What follows belongs to an exercise in optimizing a design on an open flow for small area, a short achievable clock period and few clock cycles per item; a production flow would make more cautious choices.
Where RTL was checked, it was by simulation tests only, not by an equivalence proof against the original.
Some runs may be left out. An edit can pass the tests and still lose a function that they never use.
For runs 2, 9, 10 and 14, only the layout was checked, not whether the RTL still works.
The clock port is modelled as an ideal driver; clocking choices that lean on that would not hold on a real chip.

$ cat config.mk
export PLATFORM = sky130hd
export DESIGN_NAME = ntt_processer
export DESIGN_NICKNAME = ntt_processer
export VERILOG_FILES = /design/flow/design.v
export SDC_FILE = /design/flow/constraint.sdc
export NUM_CORES = 8
export LEC_CHECK = 0
export CAP_MARGIN = 30
export CORE_MARGIN = 2
export CORE_UTILIZATION = 40
export PLACE_DENSITY = 0.6
export SLEW_MARGIN = 30
$ cat constraint.sdc
create_clock -name core_clock -period 13.0 [get_ports {clk}]
set_input_delay 2.6000 -clock core_clock [delete_from_list [all_inputs] [get_ports {clk}]]
set_output_delay 2.6000 -clock core_clock [all_outputs]
set_load 0.01 [all_outputs]
$ cat design.v
module ntt_processer (
    input clk,
    input rst,
    input start,
    input [1:0] mode,  
    input is_add_or_sub,
    input [9:0] ram_r_start_offset_A,
    input [9:0] ram_r_start_offset_B,
    input [9:0] ram_w_start_offset,
    input [95:0] ram_rdata,
    output reg last_cycle,
    output reg ram_wen,
    output [9:0] ram_raddr,
    output [9:0] ram_waddr,
    output reg [95:0] ram_wdata,
    output reg NTT_finish
);
parameter WAIT_COMMAND_AND_FRST_CYCLE = 2'd0;
parameter PROCESSING = 2'd1;
parameter LAST_CYCLE = 2'd2;
reg [1:0] st, nst;  
reg [7:0] cycle_cnt, ncnt;
reg [2:0] stage;
reg in_buf_pre_load;
reg in_buf_load;
reg bu_type;
reg [9:0] ram_r_start_offset;
reg buf_wen;
reg [95:0] BP_in_data;
reg [4:0] buf_raddr;
wire [6:0] coef_addr;
wire [4:0] ag_raddr_out, ag_waddr_out;
wire [23:0] coef_rom_out;
wire [95:0] buf_rdata, buf_wdata;
wire [95:0] BP_out_data;
reg [1:0] mode_reg;
reg is_add_or_sub_reg;
reg [9:0] ram_r_start_offset_A_reg;
reg [9:0] ram_r_start_offset_B_reg;
reg [9:0] ram_w_start_offset_reg;
addr_generator AG (
    .clk(clk),
    .rst(rst),
    .mode(start ? mode : mode_reg),
    .cycle_cnt(cycle_cnt),
    .stage(stage),
    .coef_addr(coef_addr),
    .raddr(ag_raddr_out),
    .waddr(ag_waddr_out)
);
BU_processor BP (
    .clk(clk),
    .rst(rst),
    .op_mode(start ? mode : mode_reg),  
    .stage(stage), 
    .in_buf_pre_load(in_buf_pre_load),
    .in_buf_load(in_buf_load),
    .bu_type(bu_type), 
    .in_data(BP_in_data),
    .in_coef(coef_rom_out),
    .out_data(BP_out_data)
);
twiddle_factor ROM (
    .clk(clk),
    .addr(coef_addr),
    .dout(coef_rom_out)
);
assign buf_wdata = BP_out_data; 
buf_96x32 ntt_buf (
    .clk(clk),
    .rst(rst),
    .wen(buf_wen),
    .raddr(buf_raddr),
    .waddr(ag_waddr_out),
    .din(buf_wdata),
    .dout(buf_rdata)
);
assign ram_raddr = ram_r_start_offset + ag_raddr_out;
assign ram_waddr = mode == 2'd0 || mode == 2'd1 ? ram_w_start_offset_reg + ag_waddr_out : ram_w_start_offset_reg + buf_raddr;
always @(posedge clk or posedge rst) begin
    if(rst) begin
        st <= WAIT_COMMAND_AND_FRST_CYCLE;
        cycle_cnt <= 8'd0;
    end
    else begin
        st <= nst;
        cycle_cnt <= ncnt;
    end
end
always @(*) begin
    case (st)
        WAIT_COMMAND_AND_FRST_CYCLE : begin
            stage = 3'd0;
            if(start) begin
                nst = PROCESSING;
                ncnt = cycle_cnt + 1;
            end
            else begin
                nst = st;
                ncnt = 8'd0;
            end
        end 
        PROCESSING : begin
            ncnt = cycle_cnt + 1;
            case(mode_reg)
            2'd0, 2'd1: begin
                nst = cycle_cnt == 8'd228 ? LAST_CYCLE : PROCESSING;
                stage = cycle_cnt[7:5];
            end
            2'd2: begin
                nst = cycle_cnt == 8'd138 ? LAST_CYCLE : PROCESSING;
                stage = { 1'b0, ~cycle_cnt[1], cycle_cnt[0] };  
            end
            2'd3: begin
                nst = cycle_cnt == 8'd66 ? LAST_CYCLE : PROCESSING;
                stage = { 2'b0, cycle_cnt[0] };
            end
            endcase
        end 
        LAST_CYCLE : begin
            nst = LAST_CYCLE;
            ncnt = 8'd0;
            stage = 3'd0;
        end 
        default: begin
            nst = WAIT_COMMAND_AND_FRST_CYCLE;
            stage = 3'd0;
            ncnt = 8'd0;
        end
    endcase
end
always @(*) begin
    case (st)
        WAIT_COMMAND_AND_FRST_CYCLE : begin
            in_buf_pre_load = mode == 2'd2 || mode == 2'd3;
            in_buf_load = 1'b0;
            bu_type = mode == 2'd3 ? is_add_or_sub : 1'b0;
            ram_r_start_offset = ram_r_start_offset_A;
            last_cycle = 1'b0;
            ram_wen = 1'b0;
            buf_wen = 1'b0;
            BP_in_data = ram_rdata;
            ram_wdata = 0;
            buf_raddr = 0;
            NTT_finish = 1'd0;
        end 
        PROCESSING : begin
            last_cycle = 1'b0;
            NTT_finish = 1'd0;
            case(mode_reg)
            2'd0, 2'd1: begin
                in_buf_pre_load = 1'b0;
                in_buf_load = 1'b0;
                bu_type = cycle_cnt[0];
                ram_r_start_offset = ram_r_start_offset_A_reg;
                ram_wen = cycle_cnt > 8'd197;
                buf_wen = cycle_cnt > 8'd5 && cycle_cnt <= 8'd197;
                BP_in_data = stage == 3'd0 ? ram_rdata : buf_rdata;
                ram_wdata = BP_out_data;
                buf_raddr = ag_raddr_out;
            end
            2'd2: begin
                in_buf_pre_load = cycle_cnt[1:0] == 2'd0;
                in_buf_load = cycle_cnt[1:0] == 2'd1;
                bu_type = 1'b0;
                ram_r_start_offset = cycle_cnt[0] ? ram_r_start_offset_B_reg : ram_r_start_offset_A_reg;
                ram_wen = cycle_cnt > 8'd107;
                buf_wen = cycle_cnt > 8'd12 && cycle_cnt[1:0] == 2'd3;
                BP_in_data = ram_rdata;
                ram_wdata = buf_rdata;
                buf_raddr = cycle_cnt - 8'd108;
            end
            2'd3: begin
                in_buf_pre_load = ~cycle_cnt[0];
                in_buf_load = cycle_cnt[0];
                bu_type = is_add_or_sub_reg;
                ram_r_start_offset = cycle_cnt[0] ? ram_r_start_offset_B_reg : ram_r_start_offset_A_reg;
                ram_wen = cycle_cnt > 8'd35;
                buf_wen = cycle_cnt > 8'd3 && cycle_cnt[0];
                BP_in_data = ram_rdata;
                ram_wdata = buf_rdata;
                buf_raddr = cycle_cnt - 8'd36;
            end
            endcase
        end 
        LAST_CYCLE : begin
            in_buf_pre_load = 1'b0;
            in_buf_load = 1'b0;
            bu_type = 1'b0;
            ram_r_start_offset = ram_w_start_offset_reg;
            last_cycle = 1'b1;
            ram_wen = 1'b1;
            buf_wen = 1'b0;
            BP_in_data = ram_rdata;
            ram_wdata = BP_out_data;
            buf_raddr = 5'd31;
            NTT_finish = 1'd1;
        end 
        default: begin
            in_buf_pre_load = 1'b0;
            in_buf_load = 1'b0;
            bu_type = 1'b0;
            ram_r_start_offset = ram_r_start_offset_A;
            last_cycle = 1'b0;
            ram_wen = 1'b0;
            buf_wen = 1'b0;
            BP_in_data = ram_rdata;
            ram_wdata = 0;
            buf_raddr = 0;
            NTT_finish = 1'd0;
        end
    endcase
end
always @(posedge clk or posedge rst) begin
    if(rst) begin
        mode_reg <= 0;
        is_add_or_sub_reg <= 0;
        ram_r_start_offset_A_reg <= 0;
        ram_r_start_offset_B_reg <= 0;
        ram_w_start_offset_reg <= 0;
    end
    else begin
        if(start) begin
            mode_reg <= mode;
            is_add_or_sub_reg <= is_add_or_sub;
            ram_r_start_offset_A_reg <= ram_r_start_offset_A;
            ram_r_start_offset_B_reg <= ram_r_start_offset_B;
            ram_w_start_offset_reg <= ram_w_start_offset;
        end
    end
end
endmodule
module addr_generator (
    input clk,
    input rst,
    input [1:0] mode,
    input [7:0] cycle_cnt,
    input [2:0] stage,
    output reg [6:0] coef_addr,
    output reg [4:0] raddr,
    output reg [4:0] waddr
);
reg [4:0] stage_offset;
reg [4:0] raddr_offset;
reg [6:0] coef_addr_offset;
reg [6:0] coef_addr_cnt;
wire [7:0] cycle_cnt_sub_2;
assign cycle_cnt_sub_2 = cycle_cnt - 2;
reg [4:0] waddr_shift_reg [5:0];
always @(*) begin
    case(mode)
    2'd0: begin
        case(stage)
        3'd0: stage_offset = 5'd16;
        3'd1: stage_offset = 5'd8;
        3'd2: stage_offset = 5'd4;
        3'd3: stage_offset = 5'd2;
        default: stage_offset = 5'd1;
        endcase
    end
    2'd1: begin
        case(stage)
        3'd5: stage_offset = 5'd16;
        3'd4: stage_offset = 5'd8;
        3'd3: stage_offset = 5'd4;
        3'd2: stage_offset = 5'd2;
        default: stage_offset = 5'd1;
        endcase
    end
    default: begin  
        stage_offset = 5'd0;
    end
    endcase
end
always @(*) begin
    case(mode)
    2'd0: begin
        coef_addr_offset = 7'd1 << stage;
        coef_addr_cnt = stage == 3'd6 ? {cycle_cnt[4:0], 1'b0} : (cycle_cnt[4:0] >> (3'd5-stage));
    end
    2'd1: begin
        coef_addr_offset = 7'd1 << (3'd7 - stage);
        coef_addr_cnt = stage == 3'd0 ? {cycle_cnt[4:0], 1'b0} + 6'd2 :
                        stage == 3'd1 || stage == 3'd6 ? (cycle_cnt[4:0] >> (stage-1)) + 6'd1 :
                        { (cycle_cnt[4:0] >> (stage)), 1'b0 } + (cycle_cnt[0] ? 6'd2 : 6'd1);
    end
    2'd2: begin
        coef_addr_offset = 7'd64;
        coef_addr_cnt = { cycle_cnt_sub_2[7:2], 1'b0 };
    end
    2'd3: begin
        coef_addr_offset = 7'd0;
        coef_addr_cnt = 7'd0;
    end
    endcase
end
always @(*) begin
    case(mode)
    2'd0: begin
        case(stage)
        3'd0: raddr_offset = 5'd0;
        3'd1: raddr_offset = { 1'b0, cycle_cnt[4], 3'b0 } ;  
        3'd2: raddr_offset = { 1'b0, cycle_cnt[4:3], 2'b0 } ;  
        3'd3: raddr_offset = { 1'b0, cycle_cnt[4:2], 1'b0 } ;  
        default: raddr_offset = { 1'd0, cycle_cnt[4:1] };
        endcase
    end
    2'd1: begin
        case(stage)
        3'd5: raddr_offset = 5'd0;
        3'd4: raddr_offset = { 1'b0, cycle_cnt[4], 3'b0 } ;  
        3'd3: raddr_offset = { 1'b0, cycle_cnt[4:3], 2'b0 } ;  
        3'd2: raddr_offset = { 1'b0, cycle_cnt[4:2], 1'b0 } ;  
        default: raddr_offset = { 1'd0, cycle_cnt[4:1] };
        endcase        
    end
    2'd2: begin
        raddr_offset = cycle_cnt[7:2];
    end
    2'd3: begin
        raddr_offset = cycle_cnt[6:1];
    end
    endcase
end
always @(*) begin
    case(mode)
    2'd0, 
    2'd1: begin
        raddr = raddr_offset + cycle_cnt[4:1] + (cycle_cnt[0] ? stage_offset : 5'd0);
    end
    default: begin  
        raddr = raddr_offset;
    end
    endcase
end
always @(*) begin
    case(mode)
    2'd0: begin
       coef_addr = coef_addr_offset + coef_addr_cnt;
    end
    2'd1: begin
       coef_addr = coef_addr_offset - coef_addr_cnt;
    end
    2'd2: begin
        coef_addr = coef_addr_offset + coef_addr_cnt;
    end
    2'd3: begin
        coef_addr = 0;
    end
    endcase
end
integer i;
always @(posedge clk or posedge rst) begin
    if(rst) begin
        for(i=0; i<6; i=i+1) waddr_shift_reg[i] <= 0;
    end
    else begin
        case(mode)
        2'd0, 
        2'd1: begin
        waddr_shift_reg[0] <= raddr;
        for(i=1; i<6; i=i+1) waddr_shift_reg[i] <= waddr_shift_reg[i-1];
        end
        endcase
    end
end
always @(*) begin
    case(mode)
    2'd0, 
    2'd1: begin
       waddr = waddr_shift_reg[5];
    end
    2'd2: begin
       waddr = cycle_cnt[7:2] - 3;
    end
    2'd3: begin
       waddr = cycle_cnt[7:1] - 2;
    end
    endcase
end
endmodule
module BU_processor (
    input clk,
    input rst,
    input [1:0] op_mode, 
    input [2:0] stage, 
    input in_buf_pre_load,
    input in_buf_load,
    input bu_type, 
    input [95:0] in_data,
    input [23:0] in_coef,
    output [95:0] out_data
);
integer i;
wire [11:0] in_data_split [7:0];
wire [11:0] in_coef_split [1:0];
reg [11:0] out_data_split [7:0];
wire [11:0] in_coef_split_neg [1:0];
reg [11:0] in_buf_a_pre [7:0];  
reg [11:0] in_buf_a [7:0];  
reg [11:0] in_buf_b [7:0];  
reg [11:0] out_buf [7:0];  
reg [2:0] stage_prop [8:0];  
reg type_prop [5:0];  
reg [11:0] bu_0_in_1, bu_0_in_2, bu_0_coef;
wire [1:0] bu_0_mode;
wire [11:0] bu_0_out_1, bu_0_out_2;
BU bu_0 (
    .clk(clk),
    .rst(rst),
    .u_in(bu_0_in_1),
    .t_in(bu_0_in_2),
    .coef(bu_0_coef),
    .mode(bu_0_mode),
    .U_out(bu_0_out_1),
    .T_out(bu_0_out_2)
);
reg [11:0] bu_1_in_1, bu_1_in_2, bu_1_coef;
wire [1:0] bu_1_mode;
wire [11:0] bu_1_out_1, bu_1_out_2;
BU bu_1 (
    .clk(clk),
    .rst(rst),
    .u_in(bu_1_in_1),
    .t_in(bu_1_in_2),
    .coef(bu_1_coef),
    .mode(bu_1_mode),
    .U_out(bu_1_out_1),
    .T_out(bu_1_out_2)
);
reg [11:0] bu_2_in_1, bu_2_in_2, bu_2_coef;
wire [1:0] bu_2_mode;
wire [11:0] bu_2_out_1, bu_2_out_2;
BU bu_2 (
    .clk(clk),
    .rst(rst),
    .u_in(bu_2_in_1),
    .t_in(bu_2_in_2),
    .coef(bu_2_coef),
    .mode(bu_2_mode),
    .U_out(bu_2_out_1),
    .T_out(bu_2_out_2)
);
reg [11:0] bu_3_in_1, bu_3_in_2, bu_3_coef;
wire [1:0] bu_3_mode;
wire [11:0] bu_3_out_1, bu_3_out_2;
BU bu_3 (
    .clk(clk),
    .rst(rst),
    .u_in(bu_3_in_1),
    .t_in(bu_3_in_2),
    .coef(bu_3_coef),
    .mode(bu_3_mode),
    .U_out(bu_3_out_1),
    .T_out(bu_3_out_2)
);
reg [11:0] mult_a0, mult_a1, mult_b0, mult_b1, mult_coef;
wire [11:0] mul_reduce_in_1, mul_reduce_in_2;
wire [11:0] mul_reduce_out;
mul_reduce MR (
    .clk(clk),
    .rst(rst),
    .in1(mul_reduce_in_1),
    .in2(mul_reduce_in_2),
    .res(mul_reduce_out)
);
assign mul_reduce_in_1 = op_mode == 2'd2 ? mult_a1 : 12'd0;
assign mul_reduce_in_2 = op_mode == 2'd2 ? mult_coef : 12'd0;
assign in_data_split[0] = in_data[11:00];
assign in_data_split[1] = in_data[23:12];
assign in_data_split[2] = in_data[35:24];
assign in_data_split[3] = in_data[47:36];
assign in_data_split[4] = in_data[59:48];
assign in_data_split[5] = in_data[71:60];
assign in_data_split[6] = in_data[83:72];
assign in_data_split[7] = in_data[95:84];
assign in_coef_split[0] = in_coef[11:00];
assign in_coef_split[1] = in_coef[23:12];
assign in_coef_split_neg[0] = 12'd3329 - in_coef[11:00];
assign in_coef_split_neg[1] = 12'd3329 - in_coef[23:12];
assign out_data = { out_data_split[7], out_data_split[6], out_data_split[5], out_data_split[4],
                    out_data_split[3], out_data_split[2], out_data_split[1], out_data_split[0] };
assign bu_0_mode = op_mode;
assign bu_1_mode = op_mode;
assign bu_2_mode = op_mode == 2'd2 ? 2'd0 : op_mode;
assign bu_3_mode = op_mode == 2'd2 ? 2'd0 : op_mode;
always @(*) begin
    case(op_mode)
    2'd0 : begin
        bu_0_in_1 = in_data_split[0];
        bu_0_in_2 = in_data_split[2];
        bu_1_in_1 = in_data_split[1];
        bu_1_in_2 = in_data_split[3];
        bu_2_in_1 = in_data_split[4];
        bu_2_in_2 = in_data_split[6];
        bu_3_in_1 = in_data_split[5];
        bu_3_in_2 = in_data_split[7];
        bu_0_coef = in_coef_split[0];
        bu_1_coef = in_coef_split[0];
        bu_2_coef = stage == 3'd6 ? in_coef_split[1] : in_coef_split[0];
        bu_3_coef = stage == 3'd6 ? in_coef_split[1] : in_coef_split[0];
    end
    2'd1: begin
        bu_0_in_1 = in_data_split[0];
        bu_0_in_2 = stage == 3'd0 ? in_data_split[2] : in_data_split[4];
        bu_1_in_1 = in_data_split[1];
        bu_1_in_2 = stage == 3'd0 ? in_data_split[3] : in_data_split[5];
        bu_2_in_1 = stage == 3'd0 ? in_data_split[4] : in_data_split[2];
        bu_2_in_2 = in_data_split[6];
        bu_3_in_1 = stage == 3'd0 ? in_data_split[5] : in_data_split[3];
        bu_3_in_2 = in_data_split[7];
        bu_0_coef = stage == 3'd0 ? in_coef_split_neg[1] : in_coef_split_neg[0];
        bu_1_coef = stage == 3'd0 ? in_coef_split_neg[1] : in_coef_split_neg[0];
        bu_2_coef = in_coef_split_neg[0];
        bu_3_coef = in_coef_split_neg[0];
    end
    2'd2: begin
        bu_0_in_1 = mult_b1;  
        bu_0_in_2 = mult_b0;  
        bu_0_coef = mult_a0;  
        bu_1_in_1 = mult_a0;  
        bu_1_in_2 = mult_b0;  
        bu_1_coef = mult_a1;  
        bu_2_in_1 = bu_0_out_2;  
        bu_2_in_2 = mul_reduce_out;  
        bu_2_coef = bu_0_out_1;  
        bu_3_in_1 = bu_1_out_2;  
        bu_3_in_2 = bu_0_out_1;  
        bu_3_coef = bu_1_out_1;  
    end
    default: begin  
        bu_0_in_1 = stage[0] ? in_buf_a[4] : in_buf_a[0];
        bu_0_in_2 = stage[0] ? in_buf_b[4] : in_buf_b[0];
        bu_1_in_1 = stage[0] ? in_buf_a[5] : in_buf_a[1];
        bu_1_in_2 = stage[0] ? in_buf_b[5] : in_buf_b[1];
        bu_2_in_1 = stage[0] ? in_buf_a[6] : in_buf_a[2];
        bu_2_in_2 = stage[0] ? in_buf_b[6] : in_buf_b[2];
        bu_3_in_1 = stage[0] ? in_buf_a[7] : in_buf_a[3];
        bu_3_in_2 = stage[0] ? in_buf_b[7] : in_buf_b[3];
        bu_0_coef = 12'd0;
        bu_1_coef = 12'd0;
        bu_2_coef = 12'd0;
        bu_3_coef = 12'd0;
    end
    endcase
end
always @(*) begin
    if(op_mode == 2'd2) begin
        case(stage[1:0])
        2'd0: begin
            mult_a0 = in_buf_a[0];
            mult_b0 = in_buf_b[0];
            mult_a1 = in_buf_a[1];
            mult_b1 = in_buf_b[1];
            mult_coef = in_coef_split[0];
        end
        2'd1: begin
            mult_a0 = in_buf_a[2];
            mult_b0 = in_buf_b[2];
            mult_a1 = in_buf_a[3];
            mult_b1 = in_buf_b[3];
            mult_coef = in_coef_split_neg[0];
        end
        2'd2: begin
            mult_a0 = in_buf_a[4];
            mult_b0 = in_buf_b[4];
            mult_a1 = in_buf_a[5];
            mult_b1 = in_buf_b[5];
            mult_coef = in_coef_split[1];
        end
        2'd3: begin
            mult_a0 = in_buf_a[6];
            mult_b0 = in_buf_b[6];
            mult_a1 = in_buf_a[7];
            mult_b1 = in_buf_b[7];
            mult_coef = in_coef_split_neg[1];
        end
        endcase 
    end
    else begin
        mult_a0 = 12'd0;
        mult_b0 = 12'd0;
        mult_a1 = 12'd0;
        mult_b1 = 12'd0;
        mult_coef = 12'd0;
    end
end
always @(posedge clk or posedge rst) begin
    if(rst) begin
        for(i=0; i<6; i=i+1) stage_prop[0] <= 0;
        for(i=0; i<9; i=i+1) type_prop[0] <= 0;
    end
    else begin
        stage_prop[0] <= stage;
        type_prop[0] <= bu_type;
        for(i=1; i<6; i=i+1) begin
            stage_prop[i] <= stage_prop[i-1];
            type_prop[i] <= type_prop[i-1];
        end
        for(i=6; i<9; i=i+1) begin
            stage_prop[i] <= stage_prop[i-1];
        end
    end
end
always @(posedge clk) begin
    if(rst) begin
        for(i=0; i<8; i=i+1) out_buf[i] <= 0;
    end
    else begin
        case(op_mode)
        2'd0: begin
            if(stage_prop[4] == 3'd5) begin
                out_buf[0] <= bu_0_out_1;
                out_buf[1] <= bu_1_out_1;
                out_buf[2] <= bu_2_out_1;
                out_buf[3] <= bu_3_out_1;
                out_buf[4] <= bu_0_out_2;
                out_buf[5] <= bu_1_out_2;
                out_buf[6] <= bu_2_out_2;
                out_buf[7] <= bu_3_out_2;
            end
            else if(stage_prop[4] == 3'd6) begin
                out_buf[0] <= bu_0_out_1;
                out_buf[1] <= bu_1_out_1;
                out_buf[2] <= bu_0_out_2;
                out_buf[3] <= bu_1_out_2;
                out_buf[4] <= bu_2_out_1;
                out_buf[5] <= bu_3_out_1;
                out_buf[6] <= bu_2_out_2;
                out_buf[7] <= bu_3_out_2;
            end
            else begin 
                if(type_prop[4] == 1'b0) begin 
                    out_buf[0] <= bu_0_out_2;
                    out_buf[1] <= bu_1_out_2;
                    out_buf[2] <= bu_2_out_2;
                    out_buf[3] <= bu_3_out_2;
                    out_buf[4] <= bu_0_out_1;
                    out_buf[5] <= bu_1_out_1;
                    out_buf[6] <= bu_2_out_1;
                    out_buf[7] <= bu_3_out_1;
                end
                else begin
                    out_buf[4] <= bu_0_out_2;
                    out_buf[5] <= bu_1_out_2;
                    out_buf[6] <= bu_2_out_2;
                    out_buf[7] <= bu_3_out_2;
                end
            end
        end
        2'd1: begin
            if(stage_prop[4] == 3'd0 || stage_prop[4] == 3'd6) begin
                out_buf[0] <= bu_0_out_1;
                out_buf[1] <= bu_1_out_1;
                out_buf[2] <= bu_0_out_2;
                out_buf[3] <= bu_1_out_2;
                out_buf[4] <= bu_2_out_1;
                out_buf[5] <= bu_3_out_1;
                out_buf[6] <= bu_2_out_2;
                out_buf[7] <= bu_3_out_2;
            end
            else begin 
                if(type_prop[4] == 1'b0) begin 
                    out_buf[0] <= bu_2_out_1;
                    out_buf[1] <= bu_3_out_1;
                    out_buf[2] <= bu_2_out_2;
                    out_buf[3] <= bu_3_out_2;
                    out_buf[4] <= bu_0_out_1;
                    out_buf[5] <= bu_1_out_1;
                    out_buf[6] <= bu_0_out_2;
                    out_buf[7] <= bu_1_out_2;
                end
                else begin
                    out_buf[4] <= bu_2_out_1;
                    out_buf[5] <= bu_3_out_1;
                    out_buf[6] <= bu_2_out_2;
                    out_buf[7] <= bu_3_out_2;
                end
            end
        end
        2'd2: begin
            case(stage_prop[8][1:0]) 
            2'd0: begin
                out_buf[0] <= bu_2_out_1;
                out_buf[1] <= bu_3_out_1;
            end
            2'd1: begin
                out_buf[2] <= bu_2_out_1;
                out_buf[3] <= bu_3_out_1;            
            end
            2'd2: begin
                out_buf[4] <= bu_2_out_1;
                out_buf[5] <= bu_3_out_1;            
            end
            2'd3: begin
                out_buf[6] <= bu_2_out_1;
                out_buf[7] <= bu_3_out_1;            
            end
            endcase
        end
        default: begin  
            if(type_prop[0]) begin  
                if(stage_prop[0][0]) begin
                    out_buf[4] <= bu_0_out_2;
                    out_buf[5] <= bu_1_out_2;
                    out_buf[6] <= bu_2_out_2;
                    out_buf[7] <= bu_3_out_2;    
                end
                else begin
                    out_buf[0] <= bu_0_out_2;
                    out_buf[1] <= bu_1_out_2;
                    out_buf[2] <= bu_2_out_2;
                    out_buf[3] <= bu_3_out_2;   
                end 
            end
            else begin  
                if(stage_prop[0][0]) begin
                    out_buf[4] <= bu_0_out_1;
                    out_buf[5] <= bu_1_out_1;
                    out_buf[6] <= bu_2_out_1;
                    out_buf[7] <= bu_3_out_1;    
                end
                else begin
                    out_buf[0] <= bu_0_out_1;
                    out_buf[1] <= bu_1_out_1;
                    out_buf[2] <= bu_2_out_1;
                    out_buf[3] <= bu_3_out_1;    
                end
            end
        end
        endcase
    end
end
always @(*) begin
    case(op_mode)
    2'd0: begin
        if(stage_prop[5] == 3'd5 || stage_prop[5] == 3'd6) begin
            for(i=0; i<8; i=i+1) out_data_split[i] = out_buf[i];
        end
        else begin 
            if(type_prop[5] == 1'b0) begin 
                out_data_split[0] = out_buf[4];
                out_data_split[1] = out_buf[5];
                out_data_split[2] = out_buf[6];
                out_data_split[3] = out_buf[7];
                out_data_split[4] = bu_0_out_1;
                out_data_split[5] = bu_1_out_1;
                out_data_split[6] = bu_2_out_1;
                out_data_split[7] = bu_3_out_1;
            end
            else begin
                for(i=0; i<8; i=i+1) out_data_split[i] = out_buf[i];
            end
        end
    end
    2'd1: begin
        if(stage_prop[5] == 3'd0 || stage_prop[5] == 3'd6) begin
            for(i=0; i<8; i=i+1) out_data_split[i] = out_buf[i];
        end
        else begin 
            if(type_prop[5] == 1'b0) begin 
                out_data_split[0] = out_buf[4];
                out_data_split[1] = out_buf[5];
                out_data_split[2] = out_buf[6];
                out_data_split[3] = out_buf[7];
                out_data_split[4] = bu_0_out_1;
                out_data_split[5] = bu_1_out_1;
                out_data_split[6] = bu_0_out_2;
                out_data_split[7] = bu_1_out_2;
            end
            else begin
                for(i=0; i<8; i=i+1) out_data_split[i] = out_buf[i];
            end
        end        
    end
    default: begin  
        for(i=0; i<8; i=i+1) out_data_split[i] = out_buf[i];
    end
    endcase
end
always @(posedge clk or posedge rst) begin
    if(rst) begin
        for(i=0; i<8; i=i+1) in_buf_a_pre[i] <= 0;
    end
    else begin
        if(in_buf_pre_load) begin
            for(i=0; i<8; i=i+1) in_buf_a_pre[i] <= in_data_split[i];
        end
    end
end
always @(posedge clk) begin
    if(rst) begin
        for(i=0; i<8; i=i+1) in_buf_a[i] <= 0;
        for(i=0; i<8; i=i+1) in_buf_b[i] <= 0;
    end
    else begin
        if(in_buf_load) begin
            for(i=0; i<8; i=i+1) begin
                in_buf_a[i] <= in_buf_a_pre[i];
                in_buf_b[i] <= in_data_split[i];
            end
        end
    end
end
endmodule
module BU (
    input clk,
    input rst,
    input [11:0] u_in,
    input [11:0] t_in,
    input [11:0] coef,
    input [1:0] mode,
    output [11:0] U_out,
    output [11:0] T_out
);
wire [11:0] slice_A_u_in;
wire [11:0] slice_A_t_in;
wire [11:0] slice_A_coef_in;
wire [11:0] slice_A_U_out;
wire [11:0] slice_A_T_out;
reg [11:0] slice_A_shift_regs [0:3];
mul_reduce mul_red_A (
    .clk(clk),
    .rst(rst),
    .in1(slice_A_t_in),
    .in2(slice_A_coef_in),
    .res(slice_A_T_out)
);
always @(posedge clk) begin
    slice_A_shift_regs[0] <= slice_A_u_in;
    slice_A_shift_regs[1] <= slice_A_shift_regs[0];
    slice_A_shift_regs[2] <= slice_A_shift_regs[1];
    slice_A_shift_regs[3] <= slice_A_shift_regs[2];
end
assign slice_A_U_out = slice_A_shift_regs[3];
wire [11:0] slice_B_u_in;
wire [11:0] slice_B_t_in;
wire [11:0] slice_B_U_out;
wire [11:0] slice_B_T_out;
reg [11:0] slice_B_u_in_reg;
reg [11:0] slice_B_t_in_reg;
add_div2 add_B (
    .in1(slice_B_u_in_reg),
    .in2(slice_B_t_in_reg),
    .mode(mode),
    .res(slice_B_U_out)
);
sub_div2 sub_B (
    .in1(slice_B_u_in_reg),
    .in2(slice_B_t_in_reg),
    .mode(mode),
    .res(slice_B_T_out)
);
always @(posedge clk or posedge rst) begin
    if(rst) begin
        slice_B_u_in_reg <= 0;
        slice_B_t_in_reg <= 0;
    end
    else begin
        slice_B_u_in_reg <= slice_B_u_in;
        slice_B_t_in_reg <= slice_B_t_in;
    end
end
reg [11:0] coef_reg;
always @(posedge clk) begin
    if(rst) coef_reg <= 0;
    else coef_reg <= coef;
end
assign slice_A_u_in = mode == 2'd1 || mode == 2'd3 ? slice_B_U_out : u_in;
assign slice_A_t_in = mode == 2'd1 || mode == 2'd3 ? slice_B_T_out : t_in;
assign slice_A_coef_in = mode == 2'd1 || mode == 2'd3 ? coef_reg : coef;
assign slice_B_u_in = mode == 2'd1 || mode == 2'd3 ? u_in : slice_A_U_out;
assign slice_B_t_in = mode == 2'd1 || mode == 2'd3 ? t_in : slice_A_T_out;
assign U_out = mode == 2'd0 || mode == 2'd3 ? slice_B_U_out : slice_A_U_out;
assign T_out = mode == 2'd0 || mode == 2'd3 ? slice_B_T_out : slice_A_T_out;
endmodule
module mul_reduce (
    input clk,
    input rst,
    input [11:0] in1,
    input [11:0] in2,
    output [11:0] res
);
reg [11:0] in1_reg;
reg [11:0] in2_reg;
always @(posedge clk or posedge rst) begin
    if(rst) begin
        in1_reg <= 0;
        in2_reg <= 0;
    end
    else begin
        in1_reg <= in1;
        in2_reg <= in2;
    end
end
wire [23:0] prod;
assign prod = in1_reg * in2_reg;
reg [23:0] prod_reg;
always @(posedge clk or posedge rst) begin
    if(rst) prod_reg <= 0;
    else prod_reg <= prod;
end
reduce mod (
    .clk(clk),
    .rst(rst),
    .c(prod_reg),
    .r(res)
);
endmodule
module reduce (
    input clk,
    input rst,
    input [23:0] c,
    output [11:0] r
);
wire [7:0] c0;
wire [15:0] c1;
wire [13:0] d_1;
wire [13:0] d1_sum;
wire [12:0] Q_1;
assign c0 = c[7:0];
assign c1 = c[23:8];
assign d_1 = c1[15:3] + c1[15:5];  
assign d1_sum = d_1 - d_1[13:6];
assign Q_1 = d1_sum[13:1];
reg [7:0] c0_reg;
reg [5:0] c1_reg;
reg [12:0] Q_1_reg;
always @(posedge clk or posedge rst) begin
    if(rst) begin
        Q_1_reg <= 0;
        c1_reg <= 0;
        c0_reg <= 0;
    end
    else begin
        Q_1_reg <= Q_1;
        c1_reg <= c1[5:0];
        c0_reg <= c0;
    end
end
wire [5:0] s_1;
wire [5:0] s_2;
wire [5:0] r_1;
wire [13:0] r1c0;
assign s_1[5:3] = c1_reg[5:3] - Q_1_reg[2:0];
assign s_1[2:0] = c1_reg[2:0];
assign s_2[5:2] = Q_1_reg[5:2] + Q_1_reg[3:0];
assign s_2[1:0] = Q_1_reg[1:0];
assign r_1 = s_1 - s_2;
assign r1c0 = {r_1, c0_reg};
wire [13:0] R;
reg [13:0] R_reg;
assign R = r1c0 - Q_1_reg;
always @(posedge clk or posedge rst) begin
    if(rst) R_reg = 0;
    else R_reg <= R;
end
assign r = R_reg[13] | (R_reg[12:0] >= 13'd3329) ? 
                       (R_reg[11:0] + (R_reg[13] ? 12'd3329 : -12'd3329))
                     : R_reg[11:0];
endmodule
module add_div2 (
    input [11:0] in1,
    input [11:0] in2,
    input [1:0] mode,
    output [11:0] res
);
wire [12:0] add_result;
wire [11:0] reduced_add_result;
assign add_result = in1 + in2;
assign reduced_add_result = add_result >= 13'd3329 ? add_result - 12'd3329 : add_result;
assign res = mode == 2'd1 ?  (reduced_add_result[0]  ? reduced_add_result[11:1] + 12'd1665 : reduced_add_result[11:1] )
            : reduced_add_result;
endmodule
module sub_div2 (
    input [11:0] in1,
    input [11:0] in2,
    input [1:0] mode,
    output [11:0] res
);
wire [12:0] sub_result;
wire [11:0] reduced_sub_result;
assign sub_result = in1 - in2;
assign reduced_sub_result = sub_result[12]  ? sub_result + 12'd3329 : sub_result;
assign res = mode == 2'd1 ?  (reduced_sub_result[0]  ? reduced_sub_result[11:1] + 12'd1665 : reduced_sub_result[11:1] )
            : reduced_sub_result;
endmodule
module twiddle_factor(
    input clk,
    input [6:0] addr,
    output [23:0] dout
);
function [11:0] rom;
    input [6:0] a;
    begin
        case(a)
        7'd0: rom = 12'h001;
        7'd1: rom = 12'h6c1;
        7'd2: rom = 12'ha14;
        7'd3: rom = 12'hcd9;
        7'd4: rom = 12'ha52;
        7'd5: rom = 12'h276;
        7'd6: rom = 12'h769;
        7'd7: rom = 12'h350;
        7'd8: rom = 12'h426;
        7'd9: rom = 12'h77f;
        7'd10: rom = 12'h0c1;
        7'd11: rom = 12'h31d;
        7'd12: rom = 12'hae2;
        7'd13: rom = 12'hcbc;
        7'd14: rom = 12'h239;
        7'd15: rom = 12'h6d2;
        7'd16: rom = 12'h128;
        7'd17: rom = 12'h98f;
        7'd18: rom = 12'h53b;
        7'd19: rom = 12'h5c4;
        7'd20: rom = 12'hbe6;
        7'd21: rom = 12'h038;
        7'd22: rom = 12'h8c0;
        7'd23: rom = 12'h535;
        7'd24: rom = 12'h592;
        7'd25: rom = 12'h82e;
        7'd26: rom = 12'h217;
        7'd27: rom = 12'hb42;
        7'd28: rom = 12'h959;
        7'd29: rom = 12'hb3f;
        7'd30: rom = 12'h7b6;
        7'd31: rom = 12'h335;
        7'd32: rom = 12'h121;
        7'd33: rom = 12'h14b;
        7'd34: rom = 12'hcb5;
        7'd35: rom = 12'h6dc;
        7'd36: rom = 12'h4ad;
        7'd37: rom = 12'h900;
        7'd38: rom = 12'h8e5;
        7'd39: rom = 12'h807;
        7'd40: rom = 12'h28a;
        7'd41: rom = 12'h7b9;
        7'd42: rom = 12'h9d1;
        7'd43: rom = 12'h278;
        7'd44: rom = 12'hb31;
        7'd45: rom = 12'h021;
        7'd46: rom = 12'h528;
        7'd47: rom = 12'h77b;
        7'd48: rom = 12'h90f;
        7'd49: rom = 12'h59b;
        7'd50: rom = 12'h327;
        7'd51: rom = 12'h1c4;
        7'd52: rom = 12'h59e;
        7'd53: rom = 12'hb34;
        7'd54: rom = 12'h5fe;
        7'd55: rom = 12'h962;
        7'd56: rom = 12'ha57;
        7'd57: rom = 12'ha39;
        7'd58: rom = 12'h5c9;
        7'd59: rom = 12'h288;
        7'd60: rom = 12'h9aa;
        7'd61: rom = 12'hc26;
        7'd62: rom = 12'h4cb;
        7'd63: rom = 12'h38e;
        7'd64: rom = 12'h011;
        7'd65: rom = 12'hac9;
        7'd66: rom = 12'h247;
        7'd67: rom = 12'ha59;
        7'd68: rom = 12'h665;
        7'd69: rom = 12'h2d3;
        7'd70: rom = 12'h8f0;
        7'd71: rom = 12'h44c;
        7'd72: rom = 12'h581;
        7'd73: rom = 12'ha66;
        7'd74: rom = 12'hcd1;
        7'd75: rom = 12'h0e9;
        7'd76: rom = 12'h2f4;
        7'd77: rom = 12'h86c;
        7'd78: rom = 12'hbc7;
        7'd79: rom = 12'hbea;
        7'd80: rom = 12'h6a7;
        7'd81: rom = 12'h673;
        7'd82: rom = 12'hae5;
        7'd83: rom = 12'h6fd;
        7'd84: rom = 12'h737;
        7'd85: rom = 12'h3b8;
        7'd86: rom = 12'h5b5;
        7'd87: rom = 12'ha7f;
        7'd88: rom = 12'h3ab;
        7'd89: rom = 12'h904;
        7'd90: rom = 12'h985;
        7'd91: rom = 12'h954;
        7'd92: rom = 12'h2dd;
        7'd93: rom = 12'h921;
        7'd94: rom = 12'h10c;
        7'd95: rom = 12'h281;
        7'd96: rom = 12'h630;
        7'd97: rom = 12'h8fa;
        7'd98: rom = 12'h7f5;
        7'd99: rom = 12'hc94;
        7'd100: rom = 12'h177;
        7'd101: rom = 12'h9f5;
        7'd102: rom = 12'h82a;
        7'd103: rom = 12'h66d;
        7'd104: rom = 12'h427;
        7'd105: rom = 12'h13f;
        7'd106: rom = 12'had5;
        7'd107: rom = 12'h2f5;
        7'd108: rom = 12'h833;
        7'd109: rom = 12'h231;
        7'd110: rom = 12'h9a2;
        7'd111: rom = 12'ha22;
        7'd112: rom = 12'haf4;
        7'd113: rom = 12'h444;
        7'd114: rom = 12'h193;
        7'd115: rom = 12'h402;
        7'd116: rom = 12'h477;
        7'd117: rom = 12'h866;
        7'd118: rom = 12'had7;
        7'd119: rom = 12'h376;
        7'd120: rom = 12'h6ba;
        7'd121: rom = 12'h4bc;
        7'd122: rom = 12'h752;
        7'd123: rom = 12'h405;
        7'd124: rom = 12'h83e;
        7'd125: rom = 12'hb77;
        7'd126: rom = 12'h375;
        7'd127: rom = 12'h86a;
        endcase
    end
endfunction
wire [6:0] addr_p1 = addr + 7'd1;
assign dout = {rom(addr_p1), rom(addr)};
endmodule
module buf_96x32 (
    input clk,
    input rst,
    input wen,
    input [4:0] raddr,
    input [4:0] waddr,
    input [95:0] din,
    output reg [95:0] dout
);
reg [95:0] data [0:31];
always @(*) begin
    dout = data[raddr];
end
integer i;
always@(posedge clk) begin
    if(rst) begin
        for(i=0; i<32; i=i+1) data[i] <= 0;
    end
    else begin
        if(wen) data[waddr] <= din;
    end
end
endmodule
$ cat run.sh
#!/bin/bash
# synth_recipe.tcl (not shown) runs the flow's synth.tcl, then flattens the netlist and writes it again
# the make line also repeats each setting of config.mk as NAME=value (left out here)
make -C /OpenROAD-flow-scripts/flow DESIGN_CONFIG=/design/flow/config.mk WORK_HOME=/design/flow/orfs CLKGATE_MAP_FILE= SYNTH_SCRIPT=/design/flow/synth_recipe.tcl finish
==> run_1/metal_stack.png <==
Scale bar: 200 um.
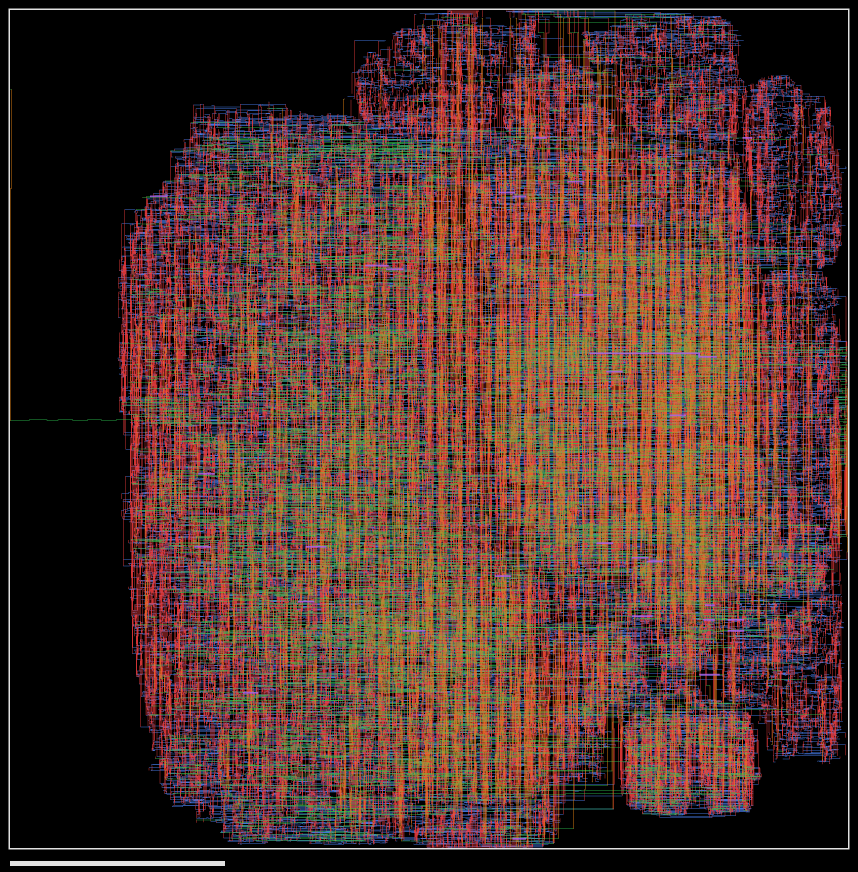
[red] met2 | wire length: 468 mm
[green] met3 | wire length: 148 mm
[orange] met4 | wire length: 112 mm
[blue] met1 | wire length: 373 mm
[purple] met5 | wire length: 528 um

==> run_1/final_routing.png <==
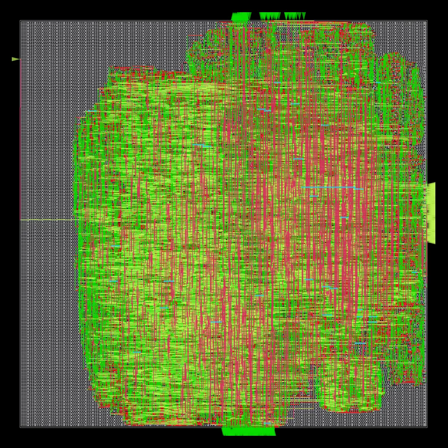
DR WL met3: 148000 um
gr usage total: 35.1%
routed vias: 198k
M1 WL: 373000 um

==> run_1/cell_classes.png <==
Fill, decap, tap and diode cells in gray.
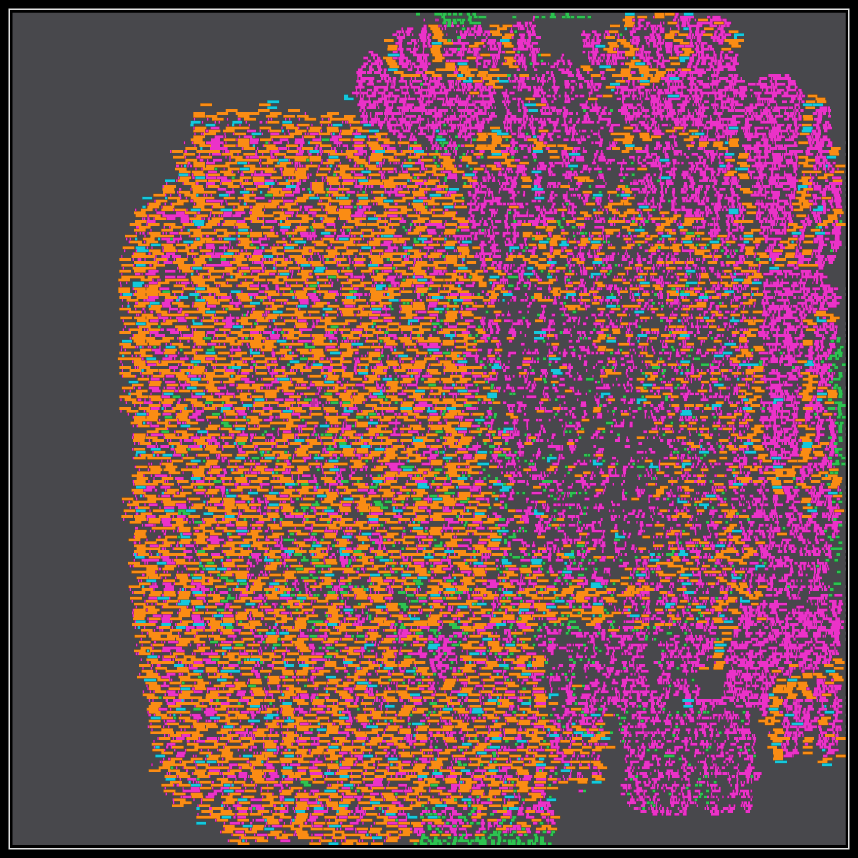
[magenta] all other logic | cells: 16732 | share of their area: 44%
[cyan] clock drivers and dummy loads | cells: 817 | share of their area: 5.6%
[orange] flip-flops | cells: 4340 | share of their area: 46%
[green] other buffers and delay cells | cells: 1245 | share of their area: 4.4%

==> run_1/pdn.png <==
Pins as bars on the die edge. Tap cells in gray.
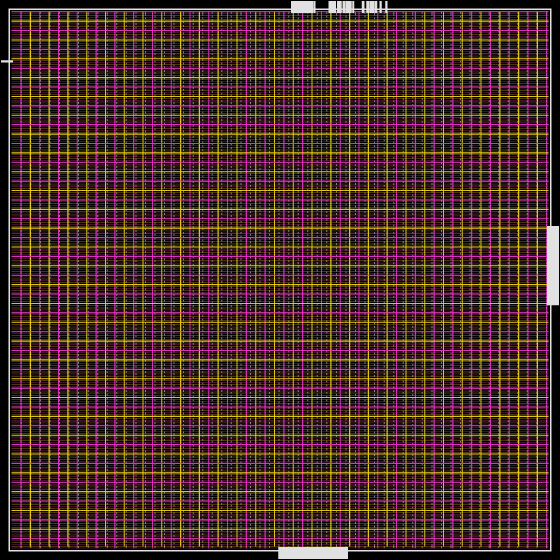
[magenta] VSS
[yellow] VDD
met5 straps: 57
rows: 285
tap cells: 8036
met1 rails: 286

==> results.sh, run 1 <==
export IMPL_reg2reg_from="st[1]"
export IMPL_drc=0
export IMPL_root_buffer="clkbuf_16"
export IMPL_layout_commonest_cell="nor2_1"
export IMPL_slew_viol_final=0
export IMPL_grt_pass1_wl_um=1510000
export IMPL_muxShareOfSynthArea_pct=8.06
export IMPL_timing_final_crit_share_pct=98.2
export IMPL_crit_slowest_cell="a21oi_1"
export IMPL_insertion_delay_ns=1.18
export IMPL_use_met2_pct=51.9
export IMPL_final_cell_mix="4236 x nor2_1, 3098 x edfxtp_1, 2378 x nand2_1"
export IMPL_busiest_layer="met2"
export IMPL_cts_buffer_depth=4
export IMPL_dieArea_um2=609000
export IMPL_drv_cap=0
export IMPL_worstHoldPathType="reg -> reg"
export IMPL_post_cts_resized=0
export IMPL_dp_hpwl_um=717000
export IMPL_period_needed_ns=12.77
export IMPL_die_h_um=780
export IMPL_place_congestion=1.06
export IMPL_start_util_pct=40.1
export IMPL_use_met1_pct=41.7
export IMPL_ant_nets=0
export IMPL_syn_inst=22900
export IMPL_hold_buffers=0
export IMPL_numCtsBuffers=449
export IMPL_criticalPathCategory="in -> out"
export IMPL_synth_area_um2=241000
export IMPL_max_clock_freq_mhz=78.3
export IMPL_top_layer="met5"
export IMPL_fin_area_um2=273000
export IMPL_cts_setup_buffers=0
export IMPL_synth_area_leader_cell="edfxtp_1"
export IMPL_largest_reg_flops=3072
export IMPL_yosys_warnings=17
export IMPL_arrival_ns=10.17
export IMPL_grt_antenna_before_repair=113
export IMPL_r2r_slack_ns=1.31
export IMPL_crit_path_end="ram_wdata[27]"
export IMPL_routedWlPerCell_um=35.2
export IMPL_status="finished clean"
export IMPL_via_per_inst=6.35
export IMPL_grt_met3_usage_pct=11.6
export IMPL_synth_seq_area_share_pct=50.4
export IMPL_fin_nets=24200
export IMPL_fillers=55500
export IMPL_synth_compound_area_share_pct=11.6
export IMPL_place_area_um2=258000
export IMPL_min_delay_start="BP.bu_3.slice_A_shift_regs[2][6]"
export IMPL_startpoint="mode[0]"
export IMPL_crit_buf_inv=9
export IMPL_drt_total_wl_um=1100000
export IMPL_ys_flop_type="edfxtp_1"
export IMPL_area_delta_synth_final_pct=13.1
export IMPL_cp_depth=27
export IMPL_synth_xor_area_share_pct=2.10
export IMPL_worst_r2r_cell_count=38
export IMPL_synth_top_family_by_area="simple AND/OR/NAND/NOR gates"
export IMPL_rows=285
export IMPL_cts_htree_levels=5
export IMPL_hold_depth=0
export IMPL_core_area_um2=602000
export IMPL_cts_sinks=4340
export IMPL_fin_skew_ns=0.131
export IMPL_max_stage_delay_ns=0.64
export IMPL_dr_pass1_iters=9
export IMPL_ys_types=123
export IMPL_pin_count=251
export IMPL_async_flop_share_pct=16.5
export IMPL_rsz0062_at_grt="no"
export IMPL_syn_nets=24300
export IMPL_postSynthAreaPerCell_um2=10.5
export IMPL_slew_headroom_pct=18.4
export IMPL_grt_pass1_vias=189000
export IMPL_synth_top_cell_area_share_pct=38.6
export IMPL_worst_pin_slew_ns=1.22
export IMPL_yosysMostFrequentCell="nor2_1"
export IMPL_synth_area_leaders="edfxtp_1 39%, dfrtp_1 7.4%, nor2_1 6.7%, mux4_2 6.5%, fa_1 4.6%"
export IMPL_critPathLaunchType="input port"
export IMPL_worstPathRequired_ns=10.40
export IMPL_grt_max_degree=168
export IMPL_crit_fanout=21
Testbench counts for the RTL of run 1, summed over its fixed seeds: cycles 30,808, ops 192.
## run 1: through the flow
| stage | setup TNS [ns] | cells | setup slack [ns] | hold slack (ns) |
|---|---|---|---|---|
| floorplan | -142.74 | 22900 | -1.48 | 0.310 |
| global placement | -0.138 | 30300 | -0.138 | 0.310 |
| detailed placement | 0 | 30300 | 0.118 | 0.312 |
| CTS | 0 | 31200 | 0.0893 | 0.255 |
| global route | 0 | 31200 | 0.0240 | 0.278 |
| finish | 0 | 31300 | 0.232 | 0.266 |
## run 1: final cells by class
class,count,area (um2),share of cell area [%]
inverters,1083,4090,1.50
clock buffers,576,12300,4.53
multi-input cells,15600,111000,40.5
well taps,8036,10100,3.69
repair buffers,1245,11600,4.26
diodes,98,245,0.0899
clock inverters,241,2400,0.881
flip-flops and latches,4340,121000,44.5
==> run_1/clock_map.png <==
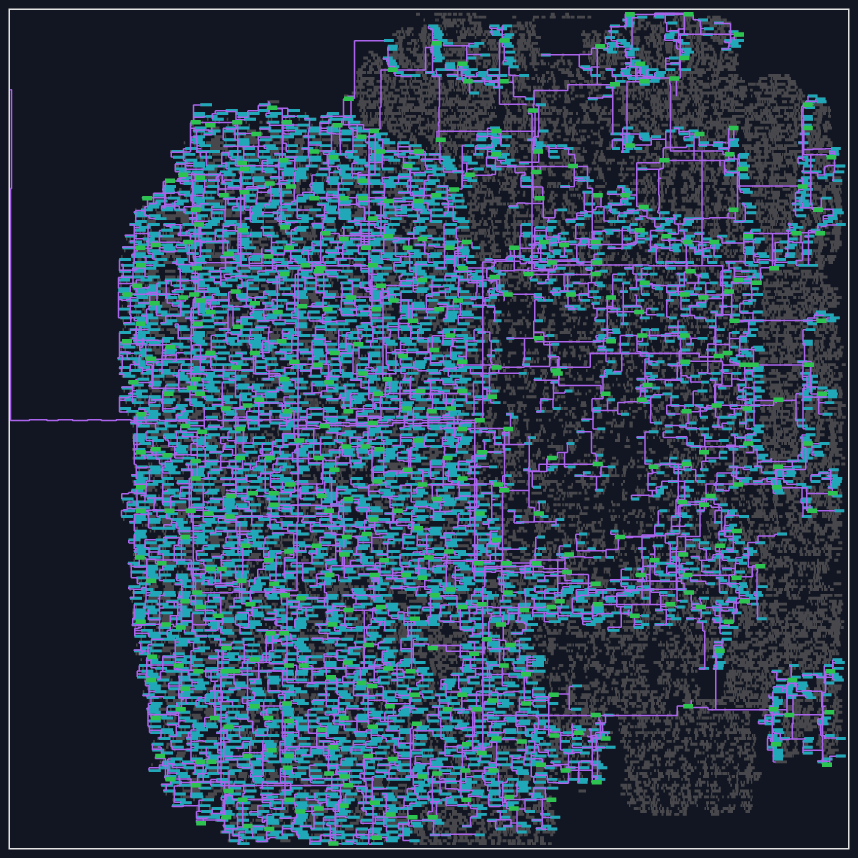

==> run 2: a larger rewrite; changed files in full <==
==> design.v <==
module ntt_processer (
    input clk,
    input rst,
    input start,
    input [1:0] mode,  
    input is_add_or_sub,
    input [9:0] ram_r_start_offset_A,
    input [9:0] ram_r_start_offset_B,
    input [9:0] ram_w_start_offset,
    input [95:0] ram_rdata,
    output last_cycle,
    output ram_wen,
    output [9:0] ram_raddr,
    output [9:0] ram_waddr,
    output [95:0] ram_wdata,
    output NTT_finish
);
localparam IDLE = 2'd0, RUN = 2'd1, DONE = 2'd2;
reg [1:0] st;
reg [7:0] cnt;
reg       wen_r, fin_r;
reg [1:0] md;
reg       sub_r;
wire [4:0] offA = ram_r_start_offset_A[9:5];
wire [4:0] offB = ram_r_start_offset_B[9:5];
wire [4:0] offW = ram_w_start_offset[9:5];
wire m_ntt  = (md == 2'd0);
wire m_intt = (md == 2'd1);
wire m_nt   = ~md[1];
wire m_mult = (md == 2'd2);
wire m_as   = (md == 2'd3);
function [4:0] ins;
    input [4:0] p;
    input [2:0] k;
    begin
        case (k)
        3'd1:    ins = {p[4:2], p[0], p[1]};
        3'd2:    ins = {p[4:3], p[0], p[2:1]};
        3'd3:    ins = {p[4], p[0], p[3:1]};
        3'd4:    ins = {p[0], p[4:1]};
        default: ins = p;
        endcase
    end
endfunction
function [2:0] pairbit;
    input       intt;
    input [2:0] pass;
    begin
        if (pass > 3'd4) pairbit = 3'd0;
        else pairbit = intt ? pass : 3'd4 - pass;
    end
endfunction
reg        wen_n, fin_n;
reg  [4:0] wad_n;
always @(posedge clk or posedge rst) begin
    if (rst) begin
        st    <= IDLE;
        cnt   <= 8'd0;
        wen_r <= 1'b0;
        fin_r <= 1'b0;
    end else begin
        case (st)
        IDLE: if (start) begin
            st  <= RUN;
            cnt <= 8'd1;
        end
        RUN: begin
            cnt   <= cnt + 8'd1;
            wen_r <= wen_n;
            if (fin_n) begin
                fin_r <= 1'b1;
                st    <= DONE;
            end
        end
        default: wen_r <= 1'b0;
        endcase
    end
end
always @(posedge clk) begin
    if (st == IDLE) begin
        md    <= mode;
        sub_r <= is_add_or_sub;
    end
end
wire [7:0] wpos  = cnt - 8'd7;
wire [7:0] mpos  = cnt - 8'd14;
wire [7:0] apos  = cnt - 8'd8;
always @(*) begin
    case (md)
    2'd2: begin
        wen_n = (cnt >= 8'd14) && (cnt <= 8'd138) && (cnt[1:0] == 2'd2);
        fin_n = (cnt == 8'd138);
        wad_n = mpos[6:2];
    end
    2'd3: begin
        wen_n = (cnt >= 8'd8) && (cnt <= 8'd70) && !cnt[0];
        fin_n = (cnt == 8'd70);
        wad_n = apos[5:1];
    end
    default: begin
        wen_n = (cnt >= 8'd7) && (cnt <= 8'd230);
        fin_n = (cnt == 8'd230);
        wad_n = ins(wpos[4:0], pairbit(md[0], wpos[7:5]));
    end
    endcase
end
reg [9:0] waddr_r;
always @(posedge clk) waddr_r <= {offW, wad_n};
assign ram_wen    = wen_r;
assign NTT_finish = fin_r;
assign last_cycle = fin_r;
assign ram_waddr  = waddr_r;
wire [2:0] pass = cnt[7:5];
wire [4:0] pos  = cnt[4:0];
wire [4:0] xa   = ins(pos, pairbit(md[0], pass));
wire [7:0] tpos = cnt - 8'd6;
reg [9:0] raddr_r;
reg       ysel_r, f_r;           
reg [5:0] row_r;
reg       sel0_r, sel1_r;
reg [4:0] rb_n, ro_n;
reg [5:0] row_n;
reg       sel0_n, sel1_n;
always @(*) begin
    case (md)
    2'd2: begin
        ro_n = cnt[6:2];
        rb_n = (cnt[1:0] == 2'd0) ? offA : offB;
    end
    2'd3: begin
        ro_n = cnt[5:1];
        rb_n = cnt[0] ? offB : offA;
    end
    default: begin
        ro_n = xa;
        rb_n = (pass == 3'd0) ? offA : offW;
    end
    endcase
    sel0_n = 1'b1;
    sel1_n = 1'b0;
    row_n  = 6'd0;
    if (m_mult) begin
        row_n  = {1'b1, tpos[6:2]};
        sel1_n = tpos[1];
    end else if (m_intt) begin
        case (pass)
        3'd0: row_n = {1'b1, ~xa};
        3'd1: row_n = {2'b01, ~xa[4:1]};
        3'd2: row_n = {3'b001, ~xa[4:2]};
        3'd3: row_n = {4'b0001, ~xa[4:3]};
        3'd4: row_n = {5'b00001, ~xa[4]};
        3'd5: row_n = 6'd1;
        default: begin row_n = 6'd0; sel1_n = 1'b1; end
        endcase
    end else begin
        case (pass)
        3'd0: begin row_n = 6'd0; sel1_n = 1'b1; end
        3'd1: begin row_n = 6'd1; sel0_n = xa[4]; sel1_n = xa[4]; end
        3'd2: begin row_n = {5'd1, xa[4]}; sel0_n = xa[3]; sel1_n = xa[3]; end
        3'd3: begin row_n = {4'd1, xa[4:3]}; sel0_n = xa[2]; sel1_n = xa[2]; end
        3'd4: begin row_n = {3'd1, xa[4:2]}; sel0_n = xa[1]; sel1_n = xa[1]; end
        3'd5: begin row_n = {2'd1, xa[4:1]}; sel0_n = xa[0]; sel1_n = xa[0]; end
        default: begin row_n = {1'b1, xa}; sel0_n = 1'b0; sel1_n = 1'b1; end
        endcase
    end
end
always @(posedge clk) begin
    if (st == IDLE) begin
        raddr_r <= {offA, 5'd0};
        ysel_r  <= 1'b0;
        f_r     <= 1'b0;
        row_r   <= (mode == 2'd1) ? 6'd63 : 6'd0;
        sel0_r  <= 1'b1;
        sel1_r  <= (mode != 2'd1);
    end else begin
        raddr_r <= {rb_n, ro_n};
        ysel_r  <= (pass <= 3'd4) & pos[0];
        f_r     <= pass[0];
        row_r   <= row_n;
        sel0_r  <= sel0_n;
        sel1_r  <= sel1_n;
    end
end
assign ram_raddr = raddr_r;
wire [23:0] rom_q;
twiddle_rom ROM (.row(row_r), .dout(rom_q));
wire [11:0] tw0 = sel0_r ? rom_q[23:12] : rom_q[11:0];
wire [11:0] tw1 = sel1_r ? rom_q[23:12] : rom_q[11:0];
wire [95:0] rd = ram_rdata;
reg  [95:0] RA;
reg  [71:0] RB;
wire ld_a  = m_mult ? (cnt[1:0] == 2'd1) : cnt[0];
wire bsel  = m_mult ? (cnt[1:0] == 2'd2) : !cnt[0];
always @(posedge clk) begin
    if (ld_a) RA <= rd;
    else if (m_mult) RA <= {24'd0, RA[95:24]};
    else RA <= {48'd0, RA[95:48]};
    if (m_mult) RB <= bsel ? rd[95:24] : {24'd0, RB[71:24]};
    else if (bsel) RB <= {24'd0, rd[95:48]};
end
reg [47:0] a_r, b_r;
reg [11:0] tw_r0, tw_r1;
reg        ysel0, f0;
always @(posedge clk) begin
    if (m_nt) begin
        a_r[11:0]  <= rd[11:0];
        b_r[11:0]  <= f_r ? rd[59:48] : rd[35:24];
        a_r[23:12] <= rd[23:12];
        b_r[23:12] <= f_r ? rd[71:60] : rd[47:36];
        a_r[35:24] <= f_r ? rd[35:24] : rd[59:48];
        b_r[35:24] <= rd[83:72];
        a_r[47:36] <= f_r ? rd[47:36] : rd[71:60];
        b_r[47:36] <= rd[95:84];
    end else begin
        a_r <= RA[47:0];
        b_r <= bsel ? rd[47:0] : RB[47:0];
    end
    tw_r0 <= m_as ? 12'd1 : tw0;
    tw_r1 <= m_as ? 12'd1 : tw1;
    ysel0 <= ysel_r;
    f0    <= f_r;
end
wire [47:0] sum_w, dif_w, r_w, u4_w;
reg  [47:0] x1, y1, u1, u2, u3, u4;
reg  [71:0] pl, ph;
reg  [59:0] s3;
reg  [47:0] r4;
genvar k;
generate
for (k = 0; k < 4; k = k + 1) begin : U
    wire [11:0] ak = a_r[12*k +: 12];
    wire [11:0] bk = b_r[12*k +: 12];
    wire [11:0] twk = (k < 2) ? tw_r0 : tw_r1;
    wire        pre = m_intt | (m_mult & (k < 2));
    wire [11:0] blk_a = !pre ? u4[12*k +: 12] : (m_mult && k == 1) ? a_r[11:0]  : bk;
    wire [11:0] blk_b = !pre ? r4[12*k +: 12] : (m_mult && k == 0) ? b_r[23:12] : ak;
    wire [11:0] bsum, bdif;
    modblk B (.a(blk_a), .b(blk_b), .half(m_intt), .sum(bsum), .dif(bdif));
    assign sum_w[12*k +: 12] = bsum;
    assign dif_w[12*k +: 12] = bdif;
    always @(posedge clk) begin
        if (m_mult) begin
            if (k == 0) begin x1[11:0] <= ak; y1[11:0] <= bk; end
            if (k == 1) begin x1[23:12] <= ak; y1[23:12] <= bk; end
            if (k == 2) begin x1[35:24] <= sum_w[23:12]; y1[35:24] <= sum_w[11:0]; end
            if (k == 3) begin x1[47:36] <= r4[23:12]; y1[47:36] <= tw1; u1[47:36] <= r4[11:0]; end
        end else begin
            x1[12*k +: 12] <= m_intt ? bdif : bk;
            y1[12*k +: 12] <= twk;
            u1[12*k +: 12] <= m_intt ? bsum : ak;
        end
    end
    always @(posedge clk) begin
        pl[18*k +: 18] <= x1[12*k +: 12] * y1[12*k +: 6];
        ph[18*k +: 18] <= x1[12*k +: 12] * y1[12*k+6 +: 6];
        u2[12*k +: 12] <= u1[12*k +: 12];
    end
    wire [14:0] sa;
    reduce_a RA_ (.pl(pl[18*k +: 18]), .ph(ph[18*k +: 18]), .s(sa));
    always @(posedge clk) begin
        s3[15*k +: 15] <= sa;
        u3[12*k +: 12] <= u2[12*k +: 12];
    end
    wire [11:0] rb;
    reduce_b RB_ (.s(s3[15*k +: 15]), .r(rb));
    always @(posedge clk) begin
        r4[12*k +: 12] <= rb;
        u4[12*k +: 12] <= u3[12*k +: 12];
    end
end
endgenerate
wire [47:0] Uo = m_intt ? u4 : sum_w;
wire [47:0] To = m_intt ? r4 : dif_w;
reg ysel1, ysel2, ysel3, ysel4, f1, f2, f3, f4;
always @(posedge clk) begin
    ysel1 <= ysel0; ysel2 <= ysel1; ysel3 <= ysel2; ysel4 <= ysel3;
    f1 <= f0; f2 <= f1; f3 <= f2; f4 <= f3;
end
wire [11:0] c1;
modsub3 KS (.r3(r4[35:24]), .r1(r4[11:0]), .r2(r4[23:12]), .c(c1));
wire [11:0] c0 = cnt[0] ? sum_w[47:36] : dif_w[47:36];
reg [47:0] HU, HT;
reg        hf;
reg [95:0] WD;
function [95:0] place;
    input        f;
    input [47:0] F0;
    input [47:0] F1;
    begin
        if (f) place = {F1, F0};
        else   place = {F1[47:24], F0[47:24], F1[23:0], F0[23:0]};
    end
endfunction
always @(posedge clk) begin
    if (m_mult) begin
        HU <= {HU[35:0], c1};
        WD <= {HU[47:36], c0, WD[95:24]};
    end else if (m_as) begin
        WD <= {(sub_r ? To : Uo), WD[95:48]};
    end else if (ysel4) begin
        HU <= HT;
        HT <= To;
        WD <= place(hf, HU, Uo);
    end else begin
        HU <= Uo;
        HT <= To;
        hf <= f4;
        WD <= place(hf, HU, HT);
    end
end
assign ram_wdata = WD;
endmodule
module modblk (
    input  [11:0] a,
    input  [11:0] b,
    input         half,
    output [11:0] sum,
    output [11:0] dif
);
wire [11:0] ah = half ? {1'b0, a[11:1]} : a;
wire [11:0] bh = half ? {1'b0, b[11:1]} : b;
wire a1 = half & a[0];
wire b1 = half & b[0];
wire [12:0] cs = (a1 & b1) ? 13'd3330 : (a1 | b1) ? 13'd1665 : 13'd0;
wire [13:0] s0 = {2'b0, ah} + {2'b0, bh} + {1'b0, cs};
wire [13:0] s1 = s0 - 14'd3329;
assign sum = s1[13] ? s0[11:0] : s1[11:0];
wire [13:0] cd = (a1 & ~b1) ? 14'd1665 : (~a1 & b1) ? -14'd1665 : 14'd0;
wire [13:0] d0 = {2'b0, ah} - {2'b0, bh} + cd;
wire [13:0] d1 = d0 + 14'd3329;
assign dif = d0[13] ? d1[11:0] : d0[11:0];
endmodule
module modsub3 (
    input  [11:0] r3,
    input  [11:0] r1,
    input  [11:0] r2,
    output [11:0] c
);
wire [13:0] z  = {2'b0, r3} - {2'b0, r1} - {2'b0, r2};
wire [13:0] z1 = z + 14'd3329;
wire [13:0] z2 = z + 14'd6658;
assign c = !z[13] ? z[11:0] : (!z1[13] ? z1[11:0] : z2[11:0]);
endmodule
module reduce_a (input [17:0] pl, input [17:0] ph, output [14:0] s);
function [11:0] t6;
    input [5:0] x;
    begin
        case (x)
        6'd0: t6 = 12'd0;
        6'd1: t6 = 12'd767;
        6'd2: t6 = 12'd1534;
        6'd3: t6 = 12'd2301;
        6'd4: t6 = 12'd3068;
        6'd5: t6 = 12'd506;
        6'd6: t6 = 12'd1273;
        6'd7: t6 = 12'd2040;
        6'd8: t6 = 12'd2807;
        6'd9: t6 = 12'd245;
        6'd10: t6 = 12'd1012;
        6'd11: t6 = 12'd1779;
        6'd12: t6 = 12'd2546;
        6'd13: t6 = 12'd3313;
        6'd14: t6 = 12'd751;
        6'd15: t6 = 12'd1518;
        6'd16: t6 = 12'd2285;
        6'd17: t6 = 12'd3052;
        6'd18: t6 = 12'd490;
        6'd19: t6 = 12'd1257;
        6'd20: t6 = 12'd2024;
        6'd21: t6 = 12'd2791;
        6'd22: t6 = 12'd229;
        6'd23: t6 = 12'd996;
        6'd24: t6 = 12'd1763;
        6'd25: t6 = 12'd2530;
        6'd26: t6 = 12'd3297;
        6'd27: t6 = 12'd735;
        6'd28: t6 = 12'd1502;
        6'd29: t6 = 12'd2269;
        6'd30: t6 = 12'd3036;
        6'd31: t6 = 12'd474;
        6'd32: t6 = 12'd1241;
        6'd33: t6 = 12'd2008;
        6'd34: t6 = 12'd2775;
        6'd35: t6 = 12'd213;
        6'd36: t6 = 12'd980;
        6'd37: t6 = 12'd1747;
        6'd38: t6 = 12'd2514;
        6'd39: t6 = 12'd3281;
        6'd40: t6 = 12'd719;
        6'd41: t6 = 12'd1486;
        6'd42: t6 = 12'd2253;
        6'd43: t6 = 12'd3020;
        6'd44: t6 = 12'd458;
        6'd45: t6 = 12'd1225;
        6'd46: t6 = 12'd1992;
        6'd47: t6 = 12'd2759;
        6'd48: t6 = 12'd197;
        6'd49: t6 = 12'd964;
        6'd50: t6 = 12'd1731;
        6'd51: t6 = 12'd2498;
        default: t6 = 12'd0;
        endcase
    end
endfunction
function [11:0] t12;
    input [3:0] x;
    begin
        case (x)
        4'd0: t12 = 12'd0;
        4'd1: t12 = 12'd767;
        4'd2: t12 = 12'd1534;
        4'd3: t12 = 12'd2301;
        4'd4: t12 = 12'd3068;
        4'd5: t12 = 12'd506;
        4'd6: t12 = 12'd1273;
        4'd7: t12 = 12'd2040;
        4'd8: t12 = 12'd2807;
        4'd9: t12 = 12'd245;
        4'd10: t12 = 12'd1012;
        4'd11: t12 = 12'd1779;
        4'd12: t12 = 12'd2546;
        4'd13: t12 = 12'd3313;
        4'd14: t12 = 12'd751;
        4'd15: t12 = 12'd1518;
        default: t12 = 12'd0;
        endcase
    end
endfunction
function [11:0] t16;
    input [3:0] x;
    begin
        case (x)
        4'd0: t16 = 12'd0;
        4'd1: t16 = 12'd2285;
        4'd2: t16 = 12'd1241;
        4'd3: t16 = 12'd197;
        4'd4: t16 = 12'd2482;
        4'd5: t16 = 12'd1438;
        4'd6: t16 = 12'd394;
        4'd7: t16 = 12'd2679;
        4'd8: t16 = 12'd1635;
        4'd9: t16 = 12'd591;
        4'd10: t16 = 12'd2876;
        4'd11: t16 = 12'd1832;
        4'd12: t16 = 12'd788;
        4'd13: t16 = 12'd3073;
        4'd14: t16 = 12'd2029;
        4'd15: t16 = 12'd985;
        default: t16 = 12'd0;
        endcase
    end
endfunction
function [11:0] t20;
    input [3:0] x;
    begin
        case (x)
        4'd0: t20 = 12'd0;
        4'd1: t20 = 12'd3270;
        4'd2: t20 = 12'd3211;
        4'd3: t20 = 12'd3152;
        4'd4: t20 = 12'd3093;
        4'd5: t20 = 12'd3034;
        4'd6: t20 = 12'd2975;
        4'd7: t20 = 12'd2916;
        4'd8: t20 = 12'd2857;
        4'd9: t20 = 12'd2798;
        4'd10: t20 = 12'd2739;
        default: t20 = 12'd0;
        endcase
    end
endfunction
assign s = {3'd0, pl[11:0]} + {3'd0, ph[5:0], 6'd0} + {3'd0, t6(pl[17:12])} + {3'd0, t12(ph[9:6])} + {3'd0, t16(ph[13:10])} + {3'd0, t20(ph[17:14])};
endmodule
module reduce_b (input [14:0] s, output [11:0] r);
function [11:0] t3;
    input [2:0] x;
    begin
        case (x)
        3'd0: t3 = 12'd0;
        3'd1: t3 = 12'd767;
        3'd2: t3 = 12'd1534;
        3'd3: t3 = 12'd2301;
        3'd4: t3 = 12'd3068;
        3'd5: t3 = 12'd506;
        default: t3 = 12'd0;
        endcase
    end
endfunction
wire [12:0] v = {1'b0, s[11:0]} + {1'b0, t3(s[14:12])};
wire [13:0] v1 = {1'b0, v} - 14'd3329;
wire [13:0] v2 = {1'b0, v} - 14'd6658;
assign r = !v2[13] ? v2[11:0] : (!v1[13] ? v1[11:0] : v[11:0]);
endmodule
module twiddle_rom (input [5:0] row, output reg [23:0] dout);
always @(*) begin
    case (row)
    6'd0: dout = {12'd1729, 12'd1};
    6'd1: dout = {12'd3289, 12'd2580};
    6'd2: dout = {12'd630, 12'd2642};
    6'd3: dout = {12'd848, 12'd1897};
    6'd4: dout = {12'd1919, 12'd1062};
    6'd5: dout = {12'd797, 12'd193};
    6'd6: dout = {12'd3260, 12'd2786};
    6'd7: dout = {12'd1746, 12'd569};
    6'd8: dout = {12'd2447, 12'd296};
    6'd9: dout = {12'd1476, 12'd1339};
    6'd10: dout = {12'd56, 12'd3046};
    6'd11: dout = {12'd1333, 12'd2240};
    6'd12: dout = {12'd2094, 12'd1426};
    6'd13: dout = {12'd2882, 12'd535};
    6'd14: dout = {12'd2879, 12'd2393};
    6'd15: dout = {12'd821, 12'd1974};
    6'd16: dout = {12'd331, 12'd289};
    6'd17: dout = {12'd1756, 12'd3253};
    6'd18: dout = {12'd2304, 12'd1197};
    6'd19: dout = {12'd2055, 12'd2277};
    6'd20: dout = {12'd1977, 12'd650};
    6'd21: dout = {12'd632, 12'd2513};
    6'd22: dout = {12'd33, 12'd2865};
    6'd23: dout = {12'd1915, 12'd1320};
    6'd24: dout = {12'd1435, 12'd2319};
    6'd25: dout = {12'd452, 12'd807};
    6'd26: dout = {12'd2868, 12'd1438};
    6'd27: dout = {12'd2402, 12'd1534};
    6'd28: dout = {12'd2617, 12'd2647};
    6'd29: dout = {12'd648, 12'd1481};
    6'd30: dout = {12'd3110, 12'd2474};
    6'd31: dout = {12'd910, 12'd1227};
    6'd32: dout = {12'd2761, 12'd17};
    6'd33: dout = {12'd2649, 12'd583};
    6'd34: dout = {12'd723, 12'd1637};
    6'd35: dout = {12'd1100, 12'd2288};
    6'd36: dout = {12'd2662, 12'd1409};
    6'd37: dout = {12'd233, 12'd3281};
    6'd38: dout = {12'd2156, 12'd756};
    6'd39: dout = {12'd3050, 12'd3015};
    6'd40: dout = {12'd1651, 12'd1703};
    6'd41: dout = {12'd1789, 12'd2789};
    6'd42: dout = {12'd952, 12'd1847};
    6'd43: dout = {12'd2687, 12'd1461};
    6'd44: dout = {12'd2308, 12'd939};
    6'd45: dout = {12'd2388, 12'd2437};
    6'd46: dout = {12'd2337, 12'd733};
    6'd47: dout = {12'd641, 12'd268};
    6'd48: dout = {12'd2298, 12'd1584};
    6'd49: dout = {12'd3220, 12'd2037};
    6'd50: dout = {12'd2549, 12'd375};
    6'd51: dout = {12'd1645, 12'd2090};
    6'd52: dout = {12'd319, 12'd1063};
    6'd53: dout = {12'd757, 12'd2773};
    6'd54: dout = {12'd561, 12'd2099};
    6'd55: dout = {12'd2594, 12'd2466};
    6'd56: dout = {12'd1092, 12'd2804};
    6'd57: dout = {12'd1026, 12'd403};
    6'd58: dout = {12'd2150, 12'd1143};
    6'd59: dout = {12'd886, 12'd2775};
    6'd60: dout = {12'd1212, 12'd1722};
    6'd61: dout = {12'd1029, 12'd1874};
    6'd62: dout = {12'd2935, 12'd2110};
    6'd63: dout = {12'd2154, 12'd885};
    default: dout = 24'd0;
    endcase
end
endmodule
==> run_2/clock_map.png <==
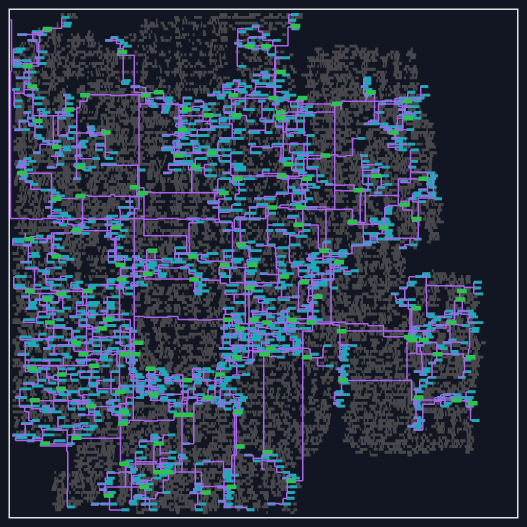
[cyan] flip-flops | count: 1198
[purple] clock wires | length: 17200 um
[green] cells driving clock nets | count: 139
routed clock nets: 140
flops lie: spread over the die

==> run_2/pdn.png <==
Pins as bars on the die edge. Tap cells in gray.
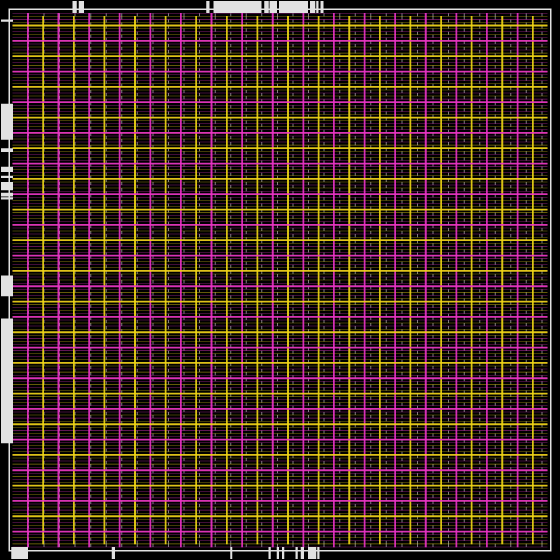
[yellow] VDD
[magenta] VSS
met1 rails: 175
met4 straps: 34
tap cells: 2992
rows: 174
signal pins: 251
Chip Height: 479 um
CORE AREA: 224000 um2
Die X: 479 um

==> run_2/metal_stack.png <==
Scale bar: 100 um.
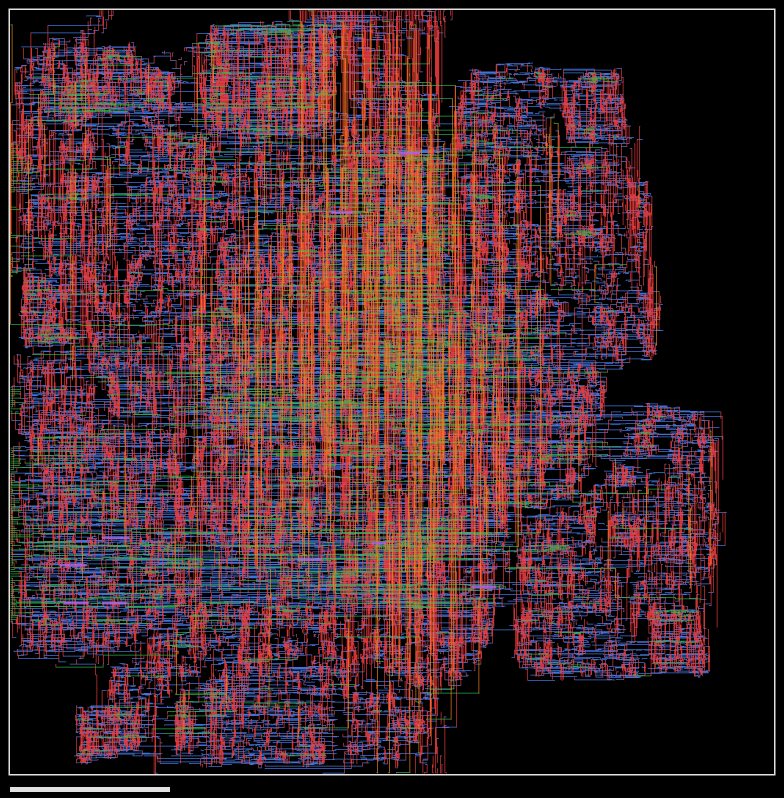
[red] met2 | wire length: 140 mm
[blue] met1 | wire length: 134 mm
[purple] met5 | wire length: 118 um
[orange] met4 | wire length: 21.9 mm
[green] met3 | wire length: 23.8 mm
drt wl/cell: 23.9 um
gr usage total: 27.3%
routed vias: 76.3k

==> run 2 against run 1 <==
  * First-iteration DRC count down 77%
  * Register-to-register slack better by 2.7 ns
  * Largest cell class is now multi-input gates
  * Highest routed layer unchanged
  * Still clean
  * Core utilization down 0.54 points
==> results.sh, run 2 <==
export IMPL_hold_worst_slack_ns=0.318
export IMPL_root_buffer="clkbuf_16"
export IMPL_ys_types=116
export IMPL_worstHoldPathType="reg -> reg"
export IMPL_dieArea_um2=229000
export IMPL_use_met1_pct=35.7
export IMPL_worst_pin_slew_ns=1.09
export IMPL_slew_viol_final=0
export IMPL_reg2reg_from="md[0]"
export IMPL_nWellTaps=2992
export IMPL_worst_slack_ns=3.99
export IMPL_nMultiInputCombCells=7694
export IMPL_antenna_cells=32
export IMPL_crit_fanout=126
export IMPL_num_nonclk_buffers=334
export IMPL_top_layer="met5"
export IMPL_dr_first_iter_drc_count=7681
export IMPL_slew_headroom_pct=26.8
export IMPL_cts_setup_buffers=0
export IMPL_drt_total_wl_um=320000
export IMPL_rows=174
export IMPL_yosysMostFrequentCell="nand2_1"
export IMPL_stdcell_count=13400
export IMPL_grt_antenna_before_repair=36
export IMPL_critPathLaunchType="register"
export IMPL_synth_seq_area_share_pct=29.0
export IMPL_worstPathRequired_ns=13.62
export IMPL_dp_slack_ns=4.31
export IMPL_syn_nets=11700
export IMPL_final_cell_mix="1219 x nand2_1, 976 x dfxtp_1, 852 x inv_1"
export IMPL_setup_tns_ns=0
export IMPL_cts_htree_levels=4
export IMPL_place_congestion=1.02
export IMPL_min_delay_start="u3[17]"
export IMPL_grt_met3_usage_pct=4.93
export IMPL_seq_cell_share_pct=26.0
export IMPL_crit_path_end="WD[41]"
export IMPL_drv_cap=0
export IMPL_layout_commonest_cell="nand2_1"
export IMPL_numCtsBuffers=139
export IMPL_register_area_um2=26100
export IMPL_synth_area_leaders="dfxtp_1 22%, fa_1 11%, ha_1 11%, edfxtp_1 6.9%, nand2_1 5.1%"
export IMPL_pin_count=251
export IMPL_start_util_pct=40.2
export IMPL_dominant_cells="multi-input gates"
export IMPL_synth_area_um2=90200
export IMPL_dr_pass1_iters=8
export IMPL_arrival_ns=9.62
export IMPL_grt_max_degree=127
export IMPL_max_clock_freq_mhz=111
export IMPL_area_delta_synth_final_pct=11.5
export IMPL_insertion_delay_ns=0.84
export IMPL_multiInputGateArea_um2=59200
export IMPL_hold_depth=0
export IMPL_cts_sinks=1198
export IMPL_route_met3_wl_um=23800
export IMPL_fin_skew_ns=0.0463
export IMPL_synth_edf_count=208
export IMPL_nClkBuffers=194
export IMPL_clkCellAreaFrac_pct=4.97
export IMPL_synth_area_leader_cell="dfxtp_1"
export IMPL_ys_flop_type="dfxtp_1"
export IMPL_drc=0
export IMPL_multi_input_area_share_pct=58.9
export IMPL_postSynthAreaPerCell_um2=8.78
export IMPL_ant_nets=0
export IMPL_async_flop_share_pct=1.00
export IMPL_cts_buffer_depth=3
export IMPL_busiest_layer="met2"
export IMPL_worst_r2r_cell_count=27
export IMPL_fillers=21600
export IMPL_startpoint="md[0]"
export IMPL_dp_cells=13100
export IMPL_period_needed_ns=9.01
export IMPL_use_met2_pct=42.2
export IMPL_fin_nets=11600
export IMPL_synth_top_cell_area_share_pct=21.7
export IMPL_via_per_inst=5.70
export IMPL_fin_area_um2=101000
export IMPL_grt_pass1_vias=73400
export IMPL_hold_buffers=0
export IMPL_io_buffers=235
export IMPL_wl_met1_um=134000
export IMPL_dp_hpwl_um=247000
export IMPL_syn_inst=10300
export IMPL_grt_pass1_wl_um=474000
export IMPL_timing_final_crit_share_pct=69.3
export IMPL_criticalPathCategory="reg -> reg"
export IMPL_final_nonclk_buf_share_pct=3.15
export IMPL_yosys_warnings=4
export IMPL_nFlopsAndLatches=1198
export IMPL_status="finished clean"
export IMPL_r2r_slack_ns=3.99
export IMPL_place_area_um2=95400
export IMPL_post_cts_resized=0
export IMPL_rsz0062_at_grt="no"
export IMPL_nNonClkInverters=861
-- run 2: logic make-up (layout without fill, tap and decap cells) --
| logic type | count (synthesis) | in the layout | synth area share [%] |
|---|---|---|---|
| and+or+nand+nor | 2887 | 2887 | 14.4 |
| AOI/OAI and AO/OA | 2464 | 2464 | 17.4 |
| buffers and inverters | 1380 | 1453 | 5.77 |
| adders and majority gates | 1256 | 1256 | 21.6 |
| DFF | 1198 | 1198 | 29.0 |
| muxes | 567 | 567 | 6.80 |
| xor gates and xnor gates | 520 | 520 | 5.10 |
| other | 0 | 32 | 0 |
-- run 2: worst max-delay path: stages (launching register included) --
cell and delay [ns]:
edfxtp_1 0.37, buf_4 0.27, inv_1 0.20, ha_4 0.40
buf_4 0.54, buf_12 0.47, nand2_1 0.15, a21oi_1 0.41
a21oi_1 0.12, mux2i_1 0.34, ha_1 0.38, inv_1 0.19
nor2_1 0.07, nor2_1 0.15, xnor2_1 0.10, ha_1 0.42
and4b_1 0.26, a311o_1 0.26, a211o_2 0.36, a41oi_1 0.24
xor2_1 0.31, nand3b_1 0.15, o311a_4 0.18, a21oi_1 0.67
nor3_1 0.12, xor2_1 0.66, nand2_1 0.10, a31oi_1 0.83
==> run_2/cts_layout.png <==
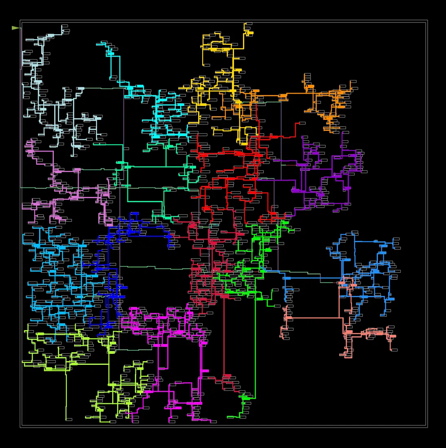

==> run 3: a larger rewrite; changed files in full <==
==> design.v <==
module ntt_processer (
    input clk,
    input rst,
    input start,
    input [1:0] mode,  
    input is_add_or_sub,
    input [9:0] ram_r_start_offset_A,
    input [9:0] ram_r_start_offset_B,
    input [9:0] ram_w_start_offset,
    input [95:0] ram_rdata,
    output last_cycle,
    output ram_wen,
    output [9:0] ram_raddr,
    output [9:0] ram_waddr,
    output [95:0] ram_wdata,
    output NTT_finish
);
localparam IDLE = 2'd0, RUN = 2'd1, DONE = 2'd2;
reg [1:0] st;
reg [7:0] cnt;
reg       wen_r, fin_r;
reg [1:0] md;
reg       sub_r;
wire [4:0] offA = ram_r_start_offset_A[9:5];
wire [4:0] offB = ram_r_start_offset_B[9:5];
wire [4:0] offW = ram_w_start_offset[9:5];
reg m_ntt, m_intt, m_nt, m_mult, m_as, m_post01, m_post23;
function [4:0] ins;
    input [4:0] p;
    input [2:0] k;
    begin
        case (k)
        3'd1:    ins = {p[4:2], p[0], p[1]};
        3'd2:    ins = {p[4:3], p[0], p[2:1]};
        3'd3:    ins = {p[4], p[0], p[3:1]};
        3'd4:    ins = {p[0], p[4:1]};
        default: ins = p;
        endcase
    end
endfunction
function [2:0] pairbit;
    input       intt;
    input [2:0] pass;
    begin
        if (pass > 3'd4) pairbit = 3'd0;
        else pairbit = intt ? pass : 3'd4 - pass;
    end
endfunction
reg        wen_n, fin_n;
reg  [4:0] wad_n;
always @(posedge clk or posedge rst) begin
    if (rst) begin
        st    <= IDLE;
        cnt   <= 8'd0;
        wen_r <= 1'b0;
        fin_r <= 1'b0;
    end else begin
        case (st)
        IDLE: if (start) begin
            st  <= RUN;
            cnt <= 8'd1;
        end
        RUN: begin
            cnt   <= cnt + 8'd1;
            wen_r <= wen_n;
            if (fin_n) begin
                fin_r <= 1'b1;
                st    <= DONE;
            end
        end
        default: wen_r <= 1'b0;
        endcase
    end
end
always @(posedge clk) begin
    if (st == IDLE) begin
        md      <= mode;
        sub_r   <= is_add_or_sub;
        m_ntt   <= (mode == 2'd0);
        m_intt  <= (mode == 2'd1);
        m_nt    <= ~mode[1];
        m_mult  <= (mode == 2'd2);
        m_as    <= (mode == 2'd3);
        m_post01 <= (mode == 2'd0) | (mode == 2'd3);
        m_post23 <= (mode != 2'd1);
    end
end
wire [7:0] wpos  = cnt - 8'd8;
wire [7:0] mpos  = cnt - 8'd15;
wire [7:0] apos  = cnt - 8'd9;
always @(*) begin
    case (md)
    2'd2: begin
        wen_n = (cnt >= 8'd15) && (cnt <= 8'd139) && (cnt[1:0] == 2'd3);
        fin_n = (cnt == 8'd139);
        wad_n = mpos[6:2];
    end
    2'd3: begin
        wen_n = (cnt >= 8'd9) && (cnt <= 8'd71) && cnt[0];
        fin_n = (cnt == 8'd71);
        wad_n = apos[5:1];
    end
    default: begin
        wen_n = (cnt >= 8'd8) && (cnt <= 8'd231);
        fin_n = (cnt == 8'd231);
        wad_n = ins(wpos[4:0], pairbit(md[0], wpos[7:5]));
    end
    endcase
end
reg [9:0] waddr_r;
always @(posedge clk) waddr_r <= {offW, wad_n};
assign ram_wen    = wen_r;
assign NTT_finish = fin_r;
assign last_cycle = fin_r;
assign ram_waddr  = waddr_r;
wire [2:0] pass = cnt[7:5];
wire [4:0] pos  = cnt[4:0];
wire [4:0] xa   = ins(pos, pairbit(md[0], pass));
wire [7:0] tpos = cnt - 8'd6;
reg [9:0] raddr_r;
reg       ysel_r, f_r;           
reg [5:0] row_r;
reg       sel0_r, sel1_r;
reg [4:0] rb_n, ro_n;
reg [5:0] row_n;
reg       sel0_n, sel1_n;
always @(*) begin
    case (md)
    2'd2: begin
        ro_n = cnt[6:2];
        rb_n = (cnt[1:0] == 2'd0) ? offA : offB;
    end
    2'd3: begin
        ro_n = cnt[5:1];
        rb_n = cnt[0] ? offB : offA;
    end
    default: begin
        ro_n = xa;
        rb_n = (pass == 3'd0) ? offA : offW;
    end
    endcase
    sel0_n = 1'b1;
    sel1_n = 1'b0;
    row_n  = 6'd0;
    if (m_mult) begin
        row_n  = {1'b1, tpos[6:2]};
        sel1_n = tpos[1];
    end else if (m_intt) begin
        case (pass)
        3'd0: row_n = {1'b1, ~xa};
        3'd1: row_n = {2'b01, ~xa[4:1]};
        3'd2: row_n = {3'b001, ~xa[4:2]};
        3'd3: row_n = {4'b0001, ~xa[4:3]};
        3'd4: row_n = {5'b00001, ~xa[4]};
        3'd5: row_n = 6'd1;
        default: begin row_n = 6'd0; sel1_n = 1'b1; end
        endcase
    end else begin
        case (pass)
        3'd0: begin row_n = 6'd0; sel1_n = 1'b1; end
        3'd1: begin row_n = 6'd1; sel0_n = xa[4]; sel1_n = xa[4]; end
        3'd2: begin row_n = {5'd1, xa[4]}; sel0_n = xa[3]; sel1_n = xa[3]; end
        3'd3: begin row_n = {4'd1, xa[4:3]}; sel0_n = xa[2]; sel1_n = xa[2]; end
        3'd4: begin row_n = {3'd1, xa[4:2]}; sel0_n = xa[1]; sel1_n = xa[1]; end
        3'd5: begin row_n = {2'd1, xa[4:1]}; sel0_n = xa[0]; sel1_n = xa[0]; end
        default: begin row_n = {1'b1, xa}; sel0_n = 1'b0; sel1_n = 1'b1; end
        endcase
    end
end
always @(posedge clk) begin
    if (st == IDLE) begin
        raddr_r <= {offA, 5'd0};
        ysel_r  <= 1'b0;
        f_r     <= 1'b0;
        row_r   <= (mode == 2'd1) ? 6'd63 : 6'd0;
        sel0_r  <= 1'b1;
        sel1_r  <= (mode != 2'd1);
    end else begin
        raddr_r <= {rb_n, ro_n};
        ysel_r  <= (pass <= 3'd4) & pos[0];
        f_r     <= pass[0];
        row_r   <= row_n;
        sel0_r  <= sel0_n;
        sel1_r  <= sel1_n;
    end
end
assign ram_raddr = raddr_r;
wire [23:0] rom_q;
twiddle_rom ROM (.row(row_r), .dout(rom_q));
wire [11:0] tw0 = sel0_r ? rom_q[23:12] : rom_q[11:0];
wire [11:0] tw1 = sel1_r ? rom_q[23:12] : rom_q[11:0];
wire [95:0] rd = ram_rdata;
reg  [95:0] RA;
reg  [71:0] RB;
wire ld_a  = m_mult ? (cnt[1:0] == 2'd1) : cnt[0];
wire bsel  = m_mult ? (cnt[1:0] == 2'd2) : !cnt[0];
always @(posedge clk) begin
    if (ld_a) RA <= rd;
    else if (m_mult) RA <= {24'd0, RA[95:24]};
    else RA <= {48'd0, RA[95:48]};
    if (m_mult) RB <= bsel ? rd[95:24] : {24'd0, RB[71:24]};
    else RB <= {24'd0, rd[95:48]};
end
reg [47:0] a_r, b_r;
reg [11:0] tw_r0, tw_r1;
reg        ysel0, f0;
always @(posedge clk) begin
    if (m_nt) begin
        a_r[11:0]  <= rd[11:0];
        b_r[11:0]  <= f_r ? rd[59:48] : rd[35:24];
        a_r[23:12] <= rd[23:12];
        b_r[23:12] <= f_r ? rd[71:60] : rd[47:36];
        a_r[35:24] <= f_r ? rd[35:24] : rd[59:48];
        b_r[35:24] <= rd[83:72];
        a_r[47:36] <= f_r ? rd[47:36] : rd[71:60];
        b_r[47:36] <= rd[95:84];
    end else begin
        a_r <= RA[47:0];
        b_r <= bsel ? rd[47:0] : RB[47:0];
    end
    tw_r0 <= m_as ? 12'd1 : tw0;
    tw_r1 <= m_as ? 12'd1 : tw1;
    ysel0 <= ysel_r;
    f0    <= f_r;
end
wire [47:0] sum_w, dif_w, uh_w;
reg  [47:0] x1, y1, u1, u2, u3, u4;
reg  [71:0] pl, ph;
reg  [59:0] s3;
reg  [47:0] r4;
wire [11:0] tw0h, tw1h;
modhalf H0 (.x(tw_r0), .h(tw0h));
modhalf H1 (.x(tw_r1), .h(tw1h));
genvar k;
generate
for (k = 0; k < 4; k = k + 1) begin : U
    wire [11:0] ak = a_r[12*k +: 12];
    wire [11:0] bk = b_r[12*k +: 12];
    wire [11:0] twk = (k < 2) ? (m_intt ? tw0h : tw_r0) : (m_intt ? tw1h : tw_r1);
    wire        post = (k < 2) ? m_post01 : m_post23;
    wire [11:0] blk_a = post ? u4[12*k +: 12] : (m_mult && k == 1) ? a_r[11:0]  : bk;
    wire [11:0] blk_b = post ? r4[12*k +: 12] : (m_mult && k == 0) ? b_r[23:12] : ak;
    wire [11:0] bsum, bdif;
    modblk B (.a(blk_a), .b(blk_b), .sum(bsum), .dif(bdif));
    assign sum_w[12*k +: 12] = bsum;
    assign dif_w[12*k +: 12] = bdif;
    wire [11:0] uh;
    modhalf HU_ (.x(u4[12*k +: 12]), .h(uh));
    assign uh_w[12*k +: 12] = uh;
    wire [11:0] x1n, y1n, u1n;
    if (k == 0) begin
        assign x1n = m_mult ? ak : m_intt ? bdif : bk;
        assign y1n = m_mult ? bk : twk;
        assign u1n = m_intt ? bsum : ak;
    end else if (k == 1) begin
        assign x1n = m_mult ? ak : m_intt ? bdif : bk;
        assign y1n = m_mult ? bk : twk;
        assign u1n = m_intt ? bsum : ak;
    end else if (k == 2) begin
        assign x1n = m_mult ? sum_w[23:12] : m_intt ? bdif : bk;
        assign y1n = m_mult ? sum_w[11:0] : twk;
        assign u1n = m_intt ? bsum : ak;
    end else begin
        assign x1n = m_mult ? r4[23:12] : m_intt ? bdif : bk;
        assign y1n = m_mult ? tw1 : twk;
        assign u1n = m_mult ? r4[11:0] : m_intt ? bsum : ak;
    end
    always @(posedge clk) begin
        x1[12*k +: 12] <= x1n;
        y1[12*k +: 12] <= y1n;
        u1[12*k +: 12] <= u1n;
    end
    always @(posedge clk) begin
        pl[18*k +: 18] <= x1[12*k +: 12] * y1[12*k +: 6];
        ph[18*k +: 18] <= x1[12*k +: 12] * y1[12*k+6 +: 6];
        u2[12*k +: 12] <= u1[12*k +: 12];
    end
    wire [14:0] sa;
    reduce_a RA_ (.pl(pl[18*k +: 18]), .ph(ph[18*k +: 18]), .s(sa));
    always @(posedge clk) begin
        s3[15*k +: 15] <= sa;
        u3[12*k +: 12] <= u2[12*k +: 12];
    end
    wire [11:0] rb;
    reduce_b RB_ (.s(s3[15*k +: 15]), .r(rb));
    always @(posedge clk) begin
        r4[12*k +: 12] <= rb;
        u4[12*k +: 12] <= u3[12*k +: 12];
    end
end
endgenerate
wire [47:0] Uo = m_intt ? uh_w : sum_w;
wire [47:0] To = m_intt ? r4 : dif_w;
reg  [47:0] RU, RT;
always @(posedge clk) begin
    RU <= Uo;
    RT <= To;
end
reg ysel1, ysel2, ysel3, ysel4, ysel5, f1, f2, f3, f4, f5;
always @(posedge clk) begin
    ysel1 <= ysel0; ysel2 <= ysel1; ysel3 <= ysel2; ysel4 <= ysel3; ysel5 <= ysel4;
    f1 <= f0; f2 <= f1; f3 <= f2; f4 <= f3; f5 <= f4;
end
wire [11:0] c1;
modsub3 KS (.r3(r4[35:24]), .r1(r4[11:0]), .r2(r4[23:12]), .c(c1));
reg  [11:0] c1r;
always @(posedge clk) c1r <= c1;
wire [11:0] c0 = cnt[0] ? RT[47:36] : RU[47:36];
reg [47:0] HU, HT;
reg        hf;
reg [95:0] WD;
function [95:0] place;
    input        f;
    input [47:0] F0;
    input [47:0] F1;
    begin
        if (f) place = {F1, F0};
        else   place = {F1[47:24], F0[47:24], F1[23:0], F0[23:0]};
    end
endfunction
always @(posedge clk) begin
    hf <= ysel5 ? hf : f5;
    if (m_mult) begin
        HU <= {HU[35:0], c1r};
        HT <= RT;
        WD <= {HU[47:36], c0, WD[95:24]};
    end else if (m_as) begin
        HU <= RU;
        HT <= RT;
        WD <= {(sub_r ? RT : RU), WD[95:48]};
    end else if (ysel5) begin
        HU <= HT;
        HT <= RT;
        WD <= place(hf, HU, RU);
    end else begin
        HU <= RU;
        HT <= RT;
        WD <= place(hf, HU, HT);
    end
end
assign ram_wdata = WD;
endmodule
module modblk (
    input  [11:0] a,
    input  [11:0] b,
    output [11:0] sum,
    output [11:0] dif
);
localparam [12:0] KS = 13'd767;
wire [12:0] a13 = {1'b0, a};
wire [12:0] b13 = {1'b0, b};
wire [12:0] s1  = a13 + b13;
wire [12:0] ks_s = a13 ^ b13 ^ KS;
wire [12:0] ks_c = (a13 & b13) | (a13 & KS) | (b13 & KS);
wire [12:0] s2  = ks_s + {ks_c[11:0], 1'b0};
assign sum = s2[12] ? s2[11:0] : s1[11:0];
localparam [12:0] KD = 13'd3330;
wire [12:0] nb  = ~b13;
wire [12:0] d1  = a13 + nb + 13'd1;
wire [12:0] kd_s = a13 ^ nb ^ KD;
wire [12:0] kd_c = (a13 & nb) | (a13 & KD) | (nb & KD);
wire [12:0] d2  = kd_s + {kd_c[11:0], 1'b0};
assign dif = d1[12] ? d2[11:0] : d1[11:0];
endmodule
module modhalf (
    input  [11:0] x,
    output [11:0] h
);
assign h = {1'b0, x[11:1]} + (x[0] ? 12'd1665 : 12'd0);
endmodule
module modsub3 (
    input  [11:0] r3,
    input  [11:0] r1,
    input  [11:0] r2,
    output [11:0] c
);
wire [13:0] z  = {2'b0, r3} - {2'b0, r1} - {2'b0, r2};
wire [13:0] z1 = z + 14'd3329;
wire [13:0] z2 = z + 14'd6658;
assign c = !z[13] ? z[11:0] : (!z1[13] ? z1[11:0] : z2[11:0]);
endmodule
module reduce_a (input [17:0] pl, input [17:0] ph, output [14:0] s);
wire [11:0] t6;
wire [63:0] t6_c0 = 64'hb4b5a5ad2d696b4a;
assign t6[0] = t6_c0[pl[17:12]];
wire [63:0] t6_c1 = 64'h926c93649b24d926;
assign t6[1] = t6_c1[pl[17:12]];
wire [63:0] t6_c2 = 64'h71e38f1c78e3c71e;
assign t6[2] = t6_c2[pl[17:12]];
wire [63:0] t6_c3 = 64'h0fe07f03f81fc0fe;
assign t6[3] = t6_c3[pl[17:12]];
wire [63:0] t6_c4 = 64'hffe000fff8003ffe;
assign t6[4] = t6_c4[pl[17:12]];
wire [63:0] t6_c5 = 64'hffe0000007fffffe;
assign t6[5] = t6_c5[pl[17:12]];
wire [63:0] t6_c6 = 64'h001ffffffffffffe;
assign t6[6] = t6_c6[pl[17:12]];
wire [63:0] t6_c7 = 64'hfffffffffffffffe;
assign t6[7] = t6_c7[pl[17:12]];
wire [63:0] t6_c8 = 64'h4b4a5a52d29694b4;
assign t6[8] = t6_c8[pl[17:12]];
wire [63:0] t6_c9 = 64'hd926c93649b24d92;
assign t6[9] = t6_c9[pl[17:12]];
wire [63:0] t6_c10 = 64'h8c5462a31518a8c4;
assign t6[10] = t6_c10[pl[17:12]];
wire [63:0] t6_c11 = 64'h11988cc466233118;
assign t6[11] = t6_c11[pl[17:12]];
wire [11:0] t12;
wire [15:0] t12_c0 = 16'h6b4a;
assign t12[0] = t12_c0[ph[9:6]];
wire [15:0] t12_c1 = 16'hd926;
assign t12[1] = t12_c1[ph[9:6]];
wire [15:0] t12_c2 = 16'hc71e;
assign t12[2] = t12_c2[ph[9:6]];
wire [15:0] t12_c3 = 16'hc0fe;
assign t12[3] = t12_c3[ph[9:6]];
wire [15:0] t12_c4 = 16'h3ffe;
assign t12[4] = t12_c4[ph[9:6]];
wire [15:0] t12_c5 = 16'hfffe;
assign t12[5] = t12_c5[ph[9:6]];
wire [15:0] t12_c6 = 16'hfffe;
assign t12[6] = t12_c6[ph[9:6]];
wire [15:0] t12_c7 = 16'hfffe;
assign t12[7] = t12_c7[ph[9:6]];
wire [15:0] t12_c8 = 16'h94b4;
assign t12[8] = t12_c8[ph[9:6]];
wire [15:0] t12_c9 = 16'h4d92;
assign t12[9] = t12_c9[ph[9:6]];
wire [15:0] t12_c10 = 16'ha8c4;
assign t12[10] = t12_c10[ph[9:6]];
wire [15:0] t12_c11 = 16'h3118;
assign t12[11] = t12_c11[ph[9:6]];
wire [11:0] t16;
wire [15:0] t16_c0 = 16'he38e;
assign t16[0] = t16_c0[ph[13:10]];
wire [15:0] t16_c1 = 16'h03f0;
assign t16[1] = t16_c1[ph[13:10]];
wire [15:0] t16_c2 = 16'h56aa;
assign t16[2] = t16_c2[ph[13:10]];
wire [15:0] t16_c3 = 16'hce66;
assign t16[3] = t16_c3[ph[13:10]];
wire [15:0] t16_c4 = 16'h94b4;
assign t16[4] = t16_c4[ph[13:10]];
wire [15:0] t16_c5 = 16'h4d92;
assign t16[5] = t16_c5[ph[13:10]];
wire [15:0] t16_c6 = 16'hc38e;
assign t16[6] = t16_c6[ph[13:10]];
wire [15:0] t16_c7 = 16'hc07e;
assign t16[7] = t16_c7[ph[13:10]];
wire [15:0] t16_c8 = 16'hdc70;
assign t16[8] = t16_c8[ph[13:10]];
wire [15:0] t16_c9 = 16'hdf80;
assign t16[9] = t16_c9[ph[13:10]];
wire [15:0] t16_c10 = 16'h6924;
assign t16[10] = t16_c10[ph[13:10]];
wire [15:0] t16_c11 = 16'h2492;
assign t16[11] = t16_c11[ph[13:10]];
wire [11:0] t20;
wire [15:0] t20_c0 = 16'h5554;
assign t20[0] = t20_c0[ph[17:14]];
wire [15:0] t20_c1 = 16'h6666;
assign t20[1] = t20_c1[ph[17:14]];
wire [15:0] t20_c2 = 16'hd2d2;
assign t20[2] = t20_c2[ph[17:14]];
wire [15:0] t20_c3 = 16'h9b64;
assign t20[3] = t20_c3[ph[17:14]];
wire [15:0] t20_c4 = 16'h1c78;
assign t20[4] = t20_c4[ph[17:14]];
wire [15:0] t20_c5 = 16'h1f80;
assign t20[5] = t20_c5[ph[17:14]];
wire [15:0] t20_c6 = 16'h4aaa;
assign t20[6] = t20_c6[ph[17:14]];
wire [15:0] t20_c7 = 16'hc666;
assign t20[7] = t20_c7[ph[17:14]];
wire [15:0] t20_c8 = 16'hc1e0;
assign t20[8] = t20_c8[ph[17:14]];
wire [15:0] t20_c9 = 16'h3fe0;
assign t20[9] = t20_c9[ph[17:14]];
wire [15:0] t20_c10 = 16'h001e;
assign t20[10] = t20_c10[ph[17:14]];
wire [15:0] t20_c11 = 16'hfffe;
assign t20[11] = t20_c11[ph[17:14]];
assign s = {3'd0, pl[11:0]} + {3'd0, ph[5:0], 6'd0} + {3'd0, t6} + {3'd0, t12} + {3'd0, t16} + {3'd0, t20};
endmodule
module reduce_b (input [14:0] s, output [11:0] r);
wire [12:0] t3;
wire [7:0] t3_c0 = 8'h4a;
assign t3[0] = t3_c0[s[14:12]];
wire [7:0] t3_c1 = 8'h26;
assign t3[1] = t3_c1[s[14:12]];
wire [7:0] t3_c2 = 8'h1e;
assign t3[2] = t3_c2[s[14:12]];
wire [7:0] t3_c3 = 8'hfe;
assign t3[3] = t3_c3[s[14:12]];
wire [7:0] t3_c4 = 8'hfe;
assign t3[4] = t3_c4[s[14:12]];
wire [7:0] t3_c5 = 8'hfe;
assign t3[5] = t3_c5[s[14:12]];
wire [7:0] t3_c6 = 8'hfe;
assign t3[6] = t3_c6[s[14:12]];
wire [7:0] t3_c7 = 8'hfe;
assign t3[7] = t3_c7[s[14:12]];
wire [7:0] t3_c8 = 8'hb4;
assign t3[8] = t3_c8[s[14:12]];
wire [7:0] t3_c9 = 8'h92;
assign t3[9] = t3_c9[s[14:12]];
wire [7:0] t3_c10 = 8'hc4;
assign t3[10] = t3_c10[s[14:12]];
wire [7:0] t3_c11 = 8'h18;
assign t3[11] = t3_c11[s[14:12]];
wire [7:0] t3_c12 = 8'h00;
assign t3[12] = t3_c12[s[14:12]];
wire [13:0] t3q;
wire [7:0] t3q_c0 = 8'hb5;
assign t3q[0] = t3q_c0[s[14:12]];
wire [7:0] t3q_c1 = 8'h93;
assign t3q[1] = t3q_c1[s[14:12]];
wire [7:0] t3q_c2 = 8'h8f;
assign t3q[2] = t3q_c2[s[14:12]];
wire [7:0] t3q_c3 = 8'h7f;
assign t3q[3] = t3q_c3[s[14:12]];
wire [7:0] t3q_c4 = 8'hff;
assign t3q[4] = t3q_c4[s[14:12]];
wire [7:0] t3q_c5 = 8'hff;
assign t3q[5] = t3q_c5[s[14:12]];
wire [7:0] t3q_c6 = 8'hff;
assign t3q[6] = t3q_c6[s[14:12]];
wire [7:0] t3q_c7 = 8'hff;
assign t3q[7] = t3q_c7[s[14:12]];
wire [7:0] t3q_c8 = 8'h4a;
assign t3q[8] = t3q_c8[s[14:12]];
wire [7:0] t3q_c9 = 8'hd9;
assign t3q[9] = t3q_c9[s[14:12]];
wire [7:0] t3q_c10 = 8'h72;
assign t3q[10] = t3q_c10[s[14:12]];
wire [7:0] t3q_c11 = 8'h9c;
assign t3q[11] = t3q_c11[s[14:12]];
wire [7:0] t3q_c12 = 8'hff;
assign t3q[12] = t3q_c12[s[14:12]];
wire [7:0] t3q_c13 = 8'hff;
assign t3q[13] = t3q_c13[s[14:12]];
wire [13:0] t3qq;
wire [7:0] t3qq_c0 = 8'h4a;
assign t3qq[0] = t3qq_c0[s[14:12]];
wire [7:0] t3qq_c1 = 8'hd9;
assign t3qq[1] = t3qq_c1[s[14:12]];
wire [7:0] t3qq_c2 = 8'hc7;
assign t3qq[2] = t3qq_c2[s[14:12]];
wire [7:0] t3qq_c3 = 8'h3f;
assign t3qq[3] = t3qq_c3[s[14:12]];
wire [7:0] t3qq_c4 = 8'hff;
assign t3qq[4] = t3qq_c4[s[14:12]];
wire [7:0] t3qq_c5 = 8'hff;
assign t3qq[5] = t3qq_c5[s[14:12]];
wire [7:0] t3qq_c6 = 8'hff;
assign t3qq[6] = t3qq_c6[s[14:12]];
wire [7:0] t3qq_c7 = 8'hff;
assign t3qq[7] = t3qq_c7[s[14:12]];
wire [7:0] t3qq_c8 = 8'hb5;
assign t3qq[8] = t3qq_c8[s[14:12]];
wire [7:0] t3qq_c9 = 8'h6c;
assign t3qq[9] = t3qq_c9[s[14:12]];
wire [7:0] t3qq_c10 = 8'ha9;
assign t3qq[10] = t3qq_c10[s[14:12]];
wire [7:0] t3qq_c11 = 8'hce;
assign t3qq[11] = t3qq_c11[s[14:12]];
wire [7:0] t3qq_c12 = 8'h10;
assign t3qq[12] = t3qq_c12[s[14:12]];
wire [7:0] t3qq_c13 = 8'hff;
assign t3qq[13] = t3qq_c13[s[14:12]];
wire [12:0] c0 = {1'b0, s[11:0]} + t3;
wire [13:0] c1 = {2'b0, s[11:0]} + t3q;
wire [13:0] c2 = {2'b0, s[11:0]} + t3qq;
assign r = !c2[13] ? c2[11:0] : (!c1[13] ? c1[11:0] : c0[11:0]);
endmodule
module twiddle_rom (input [5:0] row, output [23:0] dout);
wire [23:0] t;
wire [63:0] t_c0 = 64'h8e767fb7b36f62a9;
assign t[0] = t_c0[row];
wire [63:0] t_c1 = 64'h7edc1582df10b654;
assign t[1] = t_c1[row];
wire [63:0] t_c2 = 64'hcd36efc61f0ea412;
assign t[2] = t_c2[row];
wire [63:0] t_c3 = 64'h5008d000ed944388;
assign t[3] = t_c3[row];
wire [63:0] t_c4 = 64'hff674c691c62f286;
assign t[4] = t_c4[row];
wire [63:0] t_c5 = 64'hd5df1f4c4acf87d8;
assign t[5] = t_c5[row];
wire [63:0] t_c6 = 64'had2642eeb8284c6c;
assign t[6] = t_c6[row];
wire [63:0] t_c7 = 64'h1ba27bf8ec3e9c60;
assign t[7] = t_c7[row];
wire [63:0] t_c8 = 64'ha286bc906fe1d708;
assign t[8] = t_c8[row];
wire [63:0] t_c9 = 64'hb92357c61250a4ce;
assign t[9] = t_c9[row];
wire [63:0] t_c10 = 64'h34130d34ac869218;
assign t[10] = t_c10[row];
wire [63:0] t_c11 = 64'h49e822a8516a4c46;
assign t[11] = t_c11[row];
wire [63:0] t_c12 = 64'h607ccb2711d9c933;
assign t[12] = t_c12[row];
wire [63:0] t_c13 = 64'hce910994c9897194;
assign t[13] = t_c13[row];
wire [63:0] t_c14 = 64'h7d3e3a58c60adb74;
assign t[14] = t_c14[row];
wire [63:0] t_c15 = 64'h90190eebb1b35572;
assign t[15] = t_c15[row];
wire [63:0] t_c16 = 64'h58772f0615b2ccfe;
assign t[16] = t_c16[row];
wire [63:0] t_c17 = 64'hdcfd4ff05cf0dc54;
assign t[17] = t_c17[row];
wire [63:0] t_c18 = 64'hcd2d2bff0aa3229f;
assign t[18] = t_c18[row];
wire [63:0] t_c19 = 64'h102786a5a31203c3;
assign t[19] = t_c19[row];
wire [63:0] t_c20 = 64'h481474808f95eb38;
assign t[20] = t_c20[row];
wire [63:0] t_c21 = 64'h48e88f97b4b2e0bd;
assign t[21] = t_c21[row];
wire [63:0] t_c22 = 64'h330a030841920ad3;
assign t[22] = t_c22[row];
wire [63:0] t_c23 = 64'hc48778d35c0c7142;
assign t[23] = t_c23[row];
assign dout = t;
endmodule
==> run_3/cts_layout.png <==
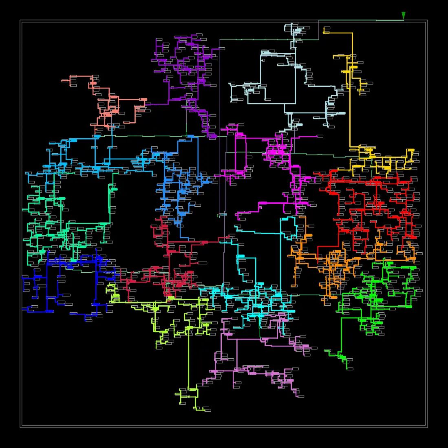
FFs & Latches: 1192
CTS H-tree lvls: 4

==> run_3/pdn.png <==
Pins as bars on the die edge. Tap cells in gray.
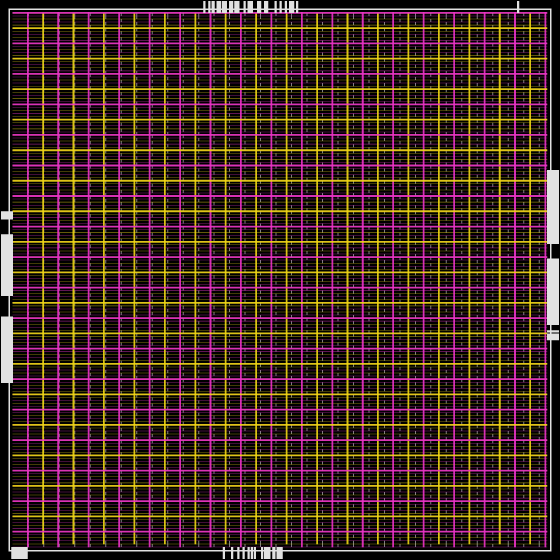
[yellow] VDD
[magenta] VSS
signal pins: 251
met4 straps: 35
met5 straps: 35
rows: 175
tap cells: 3009
Chip Height: 481 um
CORE AREA: 227000 um2

==> run 3 against run 2 <==
  * Routed wire length shrank 9.1%
  * Synthesized cell count rose by 3.3%
  * Cell count increased by 1.9%
  * Die area rose by 1.0%
  * Sequential share of layout area decreased by 2.1 points
  * Core utilization shrank 0.40 points
  * Still clean on timing, DRC and antenna
  * Count of clock-buffer cells in the layout down 6
  * Clock skew is 0.0070 ns higher
  * Via count is 2.1% lower
==> results.sh, run 3 <==
export IMPL_grt_max_degree=278
export IMPL_dp_slack_ns=6.96
export IMPL_drt_total_wl_um=291000
export IMPL_via_count=74600
export IMPL_worst_pin_slew_ns=1.25
export IMPL_drc=0
export IMPL_grt_pass1_wl_um=437000
export IMPL_synth_top_cell_area_share_pct=25.7
export IMPL_crit_fanout=160
export IMPL_syn_inst=10600
export IMPL_dr_pass1_iters=7
export IMPL_dieArea_um2=232000
export IMPL_numCtsBuffers=138
export IMPL_grt_total_usage_pct=24.5
export IMPL_hold_worst_slack_ns=0.318
export IMPL_crit_path_end="x1[6]"
export IMPL_dp_hpwl_um=229000
export IMPL_dr_first_iter_drc_count=6809
export IMPL_yosys_warnings=1
export IMPL_worstHoldPathType="reg -> reg"
export IMPL_criticalPathCategory="reg -> reg"
export IMPL_arrival_ns=6.76
export IMPL_reg2reg_from="m_mult"
export IMPL_postSynthAreaPerCell_um2=8.59
export IMPL_r2r_slack_ns=6.81
export IMPL_setup_tns_ns=0
export IMPL_drive_gt1_share_pct=4.80
export IMPL_async_flop_share_pct=1.01
export IMPL_crit_slowest_cell="mux2i_1"
export IMPL_critPathLaunchType="register"
export IMPL_io_buffers=235
export IMPL_cts_setup_buffers=0
export IMPL_ys_types=104
export IMPL_area_delta_synth_final_pct=10.5
export IMPL_stdcell_count=13600
export IMPL_worst_r2r_cell_count=16
export IMPL_post_cts_resized=0
export IMPL_cp_cell_sequence="buf_4 -> buf_12 -> mux2i_1 -> o21a_1 -> ha_1 -> inv_1 -> fa_1 -> o211ai_1 -> o221ai_1 -> o31ai_1 -> a21o_1 -> a21o_1 -> mux2i_1 -> nor2_1 -> a21oi_1 -> o21ai_0"
export IMPL_layout_commonest_cell="nand2_1"
export IMPL_hold_depth=0
export IMPL_fin_area_um2=101000
export IMPL_fin_nets=12000
export IMPL_die_x_um=481
export IMPL_status="finished clean"
export IMPL_dp_cells=13400
export IMPL_pin_count=251
export IMPL_final_cell_mix="1167 x nand2_1, 1164 x dfxtp_1, 1021 x inv_1"
export IMPL_timing_final_crit_share_pct=47.6
export IMPL_yosysMostFrequentCell="dfxtp_1"
export IMPL_fillers=22000
export IMPL_cts_sinks=1192
export IMPL_grt_pass1_vias=71700
export IMPL_period_needed_ns=6.19
export IMPL_place_area_um2=95800
export IMPL_slew_headroom_pct=16.2
export IMPL_synth_area_leaders="dfxtp_1 26%, ha_1 12%, fa_1 12%, mux2i_1 6.4%, nand2_1 4.8%"
export IMPL_syn_nets=12100
export IMPL_worst_slack_ns=6.81
export IMPL_synth_commonest_cells="1170 x dfxtp_1, 1167 x nand2_1, 1023 x inv_1, 868 x ha_1, 743 x a21oi_1"
export IMPL_min_delay_start="u2[35]"
export IMPL_root_buffer="clkbuf_16"
export IMPL_start_util_pct=40.2
export IMPL_ant_nets=0
export IMPL_via_per_inst=5.48
export IMPL_rows=175
export IMPL_rsz0062_at_grt="no"
export IMPL_ys_flop_type="dfxtp_1"
export IMPL_startpoint="m_mult"
export IMPL_hold_buffers=0
export IMPL_grt_antenna_before_repair=36
export IMPL_place_congestion=0.966
export IMPL_synth_edf_count=10
export IMPL_slew_viol_final=0
export IMPL_max_clock_freq_mhz=162
export IMPL_cts_buffer_depth=3
Testbench counts for the RTL of run 3, summed over its fixed seeds: cycles 31,352, ops 192.
==> run_3/clock_map.png <==
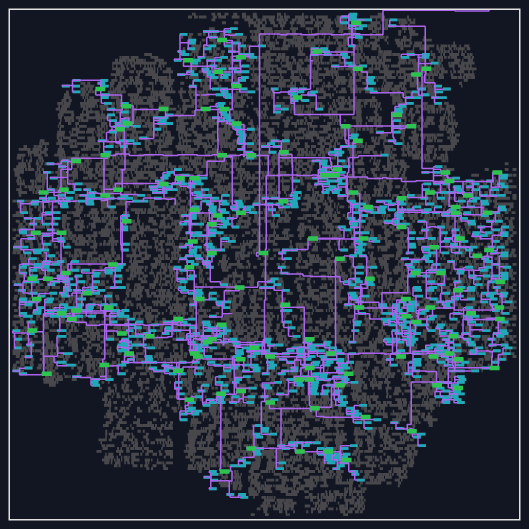
[cyan] flip-flops | count: 1192
[green] cells driving clock nets | count: 138
[purple] clock wires | length: 16300 um
routed clock nets: 139
worst clock skew: 0.0534 ns
latest clock arrival within the worst-skew pair: 0.80 ns

[run 3: layout make-up]
class	count	area, um2	share of cell area [%]
multi-input cells	7819	61200	60.8
flip-flops and latches	1192	24000	23.9
clock buffers	188	3880	3.85
inverters	1033	3880	3.85
well taps	3009	3760	3.74
repair buffers	298	2920	2.90
clock inverters	66	1000	0.992
diodes	22	55.1	0.0546
[run 3: critical path: cells and delay by family (launching register included)]
family	cells	cell delay, ns
AO/OA/AOI/OAI	8	2.23
adder cells (fa/ha/maj)	2	0.62
buffers and inverters	3	1.42
flip-flops	1	0.36
multiplexers	2	1.17
AND/OR/NAND/NOR	1	0.07
[run 3: layer usage]
metal	global-route usage, %	wire length [um]
met4	8.43	10000
met1	34.4	132000
met5	0	97
met3	4.03	19700
met2	38.0	129000
[run 3: cell families after synthesis]
kind of cell / after synthesis / synth area share (%)
buffers and inverters: 1600 / 6.61
and+or+nand+nor: 2770 / 13.8
AOI/OAI and AO/OA: 2445 / 16.7
muxes: 683 / 7.84
xor gates and xnor gates: 514 / 4.96
DFF: 1192 / 26.4
adders and majority gates: 1407 / 23.7
==> run_3/cell_classes.png <==
Fill, decap, tap and diode cells in gray.
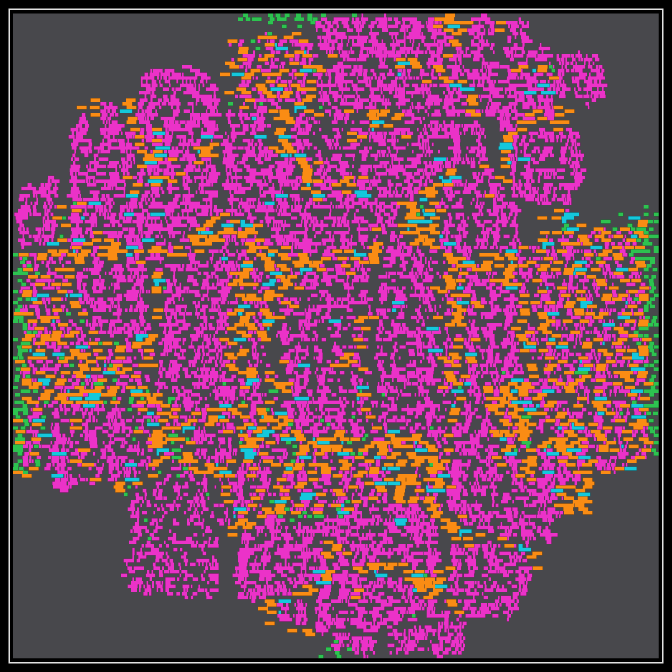

==> run 4, diff against run 3 <==
--- a/design.v
+++ b/design.v
@@ -26,3 +26,3 @@
 wire [4:0] offW = ram_w_start_offset[9:5];
-reg m_ntt, m_intt, m_nt, m_mult, m_as, m_post01, m_post23;
+reg m_intt, m_nt, m_mult, m_as, m_post01, m_post23;
 function [4:0] ins;
@@ -76,9 +76,8 @@
     if (st == IDLE) begin
-        md      <= mode;
-        sub_r   <= is_add_or_sub;
-        m_ntt   <= (mode == 2'd0);
-        m_intt  <= (mode == 2'd1);
-        m_nt    <= ~mode[1];
-        m_mult  <= (mode == 2'd2);
-        m_as    <= (mode == 2'd3);
+        md       <= mode;
+        sub_r    <= is_add_or_sub;
+        m_intt   <= (mode == 2'd1);
+        m_nt     <= ~mode[1];
+        m_mult   <= (mode == 2'd2);
+        m_as     <= (mode == 2'd3);
         m_post01 <= (mode == 2'd0) | (mode == 2'd3);
@@ -87,5 +86,14 @@
 end
-wire [7:0] wpos  = cnt - 8'd8;
-wire [7:0] mpos  = cnt - 8'd15;
-wire [7:0] apos  = cnt - 8'd9;
+reg [7:0] wc;
+always @(posedge clk) begin
+    if (st == IDLE)
+        case (mode)
+        2'd0:    wc <= 8'd248;    
+        2'd1:    wc <= 8'd249;    
+        2'd2:    wc <= 8'd240;    
+        default: wc <= 8'd247;    
+        endcase
+    else
+        wc <= wc + 8'd1;
+end
 always @(*) begin
@@ -93,15 +101,15 @@
     2'd2: begin
-        wen_n = (cnt >= 8'd15) && (cnt <= 8'd139) && (cnt[1:0] == 2'd3);
-        fin_n = (cnt == 8'd139);
-        wad_n = mpos[6:2];
+        wen_n = (wc <= 8'd124) && (wc[1:0] == 2'd0);
+        fin_n = (wc == 8'd124);
+        wad_n = wc[6:2];
     end
     2'd3: begin
-        wen_n = (cnt >= 8'd9) && (cnt <= 8'd71) && cnt[0];
-        fin_n = (cnt == 8'd71);
-        wad_n = apos[5:1];
+        wen_n = (wc <= 8'd62) && !wc[0];
+        fin_n = (wc == 8'd62);
+        wad_n = wc[5:1];
     end
     default: begin
-        wen_n = (cnt >= 8'd8) && (cnt <= 8'd231);
-        fin_n = (cnt == 8'd231);
-        wad_n = ins(wpos[4:0], pairbit(md[0], wpos[7:5]));
+        wen_n = (wc <= 8'd223);
+        fin_n = (wc == 8'd223);
+        wad_n = ins(wc[4:0], pairbit(md[0], wc[7:5]));
     end
@@ -118,3 +126,3 @@
 wire [4:0] xa   = ins(pos, pairbit(md[0], pass));
-wire [7:0] tpos = cnt - 8'd6;
+wire [7:0] tpos = cnt - 8'd7;
 reg [9:0] raddr_r;
@@ -144,6 +152,6 @@
     row_n  = 6'd0;
-    if (m_mult) begin
+    if (md == 2'd2) begin
         row_n  = {1'b1, tpos[6:2]};
         sel1_n = tpos[1];
-    end else if (m_intt) begin
+    end else if (md == 2'd1) begin
         case (pass)
@@ -203,2 +211,7 @@
 end
+wire [47:0] pu = f_r ? {rd[47:36], rd[35:24], rd[23:12], rd[11:0]}
+                     : {rd[71:60], rd[59:48], rd[23:12], rd[11:0]};
+wire [47:0] pv = f_r ? {rd[95:84], rd[83:72], rd[71:60], rd[59:48]}
+                     : {rd[95:84], rd[83:72], rd[47:36], rd[35:24]};
+wire [47:0] bsrc = bsel ? rd[47:0] : RB[47:0];
 reg [47:0] a_r, b_r;
@@ -208,13 +221,7 @@
     if (m_nt) begin
-        a_r[11:0]  <= rd[11:0];
-        b_r[11:0]  <= f_r ? rd[59:48] : rd[35:24];
-        a_r[23:12] <= rd[23:12];
-        b_r[23:12] <= f_r ? rd[71:60] : rd[47:36];
-        a_r[35:24] <= f_r ? rd[35:24] : rd[59:48];
-        b_r[35:24] <= rd[83:72];
-        a_r[47:36] <= f_r ? rd[47:36] : rd[71:60];
-        b_r[47:36] <= rd[95:84];
+        a_r <= pu;
+        b_r <= pv;
     end else begin
         a_r <= RA[47:0];
-        b_r <= bsel ? rd[47:0] : RB[47:0];
+        b_r <= bsrc;
     end
@@ -225,7 +232,2 @@
 end
-wire [47:0] sum_w, dif_w, uh_w;
-reg  [47:0] x1, y1, u1, u2, u3, u4;
-reg  [71:0] pl, ph;
-reg  [59:0] s3;
-reg  [47:0] r4;
 wire [11:0] tw0h, tw1h;
@@ -233,2 +235,8 @@
 modhalf H1 (.x(tw_r1), .h(tw1h));
+wire [47:0] sum_w, dif_w, redb_w, uh_w;
+reg  [47:0] BA, BB;
+reg  [47:0] x1, y1, u1, u2, u3, u3b;
+reg  [71:0] pl, ph;
+reg  [59:0] sa3, ca3, s3b;
+reg  [23:0] r01;
 genvar k;
@@ -236,32 +244,27 @@
 for (k = 0; k < 4; k = k + 1) begin : U
-    wire [11:0] ak = a_r[12*k +: 12];
-    wire [11:0] bk = b_r[12*k +: 12];
+    wire [11:0] ak  = a_r[12*k +: 12];
+    wire [11:0] bk  = b_r[12*k +: 12];
     wire [11:0] twk = (k < 2) ? (m_intt ? tw0h : tw_r0) : (m_intt ? tw1h : tw_r1);
     wire        post = (k < 2) ? m_post01 : m_post23;
-    wire [11:0] blk_a = post ? u4[12*k +: 12] : (m_mult && k == 1) ? a_r[11:0]  : bk;
-    wire [11:0] blk_b = post ? r4[12*k +: 12] : (m_mult && k == 0) ? b_r[23:12] : ak;
     wire [11:0] bsum, bdif;
-    modblk B (.a(blk_a), .b(blk_b), .sum(bsum), .dif(bdif));
+    modblk B (.a(BA[12*k +: 12]), .b(BB[12*k +: 12]), .sum(bsum), .dif(bdif));
     assign sum_w[12*k +: 12] = bsum;
     assign dif_w[12*k +: 12] = bdif;
-    wire [11:0] uh;
-    modhalf HU_ (.x(u4[12*k +: 12]), .h(uh));
-    assign uh_w[12*k +: 12] = uh;
     wire [11:0] x1n, y1n, u1n;
     if (k == 0) begin
-        assign x1n = m_mult ? ak : m_intt ? bdif : bk;
-        assign y1n = m_mult ? bk : twk;
+        assign x1n = m_mult ? BA[23:12] : m_intt ? bdif : bk;    
+        assign y1n = m_mult ? BA[11:0]  : twk;                   
         assign u1n = m_intt ? bsum : ak;
     end else if (k == 1) begin
-        assign x1n = m_mult ? ak : m_intt ? bdif : bk;
-        assign y1n = m_mult ? bk : twk;
+        assign x1n = m_mult ? BB[23:12] : m_intt ? bdif : bk;    
+        assign y1n = m_mult ? BB[11:0]  : twk;                   
         assign u1n = m_intt ? bsum : ak;
     end else if (k == 2) begin
-        assign x1n = m_mult ? sum_w[23:12] : m_intt ? bdif : bk;
-        assign y1n = m_mult ? sum_w[11:0] : twk;
+        assign x1n = m_mult ? sum_w[23:12] : m_intt ? bdif : bk;  
+        assign y1n = m_mult ? sum_w[11:0]  : twk;                 
         assign u1n = m_intt ? bsum : ak;
     end else begin
-        assign x1n = m_mult ? r4[23:12] : m_intt ? bdif : bk;
-        assign y1n = m_mult ? tw1 : twk;
-        assign u1n = m_mult ? r4[11:0] : m_intt ? bsum : ak;
+        assign x1n = m_mult ? r01[23:12] : m_intt ? bdif : bk;    
+        assign y1n = m_mult ? tw1 : twk;                          
+        assign u1n = m_mult ? r01[11:0] : m_intt ? bsum : ak;     
     end
@@ -277,24 +280,49 @@
     end
-    wire [14:0] sa;
-    reduce_a RA_ (.pl(pl[18*k +: 18]), .ph(ph[18*k +: 18]), .s(sa));
+    wire [14:0] sa, ca;
+    reduce_a RA_ (.pl(pl[18*k +: 18]), .ph(ph[18*k +: 18]), .sa(sa), .ca(ca));
     always @(posedge clk) begin
-        s3[15*k +: 15] <= sa;
-        u3[12*k +: 12] <= u2[12*k +: 12];
+        sa3[15*k +: 15] <= sa;
+        ca3[15*k +: 15] <= ca;
+        u3[12*k +: 12]  <= u2[12*k +: 12];
     end
-    wire [11:0] rb;
-    reduce_b RB_ (.s(s3[15*k +: 15]), .r(rb));
     always @(posedge clk) begin
-        r4[12*k +: 12] <= rb;
-        u4[12*k +: 12] <= u3[12*k +: 12];
+        s3b[15*k +: 15] <= sa3[15*k +: 15] + ca3[15*k +: 15];
+        u3b[12*k +: 12] <= u3[12*k +: 12];
     end
+    wire [11:0] rb;
+    reduce_b RB_ (.s(s3b[15*k +: 15]), .r(rb));
+    assign redb_w[12*k +: 12] = rb;
+    wire [11:0] uh;
+    modhalf HU_ (.x(u3b[12*k +: 12]), .h(uh));
+    assign uh_w[12*k +: 12] = uh;
 end
 endgenerate
-wire [47:0] Uo = m_intt ? uh_w : sum_w;
-wire [47:0] To = m_intt ? r4 : dif_w;
-reg  [47:0] RU, RT;
 always @(posedge clk) begin
-    RU <= Uo;
-    RT <= To;
+    if (m_post01) begin
+        BA[23:0] <= u3b[23:0];
+        BB[23:0] <= redb_w[23:0];
+    end else if (m_mult) begin
+        BA[11:0]  <= bsrc[11:0];
+        BB[11:0]  <= bsrc[23:12];
+        BA[23:12] <= RA[11:0];
+        BB[23:12] <= RA[23:12];
+    end else begin
+        BA[23:0] <= pv[23:0];
+        BB[23:0] <= pu[23:0];
+    end
+    if (m_post23) begin
+        BA[47:24] <= u3b[47:24];
+        BB[47:24] <= redb_w[47:24];
+    end else begin
+        BA[47:24] <= pv[47:24];
+        BB[47:24] <= pu[47:24];
+    end
+    r01 <= redb_w[23:0];
+end
+reg [47:0] RU, RT;
+always @(posedge clk) begin
+    RU <= m_intt ? uh_w : sum_w;
+    RT <= m_intt ? redb_w : dif_w;
 end
-reg ysel1, ysel2, ysel3, ysel4, ysel5, f1, f2, f3, f4, f5;
+reg ysel1, ysel2, ysel3, ysel4, ysel5, yselR, f1, f2, f3, f4, f5, fR;
 always @(posedge clk) begin
@@ -302,7 +330,10 @@
     f1 <= f0; f2 <= f1; f3 <= f2; f4 <= f3; f5 <= f4;
+    yselR <= m_intt ? ysel4 : ysel5;
+    fR    <= m_intt ? f4 : f5;
 end
-wire [11:0] c1;
-modsub3 KS (.r3(r4[35:24]), .r1(r4[11:0]), .r2(r4[23:12]), .c(c1));
-reg  [11:0] c1r;
-always @(posedge clk) c1r <= c1;
+reg  [13:0] c1raw;
+always @(posedge clk) c1raw <= {2'b0, BB[35:24]} - {2'b0, r01[11:0]} - {2'b0, r01[23:12]};
+wire [13:0] c1a = c1raw + 14'd3329;
+wire [13:0] c1b = c1raw + 14'd6658;
+wire [11:0] c1  = !c1raw[13] ? c1raw[11:0] : (!c1a[13] ? c1a[11:0] : c1b[11:0]);
 wire [11:0] c0 = cnt[0] ? RT[47:36] : RU[47:36];
@@ -321,7 +352,7 @@
 always @(posedge clk) begin
-    hf <= ysel5 ? hf : f5;
+    hf <= yselR ? hf : fR;
     if (m_mult) begin
-        HU <= {HU[35:0], c1r};
-        HT <= RT;
-        WD <= {HU[47:36], c0, WD[95:24]};
+        HU <= {HU[35:0], c1};
+        HT <= {HT[35:0], HU[47:36]};
+        WD <= {HT[11:0], c0, WD[95:24]};
     end else if (m_as) begin
@@ -330,3 +361,3 @@
         WD <= {(sub_r ? RT : RU), WD[95:48]};
-    end else if (ysel5) begin
+    end else if (yselR) begin
         HU <= HT;
@@ -381,3 +412,3 @@
 endmodule
-module reduce_a (input [17:0] pl, input [17:0] ph, output [14:0] s);
+module reduce_a (input [17:0] pl, input [17:0] ph, output [14:0] sa, output [14:0] ca);
 wire [11:0] t6;
@@ -482,3 +513,16 @@
 assign t20[11] = t20_c11[ph[17:14]];
-assign s = {3'd0, pl[11:0]} + {3'd0, ph[5:0], 6'd0} + {3'd0, t6} + {3'd0, t12} + {3'd0, t16} + {3'd0, t20};
+wire [14:0] o0 = {3'd0, pl[11:0]};
+wire [14:0] o1 = {3'd0, ph[5:0], 6'd0};
+wire [14:0] o2 = {3'd0, t6};
+wire [14:0] o3 = {3'd0, t12};
+wire [14:0] o4 = {3'd0, t16};
+wire [14:0] o5 = {3'd0, t20};
+wire [14:0] s1 = o0 ^ o1 ^ o2;
+wire [14:0] c1 = {(o0[13:0] & o1[13:0]) | (o0[13:0] & o2[13:0]) | (o1[13:0] & o2[13:0]), 1'b0};
+wire [14:0] s2 = o3 ^ o4 ^ o5;
+wire [14:0] c2 = {(o3[13:0] & o4[13:0]) | (o3[13:0] & o5[13:0]) | (o4[13:0] & o5[13:0]), 1'b0};
+wire [14:0] s3 = s1 ^ c1 ^ s2;
+wire [14:0] c3 = {(s1[13:0] & c1[13:0]) | (s1[13:0] & s2[13:0]) | (c1[13:0] & s2[13:0]), 1'b0};
+assign sa = s3 ^ c3 ^ c2;
+assign ca = {(s3[13:0] & c3[13:0]) | (s3[13:0] & c2[13:0]) | (c3[13:0] & c2[13:0]), 1'b0};
 endmodule
==> flow/run.sh (new file) <==
#!/bin/bash
# Layout flow: the standard ORFS flow (standard.sh), with one extra step
# after clock tree synthesis (flow/post_cts.tcl, run through ORFS's
# POST_CTS_TCL hook) that repairs setup timing against a tighter target than
# the clock period, so that the achieved period shrinks.  Constraints and
# clock period are unchanged.  Each tool's output is logged in this folder.
set -euo pipefail
export POST_CTS_TCL="$PWD/flow/post_cts.tcl"
bash standard.sh > standard.log 2>&1
==> flow/post_cts.tcl (new file) <==
# Sourced by ORFS cts.tcl (POST_CTS_TCL) after its own timing repair.
# Repair setup timing as if the required slack were 9 ns of the 13 ns period
# (a ~4 ns target): sizes up gates, buffers and swaps pins; the design's
# logic and registers are unchanged.
puts "post_cts: extra setup repair"
report_worst_slack -max
report_design_area
repair_timing -setup -setup_margin 9 -repair_tns 100 -skip_gate_cloning
set result [catch { detailed_placement } msg]
if { $result != 0 } {
  error "post_cts: detailed placement failed: $msg"
}
check_placement -verbose
estimate_parasitics -placement
report_worst_slack -max
report_design_area
==> standard.sh (new file) <==
#!/bin/bash
# synth_recipe.tcl (not shown) runs the flow's synth.tcl, then flattens the netlist and writes it again
# the make line also repeats each setting of config.mk as NAME=value (left out here)
make -C /OpenROAD-flow-scripts/flow DESIGN_CONFIG=/design/flow/config.mk WORK_HOME=/design/flow/orfs CLKGATE_MAP_FILE= SYNTH_SCRIPT=/design/flow/synth_recipe.tcl "${@:-finish}"
removed: run.sh
==> run_4/cell_classes.png <==
Fill, decap, tap and diode cells in gray.
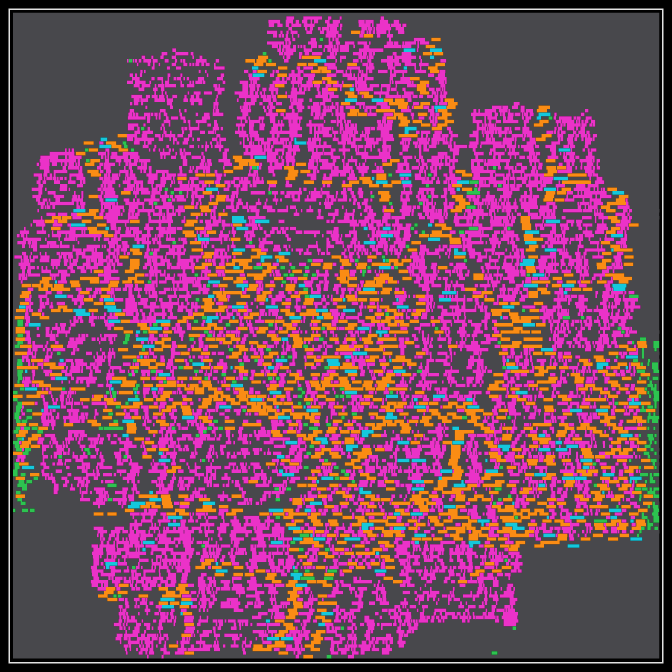
[magenta] all other logic | cells: 9139 | share of their area: 65%
[orange] flip-flops | cells: 1376 | share of their area: 27%
[green] other buffers and delay cells | cells: 358 | share of their area: 3.1%
[cyan] clock drivers and dummy loads | cells: 285 | share of their area: 5.3%

==> run_4/metal_stack.png <==
Scale bar: 100 um.
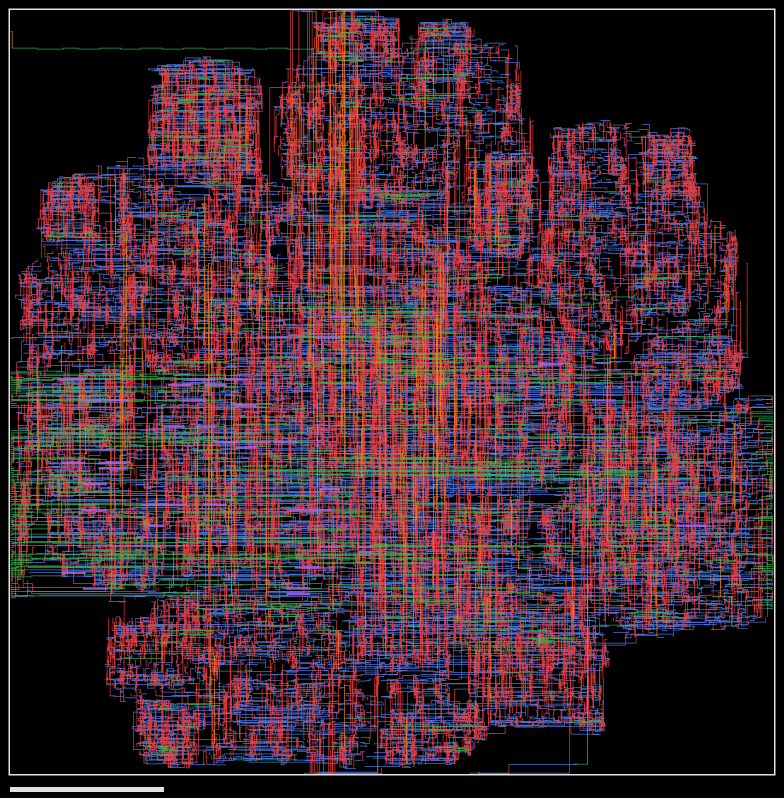
[green] met3 | wire length: 23.9 mm
[purple] met5 | wire length: 533 um
[blue] met1 | wire length: 145 mm
[red] met2 | wire length: 139 mm
[orange] met4 | wire length: 11000 um

==> run 4 against run 3 <==
  * Routed wire length rose by 9.6%
  * Cell count rose by 5.6%
  * First-iteration DRC count rose by 4.0%
  * Core utilization rose by 0.57 points
  * Clock skew fell by 0.010 ns
  * Sequential share of layout area rose by 1.8 points
  * Critical endpoint is now RU[31]
==> results.sh, run 4 <==
export IMPL_status="finished clean"
export IMPL_io_buffers=235
export IMPL_area_delta_synth_final_pct=12.2
export IMPL_max_clock_freq_mhz=240
export IMPL_dieArea_um2=247000
export IMPL_arrival_ns=4.82
export IMPL_synth_edf_count=10
export IMPL_layout_commonest_cell="dfxtp_1"
export IMPL_seq_cell_share_pct=25.7
export IMPL_postSynthAreaPerCell_um2=8.77
export IMPL_worst_pin_slew_ns=0.995
export IMPL_clkCellAreaFrac_pct=5.05
export IMPL_rsz0062_at_grt="no"
export IMPL_dr_first_iter_drc_count=7078
export IMPL_dr_pass1_iters=6
export IMPL_routedWlPerCell_um=22.2
export IMPL_pin_count=251
export IMPL_cts_sinks=1376
export IMPL_critPathLaunchType="register"
export IMPL_slew_viol_final=0
export IMPL_yosys_warnings=1
export IMPL_nMultiInputCombCells=7958
export IMPL_muxShareOfSynthArea_pct=8.49
export IMPL_crit_family="compound AO/OA/AOI/OAI gates"
export IMPL_register_area_um2=28000
export IMPL_nNonClkInverters=1181
export IMPL_synth_seq_area_share_pct=28.5
export IMPL_place_congestion=0.911
export IMPL_num_nonclk_buffers=358
export IMPL_fin_nets=12600
export IMPL_worstPathRequired_ns=13.65
export IMPL_slew_headroom_pct=33.7
export IMPL_via_per_inst=5.46
export IMPL_grt_max_degree=176
export IMPL_synth_area_leaders="dfxtp_1 28%, fa_1 11%, ha_1 11%, mux2i_1 5.8%, inv_1 4.5%"
export IMPL_syn_inst=11100
export IMPL_ys_flop_type="dfxtp_1"
export IMPL_grt_pass1_wl_um=478000
export IMPL_final_nonclk_buf_share_pct=3.00
export IMPL_dominant_cells="multi-input gates"
export IMPL_drc=0
export IMPL_nFlopsAndLatches=1376
export IMPL_crit_slowest_cell="mux2i_2"
export IMPL_timing_final_crit_share_pct=32.1
export IMPL_crit_buf_inv=4
export IMPL_fin_area_um2=109000
export IMPL_insertion_delay_ns=0.83
export IMPL_grt_pass1_vias=75900
export IMPL_crit_fanout=15
export IMPL_synth_top_cell_area_share_pct=27.9
export IMPL_rows=181
export IMPL_ys_types=94
export IMPL_fin_skew_ns=0.0429
export IMPL_multiInputGateArea_um2=63800
export IMPL_place_area_um2=102000
export IMPL_async_flop_share_pct=0.872
Testbench counts for the RTL of run 4, summed over its fixed seeds: cycles 31,576, ops 192.
==> run_4/final_routing.png <==
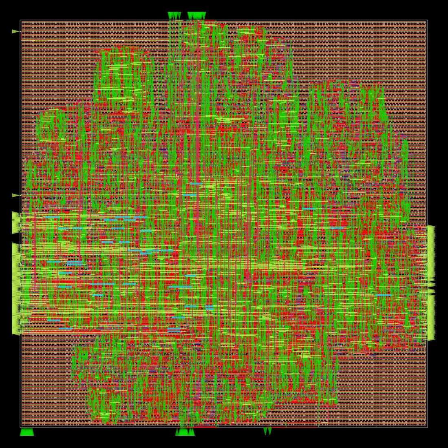
routed vias: 78.5k
M1 WL: 145000 um
gr usage total: 25.1%

## run 4: path summary, 6_finish.rpt
check / start / to / slack (ns) / cells after the start
min reg2reg: u1[11] / u2[11] / 0.31 / 0
min in group asynchronous: rst / fin_r / 2.14 / 2
min: u1[11] / u2[11] / 0.31 / 0
max: BB[26] / RU[31] / 8.82 / 14
max in group asynchronous: rst / cnt[5] / 10.49 / 2
max reg2reg: BB[26] / RU[31] / 8.82 / 14
## run 4: stage by stage
step	setup WS, ns	utilization [%]	hold WS, ns	instances
2_1_floorplan	8.87	-	0.310	11100
3_3_place_gp	8.06	42.1	0.310	14000
3_5_place_dp	8.24	42.1	0.312	14000
5_1_grt	8.61	45.0	0.312	14400
6_report	8.82	45.0	0.314	14400
## run 4: routing by layer
metal | part of all wire [%] | track usage (%) | wire [um]
met5 | 0.17 | 0 | 532
met4 | 3.5 | 8.89 | 11000
met3 | 7.5 | 5.23 | 23900
met2 | 44 | 38.3 | 139000
met1 | 45 | 34.9 | 145000
==> run_4/clock_map.png <==
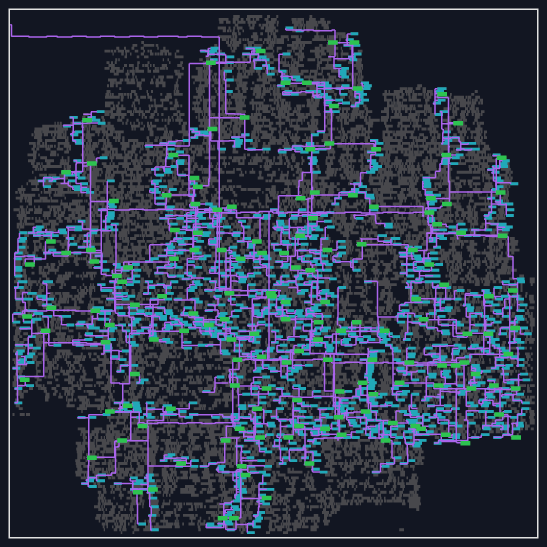

==> run 5, diff against run 4 <==
==> run.sh (new file) <==
#!/bin/bash
# synth_recipe.tcl (not shown) runs the flow's synth.tcl, then flattens the netlist and writes it again
# the make line also repeats each setting of config.mk as NAME=value (left out here)
make -C /OpenROAD-flow-scripts/flow DESIGN_CONFIG=/design/flow/config.mk WORK_HOME=/design/flow/orfs CLKGATE_MAP_FILE= SYNTH_SCRIPT=/design/flow/synth_recipe.tcl finish
removed: flow/run.sh
removed: flow/post_cts.tcl
removed: standard.sh
==> run_5/clock_map.png <==
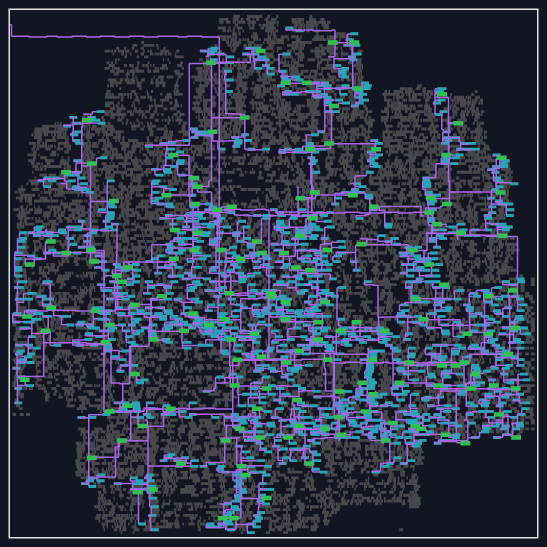
[purple] clock wires | length: 18600 um
[green] cells driving clock nets | count: 156
[cyan] flip-flops | count: 1376
routed clock nets: 157

==> run_5/pdn.png <==
Pins as bars on the die edge. Tap cells in gray.
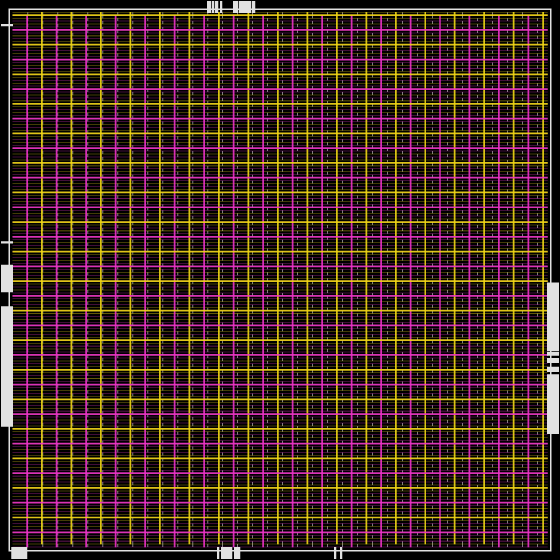
[magenta] VSS
[yellow] VDD
tap cells: 3202
rows: 181
met5 straps: 36
signal pins: 251

==> run_5/final_routing.png <==
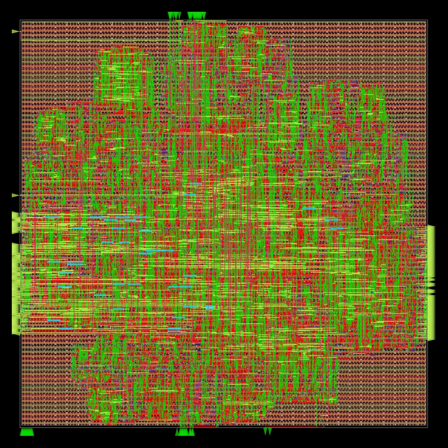
M1 WL: 143000 um
drt wl/cell: 22.0 um
gr usage total: 24.9%
Post-Route WL: 316000 um

==> run 5 against run 4 <==
  * Die area stayed put
  * Cell count is 0.31% lower
  * Critical path depth is 1 lower
  * Core utilization is 0.54 points lower
  * Critical path type unchanged
  * Largest cell class unchanged
==> results.sh, run 5 <==
export IMPL_layout_commonest_cell="dfxtp_1"
export IMPL_cts_htree_levels=4
export IMPL_rows=181
export IMPL_slew_headroom_pct=24.8
export IMPL_synth_compound_area_share_pct=15.9
export IMPL_yosysMostFrequentCell="dfxtp_1"
export IMPL_area_delta_synth_final_pct=10.8
export IMPL_register_area_um2=27700
export IMPL_grt_antenna_before_repair=96
export IMPL_synth_area_um2=97300
export IMPL_route_met3_wl_um=24100
export IMPL_die_h_um=497
export IMPL_async_flop_share_pct=0.872
export IMPL_max_stage_delay_ns=0.72
export IMPL_startpoint="BA[4]"
export IMPL_synth_commonest_cells="1354 x dfxtp_1, 1173 x inv_1, 855 x nand2_1, 831 x ha_1, 764 x o21ai_0"
export IMPL_syn_inst=11100
export IMPL_synth_top_cell_area_share_pct=27.9
export IMPL_via_per_inst=5.45
export IMPL_cts_setup_buffers=0
export IMPL_cts_sinks=1376
export IMPL_post_cts_resized=0
export IMPL_worstPathRequired_ns=13.64
export IMPL_cp_cell_sequence="inv_1 -> ha_1 -> inv_1 -> ha_1 -> o21ai_0 -> o21a_1 -> o311ai_0 -> o31ai_1 -> xnor2_1 -> buf_4 -> mux2i_1 -> nor2_1 -> a21oi_1"
export IMPL_timing_final_crit_share_pct=37.5
export IMPL_grt_pass1_vias=75200
export IMPL_synth_edf_count=10
export IMPL_arrival_ns=5.52
export IMPL_core_area_um2=243000
export IMPL_cp_depth=13
export IMPL_hold_depth=0
export IMPL_yosys_warnings=1
export IMPL_place_congestion=0.911
export IMPL_synth_xor_area_share_pct=4.29
export IMPL_ys_types=94
export IMPL_postSynthAreaPerCell_um2=8.77
export IMPL_grt_max_degree=176
export IMPL_fillers=23500
export IMPL_period_needed_ns=4.88
export IMPL_rsz0062_at_grt="no"
export IMPL_worstHoldPathType="reg -> reg"
export IMPL_dr_pass1_iters=8
export IMPL_r2r_end="RU[5]"
export IMPL_fin_nets=12500
export IMPL_worst_r2r_cell_count=13
export IMPL_pin_count=251
export IMPL_drive_gt1_share_pct=5.83
export IMPL_crit_family="compound AO/OA/AOI/OAI gates"
export IMPL_crit_fanout=21
export IMPL_insertion_delay_ns=0.83
export IMPL_start_util_pct=40.1
export IMPL_max_clock_freq_mhz=205
export IMPL_muxShareOfSynthArea_pct=8.49
export IMPL_slew_viol_final=0
export IMPL_ys_flop_type="dfxtp_1"
export IMPL_final_cell_mix="1346 x dfxtp_1, 1171 x inv_1, 855 x nand2_1"
export IMPL_dp_hpwl_um=251000
export IMPL_dr_first_iter_drc_count=7115
export IMPL_crit_buf_inv=3
export IMPL_root_buffer="clkbuf_16"
export IMPL_crit_slowest_cell="mux2i_1"
export IMPL_status="finished clean"
export IMPL_hold_buffers=0
export IMPL_criticalPathCategory="reg -> reg"
export IMPL_die_x_um=497
export IMPL_yosys_area_share_adder_pct=22.2
## run 5: cell counts after synthesis
No cell type changed its count.
## run 5: final cells by class
class	instances	share of cell area [%]
Tap cell	3202	3.72
Timing Repair Buffer	312	2.76
Multi-Input combinational cell	7958	58.5
Antenna cell	35	0.0813
Clock inverter	73	0.952
Inverter	1181	4.12
Sequential cell	1376	25.7
Clock buffer	212	4.16
## run 5: stage by stage
stage	area, um2	std cells	worst slack [ns]	hold WS [ns]	utilization (%)
floorplan	97300	11100	8.87	0.310	-
CTS	108000	14300	8.21	0.311	44.4
global placement	102000	14000	8.06	0.310	42.1
global route	108000	14300	7.88	0.315	44.4
detailed placement	102000	14000	8.24	0.312	42.1
finish	108000	14300	8.12	0.315	44.4
## run 5: per-layer routing
layer  global-route usage (%)  up-vias
met4                     9.08       76
li1                         -    37200
met5                        0        -
met2                     37.8     2482
met3                     5.38      468
met1                     34.5    37900
## run 5: how the worst min path moves through the flow
stage	end	slack, ns	start
after floorplan	f1	0.31	f0
after global placement	u3[40]	0.31	u2[40]
after detailed placement	u2[26]	0.31	u1[26]
after CTS	u2[11]	0.31	u1[11]
after global routing	u2[11]	0.31	u1[11]
final	u2[11]	0.32	u1[11]
==> run_5/cell_classes.png <==
Fill, decap, tap and diode cells in gray.
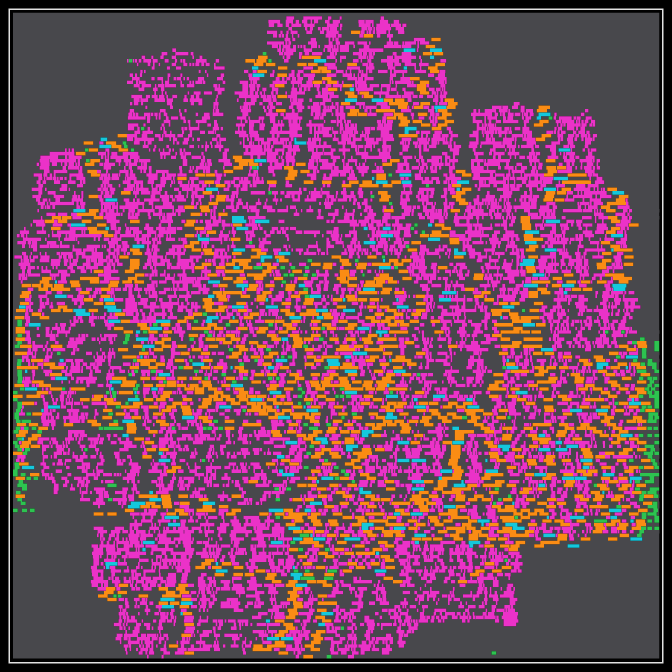

==> run 6, diff against run 5 <==
--- a/design.v
+++ b/design.v
@@ -239,2 +239,3 @@
 reg  [71:0] pl, ph;
+reg  [3:0]  n2;
 reg  [59:0] sa3, ca3, s3b;
@@ -275,5 +276,9 @@
     end
+    wire [17:0] pln, phn;
+    wire        n2n;
+    booth_mul M (.x(x1[12*k +: 12]), .y(y1[12*k +: 12]), .pl(pln), .ph(phn), .n2(n2n));
     always @(posedge clk) begin
-        pl[18*k +: 18] <= x1[12*k +: 12] * y1[12*k +: 6];
-        ph[18*k +: 18] <= x1[12*k +: 12] * y1[12*k+6 +: 6];
+        pl[18*k +: 18] <= pln;
+        ph[18*k +: 18] <= phn;
+        n2[k]          <= n2n;
         u2[12*k +: 12] <= u1[12*k +: 12];
@@ -281,3 +286,3 @@
     wire [14:0] sa, ca;
-    reduce_a RA_ (.pl(pl[18*k +: 18]), .ph(ph[18*k +: 18]), .sa(sa), .ca(ca));
+    reduce_a RA_ (.pl(pl[18*k +: 18]), .ph(ph[18*k +: 18]), .n2(n2[k]), .sa(sa), .ca(ca));
     always @(posedge clk) begin
@@ -412,27 +417,67 @@
 endmodule
-module reduce_a (input [17:0] pl, input [17:0] ph, output [14:0] sa, output [14:0] ca);
+module booth_mul (
+    input  [11:0] x,
+    input  [11:0] y,
+    output [17:0] pl,
+    output [17:0] ph,
+    output        n2
+);
+wire [12:0] ye = {y, 1'b0};
+wire [5:0]  neg;
+wire [17:0] row [0:5];
+genvar i;
+generate
+for (i = 0; i < 6; i = i + 1) begin : D
+    wire b2 = ye[2*i+2];
+    wire b1 = ye[2*i+1];
+    wire b0 = ye[2*i];
+    wire one = b1 ^ b0;
+    wire two = (b2 & ~b1 & ~b0) | (~b2 & b1 & b0);
+    assign neg[i] = b2 & ~(b1 & b0);
+    wire [12:0] m = one ? {1'b0, x} : two ? {x, 1'b0} : 13'd0;
+    assign row[i] = neg[i] ? ~{5'd0, m} : {5'd0, m};
+end
+endgenerate
+wire [17:0] la = row[0];
+wire [17:0] lb = {row[1][15:0], 1'b0, neg[0]};
+wire [17:0] lc = {row[2][13:0], 1'b0, neg[1], 2'b00};
+wire [17:0] ls = la ^ lb ^ lc;
+wire [17:0] lk = {(la[16:0] & lb[16:0]) | (la[16:0] & lc[16:0]) | (lb[16:0] & lc[16:0]), 1'b0};
+assign pl = ls + lk;
+wire [17:0] ha = row[3];
+wire [17:0] hb = {row[4][15:0], 1'b0, neg[3]};
+wire [17:0] hc = {row[5][13:0], 1'b0, neg[4], 2'b00};
+wire [17:0] hd = {(y[11] ? {x} : 12'd0), 1'b0, neg[5], 4'b0000};
+wire [17:0] hs1 = ha ^ hb ^ hc;
+wire [17:0] hk1 = {(ha[16:0] & hb[16:0]) | (ha[16:0] & hc[16:0]) | (hb[16:0] & hc[16:0]), 1'b0};
+wire [17:0] hs2 = hs1 ^ hk1 ^ hd;
+wire [17:0] hk2 = {(hs1[16:0] & hk1[16:0]) | (hs1[16:0] & hd[16:0]) | (hk1[16:0] & hd[16:0]), 1'b0};
+assign ph = hs2 + hk2;
+assign n2 = neg[2];
+endmodule
+module reduce_a (input [17:0] pl, input [17:0] ph, input n2, output [14:0] sa, output [14:0] ca);
 wire [11:0] t6;
-wire [63:0] t6_c0 = 64'hb4b5a5ad2d696b4a;
+wire [63:0] t6_c0 = 64'h5a52d2962d696b4a;
 assign t6[0] = t6_c0[pl[17:12]];
-wire [63:0] t6_c1 = 64'h926c93649b24d926;
+wire [63:0] t6_c1 = 64'hc93649b29b24d926;
 assign t6[1] = t6_c1[pl[17:12]];
-wire [63:0] t6_c2 = 64'h71e38f1c78e3c71e;
+wire [63:0] t6_c2 = 64'h38f1c78e78e3c71e;
 assign t6[2] = t6_c2[pl[17:12]];
-wire [63:0] t6_c3 = 64'h0fe07f03f81fc0fe;
+wire [63:0] t6_c3 = 64'h07f03f81f81fc0fe;
 assign t6[3] = t6_c3[pl[17:12]];
-wire [63:0] t6_c4 = 64'hffe000fff8003ffe;
+wire [63:0] t6_c4 = 64'h000fff80f8003ffe;
 assign t6[4] = t6_c4[pl[17:12]];
-wire [63:0] t6_c5 = 64'hffe0000007fffffe;
+wire [63:0] t6_c5 = 64'h0000007f07fffffe;
 assign t6[5] = t6_c5[pl[17:12]];
-wire [63:0] t6_c6 = 64'h001ffffffffffffe;
+wire [63:0] t6_c6 = 64'h00000000fffffffe;
 assign t6[6] = t6_c6[pl[17:12]];
-wire [63:0] t6_c7 = 64'hfffffffffffffffe;
+wire [63:0] t6_c7 = 64'h00000000fffffffe;
 assign t6[7] = t6_c7[pl[17:12]];
-wire [63:0] t6_c8 = 64'h4b4a5a52d29694b4;
+wire [63:0] t6_c8 = 64'h5a52d296d29694b4;
 assign t6[8] = t6_c8[pl[17:12]];
-wire [63:0] t6_c9 = 64'hd926c93649b24d92;
+wire [63:0] t6_c9 = 64'hc93649b249b24d92;
 assign t6[9] = t6_c9[pl[17:12]];
-wire [63:0] t6_c10 = 64'h8c5462a31518a8c4;
+wire [63:0] t6_c10 = 64'h62a315181518a8c4;
 assign t6[10] = t6_c10[pl[17:12]];
-wire [63:0] t6_c11 = 64'h11988cc466233118;
+wire [63:0] t6_c11 = 64'h8cc4662366233118;
 assign t6[11] = t6_c11[pl[17:12]];
@@ -514,3 +559,3 @@
 wire [14:0] o0 = {3'd0, pl[11:0]};
-wire [14:0] o1 = {3'd0, ph[5:0], 6'd0};
+wire [14:0] o1 = {3'd0, ph[5:0], 1'b0, n2, 4'd0};
 wire [14:0] o2 = {3'd0, t6};
==> flow/run.sh (new file) <==
#!/bin/bash
# Layout flow: the standard ORFS flow (standard.sh), with one extra step
# after clock tree synthesis (flow/post_cts.tcl, run through ORFS's
# POST_CTS_TCL hook) that repairs setup timing against a tighter target than
# the clock period, so that the achieved period shrinks.  Constraints and
# clock period are unchanged.  Each tool's output is logged in this folder.
set -euo pipefail
export POST_CTS_TCL="$PWD/flow/post_cts.tcl"
bash standard.sh > standard.log 2>&1
==> flow/post_cts.tcl (new file) <==
# Sourced by ORFS cts.tcl (POST_CTS_TCL) after its own timing repair.
# Repair setup timing as if the required slack were 9 ns of the 13 ns period
# (a ~4 ns target): sizes up gates, buffers and swaps pins; the design's
# logic and registers are unchanged.
puts "post_cts: extra setup repair"
report_worst_slack -max
report_design_area
repair_timing -setup -setup_margin 9 -repair_tns 100 -skip_gate_cloning
set result [catch { detailed_placement } msg]
if { $result != 0 } {
  error "post_cts: detailed placement failed: $msg"
}
check_placement -verbose
estimate_parasitics -placement
report_worst_slack -max
report_design_area
==> standard.sh (new file) <==
#!/bin/bash
# synth_recipe.tcl (not shown) runs the flow's synth.tcl, then flattens the netlist and writes it again
# the make line also repeats each setting of config.mk as NAME=value (left out here)
make -C /OpenROAD-flow-scripts/flow DESIGN_CONFIG=/design/flow/config.mk WORK_HOME=/design/flow/orfs CLKGATE_MAP_FILE= SYNTH_SCRIPT=/design/flow/synth_recipe.tcl "${@:-finish}"
removed: run.sh
==> run_6/cell_classes.png <==
Fill, decap, tap and diode cells in gray.
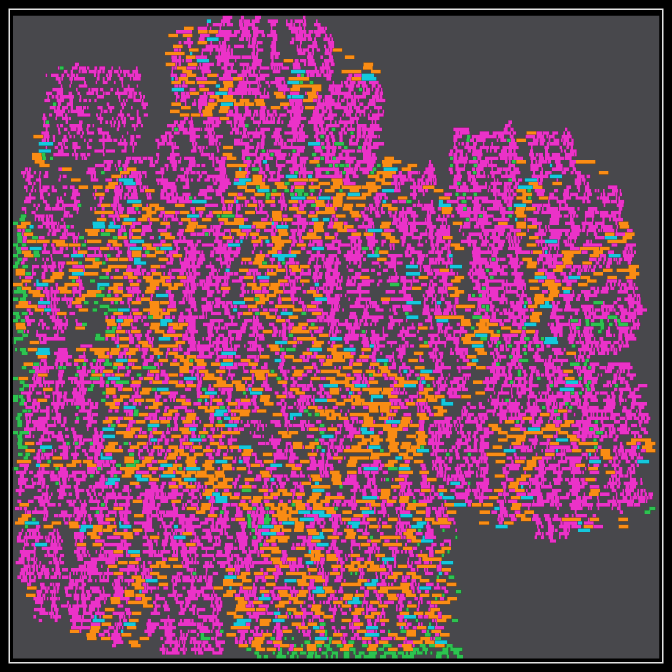
[cyan] clock drivers and dummy loads | cells: 284 | share of their area: 5.3%
[orange] flip-flops | cells: 1380 | share of their area: 27%
[green] other buffers and delay cells | cells: 481 | share of their area: 4.3%
[magenta] all other logic | cells: 9011 | share of their area: 64%

==> run_6/clock_map.png <==
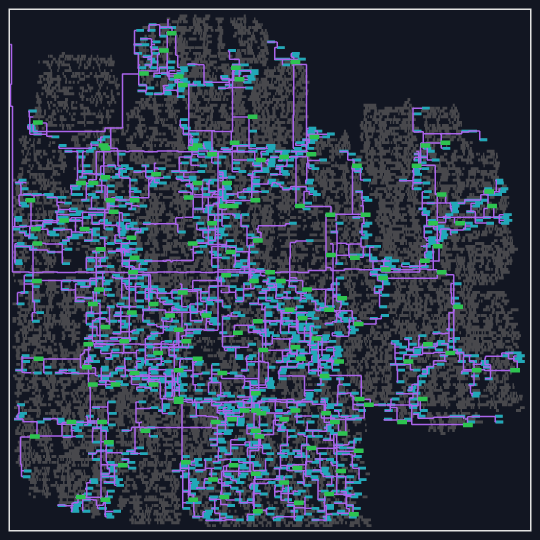
[purple] clock wires | length: 18900 um
[green] cells driving clock nets | count: 155
[cyan] flip-flops | count: 1380
routed clock nets: 156

==> run 6 against run 5 <==
  * Still clean on timing, DRC and antenna
  * Core utilization is 1.8 points higher
  * Design area grew 1.0%
  * Non-clock buffer count is 169 higher
  * Fmax up 15%
  * Cell count barely moved
  * Count of clock-buffer cells in the layout is 13 lower
  * Critical path type unchanged
  * Critical endpoint is now x1[35]
  * Largest cell class unchanged
==> results.sh, run 6 <==
export IMPL_grt_max_degree=227
export IMPL_utilization_pct=46.2
export IMPL_slew_headroom_pct=31.1
export IMPL_worstHoldPathType="reg -> reg"
export IMPL_yosys_warnings=2
export IMPL_synth_area_leaders="dfxtp_1 29%, ha_1 10%, fa_1 8.1%, mux2i_1 6.0%, xnor2_1 5.4%"
export IMPL_layout_commonest_cell="dfxtp_1"
export IMPL_pin_count=251
export IMPL_yosys_area_share_adder_pct=18.5
export IMPL_yosys_area_share_simple_pct=11.6
export IMPL_synth_area_um2=94900
export IMPL_synth_area_leader_cell="dfxtp_1"
export IMPL_worstPathRequired_ns=13.64
export IMPL_insertion_delay_ns=0.84
export IMPL_fin_area_um2=109000
export IMPL_slew_viol_final=0
export IMPL_routedWlPerCell_um=22.1
export IMPL_syn_inst=11000
export IMPL_syn_nets=12300
export IMPL_async_flop_share_pct=0.870
export IMPL_max_stage_delay_ns=0.76
export IMPL_dieArea_um2=241000
export IMPL_worst_slack_ns=8.77
export IMPL_start_util_pct=40.3
export IMPL_hold_worst_slack_ns=0.297
export IMPL_grt_pass1_wl_um=474000
export IMPL_synth_xor_area_share_pct=7.10
export IMPL_stdcell_count=14400
export IMPL_grt_antenna_before_repair=76
export IMPL_drive_gt1_share_pct=10.6
export IMPL_synth_compound_area_share_pct=18.6
export IMPL_drc=0
export IMPL_max_clock_freq_mhz=237
export IMPL_dr_first_iter_drc_count=6832
export IMPL_fin_skew_ns=0.0570
export IMPL_dp_cells=13900
export IMPL_grt_total_usage_pct=25.3
export IMPL_final_cell_mix="1284 x dfxtp_1, 1005 x inv_1, 889 x nand2_1"
export IMPL_crit_slowest_cell="a2111oi_1"
export IMPL_cts_sinks=1380
export IMPL_timing_final_crit_share_pct=32.5
export IMPL_rows=178
export IMPL_rsz0062_at_grt="no"
export IMPL_worst_pin_slew_ns=1.03
export IMPL_core_area_um2=236000
export IMPL_ant_nets=0
export IMPL_r2r_slack_ns=8.77
export IMPL_dr_pass1_iters=7
export IMPL_period_needed_ns=4.23
export IMPL_ys_types=97
export IMPL_setup_tns_ns=0
export IMPL_dp_hpwl_um=243000
export IMPL_drv_cap=0
export IMPL_area_delta_synth_final_pct=14.7
export IMPL_synth_edf_count=10
export IMPL_muxShareOfSynthArea_pct=8.26
export IMPL_dp_slack_ns=7.57
export IMPL_synth_seq_area_share_pct=29.3
export IMPL_critPathLaunchType="register"
export IMPL_synth_top_cell_area_share_pct=28.6
export IMPL_status="finished clean"
export IMPL_drt_total_wl_um=317000
export IMPL_place_congestion=0.941
export IMPL_crit_family="compound AO/OA/AOI/OAI gates"
export IMPL_yosysMostFrequentCell="dfxtp_1"
export IMPL_fin_nets=12300
export IMPL_arrival_ns=4.87
export IMPL_grt_pass1_vias=75700
export IMPL_synth_top_family_by_area="compound AO/OA/AOI/OAI gates"
export IMPL_die_h_um=491
export IMPL_cp_cell_sequence="inv_1 -> ha_1 -> ha_1 -> inv_1 -> fa_1 -> o21bai_1 -> a21o_1 -> a21oi_1 -> o21ai_0 -> a2111oi_0 -> nor3b_1 -> o41ai_1 -> a2111oi_1 -> a21oi_1"
export IMPL_ys_flop_type="dfxtp_1"
export IMPL_place_area_um2=99700
export IMPL_die_x_um=491
export IMPL_via_count=79000
export IMPL_via_per_inst=5.51
export IMPL_crit_fanout=6
export IMPL_criticalPathCategory="reg -> reg"
export IMPL_crit_buf_inv=2
Testbench counts for the RTL of run 6, summed over its fixed seeds: cycles 31,576, ops 192.
==> run_6/metal_stack.png <==
Scale bar: 100 um.
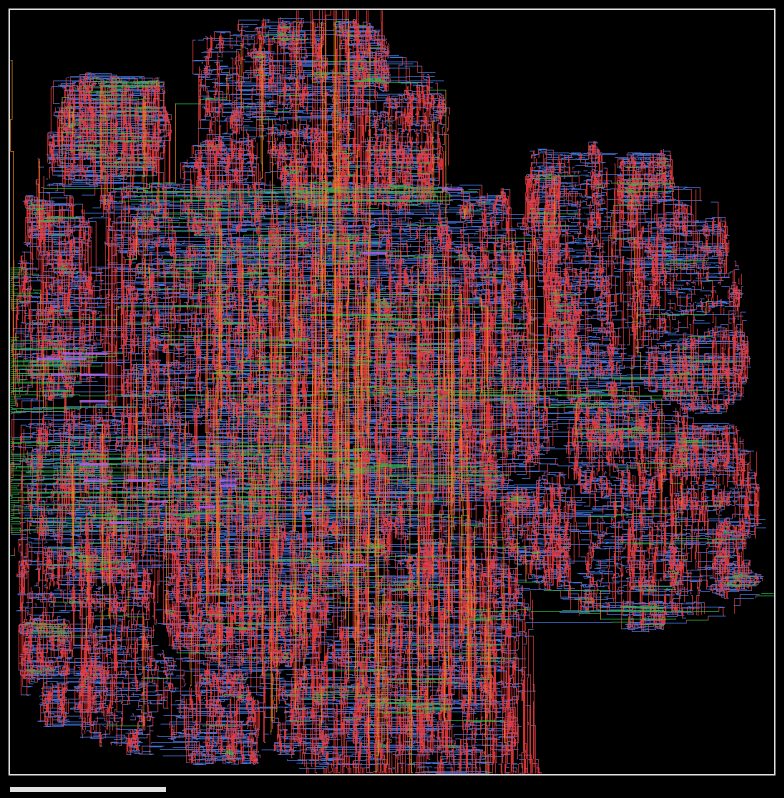
[purple] met5 | wire length: 264 um
[blue] met1 | wire length: 136 mm
[green] met3 | wire length: 20000 um
[red] met2 | wire length: 146 mm
[orange] met4 | wire length: 14800 um

## run 6: metal layers
layer | routed length [um] | vias to the layer above | GRT usage, % | share of wire (%)
met1 | 136000 | 38100 | 33.4 | 43
met3 | 20000 | 504 | 3.91 | 6.3
met2 | 146000 | 2504 | 40.9 | 46
met4 | 14800 | 42 | 11.1 | 4.7
li1 | - | 37800 | - | -
met5 | 264 | - | 0 | 0.083
## run 6: final timing paths
path / cells after the start / to / from
worst max register to register: 14 / x1[35] / BB[25]
worst min register to register: 0 / u3b[15] / u3[15]
worst max-delay path: 14 / x1[35] / BB[25]
max in group asynchronous: 2 / cnt[7] / rst
worst min-delay path: 0 / u3b[15] / u3[15]
min in group asynchronous: 2 / fin_r / rst
## run 6: final cells by class
cell class                      instances  area (um2)
Fill cell                           22700      127000
Antenna cell                           44         110
Tap cell                             3150        3940
Clock inverter                         85        1250
Timing Repair Buffer                  481        4500
Inverter                             1033        3940
Multi-Input combinational cell       7978       62900
Sequential cell                      1380       27900
Clock buffer                          199        4350
==> run_6/final_routing.png <==
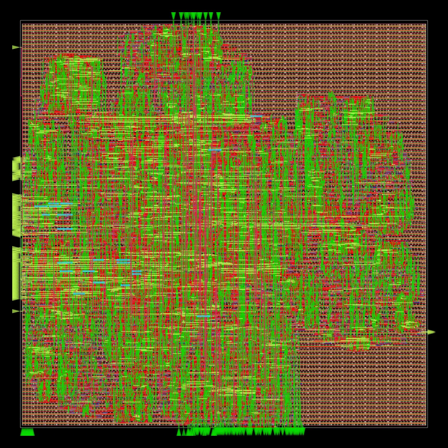

==> run 7, diff against run 6 <==
--- a/design.v
+++ b/design.v
@@ -90,6 +90,5 @@
         case (mode)
-        2'd0:    wc <= 8'd248;    
-        2'd1:    wc <= 8'd249;    
         2'd2:    wc <= 8'd240;    
-        default: wc <= 8'd247;    
+        2'd3:    wc <= 8'd248;    
+        default: wc <= 8'd249;    
         endcase
@@ -216,3 +215,2 @@
 wire [47:0] bsrc = bsel ? rd[47:0] : RB[47:0];
-reg [47:0] a_r, b_r;
 reg [11:0] tw_r0, tw_r1;
@@ -220,11 +218,4 @@
 always @(posedge clk) begin
-    if (m_nt) begin
-        a_r <= pu;
-        b_r <= pv;
-    end else begin
-        a_r <= RA[47:0];
-        b_r <= bsrc;
-    end
-    tw_r0 <= m_as ? 12'd1 : tw0;
-    tw_r1 <= m_as ? 12'd1 : tw1;
+    tw_r0 <= tw0;
+    tw_r1 <= tw1;
     ysel0 <= ysel_r;
@@ -237,3 +228,4 @@
 reg  [47:0] BA, BB;
-reg  [47:0] x1, y1, u1, u2, u3, u3b;
+reg  [47:0] x1, u1, u2, u3, u3b;
+reg  [75:0] y1;                  
 reg  [71:0] pl, ph;
@@ -245,5 +237,5 @@
 for (k = 0; k < 4; k = k + 1) begin : U
-    wire [11:0] ak  = a_r[12*k +: 12];
-    wire [11:0] bk  = b_r[12*k +: 12];
-    wire [11:0] twk = (k < 2) ? (m_intt ? tw0h : tw_r0) : (m_intt ? tw1h : tw_r1);
+    wire [11:0] ak  = m_as ? RA[12*k +: 12]   : pu[12*k +: 12];
+    wire [11:0] bk  = m_as ? bsrc[12*k +: 12] : pv[12*k +: 12];
+    wire [11:0] twk = m_as ? 12'd1 : (k < 2) ? (m_intt ? tw0h : tw0) : (m_intt ? tw1h : tw1);
     wire        post = (k < 2) ? m_post01 : m_post23;
@@ -271,5 +263,7 @@
     end
+    wire [18:0] y1e;
+    booth_enc E (.y(y1n), .e(y1e));
     always @(posedge clk) begin
         x1[12*k +: 12] <= x1n;
-        y1[12*k +: 12] <= y1n;
+        y1[19*k +: 19] <= y1e;
         u1[12*k +: 12] <= u1n;
@@ -278,3 +272,3 @@
     wire        n2n;
-    booth_mul M (.x(x1[12*k +: 12]), .y(y1[12*k +: 12]), .pl(pln), .ph(phn), .n2(n2n));
+    booth_mul M (.x(x1[12*k +: 12]), .e(y1[19*k +: 19]), .pl(pln), .ph(phn), .n2(n2n));
     always @(posedge clk) begin
@@ -331,8 +325,8 @@
 end
-reg ysel1, ysel2, ysel3, ysel4, ysel5, yselR, f1, f2, f3, f4, f5, fR;
+reg ysel1, ysel2, ysel3, ysel4, yselR, f1, f2, f3, f4, fR;
 always @(posedge clk) begin
-    ysel1 <= ysel0; ysel2 <= ysel1; ysel3 <= ysel2; ysel4 <= ysel3; ysel5 <= ysel4;
-    f1 <= f0; f2 <= f1; f3 <= f2; f4 <= f3; f5 <= f4;
-    yselR <= m_intt ? ysel4 : ysel5;
-    fR    <= m_intt ? f4 : f5;
+    ysel1 <= ysel0; ysel2 <= ysel1; ysel3 <= ysel2; ysel4 <= ysel3;
+    f1 <= f0; f2 <= f1; f3 <= f2; f4 <= f3;
+    yselR <= ysel4;
+    fR    <= f4;
 end
@@ -417,5 +411,23 @@
 endmodule
+module booth_enc (
+    input  [11:0] y,
+    output [18:0] e
+);
+wire [12:0] ye = {y, 1'b0};
+genvar i;
+generate
+for (i = 0; i < 6; i = i + 1) begin : D
+    wire b2 = ye[2*i+2];
+    wire b1 = ye[2*i+1];
+    wire b0 = ye[2*i];
+    assign e[3*i]   = b1 ^ b0;                                   
+    assign e[3*i+1] = (b2 & ~b1 & ~b0) | (~b2 & b1 & b0);        
+    assign e[3*i+2] = b2 & ~(b1 & b0);                           
+end
+endgenerate
+assign e[18] = y[11];
+endmodule
 module booth_mul (
     input  [11:0] x,
-    input  [11:0] y,
+    input  [18:0] e,
     output [17:0] pl,
@@ -424,3 +436,2 @@
 );
-wire [12:0] ye = {y, 1'b0};
 wire [5:0]  neg;
@@ -430,8 +441,5 @@
 for (i = 0; i < 6; i = i + 1) begin : D
-    wire b2 = ye[2*i+2];
-    wire b1 = ye[2*i+1];
-    wire b0 = ye[2*i];
-    wire one = b1 ^ b0;
-    wire two = (b2 & ~b1 & ~b0) | (~b2 & b1 & b0);
-    assign neg[i] = b2 & ~(b1 & b0);
+    wire one = e[3*i];
+    wire two = e[3*i+1];
+    assign neg[i] = e[3*i+2];
     wire [12:0] m = one ? {1'b0, x} : two ? {x, 1'b0} : 13'd0;
@@ -449,3 +457,3 @@
 wire [17:0] hc = {row[5][13:0], 1'b0, neg[4], 2'b00};
-wire [17:0] hd = {(y[11] ? {x} : 12'd0), 1'b0, neg[5], 4'b0000};
+wire [17:0] hd = {(e[18] ? x : 12'd0), 1'b0, neg[5], 4'b0000};
 wire [17:0] hs1 = ha ^ hb ^ hc;
==> flow/run.sh (replaced) <==
#!/bin/bash
# Layout flow: the standard ORFS flow (standard.sh), with two extra
# setup-repair steps run through ORFS's own hooks: flow/post_cts.tcl after
# clock tree synthesis (POST_CTS_TCL) and flow/post_grt.tcl after global
# routing (POST_GLOBAL_ROUTE_TCL).  They repair setup timing against a
# tighter target than the clock period, so that the achieved period shrinks.
# Synthesis, constraints and clock period are unchanged.  Each tool's output
# is logged in this folder (standard.log; ORFS's per-step logs under orfs/).
set -euo pipefail
export POST_CTS_TCL="$PWD/flow/post_cts.tcl"
export POST_GLOBAL_ROUTE_TCL="$PWD/flow/post_grt.tcl"
bash standard.sh > standard.log 2>&1
==> flow/post_grt.tcl (new file) <==
# Sourced by ORFS global_route.tcl (POST_GLOBAL_ROUTE_TCL) before it writes
# the global-routed design: one more setup repair against the ~4 ns target,
# now with global-routing parasitics, then the incremental global route and
# legalisation that ORFS itself uses after a repair.
puts "post_grt: extra setup repair"
estimate_parasitics -global_routing
report_worst_slack -max
report_design_area
repair_timing -setup -setup_margin 9 -repair_tns 100 -skip_gate_cloning
global_route -start_incremental
detailed_placement
global_route -end_incremental
estimate_parasitics -global_routing
repair_timing -hold
global_route -start_incremental
detailed_placement
global_route -end_incremental
check_placement -verbose
estimate_parasitics -global_routing
report_worst_slack -max
report_worst_slack -min
report_design_area
--- a/config.mk
+++ b/config.mk
@@ -9,4 +9,6 @@
 export CORE_MARGIN = 2
-export CORE_UTILIZATION = 40
-export PLACE_DENSITY = 0.6
+export CORE_UTILIZATION = 65
+export CTS_CLUSTER_DIAMETER = 80
+export CTS_CLUSTER_SIZE = 20
+export PLACE_DENSITY = 0.8
 export SLEW_MARGIN = 30
==> run_7/final_routing.png <==
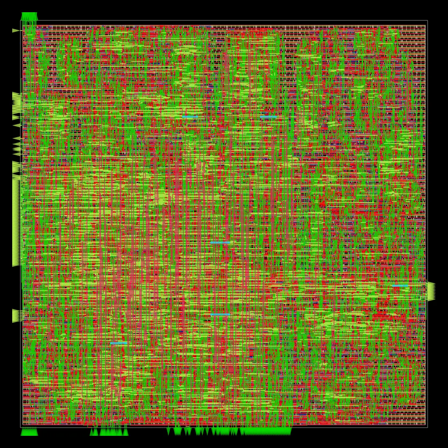
M1 WL: 122000 um
routed vias: 81.9k
met2 WL: 132000 um

==> run_7/cell_classes.png <==
Fill, decap, tap and diode cells in gray.
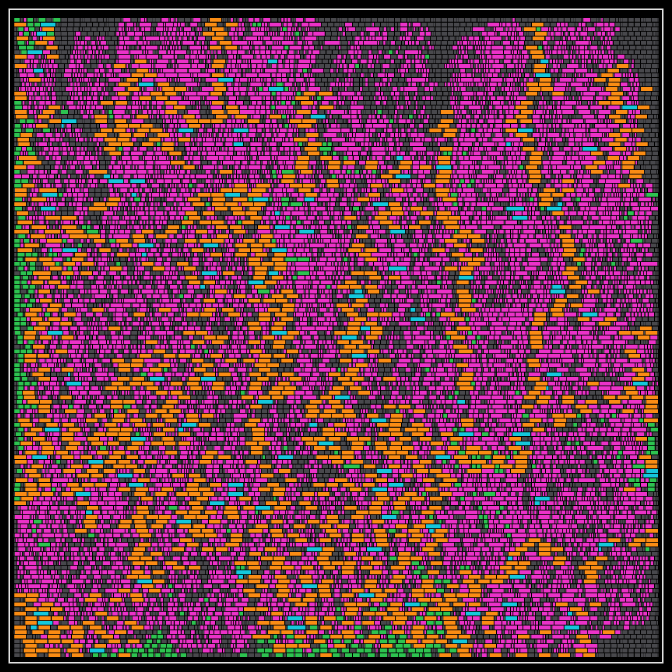
[magenta] all other logic | cells: 9240 | share of their area: 67%
[cyan] clock drivers and dummy loads | cells: 132 | share of their area: 2.8%
[orange] flip-flops | cells: 1309 | share of their area: 26%
[green] other buffers and delay cells | cells: 445 | share of their area: 4.4%

==> run 7 against run 6 <==
  * Still clean
  * Count of clock-buffer cells in the layout is 100 lower
  * Fmax is 0.79% lower
  * Cell count is 9.2% lower
  * Core utilization is 26 points higher
  * Design area is 4.6% lower
==> results.sh, run 7 <==
export IMPL_top_layer="met5"
export IMPL_worst_slack_ns=8.74
export IMPL_crit_fanout=5
export IMPL_setup_tns_ns=0
export IMPL_status="finished clean"
export IMPL_num_nonclk_buffers=445
export IMPL_place_area_um2=97500
export IMPL_route_met3_wl_um=30200
export IMPL_place_congestion=1.02
export IMPL_grt_pass1_wl_um=449000
export IMPL_grt_pass1_vias=76000
export IMPL_dr_first_iter_drc_count=9639
export IMPL_nWellTaps=1903
export IMPL_criticalPathCategory="in -> reg"
export IMPL_nMultiInputCombCells=8233
export IMPL_register_area_um2=26700
export IMPL_worstHoldPathType="reg -> reg"
export IMPL_cts_sinks=1309
export IMPL_synth_edf_count=9
export IMPL_nClkBuffers=99
export IMPL_pin_count=251
export IMPL_multi_input_area_share_pct=61.3
export IMPL_worstPathRequired_ns=13.59
export IMPL_io_buffers=235
export IMPL_drc=0
export IMPL_arrival_ns=4.85
export IMPL_crit_slowest_cell="a311oi_1"
export IMPL_dp_cells=12800
export IMPL_utilization_pct=72.2
export IMPL_dp_slack_ns=7.89
export IMPL_dieArea_um2=148000
export IMPL_dominant_cells="multi-input gates"
export IMPL_fin_nets=12400
export IMPL_cp_cell_sequence="clkdlybuf4s50_1 -> mux2_2 -> nor2_1 -> a311oi_1 -> a211oi_2 -> a21oi_1"
export IMPL_final_cell_mix="1201 x nand2_1, 1126 x dfxtp_1, 983 x inv_1"
export IMPL_routedWlPerCell_um=23.1
export IMPL_synth_top_cell_area_share_pct=27.3
export IMPL_grt_met3_usage_pct=6.85
export IMPL_dp_hpwl_um=228000
export IMPL_min_to="u3[45]"
export IMPL_rows=139
export IMPL_grt_total_usage_pct=39.0
export IMPL_slew_headroom_pct=26.7
export IMPL_use_met1_pct=53.2
export IMPL_postSynthAreaPerCell_um2=8.46
export IMPL_critPathLaunchType="input port"
export IMPL_crit_path_end="x1[8]"
export IMPL_synth_area_leaders="dfxtp_1 27%, ha_1 11%, fa_1 8.2%, xnor2_1 5.7%, mux2i_1 5.2%"
export IMPL_layout_commonest_cell="nand2_1"
export IMPL_period_needed_ns=4.26
export IMPL_worst_r2r_cell_count=14
export IMPL_syn_inst=11200
export IMPL_grt_max_degree=262
export IMPL_fin_area_um2=104000
export IMPL_syn_nets=12500
export IMPL_cp_depth=6
export IMPL_nFlopsAndLatches=1309
export IMPL_min_delay_start="u2[45]"
export IMPL_synth_area_um2=94500
export IMPL_async_flop_share_pct=0.917
export IMPL_clkCellAreaFrac_pct=2.72
export IMPL_startpoint="ram_rdata[56]"
export IMPL_hold_depth=0
export IMPL_dr_pass1_iters=8
export IMPL_synth_commonest_cells="1288 x dfxtp_1, 1202 x nand2_1, 991 x inv_1, 798 x ha_1, 781 x o21ai_0"
export IMPL_busiest_layer="met2"
export IMPL_seq_cell_share_pct=25.7
export IMPL_fin_skew_ns=0.0535
export IMPL_reg2reg_from="BB[13]"
export IMPL_via_per_inst=6.29
export IMPL_grt_antenna_before_repair=25
Testbench counts for the RTL of run 7, summed over its fixed seeds: cycles 31,480, ops 192.
==> run_7/pdn.png <==
Pins as bars on the die edge. Tap cells in gray.
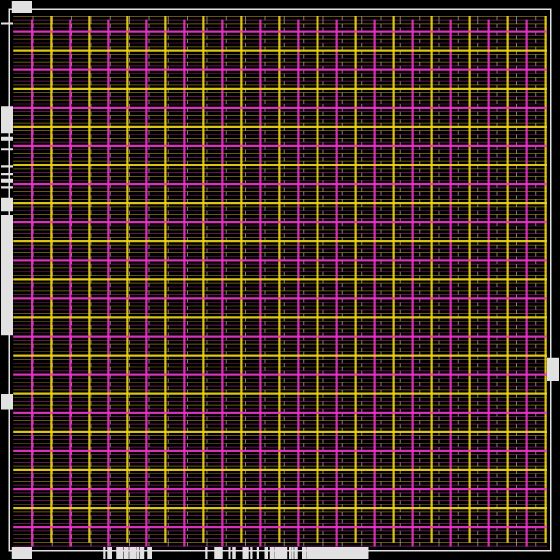
[yellow] VDD
[magenta] VSS
met5 straps: 27
met1 rails: 140
CORE AREA: 144000 um2
Chip Height: 385 um

## run 7: cell count changes in the layout (fill, tap and decap cells not counted), moves of 39 or more
cell            previous run  this run
a22oi_1                  252       145
clkbuf_16                158        92
mux2i_1                  532       462
dfxtp_1                 1284      1126
a311oi_1                  20        62
nand2_1                  889      1201
dlymetal6s2s_1            73       112
buf_4                    215       171
a211oi_1                 172       121
dfxtp_2                   52       111
## run 7: logic make-up after synthesis
| kind of cell | count (synthesis) | share of synthesized area [%] |
|---|---|---|
| flops | 1309 | 27.9 |
| fa+ha+maj | 1184 | 18.7 |
| compound gates | 2748 | 18.3 |
| xor+xnor | 801 | 7.42 |
| buf+inv | 1634 | 6.56 |
| mux | 700 | 8.00 |
| simple gates | 2800 | 13.1 |
==> run_7/metal_stack.png <==
Scale bar: 100 um.
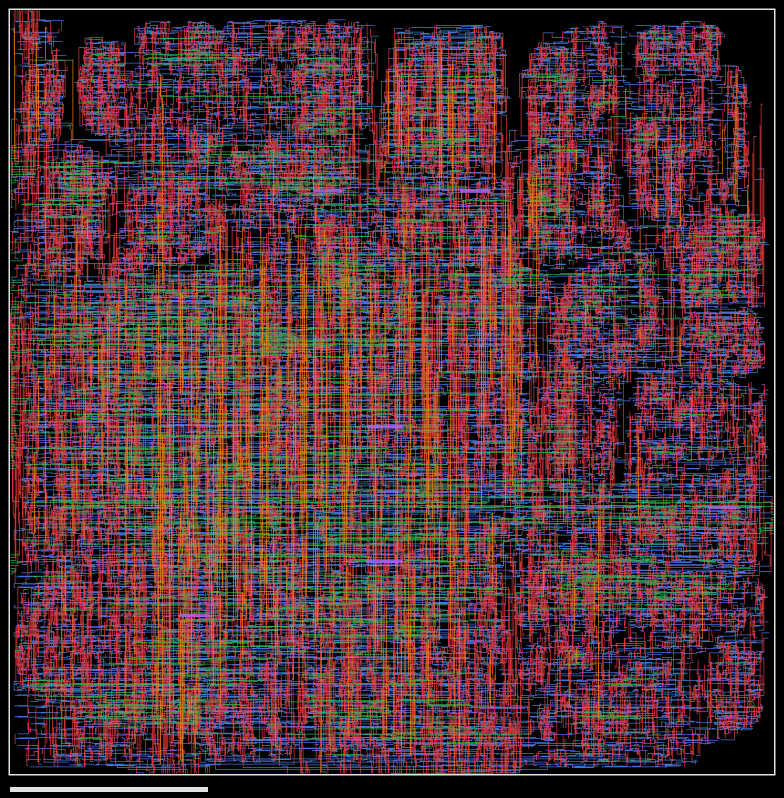

==> run 8, diff against run 7 <==
--- a/config.mk
+++ b/config.mk
@@ -9,6 +9,4 @@
 export CORE_MARGIN = 2
-export CORE_UTILIZATION = 65
-export CTS_CLUSTER_DIAMETER = 80
-export CTS_CLUSTER_SIZE = 20
-export PLACE_DENSITY = 0.8
+export CORE_UTILIZATION = 40
+export PLACE_DENSITY = 0.6
 export SLEW_MARGIN = 30
==> run_8/metal_stack.png <==
Scale bar: 100 um.
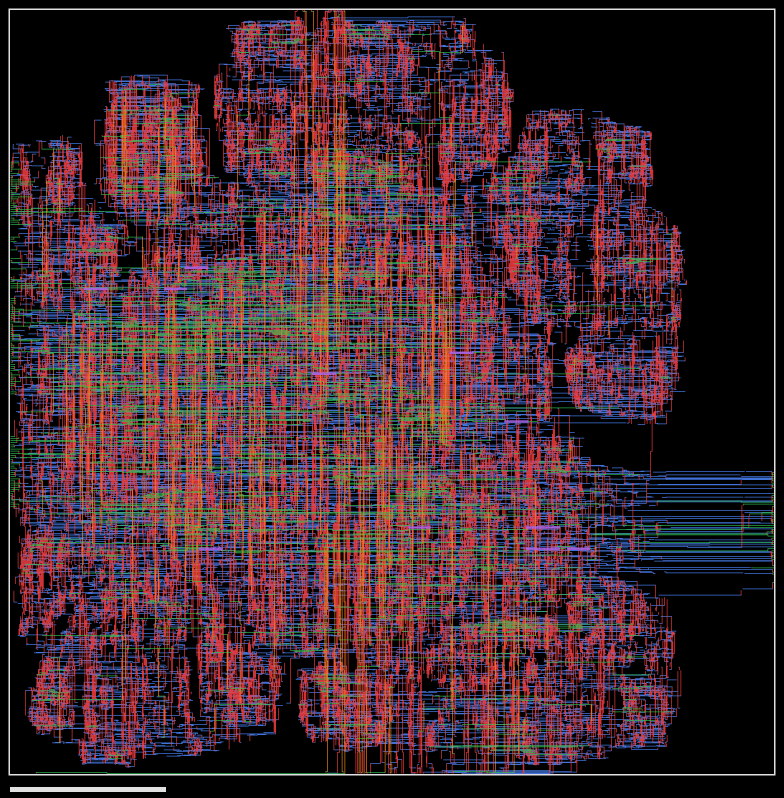
[orange] met4 | wire length: 15200 um
[red] met2 | wire length: 141 mm
[blue] met1 | wire length: 146 mm
[green] met3 | wire length: 26.6 mm
[purple] met5 | wire length: 162 um
gr usage total: 26.1%
Post-Route WL: 329000 um
routed vias: 81.0k

==> run_8/clock_map.png <==
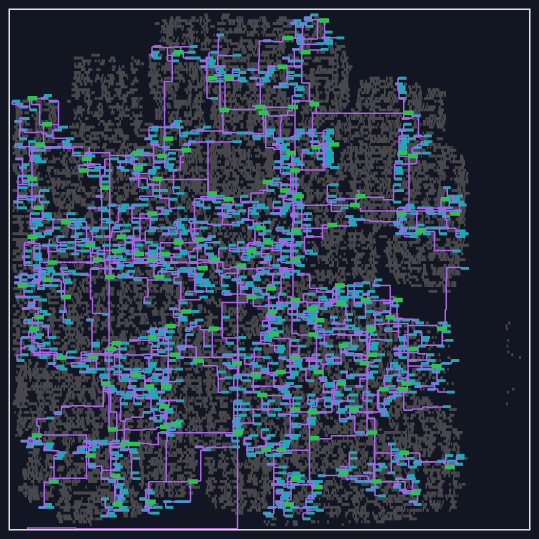
[green] cells driving clock nets | count: 146
[cyan] flip-flops | count: 1309
[purple] clock wires | length: 18100 um
flops lie: spread over the die
worst clock skew: 0.0546 ns

==> run 8 against run 7 <==
  * Still clean on timing, DRC and antenna
  * Non-clock buffer count rose by 15
  * Flip-flop and latch count did not move
  * Synthesized cell count did not move
  * Clock skew rose by 0.0010 ns
  * Die area rose by 62%
  * Critical path type unchanged
  * Largest cell class unchanged
==> results.sh, run 8 <==
export IMPL_final_cell_mix="1201 x nand2_1, 1112 x dfxtp_1, 980 x inv_1"
export IMPL_postSynthAreaPerCell_um2=8.46
export IMPL_timing_final_crit_share_pct=31.6
export IMPL_worstHoldPathType="reg -> reg"
export IMPL_end_kind="register"
export IMPL_place_congestion=0.981
export IMPL_synth_top_cell_area_share_pct=27.3
export IMPL_syn_inst=11200
export IMPL_dr_first_iter_drc_count=7973
export IMPL_core_area_um2=235000
export IMPL_setup_tns_ns=0
export IMPL_synth_area_leaders="dfxtp_1 27%, ha_1 11%, fa_1 8.2%, xnor2_1 5.7%, mux2i_1 5.2%"
export IMPL_synth_seq_area_share_pct=27.9
export IMPL_rows=178
export IMPL_synth_xor_area_share_pct=7.42
export IMPL_ys_types=99
export IMPL_start_util_pct=40.2
export IMPL_synth_commonest_cells="1288 x dfxtp_1, 1202 x nand2_1, 991 x inv_1, 798 x ha_1, 781 x o21ai_0"
export IMPL_hold_depth=0
export IMPL_yosys_area_share_adder_pct=18.7
export IMPL_drv_cap=0
export IMPL_crit_path_end="x1[16]"
export IMPL_min_delay_start="u1[35]"
export IMPL_cts_tree="yes"
export IMPL_max_clock_freq_mhz=244
export IMPL_area_delta_synth_final_pct=13.8
export IMPL_grt_max_degree=209
export IMPL_die_h_um=490
export IMPL_ant_nets=0
export IMPL_drive_gt1_share_pct=11.6
export IMPL_cts_sinks=1309
export IMPL_hold_worst_slack_ns=0.293
export IMPL_grt_pass1_vias=76500
export IMPL_muxShareOfSynthArea_pct=8.00
export IMPL_criticalPathCategory="in -> reg"
export IMPL_layout_commonest_cell="nand2_1"
export IMPL_dp_hpwl_um=255000
export IMPL_synth_edf_count=9
export IMPL_synth_top_family_by_area="adder cells"
export IMPL_yosys_area_share_simple_pct=13.1
export IMPL_dp_slack_ns=7.65
export IMPL_arrival_ns=4.78
export IMPL_via_per_inst=5.61
export IMPL_ys_flop_type="dfxtp_1"
export IMPL_drc=0
export IMPL_yosys_warnings=2
export IMPL_die_x_um=490
export IMPL_slew_headroom_pct=26.7
export IMPL_io_buffers=235
export IMPL_synth_compound_area_share_pct=18.3
export IMPL_grt_antenna_before_repair=46
export IMPL_finalSetupViolCount=0
export IMPL_worst_pin_slew_ns=1.10
export IMPL_pin_count=251
export IMPL_dr_pass1_iters=6
export IMPL_startpoint="ram_rdata[64]"
export IMPL_dieArea_um2=240000
export IMPL_synth_seq_cells=1309
export IMPL_fin_nets=12500
export IMPL_yosysMostFrequentCell="dfxtp_1"
export IMPL_grt_pass1_wl_um=483000
export IMPL_r2r_end="y1[53]"
export IMPL_slew_viol_final=0
export IMPL_worstPathRequired_ns=13.68
export IMPL_reg2reg_from="BA[5]"
export IMPL_status="finished clean"
export IMPL_crit_fanout=5
export IMPL_utilization_pct=45.7
export IMPL_worst_slack_ns=8.90
export IMPL_min_to="u2[35]"
export IMPL_insertion_delay_ns=0.84
export IMPL_synth_area_leader_cell="dfxtp_1"
export IMPL_place_area_um2=99300
export IMPL_worst_r2r_cell_count=14
export IMPL_r2r_slack_ns=9.03
export IMPL_syn_nets=12500
export IMPL_critPathLaunchType="input port"
export IMPL_fin_area_um2=108000
export IMPL_period_needed_ns=4.10
export IMPL_synth_area_um2=94500
export IMPL_async_flop_share_pct=0.917
==> run_8/final_routing.png <==
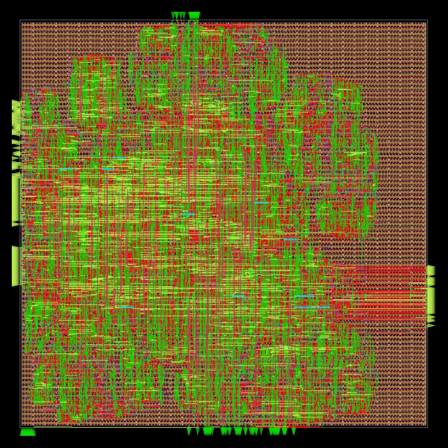
met2 WL: 141000 um
drt wl/cell: 22.8 um
DR WL met3: 26600 um
DR top layer: met5
M1 WL: 146000 um

-- run 8: cell counts after synthesis --
Identical to the previous run, type by type.
-- run 8: kinds of logic (layout without fill, tap and decap cells) --
kind of cell,after synthesis,after routing
simple gates,2800,2800
compound gates,2748,2748
fa+ha+maj,1184,1184
other cells,0,21
xor+xnor,801,801
flops,1309,1309
mux,700,700
buf+inv,1634,1731
-- run 8: final cells by class --
type	instances	area (um2)
timing repair buffer	460	4120
inverter	1007	3820
clock inverter	73	1070
fill	22700	128000
sequential	1309	26700
tap	3150	3940
clock buffer	191	4060
antenna	21	52.6
multi-input combinational	8233	63700
-- run 8: worst max-delay path, stage by stage --
cell and delay [ns]:
clkdlybuf4s50_1 0.70, mux2_2 0.28, nor2_1 0.05, a311oi_1 0.70, a211oi_1 0.10, a21oi_1 0.33
-- run 8: per-layer routing --
metal	up-vias	GRT usage, %	share of wire, %
li1	38200	-	-
met1	39100	36.2	44
met2	3178	39.3	43
met3	532	5.02	8.1
met4	22	11.4	4.6
met5	-	0	0.049
-- run 8: metrics by stage --
step | std cells
global placement | 14000
floorplan | 11200
detailed placement | 14000
finish | 14400
==> run_8/pdn.png <==
Pins as bars on the die edge. Tap cells in gray.
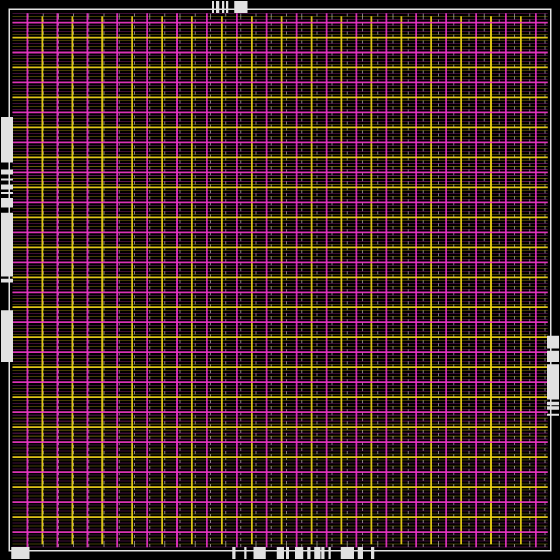

==> run 9, diff against run 8 <==
--- a/design.v
+++ b/design.v
@@ -200,5 +200,5 @@
 reg  [95:0] RA;
-reg  [71:0] RB;
+reg  [47:0] RB;
 wire ld_a  = m_mult ? (cnt[1:0] == 2'd1) : cnt[0];
-wire bsel  = m_mult ? (cnt[1:0] == 2'd2) : !cnt[0];
+wire bsel  = !cnt[0];         
 always @(posedge clk) begin
@@ -207,4 +207,3 @@
     else RA <= {48'd0, RA[95:48]};
-    if (m_mult) RB <= bsel ? rd[95:24] : {24'd0, RB[71:24]};
-    else RB <= {24'd0, rd[95:48]};
+    RB <= m_mult ? {24'd0, rd[95:72]} : rd[95:48];
 end
@@ -214,3 +213,5 @@
                      : {rd[95:84], rd[83:72], rd[47:36], rd[35:24]};
-wire [47:0] bsrc = bsel ? rd[47:0] : RB[47:0];
+wire [47:0] bsrc = !m_mult ? (bsel ? rd[47:0] : RB)
+                  : {24'd0, (cnt[1:0] == 2'd2) ? rd[23:0] : (cnt[1:0] == 2'd3) ? rd[47:24] :
+                            (cnt[1:0] == 2'd0) ? rd[71:48] : RB[23:0]};
 reg [11:0] tw_r0, tw_r1;
--- a/config.mk
+++ b/config.mk
@@ -9,4 +9,6 @@
 export CORE_MARGIN = 2
-export CORE_UTILIZATION = 40
-export PLACE_DENSITY = 0.6
+export CORE_UTILIZATION = 55
+export CTS_CLUSTER_DIAMETER = 80
+export CTS_CLUSTER_SIZE = 20
+export PLACE_DENSITY = 0.7
 export SLEW_MARGIN = 30
==> run_9/pdn.png <==
Pins as bars on the die edge. Tap cells in gray.
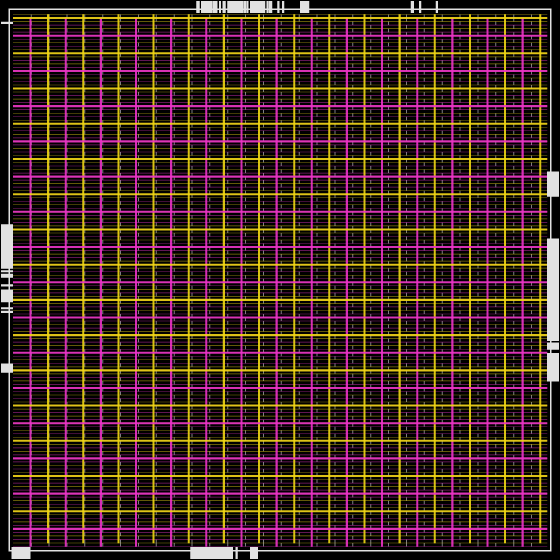
[yellow] VDD
[magenta] VSS
met5 straps: 30
tap cells: 2218
signal pins: 251

==> run_9/metal_stack.png <==
Scale bar: 100 um.
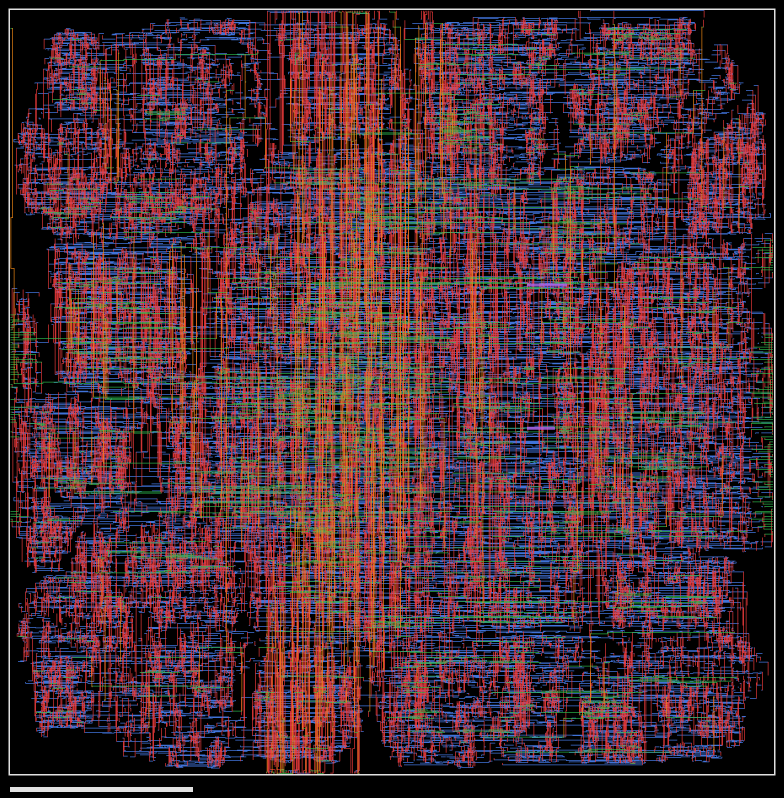
[purple] met5 | wire length: 34.0 um
[red] met2 | wire length: 129 mm
[blue] met1 | wire length: 130 mm
[orange] met4 | wire length: 16400 um
[green] met3 | wire length: 21.9 mm
gr usage total: 33.0%
Post-Route WL: 298000 um
drt wl/cell: 22.4 um

==> run 9 against run 8 <==
  * Non-clock buffer count shrank 41
  * Critical endpoint is now y1[47]
  * Worst setup slack gained 0.13 ns
==> results.sh, run 9 <==
export IMPL_dr_first_iter_drc_count=8184
export IMPL_final_cell_mix="1193 x nand2_1, 1127 x dfxtp_1, 971 x inv_1"
export IMPL_io_buffers=235
export IMPL_drive_gt1_share_pct=9.24
export IMPL_yosys_area_share_adder_pct=18.9
export IMPL_via_count=79300
export IMPL_ys_flop_type="dfxtp_1"
export IMPL_num_nonclk_buffers=419
export IMPL_max_stage_delay_ns=0.53
export IMPL_drv_cap=0
export IMPL_yosys_warnings=2
export IMPL_cts_sinks=1285
export IMPL_hold_worst_slack_ns=0.316
export IMPL_die_h_um=417
export IMPL_cts_tree="yes"
export IMPL_layout_commonest_cell="nand2_1"
export IMPL_async_flop_share_pct=0.934
export IMPL_synth_commonest_cells="1264 x dfxtp_1, 1196 x nand2_1, 976 x inv_1, 855 x o21ai_0, 799 x ha_1"
export IMPL_r2r_slack_ns=9.02
export IMPL_synth_edf_count=9
export IMPL_synth_compound_area_share_pct=18.4
export IMPL_nNonClkInverters=1000
export IMPL_yosysMostFrequentCell="dfxtp_1"
export IMPL_place_congestion=0.987
export IMPL_start_util_pct=55.3
export IMPL_status="finished clean"
export IMPL_synth_xor_area_share_pct=7.43
export IMPL_seq_cell_share_pct=25.4
export IMPL_die_x_um=417
export IMPL_utilization_pct=60.8
export IMPL_fillers=14800
export IMPL_rows=151
export IMPL_crit_buf_inv=6
export IMPL_nWellTaps=2218
export IMPL_fin_area_um2=103000
export IMPL_clkCellAreaFrac_pct=2.67
export IMPL_fin_nets=12300
export IMPL_stdcell_count=13300
==> run_9/final_routing.png <==
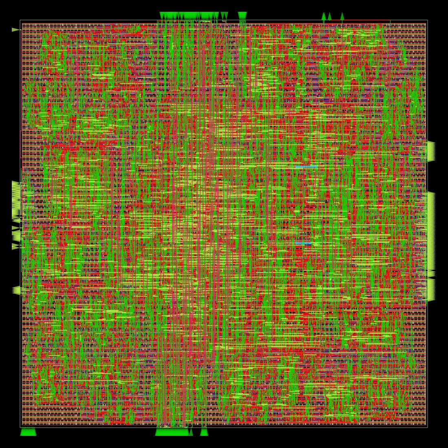
met2 WL: 129000 um
M1 WL: 130000 um
DR WL met3: 21900 um

run 9: path summary, 6_finish.rpt:
| path | from | endpoint | cells past startpoint |
|---|---|---|---|
| worst max-delay path | row_r[0] | y1[47] | 15 |
| worst min-delay path | u3[22] | u3b[22] | 0 |
| worst max register to register | row_r[0] | y1[47] | 15 |
| worst min register to register | u3[22] | u3b[22] | 0 |
| max in group asynchronous | rst | cnt[0] | 2 |
| min in group asynchronous | rst | fin_r | 2 |
run 9: layer usage:
layer	GRT usage (%)	routed length (um)	up-vias
met4	16.9	16400	4
li1	-	-	37700
met2	50.4	129000	3164
met5	0	34	-
met3	3.88	21900	567
met1	46.0	130000	37800
run 9: worst register-to-register path, delay by kind of cell (launching register included):
| family | cells | cell delay [ns] |
|---|---|---|
| buffers and inverters | 6 | 0.99 |
| adder cells (fa/ha/maj) | 2 | 0.47 |
| AND/OR/NAND/NOR | 1 | 0.39 |
| flip-flops | 1 | 0.34 |
| AO/OA/AOI/OAI | 5 | 1.54 |
| multiplexers | 1 | 0.14 |
==> run_9/clock_map.png <==
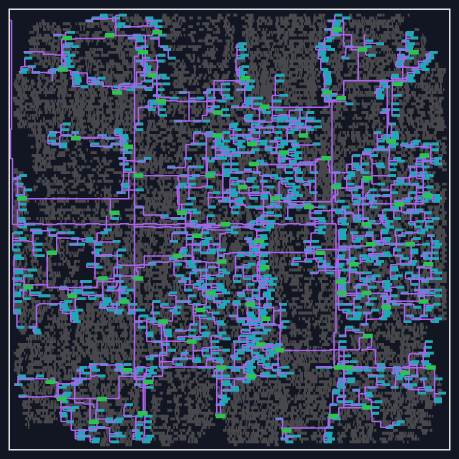

==> run 10, diff against run 9 <==
--- a/config.mk
+++ b/config.mk
@@ -9,6 +9,6 @@
 export CORE_MARGIN = 2
-export CORE_UTILIZATION = 55
+export CORE_UTILIZATION = 40
 export CTS_CLUSTER_DIAMETER = 80
 export CTS_CLUSTER_SIZE = 20
-export PLACE_DENSITY = 0.7
+export PLACE_DENSITY = 0.6
 export SLEW_MARGIN = 30
==> run_10/clock_map.png <==
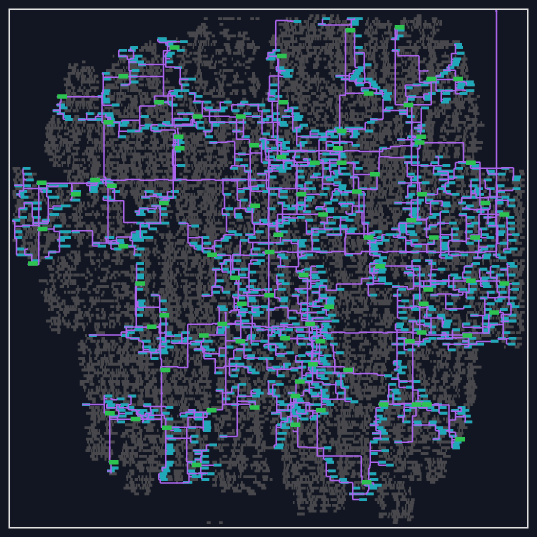
[green] cells driving clock nets | count: 91
[purple] clock wires | length: 16100 um
[cyan] flip-flops | count: 1285
routed clock nets: 92
worst clock skew: 0.0697 ns
latest clock arrival within the worst-skew pair: 0.79 ns

==> run_10/metal_stack.png <==
Scale bar: 100 um.
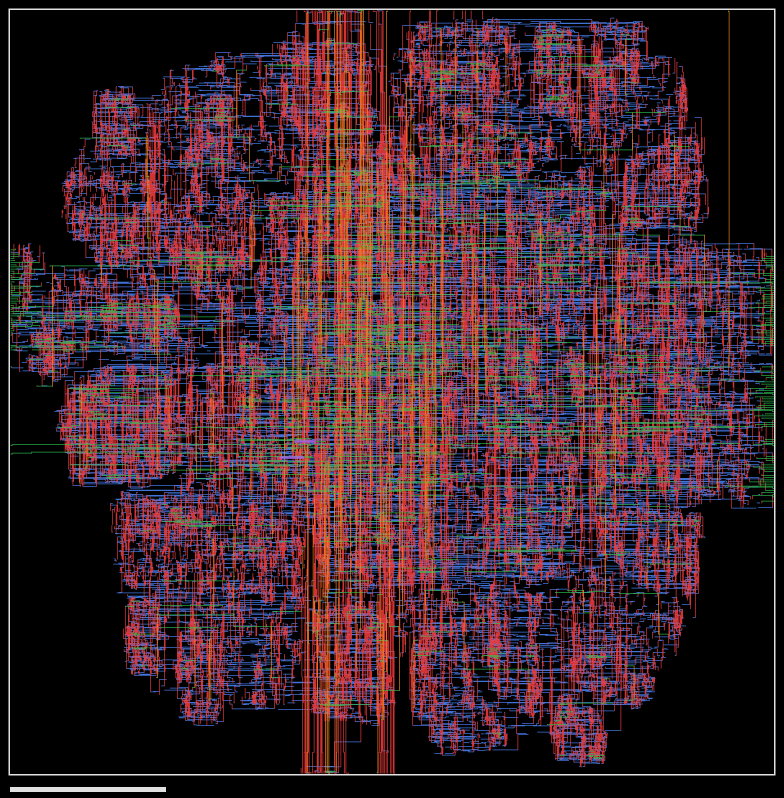
[blue] met1 | wire length: 136 mm
[purple] met5 | wire length: 26.0 um
[red] met2 | wire length: 135 mm
[green] met3 | wire length: 18700 um
[orange] met4 | wire length: 14800 um
routed vias: 78.4k
Post-Route WL: 304000 um
drt wl/cell: 21.4 um
gr usage total: 24.5%

==> run 10 against run 9 <==
  * Still clean
  * Die area grew 37%
  * Count of clock-buffer cells in the layout up 3
  * Design area rose by 1.2%
  * Sequential share of layout area fell by 0.26 points
  * Critical path type unchanged
==> results.sh, run 10 <==
export IMPL_slew_headroom_pct=25.6
export IMPL_crit_buf_inv=1
export IMPL_pin_count=251
export IMPL_cp_cell_sequence="inv_1 -> ha_1 -> fa_1 -> o31a_1 -> o31a_1 -> o31ai_2 -> a221o_1 -> a31o_4 -> mux2i_2 -> o21ai_0"
export IMPL_grt_antenna_before_repair=68
export IMPL_via_per_inst=5.50
export IMPL_grt_pass1_vias=74000
export IMPL_final_cell_mix="1194 x nand2_1, 1105 x dfxtp_1, 970 x inv_1"
export IMPL_synth_seq_cells=1285
export IMPL_drv_cap=0
export IMPL_yosys_area_share_simple_pct=12.9
export IMPL_postSynthAreaPerCell_um2=8.44
export IMPL_dp_cells=13900
export IMPL_yosysMostFrequentCell="dfxtp_1"
export IMPL_ys_flop_type="dfxtp_1"
export IMPL_end_kind="register"
export IMPL_criticalPathCategory="reg -> reg"
export IMPL_stdcell_count=14200
export IMPL_grt_max_degree=180
export IMPL_ys_types=99
export IMPL_dp_slack_ns=7.88
export IMPL_synth_commonest_cells="1264 x dfxtp_1, 1196 x nand2_1, 976 x inv_1, 855 x o21ai_0, 799 x ha_1"
export IMPL_layout_commonest_cell="nand2_1"
export IMPL_setup_tns_ns=0
export IMPL_crit_slowest_cell="mux2i_2"
export IMPL_crit_family="compound AO/OA/AOI/OAI gates"
export IMPL_synth_top_family_by_area="adder cells"
export IMPL_arrival_ns=4.56
export IMPL_drive_gt1_share_pct=9.53
export IMPL_syn_inst=11100
export IMPL_area_delta_synth_final_pct=11.3
export IMPL_muxShareOfSynthArea_pct=8.23
export IMPL_synth_top_cell_area_share_pct=27.0
export IMPL_max_stage_delay_ns=0.62
export IMPL_synth_edf_count=9
export IMPL_synth_area_leader_cell="dfxtp_1"
export IMPL_status="finished clean"
export IMPL_worstPathRequired_ns=13.53
export IMPL_crit_fanout=21
export IMPL_drc=0
export IMPL_dp_hpwl_um=234000
export IMPL_die_h_um=488
export IMPL_fin_nets=12300
export IMPL_start_util_pct=40.3
export IMPL_timing_final_crit_share_pct=31.0
export IMPL_worstHoldPathType="reg -> reg"
export IMPL_yosys_area_share_adder_pct=18.9
export IMPL_async_flop_share_pct=0.934
export IMPL_io_buffers=235
export IMPL_place_area_um2=98300
export IMPL_worst_pin_slew_ns=1.10
export IMPL_worst_slack_ns=8.97
export IMPL_syn_nets=12400
export IMPL_max_clock_freq_mhz=248
export IMPL_synth_seq_area_share_pct=27.6
export IMPL_place_congestion=0.965
export IMPL_yosys_warnings=2
export IMPL_cts_sinks=1285
export IMPL_finalSetupViolCount=0
export IMPL_crit_top_cell="o31a_1"
==> run_10/cell_classes.png <==
Fill, decap, tap and diode cells in gray.
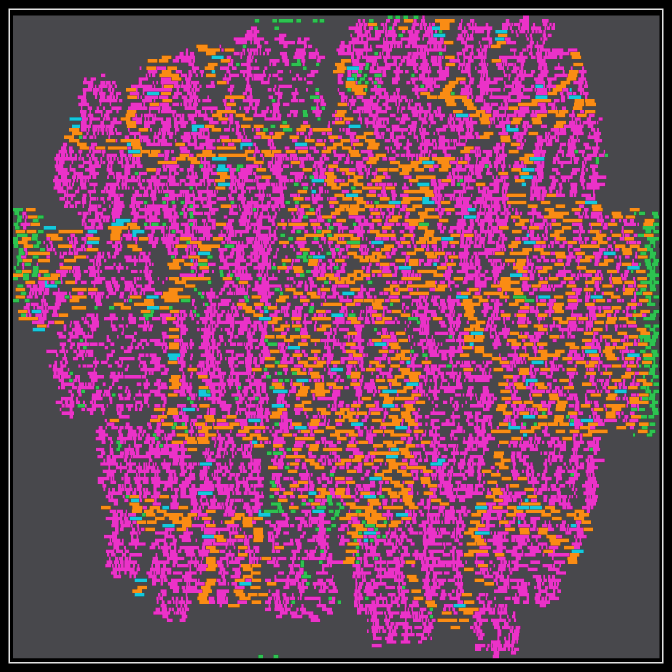
[cyan] clock drivers and dummy loads | cells: 143 | share of their area: 3.0%
[green] other buffers and delay cells | cells: 415 | share of their area: 4.1%
[magenta] all other logic | cells: 9212 | share of their area: 67%
[orange] flip-flops | cells: 1285 | share of their area: 26%
CORE AREA: 233000 um2
Util after Layout: 44.8%
Cell Rows: 177
cell area after layout: 104000 um2

-- run 10: routing by layer --
metal	wire [um]	part of all wire [%]	vias up	GRT usage, %
met5	25	0.0082	-	0
met4	14800	4.9	4	11.3
met3	18700	6.2	465	2.72
met2	135000	44	2656	38.4
met1	136000	45	37500	33.9
li1	-	-	37700	-
-- run 10: worst paths after layout --
| kind | end | depth (start not counted) | startpoint | slack (ns) |
|---|---|---|---|---|
| setup / recovery | x1[10] | 10 | BA[0] | 8.97 |
| hold / removal | u2[11] | 0 | u1[11] | 0.30 |
| setup reg to reg | x1[10] | 10 | BA[0] | 8.97 |
| hold reg to reg | u2[11] | 0 | u1[11] | 0.30 |
| max in group asynchronous | cnt[0] | 2 | rst | 10.49 |
| min in group asynchronous | fin_r | 2 | rst | 2.15 |
-- run 10: per-stage QoR --
stage	util, %	hold WS, ns
after floorplan	-	0.310
after global placement	42.2	0.310
after detailed placement	42.2	0.312
final	44.8	0.298
-- run 10: layout make-up --
type,count,area [um2]
clock inverter,43,652
tap,3132,3920
multi-input combinational,8212,63200
timing repair buffer,415,4100
antenna,53,133
clock buffer,100,2350
fill,22600,129000
sequential,1285,26200
inverter,1000,3790
==> run_10/final_routing.png <==
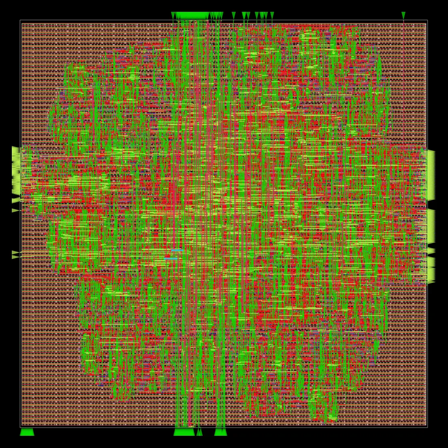

==> run 11, diff against run 10 <==
--- a/design.v
+++ b/design.v
@@ -82,4 +82,4 @@
         m_as     <= (mode == 2'd3);
-        m_post01 <= (mode == 2'd0) | (mode == 2'd3);
-        m_post23 <= (mode != 2'd1);
+        m_post01 <= (mode == 2'd0);
+        m_post23 <= (mode == 2'd0) | (mode == 2'd2);
     end
@@ -91,3 +91,3 @@
         2'd2:    wc <= 8'd240;    
-        2'd3:    wc <= 8'd248;    
+        2'd3:    wc <= 8'd252;    
         default: wc <= 8'd249;    
@@ -238,5 +238,5 @@
 for (k = 0; k < 4; k = k + 1) begin : U
-    wire [11:0] ak  = m_as ? RA[12*k +: 12]   : pu[12*k +: 12];
-    wire [11:0] bk  = m_as ? bsrc[12*k +: 12] : pv[12*k +: 12];
-    wire [11:0] twk = m_as ? 12'd1 : (k < 2) ? (m_intt ? tw0h : tw0) : (m_intt ? tw1h : tw1);
+    wire [11:0] ak  = pu[12*k +: 12];
+    wire [11:0] bk  = pv[12*k +: 12];
+    wire [11:0] twk = (k < 2) ? (m_intt ? tw0h : tw0) : (m_intt ? tw1h : tw1);
     wire        post = (k < 2) ? m_post01 : m_post23;
@@ -308,2 +308,5 @@
         BB[23:12] <= RA[23:12];
+    end else if (m_as) begin
+        BA[23:0] <= RA[23:0];
+        BB[23:0] <= bsrc[23:0];
     end else begin
@@ -315,2 +318,5 @@
         BB[47:24] <= redb_w[47:24];
+    end else if (m_as) begin
+        BA[47:24] <= RA[47:24];
+        BB[47:24] <= bsrc[47:24];
     end else begin
==> run_11/final_routing.png <==
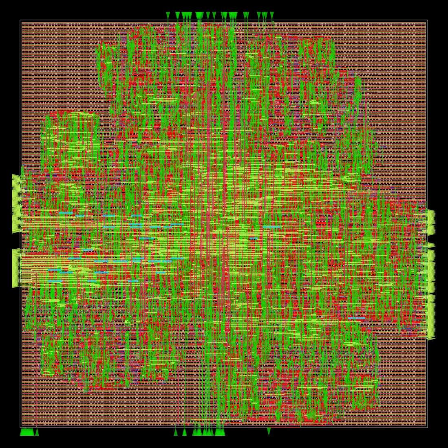
met2 WL: 139000 um
M1 WL: 137000 um
routed vias: 78.6k
DR WL met3: 26800 um
drt wl/cell: 22.5 um

==> run_11/pdn.png <==
Pins as bars on the die edge. Tap cells in gray.
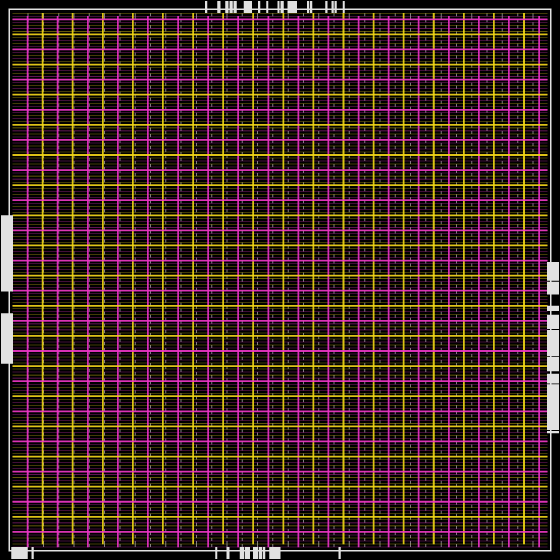
[magenta] VSS
[yellow] VDD
met5 straps: 35
met1 rails: 178
rows: 177
signal pins: 251
CORE AREA: 232000 um2

==> run_11/metal_stack.png <==
Scale bar: 100 um.
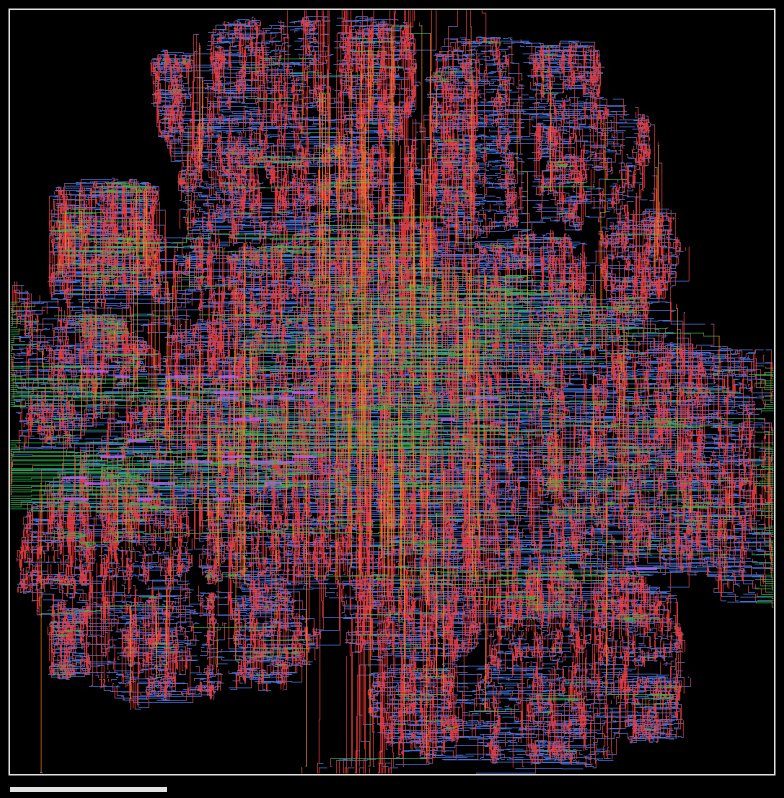
[green] met3 | wire length: 26.8 mm
[blue] met1 | wire length: 137 mm
[red] met2 | wire length: 139 mm
[orange] met4 | wire length: 12200 um
[purple] met5 | wire length: 375 um

==> run 11 against run 10 <==
  * Count of clock-buffer cells in the layout up 11
  * Synthesized cell count down 1.1%
  * Fmax up 0.75%
  * Synthesized area down 0.46%
  * Register-to-register slack better by 0.03 ns
  * First-iteration DRC count up 11%
  * Core utilization about the same
  * Cell count down 1.3%
  * Critical path type unchanged
  * Sequential share of layout area up 0.094 points
==> results.sh, run 11 <==
export IMPL_multi_input_area_share_pct=60.2
export IMPL_grt_total_usage_pct=25.6
export IMPL_max_clock_freq_mhz=250
export IMPL_min_to="u3b[16]"
export IMPL_nWellTaps=3043
export IMPL_synth_top_cell_area_share_pct=27.1
export IMPL_nFlopsAndLatches=1285
export IMPL_status="finished clean"
export IMPL_final_cell_mix="1101 x nand2_1, 1096 x dfxtp_1, 1012 x inv_1"
export IMPL_crit_family="multiplexers"
export IMPL_min_delay_start="u3[16]"
export IMPL_grt_pass1_vias=74200
export IMPL_top_layer="met5"
export IMPL_synth_area_um2=93400
export IMPL_pin_count=251
export IMPL_dp_slack_ns=7.94
export IMPL_cp_depth=11
export IMPL_syn_inst=11000
export IMPL_fin_nets=12200
export IMPL_utilization_pct=44.8
export IMPL_yosys_warnings=2
export IMPL_worstHoldPathType="reg -> reg"
export IMPL_register_area_um2=26300
export IMPL_max_stage_delay_ns=0.78
export IMPL_synth_edf_count=9
export IMPL_criticalPathCategory="reg -> reg"
export IMPL_crit_top_cell="mux4_2"
export IMPL_cts_sinks=1285
export IMPL_dominant_cells="multi-input gates"
export IMPL_ys_types=101
export IMPL_ant_nets=0
export IMPL_period_needed_ns=4.00
export IMPL_startpoint="row_r[1]"
export IMPL_hold_depth=0
export IMPL_crit_buf_inv=3
export IMPL_cp_cell_sequence="buf_12 -> clkinvlp_4 -> ha_4 -> inv_1 -> ha_2 -> or2_2 -> mux4_2 -> mux4_2 -> o211ai_1 -> o21a_2 -> mux2i_1"
export IMPL_die_h_um=487
export IMPL_io_buffers=235
export IMPL_layout_commonest_cell="nand2_1"
export IMPL_synth_seq_cells=1285
export IMPL_drv_cap=0
export IMPL_dr_pass1_iters=6
export IMPL_crit_path_end="y1[54]"
export IMPL_arrival_ns=4.72
export IMPL_grt_max_degree=156
export IMPL_dp_cells=13700
export IMPL_dr_first_iter_drc_count=7483
export IMPL_rows=177
export IMPL_worstPathRequired_ns=13.72
Testbench counts for the RTL of run 11, summed over its fixed seeds: cycles 31,288, ops 192.
-- run 11: changes by cell type after synthesis, sizes merged, moves of 33 or more --
cell and delta:
clkbuf -33, inv +44, a21oi -58, nand2 -93
mux2i +51
-- run 11: logic make-up (layout without fill, tap and decap cells) --
family | count (synthesis) | count (layout) | share of synthesized area, %
flip-flops | 1285 | 1285 | 27.7
buffers and inverters | 1644 | 1636 | 6.68
adder cells (fa/ha/maj) | 1180 | 1180 | 18.9
XOR/XNOR | 803 | 803 | 7.54
AO/OA/AOI/OAI | 2693 | 2693 | 18.0
AND/OR/NAND/NOR | 2630 | 2630 | 12.5
other | 0 | 37 | 0
multiplexers | 747 | 747 | 8.60
==> run_11/clock_map.png <==
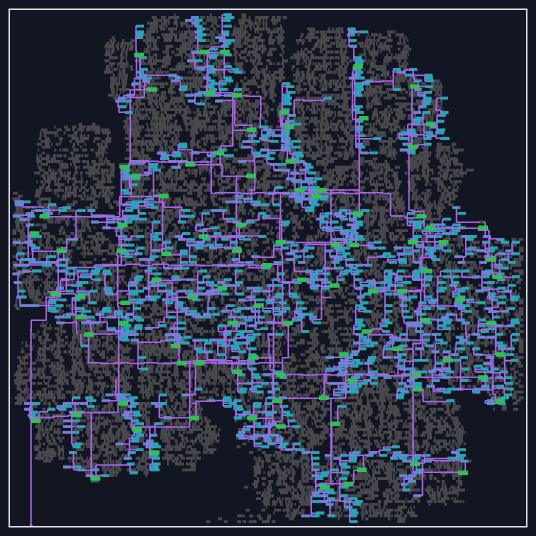

==> run 12, diff against run 11 <==
--- a/design.v
+++ b/design.v
@@ -204,6 +204,7 @@
 always @(posedge clk) begin
-    if (ld_a) RA <= rd;
-    else if (m_mult) RA <= {24'd0, RA[95:24]};
-    else RA <= {48'd0, RA[95:48]};
-    RB <= m_mult ? {24'd0, rd[95:72]} : rd[95:48];
+    RA[95:72] <= rd[95:72];
+    RA[71:48] <= ld_a ? rd[71:48] : RA[95:72];
+    RA[47:24] <= ld_a ? rd[47:24] : m_mult ? RA[71:48] : RA[95:72];
+    RA[23:0]  <= ld_a ? rd[23:0]  : m_mult ? RA[47:24] : RA[71:48];
+    RB <= rd[95:48];
 end
@@ -215,3 +216,3 @@
                   : {24'd0, (cnt[1:0] == 2'd2) ? rd[23:0] : (cnt[1:0] == 2'd3) ? rd[47:24] :
-                            (cnt[1:0] == 2'd0) ? rd[71:48] : RB[23:0]};
+                            (cnt[1:0] == 2'd0) ? rd[71:48] : RB[47:24]};
 reg [11:0] tw_r0, tw_r1;
==> run_12/clock_map.png <==
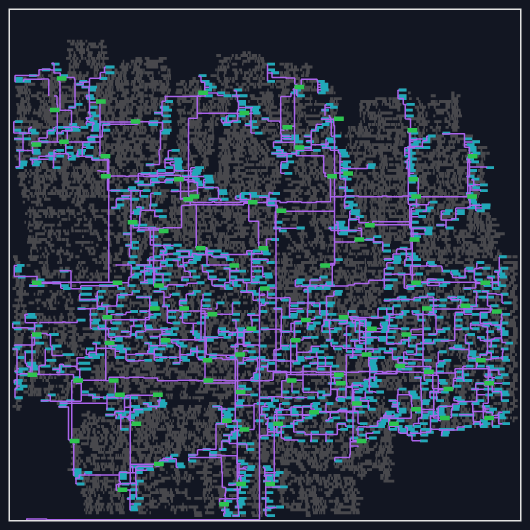
[green] cells driving clock nets | count: 92
[purple] clock wires | length: 16300 um
[cyan] flip-flops | count: 1261
routed clock nets: 93

==> run_12/cell_classes.png <==
Fill, decap, tap and diode cells in gray.
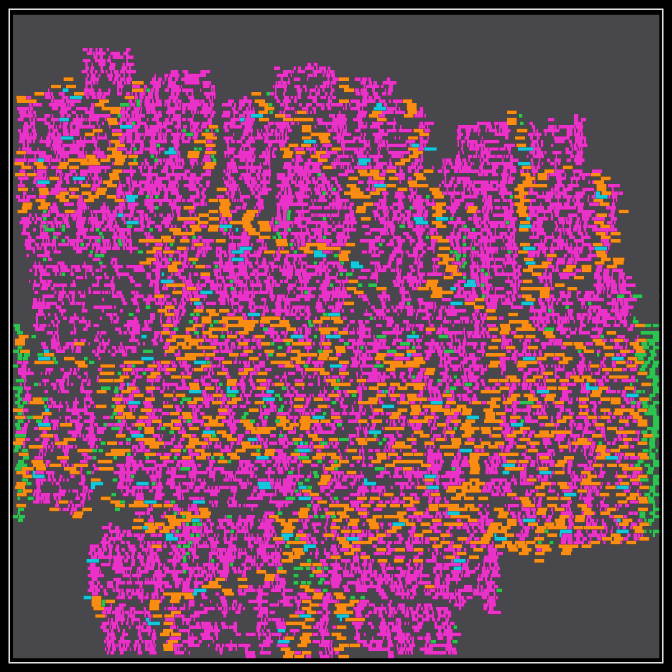
[green] other buffers and delay cells | cells: 463 | share of their area: 4.5%
[orange] flip-flops | cells: 1261 | share of their area: 26%
[magenta] all other logic | cells: 8923 | share of their area: 66%
[cyan] clock drivers and dummy loads | cells: 147 | share of their area: 3.0%
Seq area share: 25.0%
CORE AREA: 227000 um2
Util after Layout: 45.3%
Cell Rows: 175
cell area after layout: 103000 um2

==> run_12/final_routing.png <==
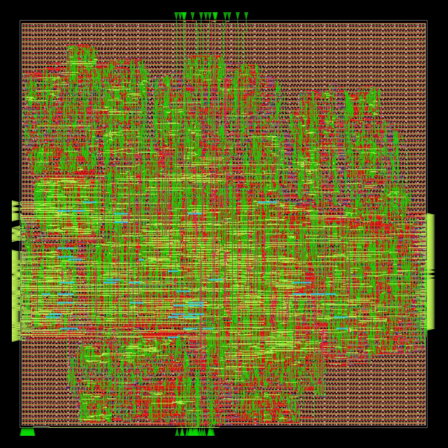
M1 WL: 138000 um
drt wl/cell: 22.4 um
routed vias: 76.8k
met2 WL: 134000 um
gr usage total: 25.6%

==> run 12 against run 11 <==
  * Critical path type unchanged
  * Sequential share of layout area shrank 0.21 points
  * Worst setup slack lost 0.0011 ns
  * Cell count shrank 1.6%
  * Design area shrank 1.1%
  * Critical endpoint is now y1[34]
  * Worst hold slack gained 0.0052 ns
  * Critical path depth shrank 1
  * Largest cell class unchanged
  * Via count shrank 2.4%
==> results.sh, run 12 <==
export IMPL_status="finished clean"
export IMPL_fin_nets=12100
export IMPL_cts_sinks=1261
export IMPL_dieArea_um2=233000
export IMPL_dominant_cells="multi-input gates"
export IMPL_worstPathRequired_ns=13.62
export IMPL_register_area_um2=25800
export IMPL_min_delay_start="u2[1]"
export IMPL_r2r_slack_ns=9.00
export IMPL_grt_max_degree=252
export IMPL_syn_nets=12100
export IMPL_reg2reg_from="row_r[1]"
export IMPL_synth_area_leader_cell="dfxtp_1"
export IMPL_startpoint="row_r[1]"
export IMPL_min_to="u3[1]"
export IMPL_arrival_ns=4.62
export IMPL_hold_depth=0
export IMPL_crit_buf_inv=1
export IMPL_yosysMostFrequentCell="dfxtp_1"
export IMPL_synth_compound_area_share_pct=18.0
export IMPL_antenna_cells=28
export IMPL_critPathLaunchType="register"
export IMPL_grt_antenna_before_repair=80
export IMPL_yosys_area_share_simple_pct=11.8
export IMPL_crit_top_cell="ha_1"
export IMPL_finalSetupViolCount=0
export IMPL_synth_xor_area_share_pct=7.85
export IMPL_synth_edf_count=9
export IMPL_io_buffers=235
export IMPL_slew_headroom_pct=26.2
export IMPL_max_stage_delay_ns=0.59
export IMPL_synth_area_um2=91500
export IMPL_via_per_inst=5.55
export IMPL_syn_inst=10800
export IMPL_nMultiInputCombCells=7895
export IMPL_pin_count=251
export IMPL_worst_r2r_cell_count=10
export IMPL_place_area_um2=95900
export IMPL_r2r_end="y1[34]"
export IMPL_grt_pass1_wl_um=457000
export IMPL_dr_first_iter_drc_count=7147
export IMPL_nClkBuffers=101
export IMPL_clkCellAreaFrac_pct=2.91
export IMPL_die_h_um=482
export IMPL_worst_slack_ns=9.00
export IMPL_drive_gt1_share_pct=10.8
export IMPL_dp_hpwl_um=238000
export IMPL_max_clock_freq_mhz=250
export IMPL_crit_fanout=21
export IMPL_drc=0
export IMPL_crit_slowest_cell="ha_1"
export IMPL_ant_nets=0
export IMPL_yosys_area_share_adder_pct=19.3
export IMPL_multiInputGateArea_um2=62100
export IMPL_fin_skew_ns=0.0472
export IMPL_drt_total_wl_um=309000
export IMPL_num_nonclk_buffers=463
export IMPL_fillers=21900
export IMPL_period_needed_ns=4.00
export IMPL_nWellTaps=3009
export IMPL_postSynthAreaPerCell_um2=8.49
export IMPL_cp_cell_sequence="buf_4 -> ha_1 -> and2_0 -> nor3_1 -> a31o_1 -> mux4_2 -> mux2i_1 -> a211oi_4 -> a21oi_1 -> ha_1"
export IMPL_area_delta_synth_final_pct=12.6
export IMPL_timing_final_crit_share_pct=30.8
export IMPL_dp_slack_ns=7.93
export IMPL_synth_seq_cells=1261
export IMPL_final_nonclk_buf_share_pct=4.36
export IMPL_yosys_warnings=2
export IMPL_nFlopsAndLatches=1261
export IMPL_dr_pass1_iters=6
export IMPL_largest_reg_flops=96
export IMPL_criticalPathCategory="reg -> reg"
export IMPL_ys_types=108
export IMPL_crit_family="adder cells"
export IMPL_synth_top_family_by_area="adder cells"
export IMPL_place_congestion=0.977
export IMPL_slew_viol_final=0
export IMPL_ys_flop_type="dfxtp_1"
export IMPL_final_cell_mix="1084 x dfxtp_1, 1058 x nand2_1, 996 x inv_1"
export IMPL_synth_top_cell_area_share_pct=27.1
export IMPL_drv_cap=0
export IMPL_synth_commonest_cells="1240 x dfxtp_1, 1060 x nand2_1, 1005 x inv_1, 793 x ha_1, 783 x nor2_1"
export IMPL_end_kind="register"
export IMPL_start_util_pct=40.2
export IMPL_die_x_um=482
Testbench counts for the RTL of run 12, summed over its fixed seeds: cycles 31,288, ops 192.
==> run 12: cell types whose count changed in the layout (fill, tap and decap cells not counted), moves of 22 or more <==
cell            before   now
o21ai_0            809   714
nor2_1             699   776
a21oi_1            615   660
nand2_1           1101  1058
o21ai_1             32    74
nand3_1            140   114
xor2_1             174   199
dlymetal6s2s_1      78   101
clkbuf_2            40    18
==> run 12: kinds of logic (layout without fill, tap and decap cells) <==
| logic type | after synthesis | after routing |
|---|---|---|
| DFF | 1261 | 1261 |
| adders and majority gates | 1179 | 1179 |
| and+or+nand+nor | 2498 | 2498 |
| muxes | 744 | 744 |
| other | 0 | 28 |
| AOI/OAI and AO/OA | 2655 | 2655 |
| xor gates and xnor gates | 819 | 819 |
| buffers and inverters | 1619 | 1638 |
==> run 12: stage by stage <==
| stage | std cells | hold WS [ns] |
|---|---|---|
| after floorplan | 10800 | 0.310 |
| after global placement | 13500 | 0.310 |
| after detailed placement | 13500 | 0.312 |
| final | 13800 | 0.305 |
==> run 12: per-layer routing <==
layer,up-vias,track usage [%],part of all wire [%]
met1,37000,35.7,45
met3,469,6.18,8.8
met4,82,7.02,2.9
met5,-,0,0.18
li1,36500,-,-
met2,2714,39.2,43
==> run_12/metal_stack.png <==
Scale bar: 100 um.
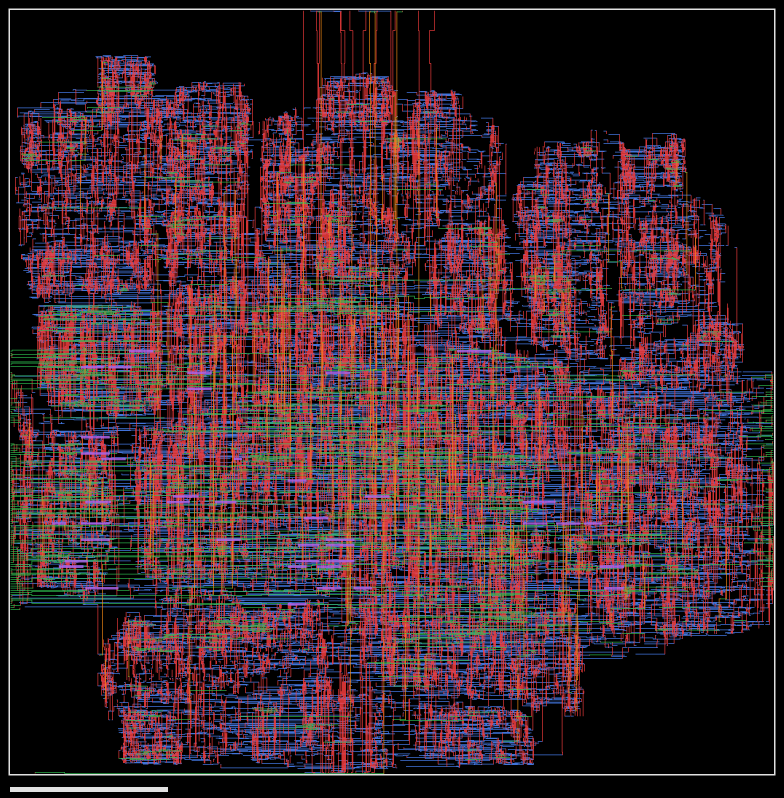

==> run 13, diff against run 12 <==
==> flow/post_cts.tcl (replaced) <==
# Sourced by ORFS cts.tcl (POST_CTS_TCL) after its own timing repair.
# Repair setup timing as if the required slack were 9.2 ns of the 13 ns period
# (a ~3.8 ns target): sizes up gates, buffers and swaps pins; the design's
# logic and registers are unchanged.
puts "post_cts: extra setup repair"
report_worst_slack -max
report_design_area
repair_timing -setup -setup_margin 9.2 -repair_tns 100 -skip_gate_cloning
set result [catch { detailed_placement } msg]
if { $result != 0 } {
  error "post_cts: detailed placement failed: $msg"
}
check_placement -verbose
estimate_parasitics -placement
report_worst_slack -max
report_design_area
--- a/flow/post_grt.tcl
+++ b/flow/post_grt.tcl
@@ -1,3 +1,3 @@
 # Sourced by ORFS global_route.tcl (POST_GLOBAL_ROUTE_TCL) before it writes
-# the global-routed design: one more setup repair against the ~4 ns target,
+# the global-routed design: one more setup repair against the ~3.8 ns target,
 # now with global-routing parasitics, then the incremental global route and
@@ -8,3 +8,3 @@
 report_design_area
-repair_timing -setup -setup_margin 9 -repair_tns 100 -skip_gate_cloning
+repair_timing -setup -setup_margin 9.2 -repair_tns 100 -skip_gate_cloning
 global_route -start_incremental
==> run_13/metal_stack.png <==
Scale bar: 100 um.
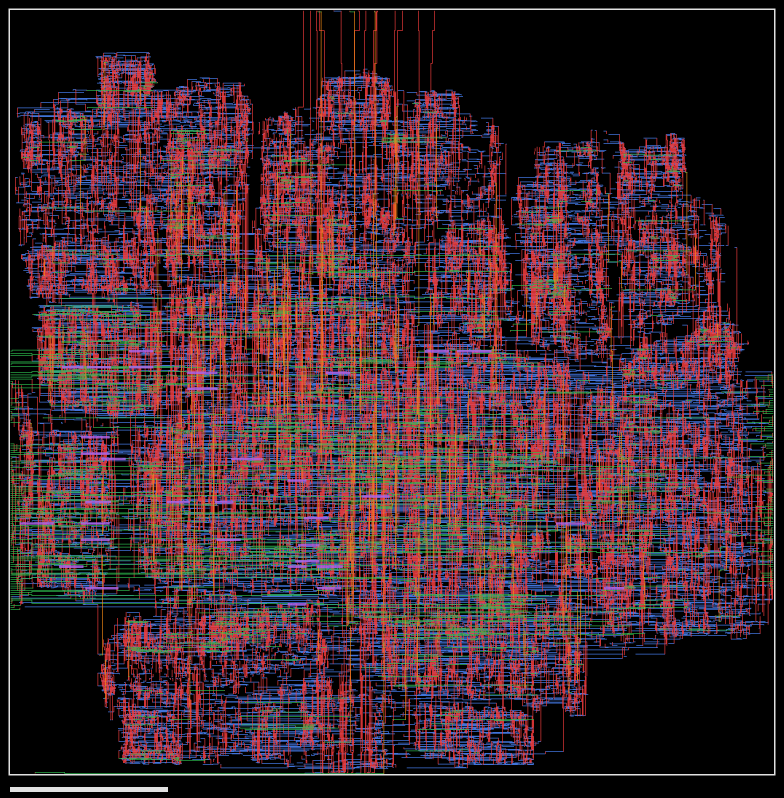
[orange] met4 | wire length: 9140 um
[blue] met1 | wire length: 140 mm
[purple] met5 | wire length: 481 um
[green] met3 | wire length: 27.7 mm
[red] met2 | wire length: 137 mm

==> run_13/pdn.png <==
Pins as bars on the die edge. Tap cells in gray.
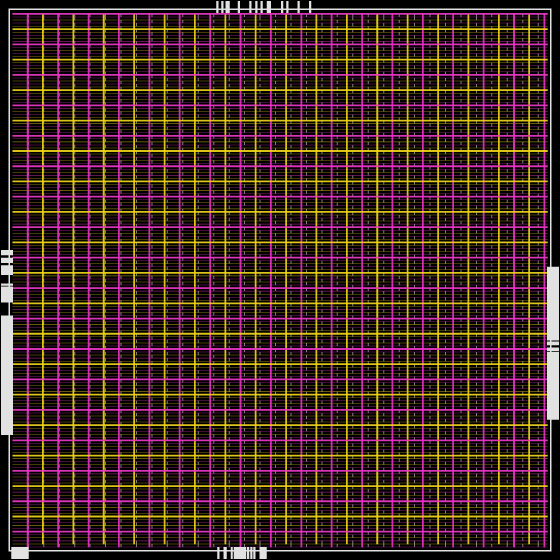
[yellow] VDD
[magenta] VSS
met4 straps: 35
met1 rails: 176
rows: 175
signal pins: 251

==> run_13/final_routing.png <==
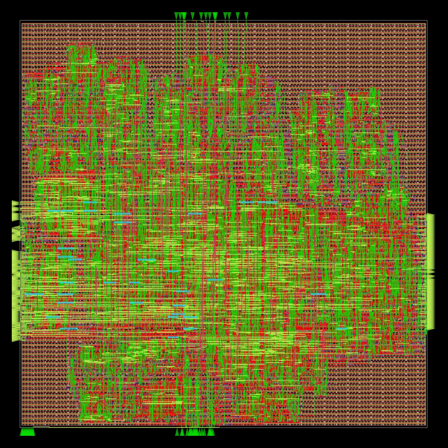
gr usage total: 25.8%
drt wl/cell: 22.4 um

==> run 13 against run 12 <==
  * Worst setup slack better by 0.076 ns
  * Clock skew unchanged
  * Die area is the same
  * Cell count up 1.4%
  * Core utilization grew 1.2 points
  * Register-to-register slack gained 0.09 ns
==> results.sh, run 13 <==
export IMPL_cp_cell_sequence="clkbuf_2"
export IMPL_dr_pass1_iters=6
export IMPL_via_per_inst=5.57
export IMPL_fin_area_um2=106000
export IMPL_die_h_um=482
export IMPL_gr_total_overflow=0
export IMPL_crit_buf_inv=1
export IMPL_synth_seq_area_share_pct=27.8
export IMPL_grt_met3_usage_pct=6.04
export IMPL_dp_cells=13500
export IMPL_finalSetupViolCount=0
export IMPL_synth_area_um2=91500
export IMPL_async_flop_share_pct=0.952
export IMPL_crit_family="flip-flops"
export IMPL_rows=175
export IMPL_startpoint="fin_r"
export IMPL_place_congestion=0.977
export IMPL_arrival_ns=1.32
export IMPL_largest_reg_flops=96
export IMPL_yosys_area_share_adder_pct=19.3
export IMPL_crit_fanout=3
export IMPL_via_count=78000
export IMPL_ys_flop_type="dfxtp_1"
export IMPL_synth_seq_cells=1261
export IMPL_synth_area_leader_cell="dfxtp_1"
export IMPL_period_needed_ns=3.92
export IMPL_status="finished clean"
export IMPL_busiest_layer="met2"
export IMPL_r2r_end="ph[52]"
export IMPL_wl_met1_um=140000
export IMPL_worst_r2r_cell_count=17
export IMPL_pin_count=251
export IMPL_grt_pass1_vias=72700
export IMPL_ant_nets=0
export IMPL_register_area_um2=26000
export IMPL_insertion_delay_ns=0.78
export IMPL_criticalPathCategory="reg -> out"
export IMPL_ys_types=108
export IMPL_worstPathRequired_ns=10.40
export IMPL_drive_gt1_share_pct=15.8
export IMPL_area_delta_synth_final_pct=15.7
export IMPL_postSynthAreaPerCell_um2=8.49
export IMPL_synth_xor_area_share_pct=7.85
export IMPL_end_kind="output pin"
export IMPL_hold_worst_slack_ns=0.311
export IMPL_grt_pass1_wl_um=461000
export IMPL_core_area_um2=227000
export IMPL_synth_edf_count=9
export IMPL_die_x_um=482
export IMPL_fillers=21700
export IMPL_crit_slowest_cell="dfrtp_1"
export IMPL_critPathLaunchType="register"
export IMPL_max_clock_freq_mhz=255
export IMPL_top_layer="met5"
export IMPL_grt_antenna_before_repair=81
export IMPL_max_stage_delay_ns=0.42
export IMPL_route_met3_wl_um=27700
export IMPL_layout_commonest_cell="nand2_1"
export IMPL_use_met1_pct=36.1
export IMPL_fin_skew_ns=0.0472
export IMPL_drc=0
export IMPL_reg2reg_from="y1[48]"
export IMPL_yosys_warnings=2
export IMPL_io_buffers=235
export IMPL_grt_max_degree=252
export IMPL_synth_commonest_cells="1240 x dfxtp_1, 1060 x nand2_1, 1005 x inv_1, 793 x ha_1, 783 x nor2_1"
export IMPL_synth_top_cell_area_share_pct=27.1
export IMPL_yosys_area_share_simple_pct=11.8
export IMPL_place_area_um2=95900
export IMPL_muxShareOfSynthArea_pct=8.61
export IMPL_dr_first_iter_drc_count=7490
export IMPL_synth_compound_area_share_pct=18.0
export IMPL_cts_tree="yes"
export IMPL_slew_viol_final=0
export IMPL_hold_depth=0
export IMPL_worstHoldPathType="reg -> reg"
export IMPL_min_to="u3[1]"
export IMPL_dieArea_um2=233000
export IMPL_syn_nets=12100
export IMPL_drt_total_wl_um=314000
export IMPL_final_cell_mix="1052 x nand2_1, 982 x dfxtp_1, 980 x inv_1"
export IMPL_start_util_pct=40.2
export IMPL_timing_final_crit_share_pct=30.2
export IMPL_drv_cap=0
export IMPL_fin_nets=12200
export IMPL_slew_headroom_pct=28.2
export IMPL_stdcell_count=14000
export IMPL_yosysMostFrequentCell="dfxtp_1"
export IMPL_met2WireLength_um=137000
export IMPL_use_met2_pct=39.7
export IMPL_min_delay_start="u2[1]"
export IMPL_dp_hpwl_um=238000
export IMPL_r2r_slack_ns=9.09
export IMPL_multiInputGateArea_um2=63100
export IMPL_setup_tns_ns=0
-- run 13: area by class of cell --
| class | count | share of cell area (%) |
|---|---|---|
| Multi-Input combinational cell | 7895 | 59.6 |
| Sequential cell | 1261 | 24.6 |
| Timing Repair Buffer | 642 | 5.63 |
| Inverter | 1028 | 3.69 |
| Tap cell | 3009 | 3.56 |
| Clock buffer | 101 | 2.28 |
| Clock inverter | 46 | 0.554 |
| Antenna cell | 40 | 0.0946 |
-- run 13: worst max-delay path by stage --
| stage | endpoint | slack (ns) | depth (start not counted) |
|---|---|---|---|
| floorplan | ph[17] | 8.55 | 17 |
| global placement | RT[30] | 7.83 | 13 |
| detailed placement | RT[35] | 7.93 | 13 |
| finish | NTT_finish | 9.08 | 1 |
-- run 13: per-stage QoR --
step | setup slack [ns] | util, %
global placement | 7.83 | 42.2
finish | 9.08 | 46.5
floorplan | 8.55 | -
detailed placement | 7.93 | 42.2
==> run_13/clock_map.png <==
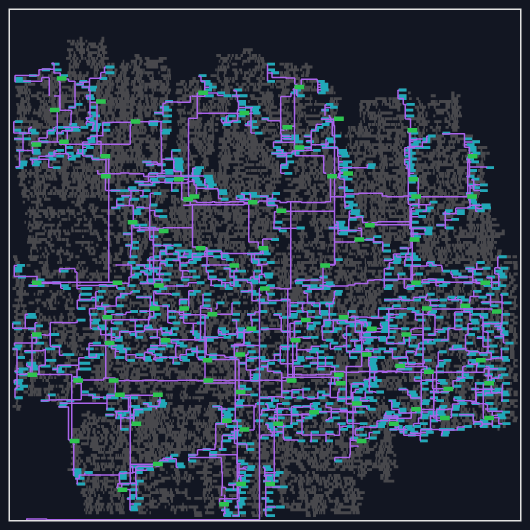

--- run 14: outline of the changes from run 13 ---
design.v: 732 -> 672 lines; modules unchanged: 6
  ntt_processer: edited, 380 -> 380 lines
  reduce_a: edited, 116 -> 86 lines
  reduce_b: edited, 91 -> 61 lines
==> module reduce_b as of run 14 <==
module reduce_b (input [13:0] s, output [11:0] r);
wire [12:0] t3;
wire [3:0] t3_c0 = 4'ha;
assign t3[0] = t3_c0[s[13:12]];
wire [3:0] t3_c1 = 4'h6;
assign t3[1] = t3_c1[s[13:12]];
wire [3:0] t3_c2 = 4'he;
assign t3[2] = t3_c2[s[13:12]];
wire [3:0] t3_c3 = 4'he;
assign t3[3] = t3_c3[s[13:12]];
wire [3:0] t3_c4 = 4'he;
assign t3[4] = t3_c4[s[13:12]];
wire [3:0] t3_c5 = 4'he;
assign t3[5] = t3_c5[s[13:12]];
wire [3:0] t3_c6 = 4'he;
assign t3[6] = t3_c6[s[13:12]];
wire [3:0] t3_c7 = 4'he;
assign t3[7] = t3_c7[s[13:12]];
wire [3:0] t3_c8 = 4'h4;
assign t3[8] = t3_c8[s[13:12]];
wire [3:0] t3_c9 = 4'h2;
assign t3[9] = t3_c9[s[13:12]];
wire [3:0] t3_c10 = 4'h4;
assign t3[10] = t3_c10[s[13:12]];
wire [3:0] t3_c11 = 4'h8;
assign t3[11] = t3_c11[s[13:12]];
wire [3:0] t3_c12 = 4'h0;
assign t3[12] = t3_c12[s[13:12]];
wire [13:0] t3q;
wire [3:0] t3q_c0 = 4'h5;
assign t3q[0] = t3q_c0[s[13:12]];
wire [3:0] t3q_c1 = 4'h3;
assign t3q[1] = t3q_c1[s[13:12]];
wire [3:0] t3q_c2 = 4'hf;
assign t3q[2] = t3q_c2[s[13:12]];
wire [3:0] t3q_c3 = 4'hf;
assign t3q[3] = t3q_c3[s[13:12]];
wire [3:0] t3q_c4 = 4'hf;
assign t3q[4] = t3q_c4[s[13:12]];
wire [3:0] t3q_c5 = 4'hf;
assign t3q[5] = t3q_c5[s[13:12]];
wire [3:0] t3q_c6 = 4'hf;
assign t3q[6] = t3q_c6[s[13:12]];
wire [3:0] t3q_c7 = 4'hf;
assign t3q[7] = t3q_c7[s[13:12]];
wire [3:0] t3q_c8 = 4'ha;
assign t3q[8] = t3q_c8[s[13:12]];
wire [3:0] t3q_c9 = 4'h9;
assign t3q[9] = t3q_c9[s[13:12]];
wire [3:0] t3q_c10 = 4'h2;
assign t3q[10] = t3q_c10[s[13:12]];
wire [3:0] t3q_c11 = 4'hc;
assign t3q[11] = t3q_c11[s[13:12]];
wire [3:0] t3q_c12 = 4'hf;
assign t3q[12] = t3q_c12[s[13:12]];
wire [3:0] t3q_c13 = 4'hf;
assign t3q[13] = t3q_c13[s[13:12]];
wire [12:0] c0 = {1'b0, s[11:0]} + t3;
wire [13:0] c1 = {2'b0, s[11:0]} + t3q;
assign r = !c1[13] ? c1[11:0] : c0[11:0];
endmodule
==> flow/post_cts.tcl (replaced) <==
# Sourced by ORFS cts.tcl (POST_CTS_TCL) after its own timing repair.
# Repair setup timing as if the required slack were 9 ns of the 13 ns period
# (a ~4 ns target): sizes up gates, buffers and swaps pins; the design's
# logic and registers are unchanged.
puts "post_cts: extra setup repair"
report_worst_slack -max
report_design_area
repair_timing -setup -setup_margin 9 -repair_tns 100 -skip_gate_cloning
set result [catch { detailed_placement } msg]
if { $result != 0 } {
  error "post_cts: detailed placement failed: $msg"
}
check_placement -verbose
estimate_parasitics -placement
report_worst_slack -max
report_design_area
--- a/flow/post_grt.tcl
+++ b/flow/post_grt.tcl
@@ -1,4 +1,4 @@
 # Sourced by ORFS global_route.tcl (POST_GLOBAL_ROUTE_TCL) before it writes
-# the global-routed design: one more setup repair against the ~3.8 ns target,
+# the global-routed design: one more setup repair against the ~4 ns target,
 # now with global-routing parasitics, then the incremental global route and
 # legalisation that ORFS itself uses after a repair.
@@ -7,5 +7,5 @@
 report_worst_slack -max
 report_design_area
-repair_timing -setup -setup_margin 9.2 -repair_tns 100 -skip_gate_cloning
+repair_timing -setup -setup_margin 9 -repair_tns 100 -skip_gate_cloning
 global_route -start_incremental
 detailed_placement
==> run_14/clock_map.png <==
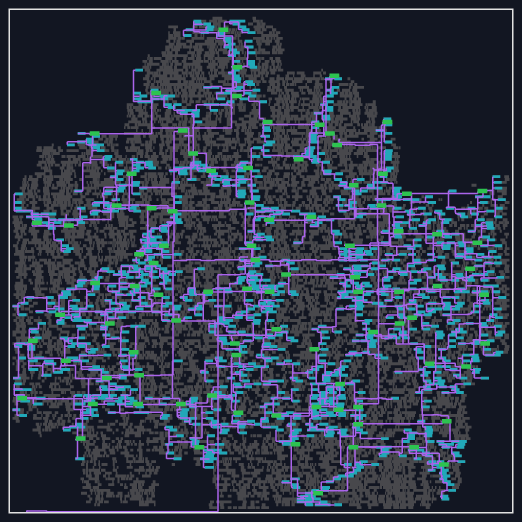
[green] cells driving clock nets | count: 90
[purple] clock wires | length: 15800 um
[cyan] flip-flops | count: 1257
routed clock nets: 91

==> run_14/pdn.png <==
Pins as bars on the die edge. Tap cells in gray.
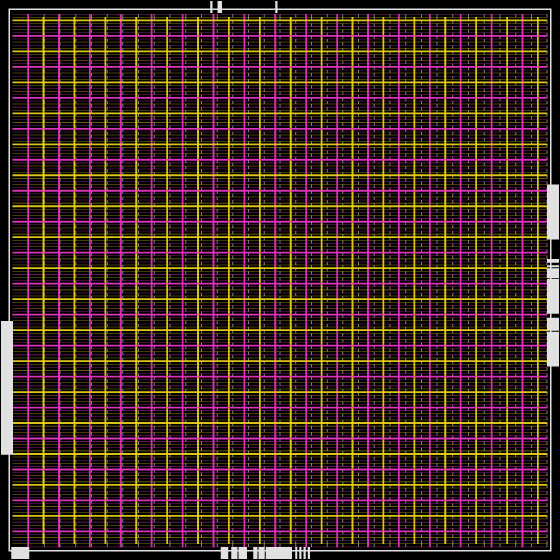
[magenta] VSS
[yellow] VDD
met4 straps: 34
met5 straps: 34
tap cells: 2958

==> run_14/final_routing.png <==
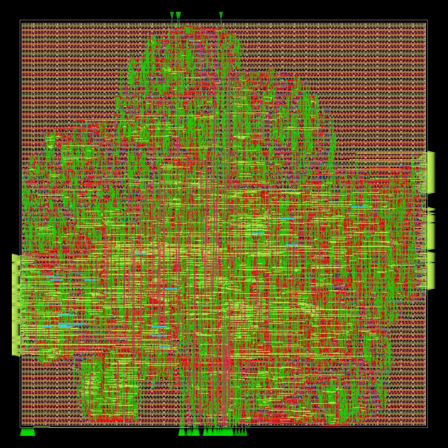
DR WL met3: 23700 um
Post-Route WL: 293000 um
routed vias: 74.2k
M1 WL: 128000 um
gr usage total: 25.0%

==> run 14 against run 13 <==
  * Die area is 3.3% lower
  * Routed wire length fell by 6.6%
  * Still clean
  * Flip-flop and latch count fell by 4
  * Worst hold slack gained 0.012 ns
  * Highest routed layer unchanged
  * Critical path depth up 13
  * Sequential share of layout area up 0.75 points
  * Clock skew is 0.037 ns higher
  * Critical endpoint is now sa3[10]
  * Critical path type is now reg -> reg
  * Cell count shrank 4.8%
  * First-iteration DRC count decreased by 5.9%
==> results.sh, run 14 <==
export IMPL_syn_nets=11400
export IMPL_largest_reg_flops=96
export IMPL_fillers=21100
export IMPL_crit_slowest_cell="fa_1"
export IMPL_via_per_inst=5.56
export IMPL_rows=172
export IMPL_end_kind="register"
export IMPL_num_nonclk_buffers=538
export IMPL_synth_compound_area_share_pct=16.8
export IMPL_critPathLaunchType="register"
export IMPL_dr_pass1_iters=9
export IMPL_die_h_um=474
export IMPL_busiest_layer="met2"
export IMPL_crit_family="adder cells"
export IMPL_grt_pass1_wl_um=434000
export IMPL_ys_types=115
export IMPL_core_area_um2=220000
export IMPL_period_needed_ns=4.08
export IMPL_worst_pin_slew_ns=1.06
export IMPL_reg2reg_from="ph[0]"
export IMPL_use_met2_pct=39.0
export IMPL_yosys_area_share_adder_pct=18.3
export IMPL_fin_nets=11500
export IMPL_drv_cap=0
export IMPL_worstHoldPathType="reg -> reg"
export IMPL_area_delta_synth_final_pct=14.4
export IMPL_seq_cell_share_pct=25.3
export IMPL_status="finished clean"
export IMPL_crit_buf_inv=2
export IMPL_drive_gt1_share_pct=12.8
export IMPL_die_x_um=474
export IMPL_synth_top_family_by_area="adder cells"
export IMPL_stdcell_count=13300
export IMPL_cp_cell_sequence="ha_4 -> inv_4 -> fa_2 -> nor2b_4 -> o31a_1 -> o211ai_1 -> nor2b_2 -> xor2_4 -> and2_1 -> nor2_1 -> mux4_2 -> fa_1 -> inv_1 -> fa_1"
export IMPL_r2r_end="sa3[10]"
export IMPL_synth_area_um2=88500
export IMPL_synth_seq_area_share_pct=28.6
export IMPL_synth_top_cell_area_share_pct=28.0
export IMPL_muxShareOfSynthArea_pct=9.79
export IMPL_postSynthAreaPerCell_um2=8.70
export IMPL_fin_skew_ns=0.0840
export IMPL_gr_total_overflow=0
export IMPL_synth_seq_cells=1257
export IMPL_crit_path_end="sa3[10]"
export IMPL_yosys_area_share_simple_pct=12.0
==> run 14: cells by family (layout without fill, tap and decap cells) <==
| logic type | after synthesis | in the layout |
|---|---|---|
| other cells | 0 | 37 |
| xor+xnor | 843 | 843 |
| simple gates | 2401 | 2401 |
| buf+inv | 1384 | 1563 |
| mux | 795 | 795 |
| fa+ha+maj | 1110 | 1110 |
| flops | 1257 | 1257 |
| compound gates | 2379 | 2379 |
==> run 14: stage by stage <==
stage / instance area, um2
finish: 101000
detailed placement: 93100
global placement: 93000
floorplan: 88500
==> run 14: worst register-to-register path, cell delays in order (launching register included) <==
cell      delay [ns]
dfxtp_2         0.34
ha_4            0.17
inv_4           0.05
fa_2            0.23
nor2b_4         0.05
o31a_1          0.27
o211ai_1        0.26
nor2b_2         0.41
xor2_4          0.37
and2_1          0.23
nor2_1          0.06
mux4_2          0.48
fa_1            0.52
inv_1           0.06
fa_1            0.47

## Gallery

Cell classes on the final placement.
Fill, decap, tap and diode cells in gray.
picture 1
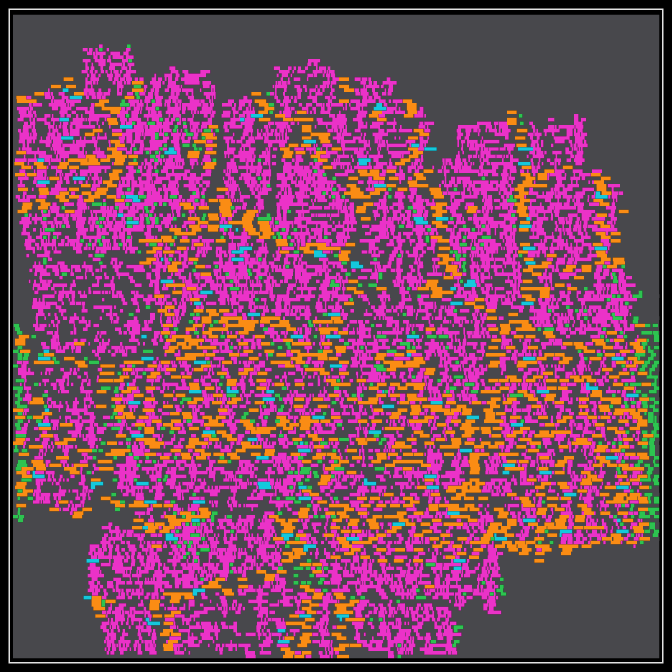
picture 2
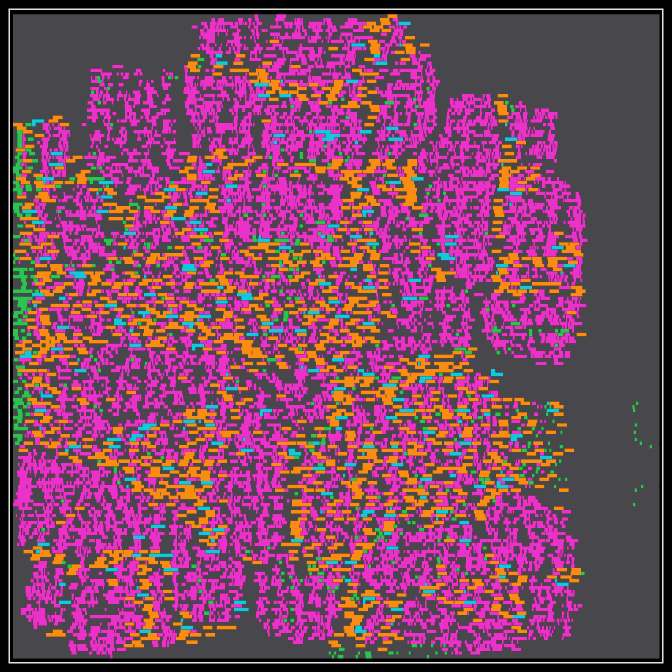
picture 3
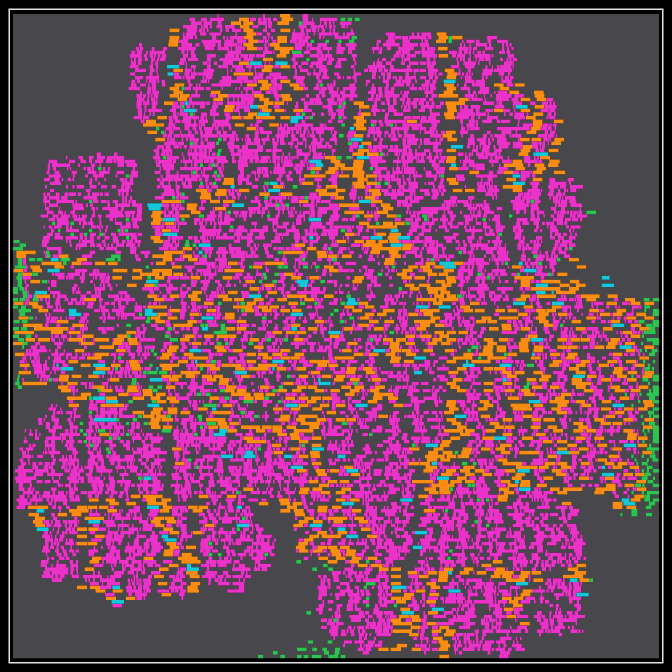
picture 4
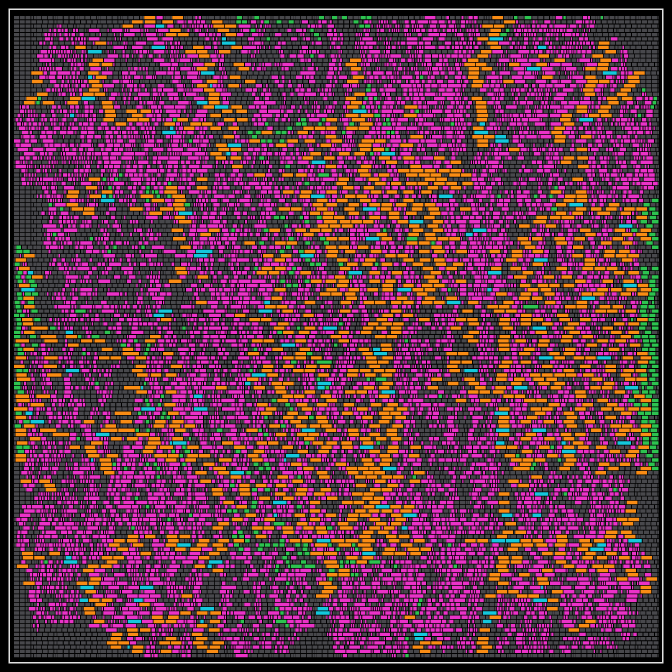
picture 5
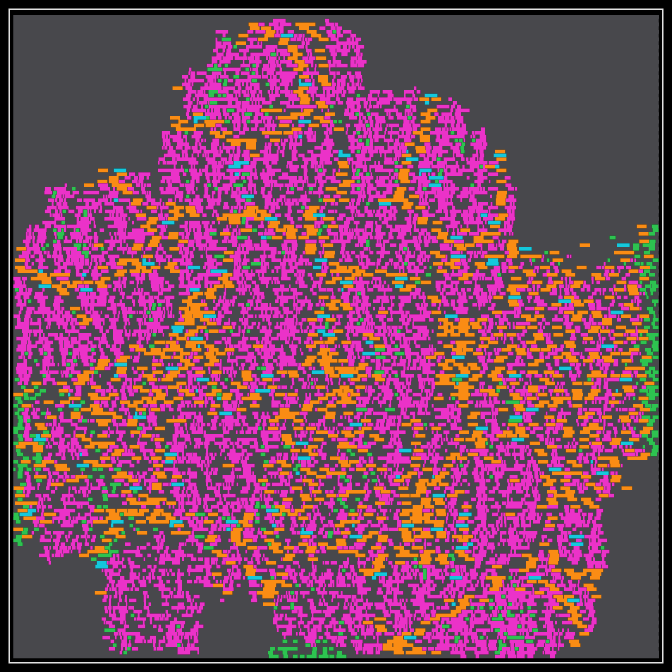
picture 6
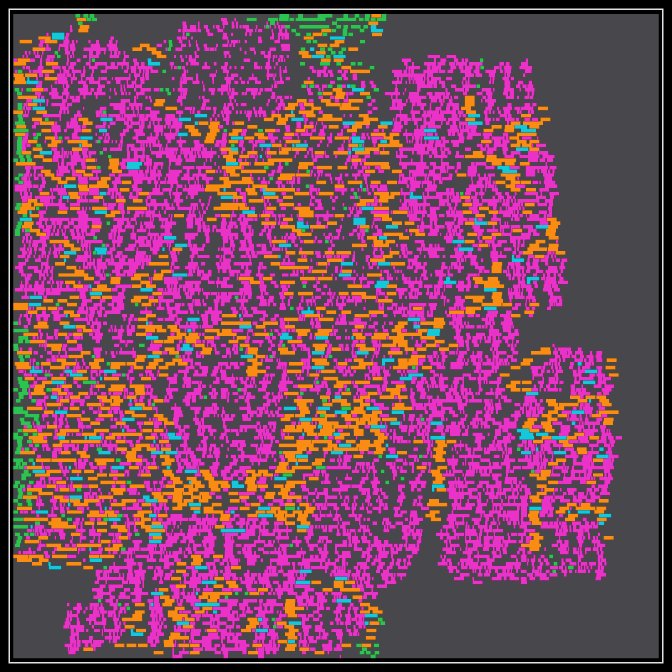
For run 9, see picture 4.
For run 8, see picture 2.
For run 14, see picture 5.
For run 11, see picture 3.
For run 2, see picture 6.
For run 13, see picture 1.
The one with the highest utilization is picture 4.

Key to picture 2:
[orange] flip-flops | cells: 1309 | share of their area: 26%
[cyan] clock drivers and dummy loads | cells: 264 | share of their area: 5.0%
[magenta] all other logic | cells: 9240 | share of their area: 65%
[green] other buffers and delay cells | cells: 460 | share of their area: 4.0%


## Gallery

Signal wires by layer.
Scale bar: 100 um.
Plate I
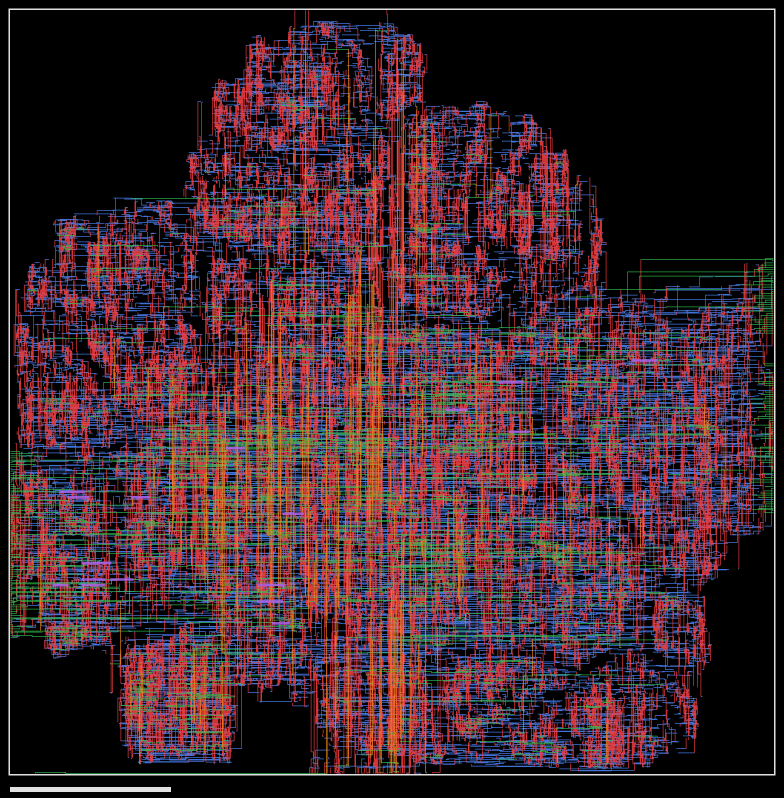
Plate II
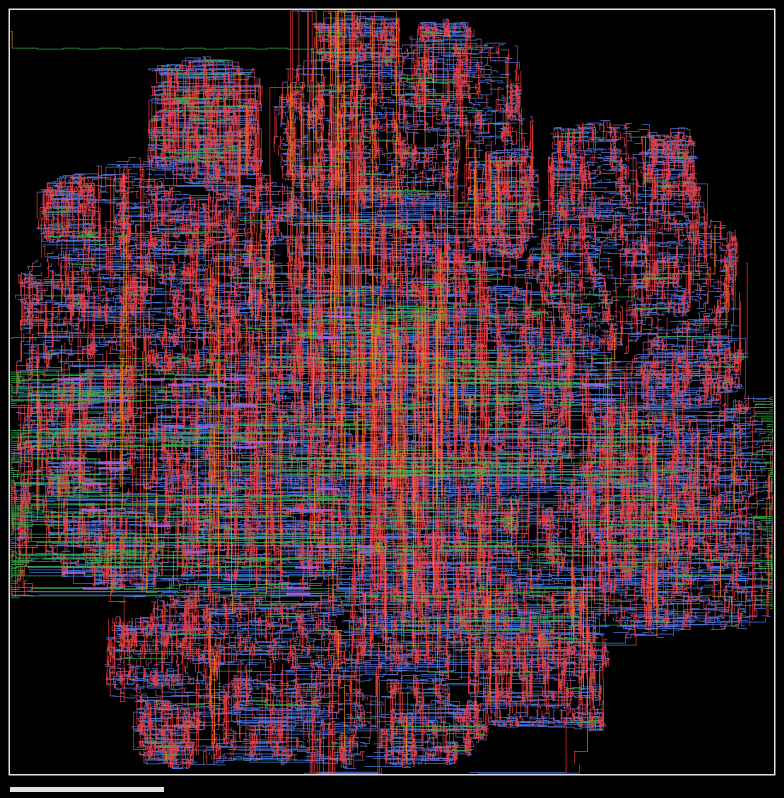
Plate II is run 5.
Plate I is run 14.

## afterwards: timing with drivers on the ports
How much do the figures lean on ideal ports? The routed layouts below were timed once more, with nothing changed but the port constraints.
Step 1 sets driving cells, clkbuf_16 on the clock port and buf_2 on the other inputs (assumed; they add their load-dependent delay and slew).
Step 2 also shifts input and output timing later by t, the mid clock arrival at the registers, as if the neighbouring blocks saw the same clock.
Slacks: ideal ports / drivers / drivers and shift; pairs: ideal ports / drivers.
run | shift t [ns] | setup slack, ns | latest minus earliest clock arrival (ns)
run 1 | 1.226 | 0.232 / 0.188 / 0.188 | 0.156 / 0.157
run 2 | 0.911 | 3.991 / 3.991 / 3.991 | 0.047 / 0.047
run 3 | 0.871 | 6.812 / 6.812 / 6.812 | 0.065 / 0.066
run 4 | 0.903 | 8.825 / 8.752 / 8.294 | 0.051 / 0.051
run 5 | 0.904 | 8.120 / 8.120 / 8.120 | 0.052 / 0.052
run 6 | 0.906 | 8.773 / 8.773 / 8.274 | 0.062 / 0.063
run 7 | 0.812 | 8.739 / 8.805 / 7.993 | 0.053 / 0.053
run 8 | 0.892 | 8.895 / 8.938 / 8.060 | 0.056 / 0.056
run 9 | 0.826 | 9.022 / 8.954 / 8.159 | 0.044 / 0.044
run 10 | 0.855 | 8.970 / 8.917 / 8.063 | 0.073 / 0.073
run 11 | 0.868 | 9.000 / 8.939 / 8.125 | 0.062 / 0.062
run 12 | 0.842 | 8.999 / 8.956 / 8.193 | 0.053 / 0.052
run 13 | 0.843 | 9.075 / 8.987 / 8.319 | 0.048 / 0.048
run 14 | 0.824 | 8.916 / 8.859 / 8.269 | 0.094 / 0.095
After both steps setup and hold are still met in every run listed. The setup slack of run 10, which loses most, moves by -0.053 ns with the drivers and by -0.907 ns with both steps.
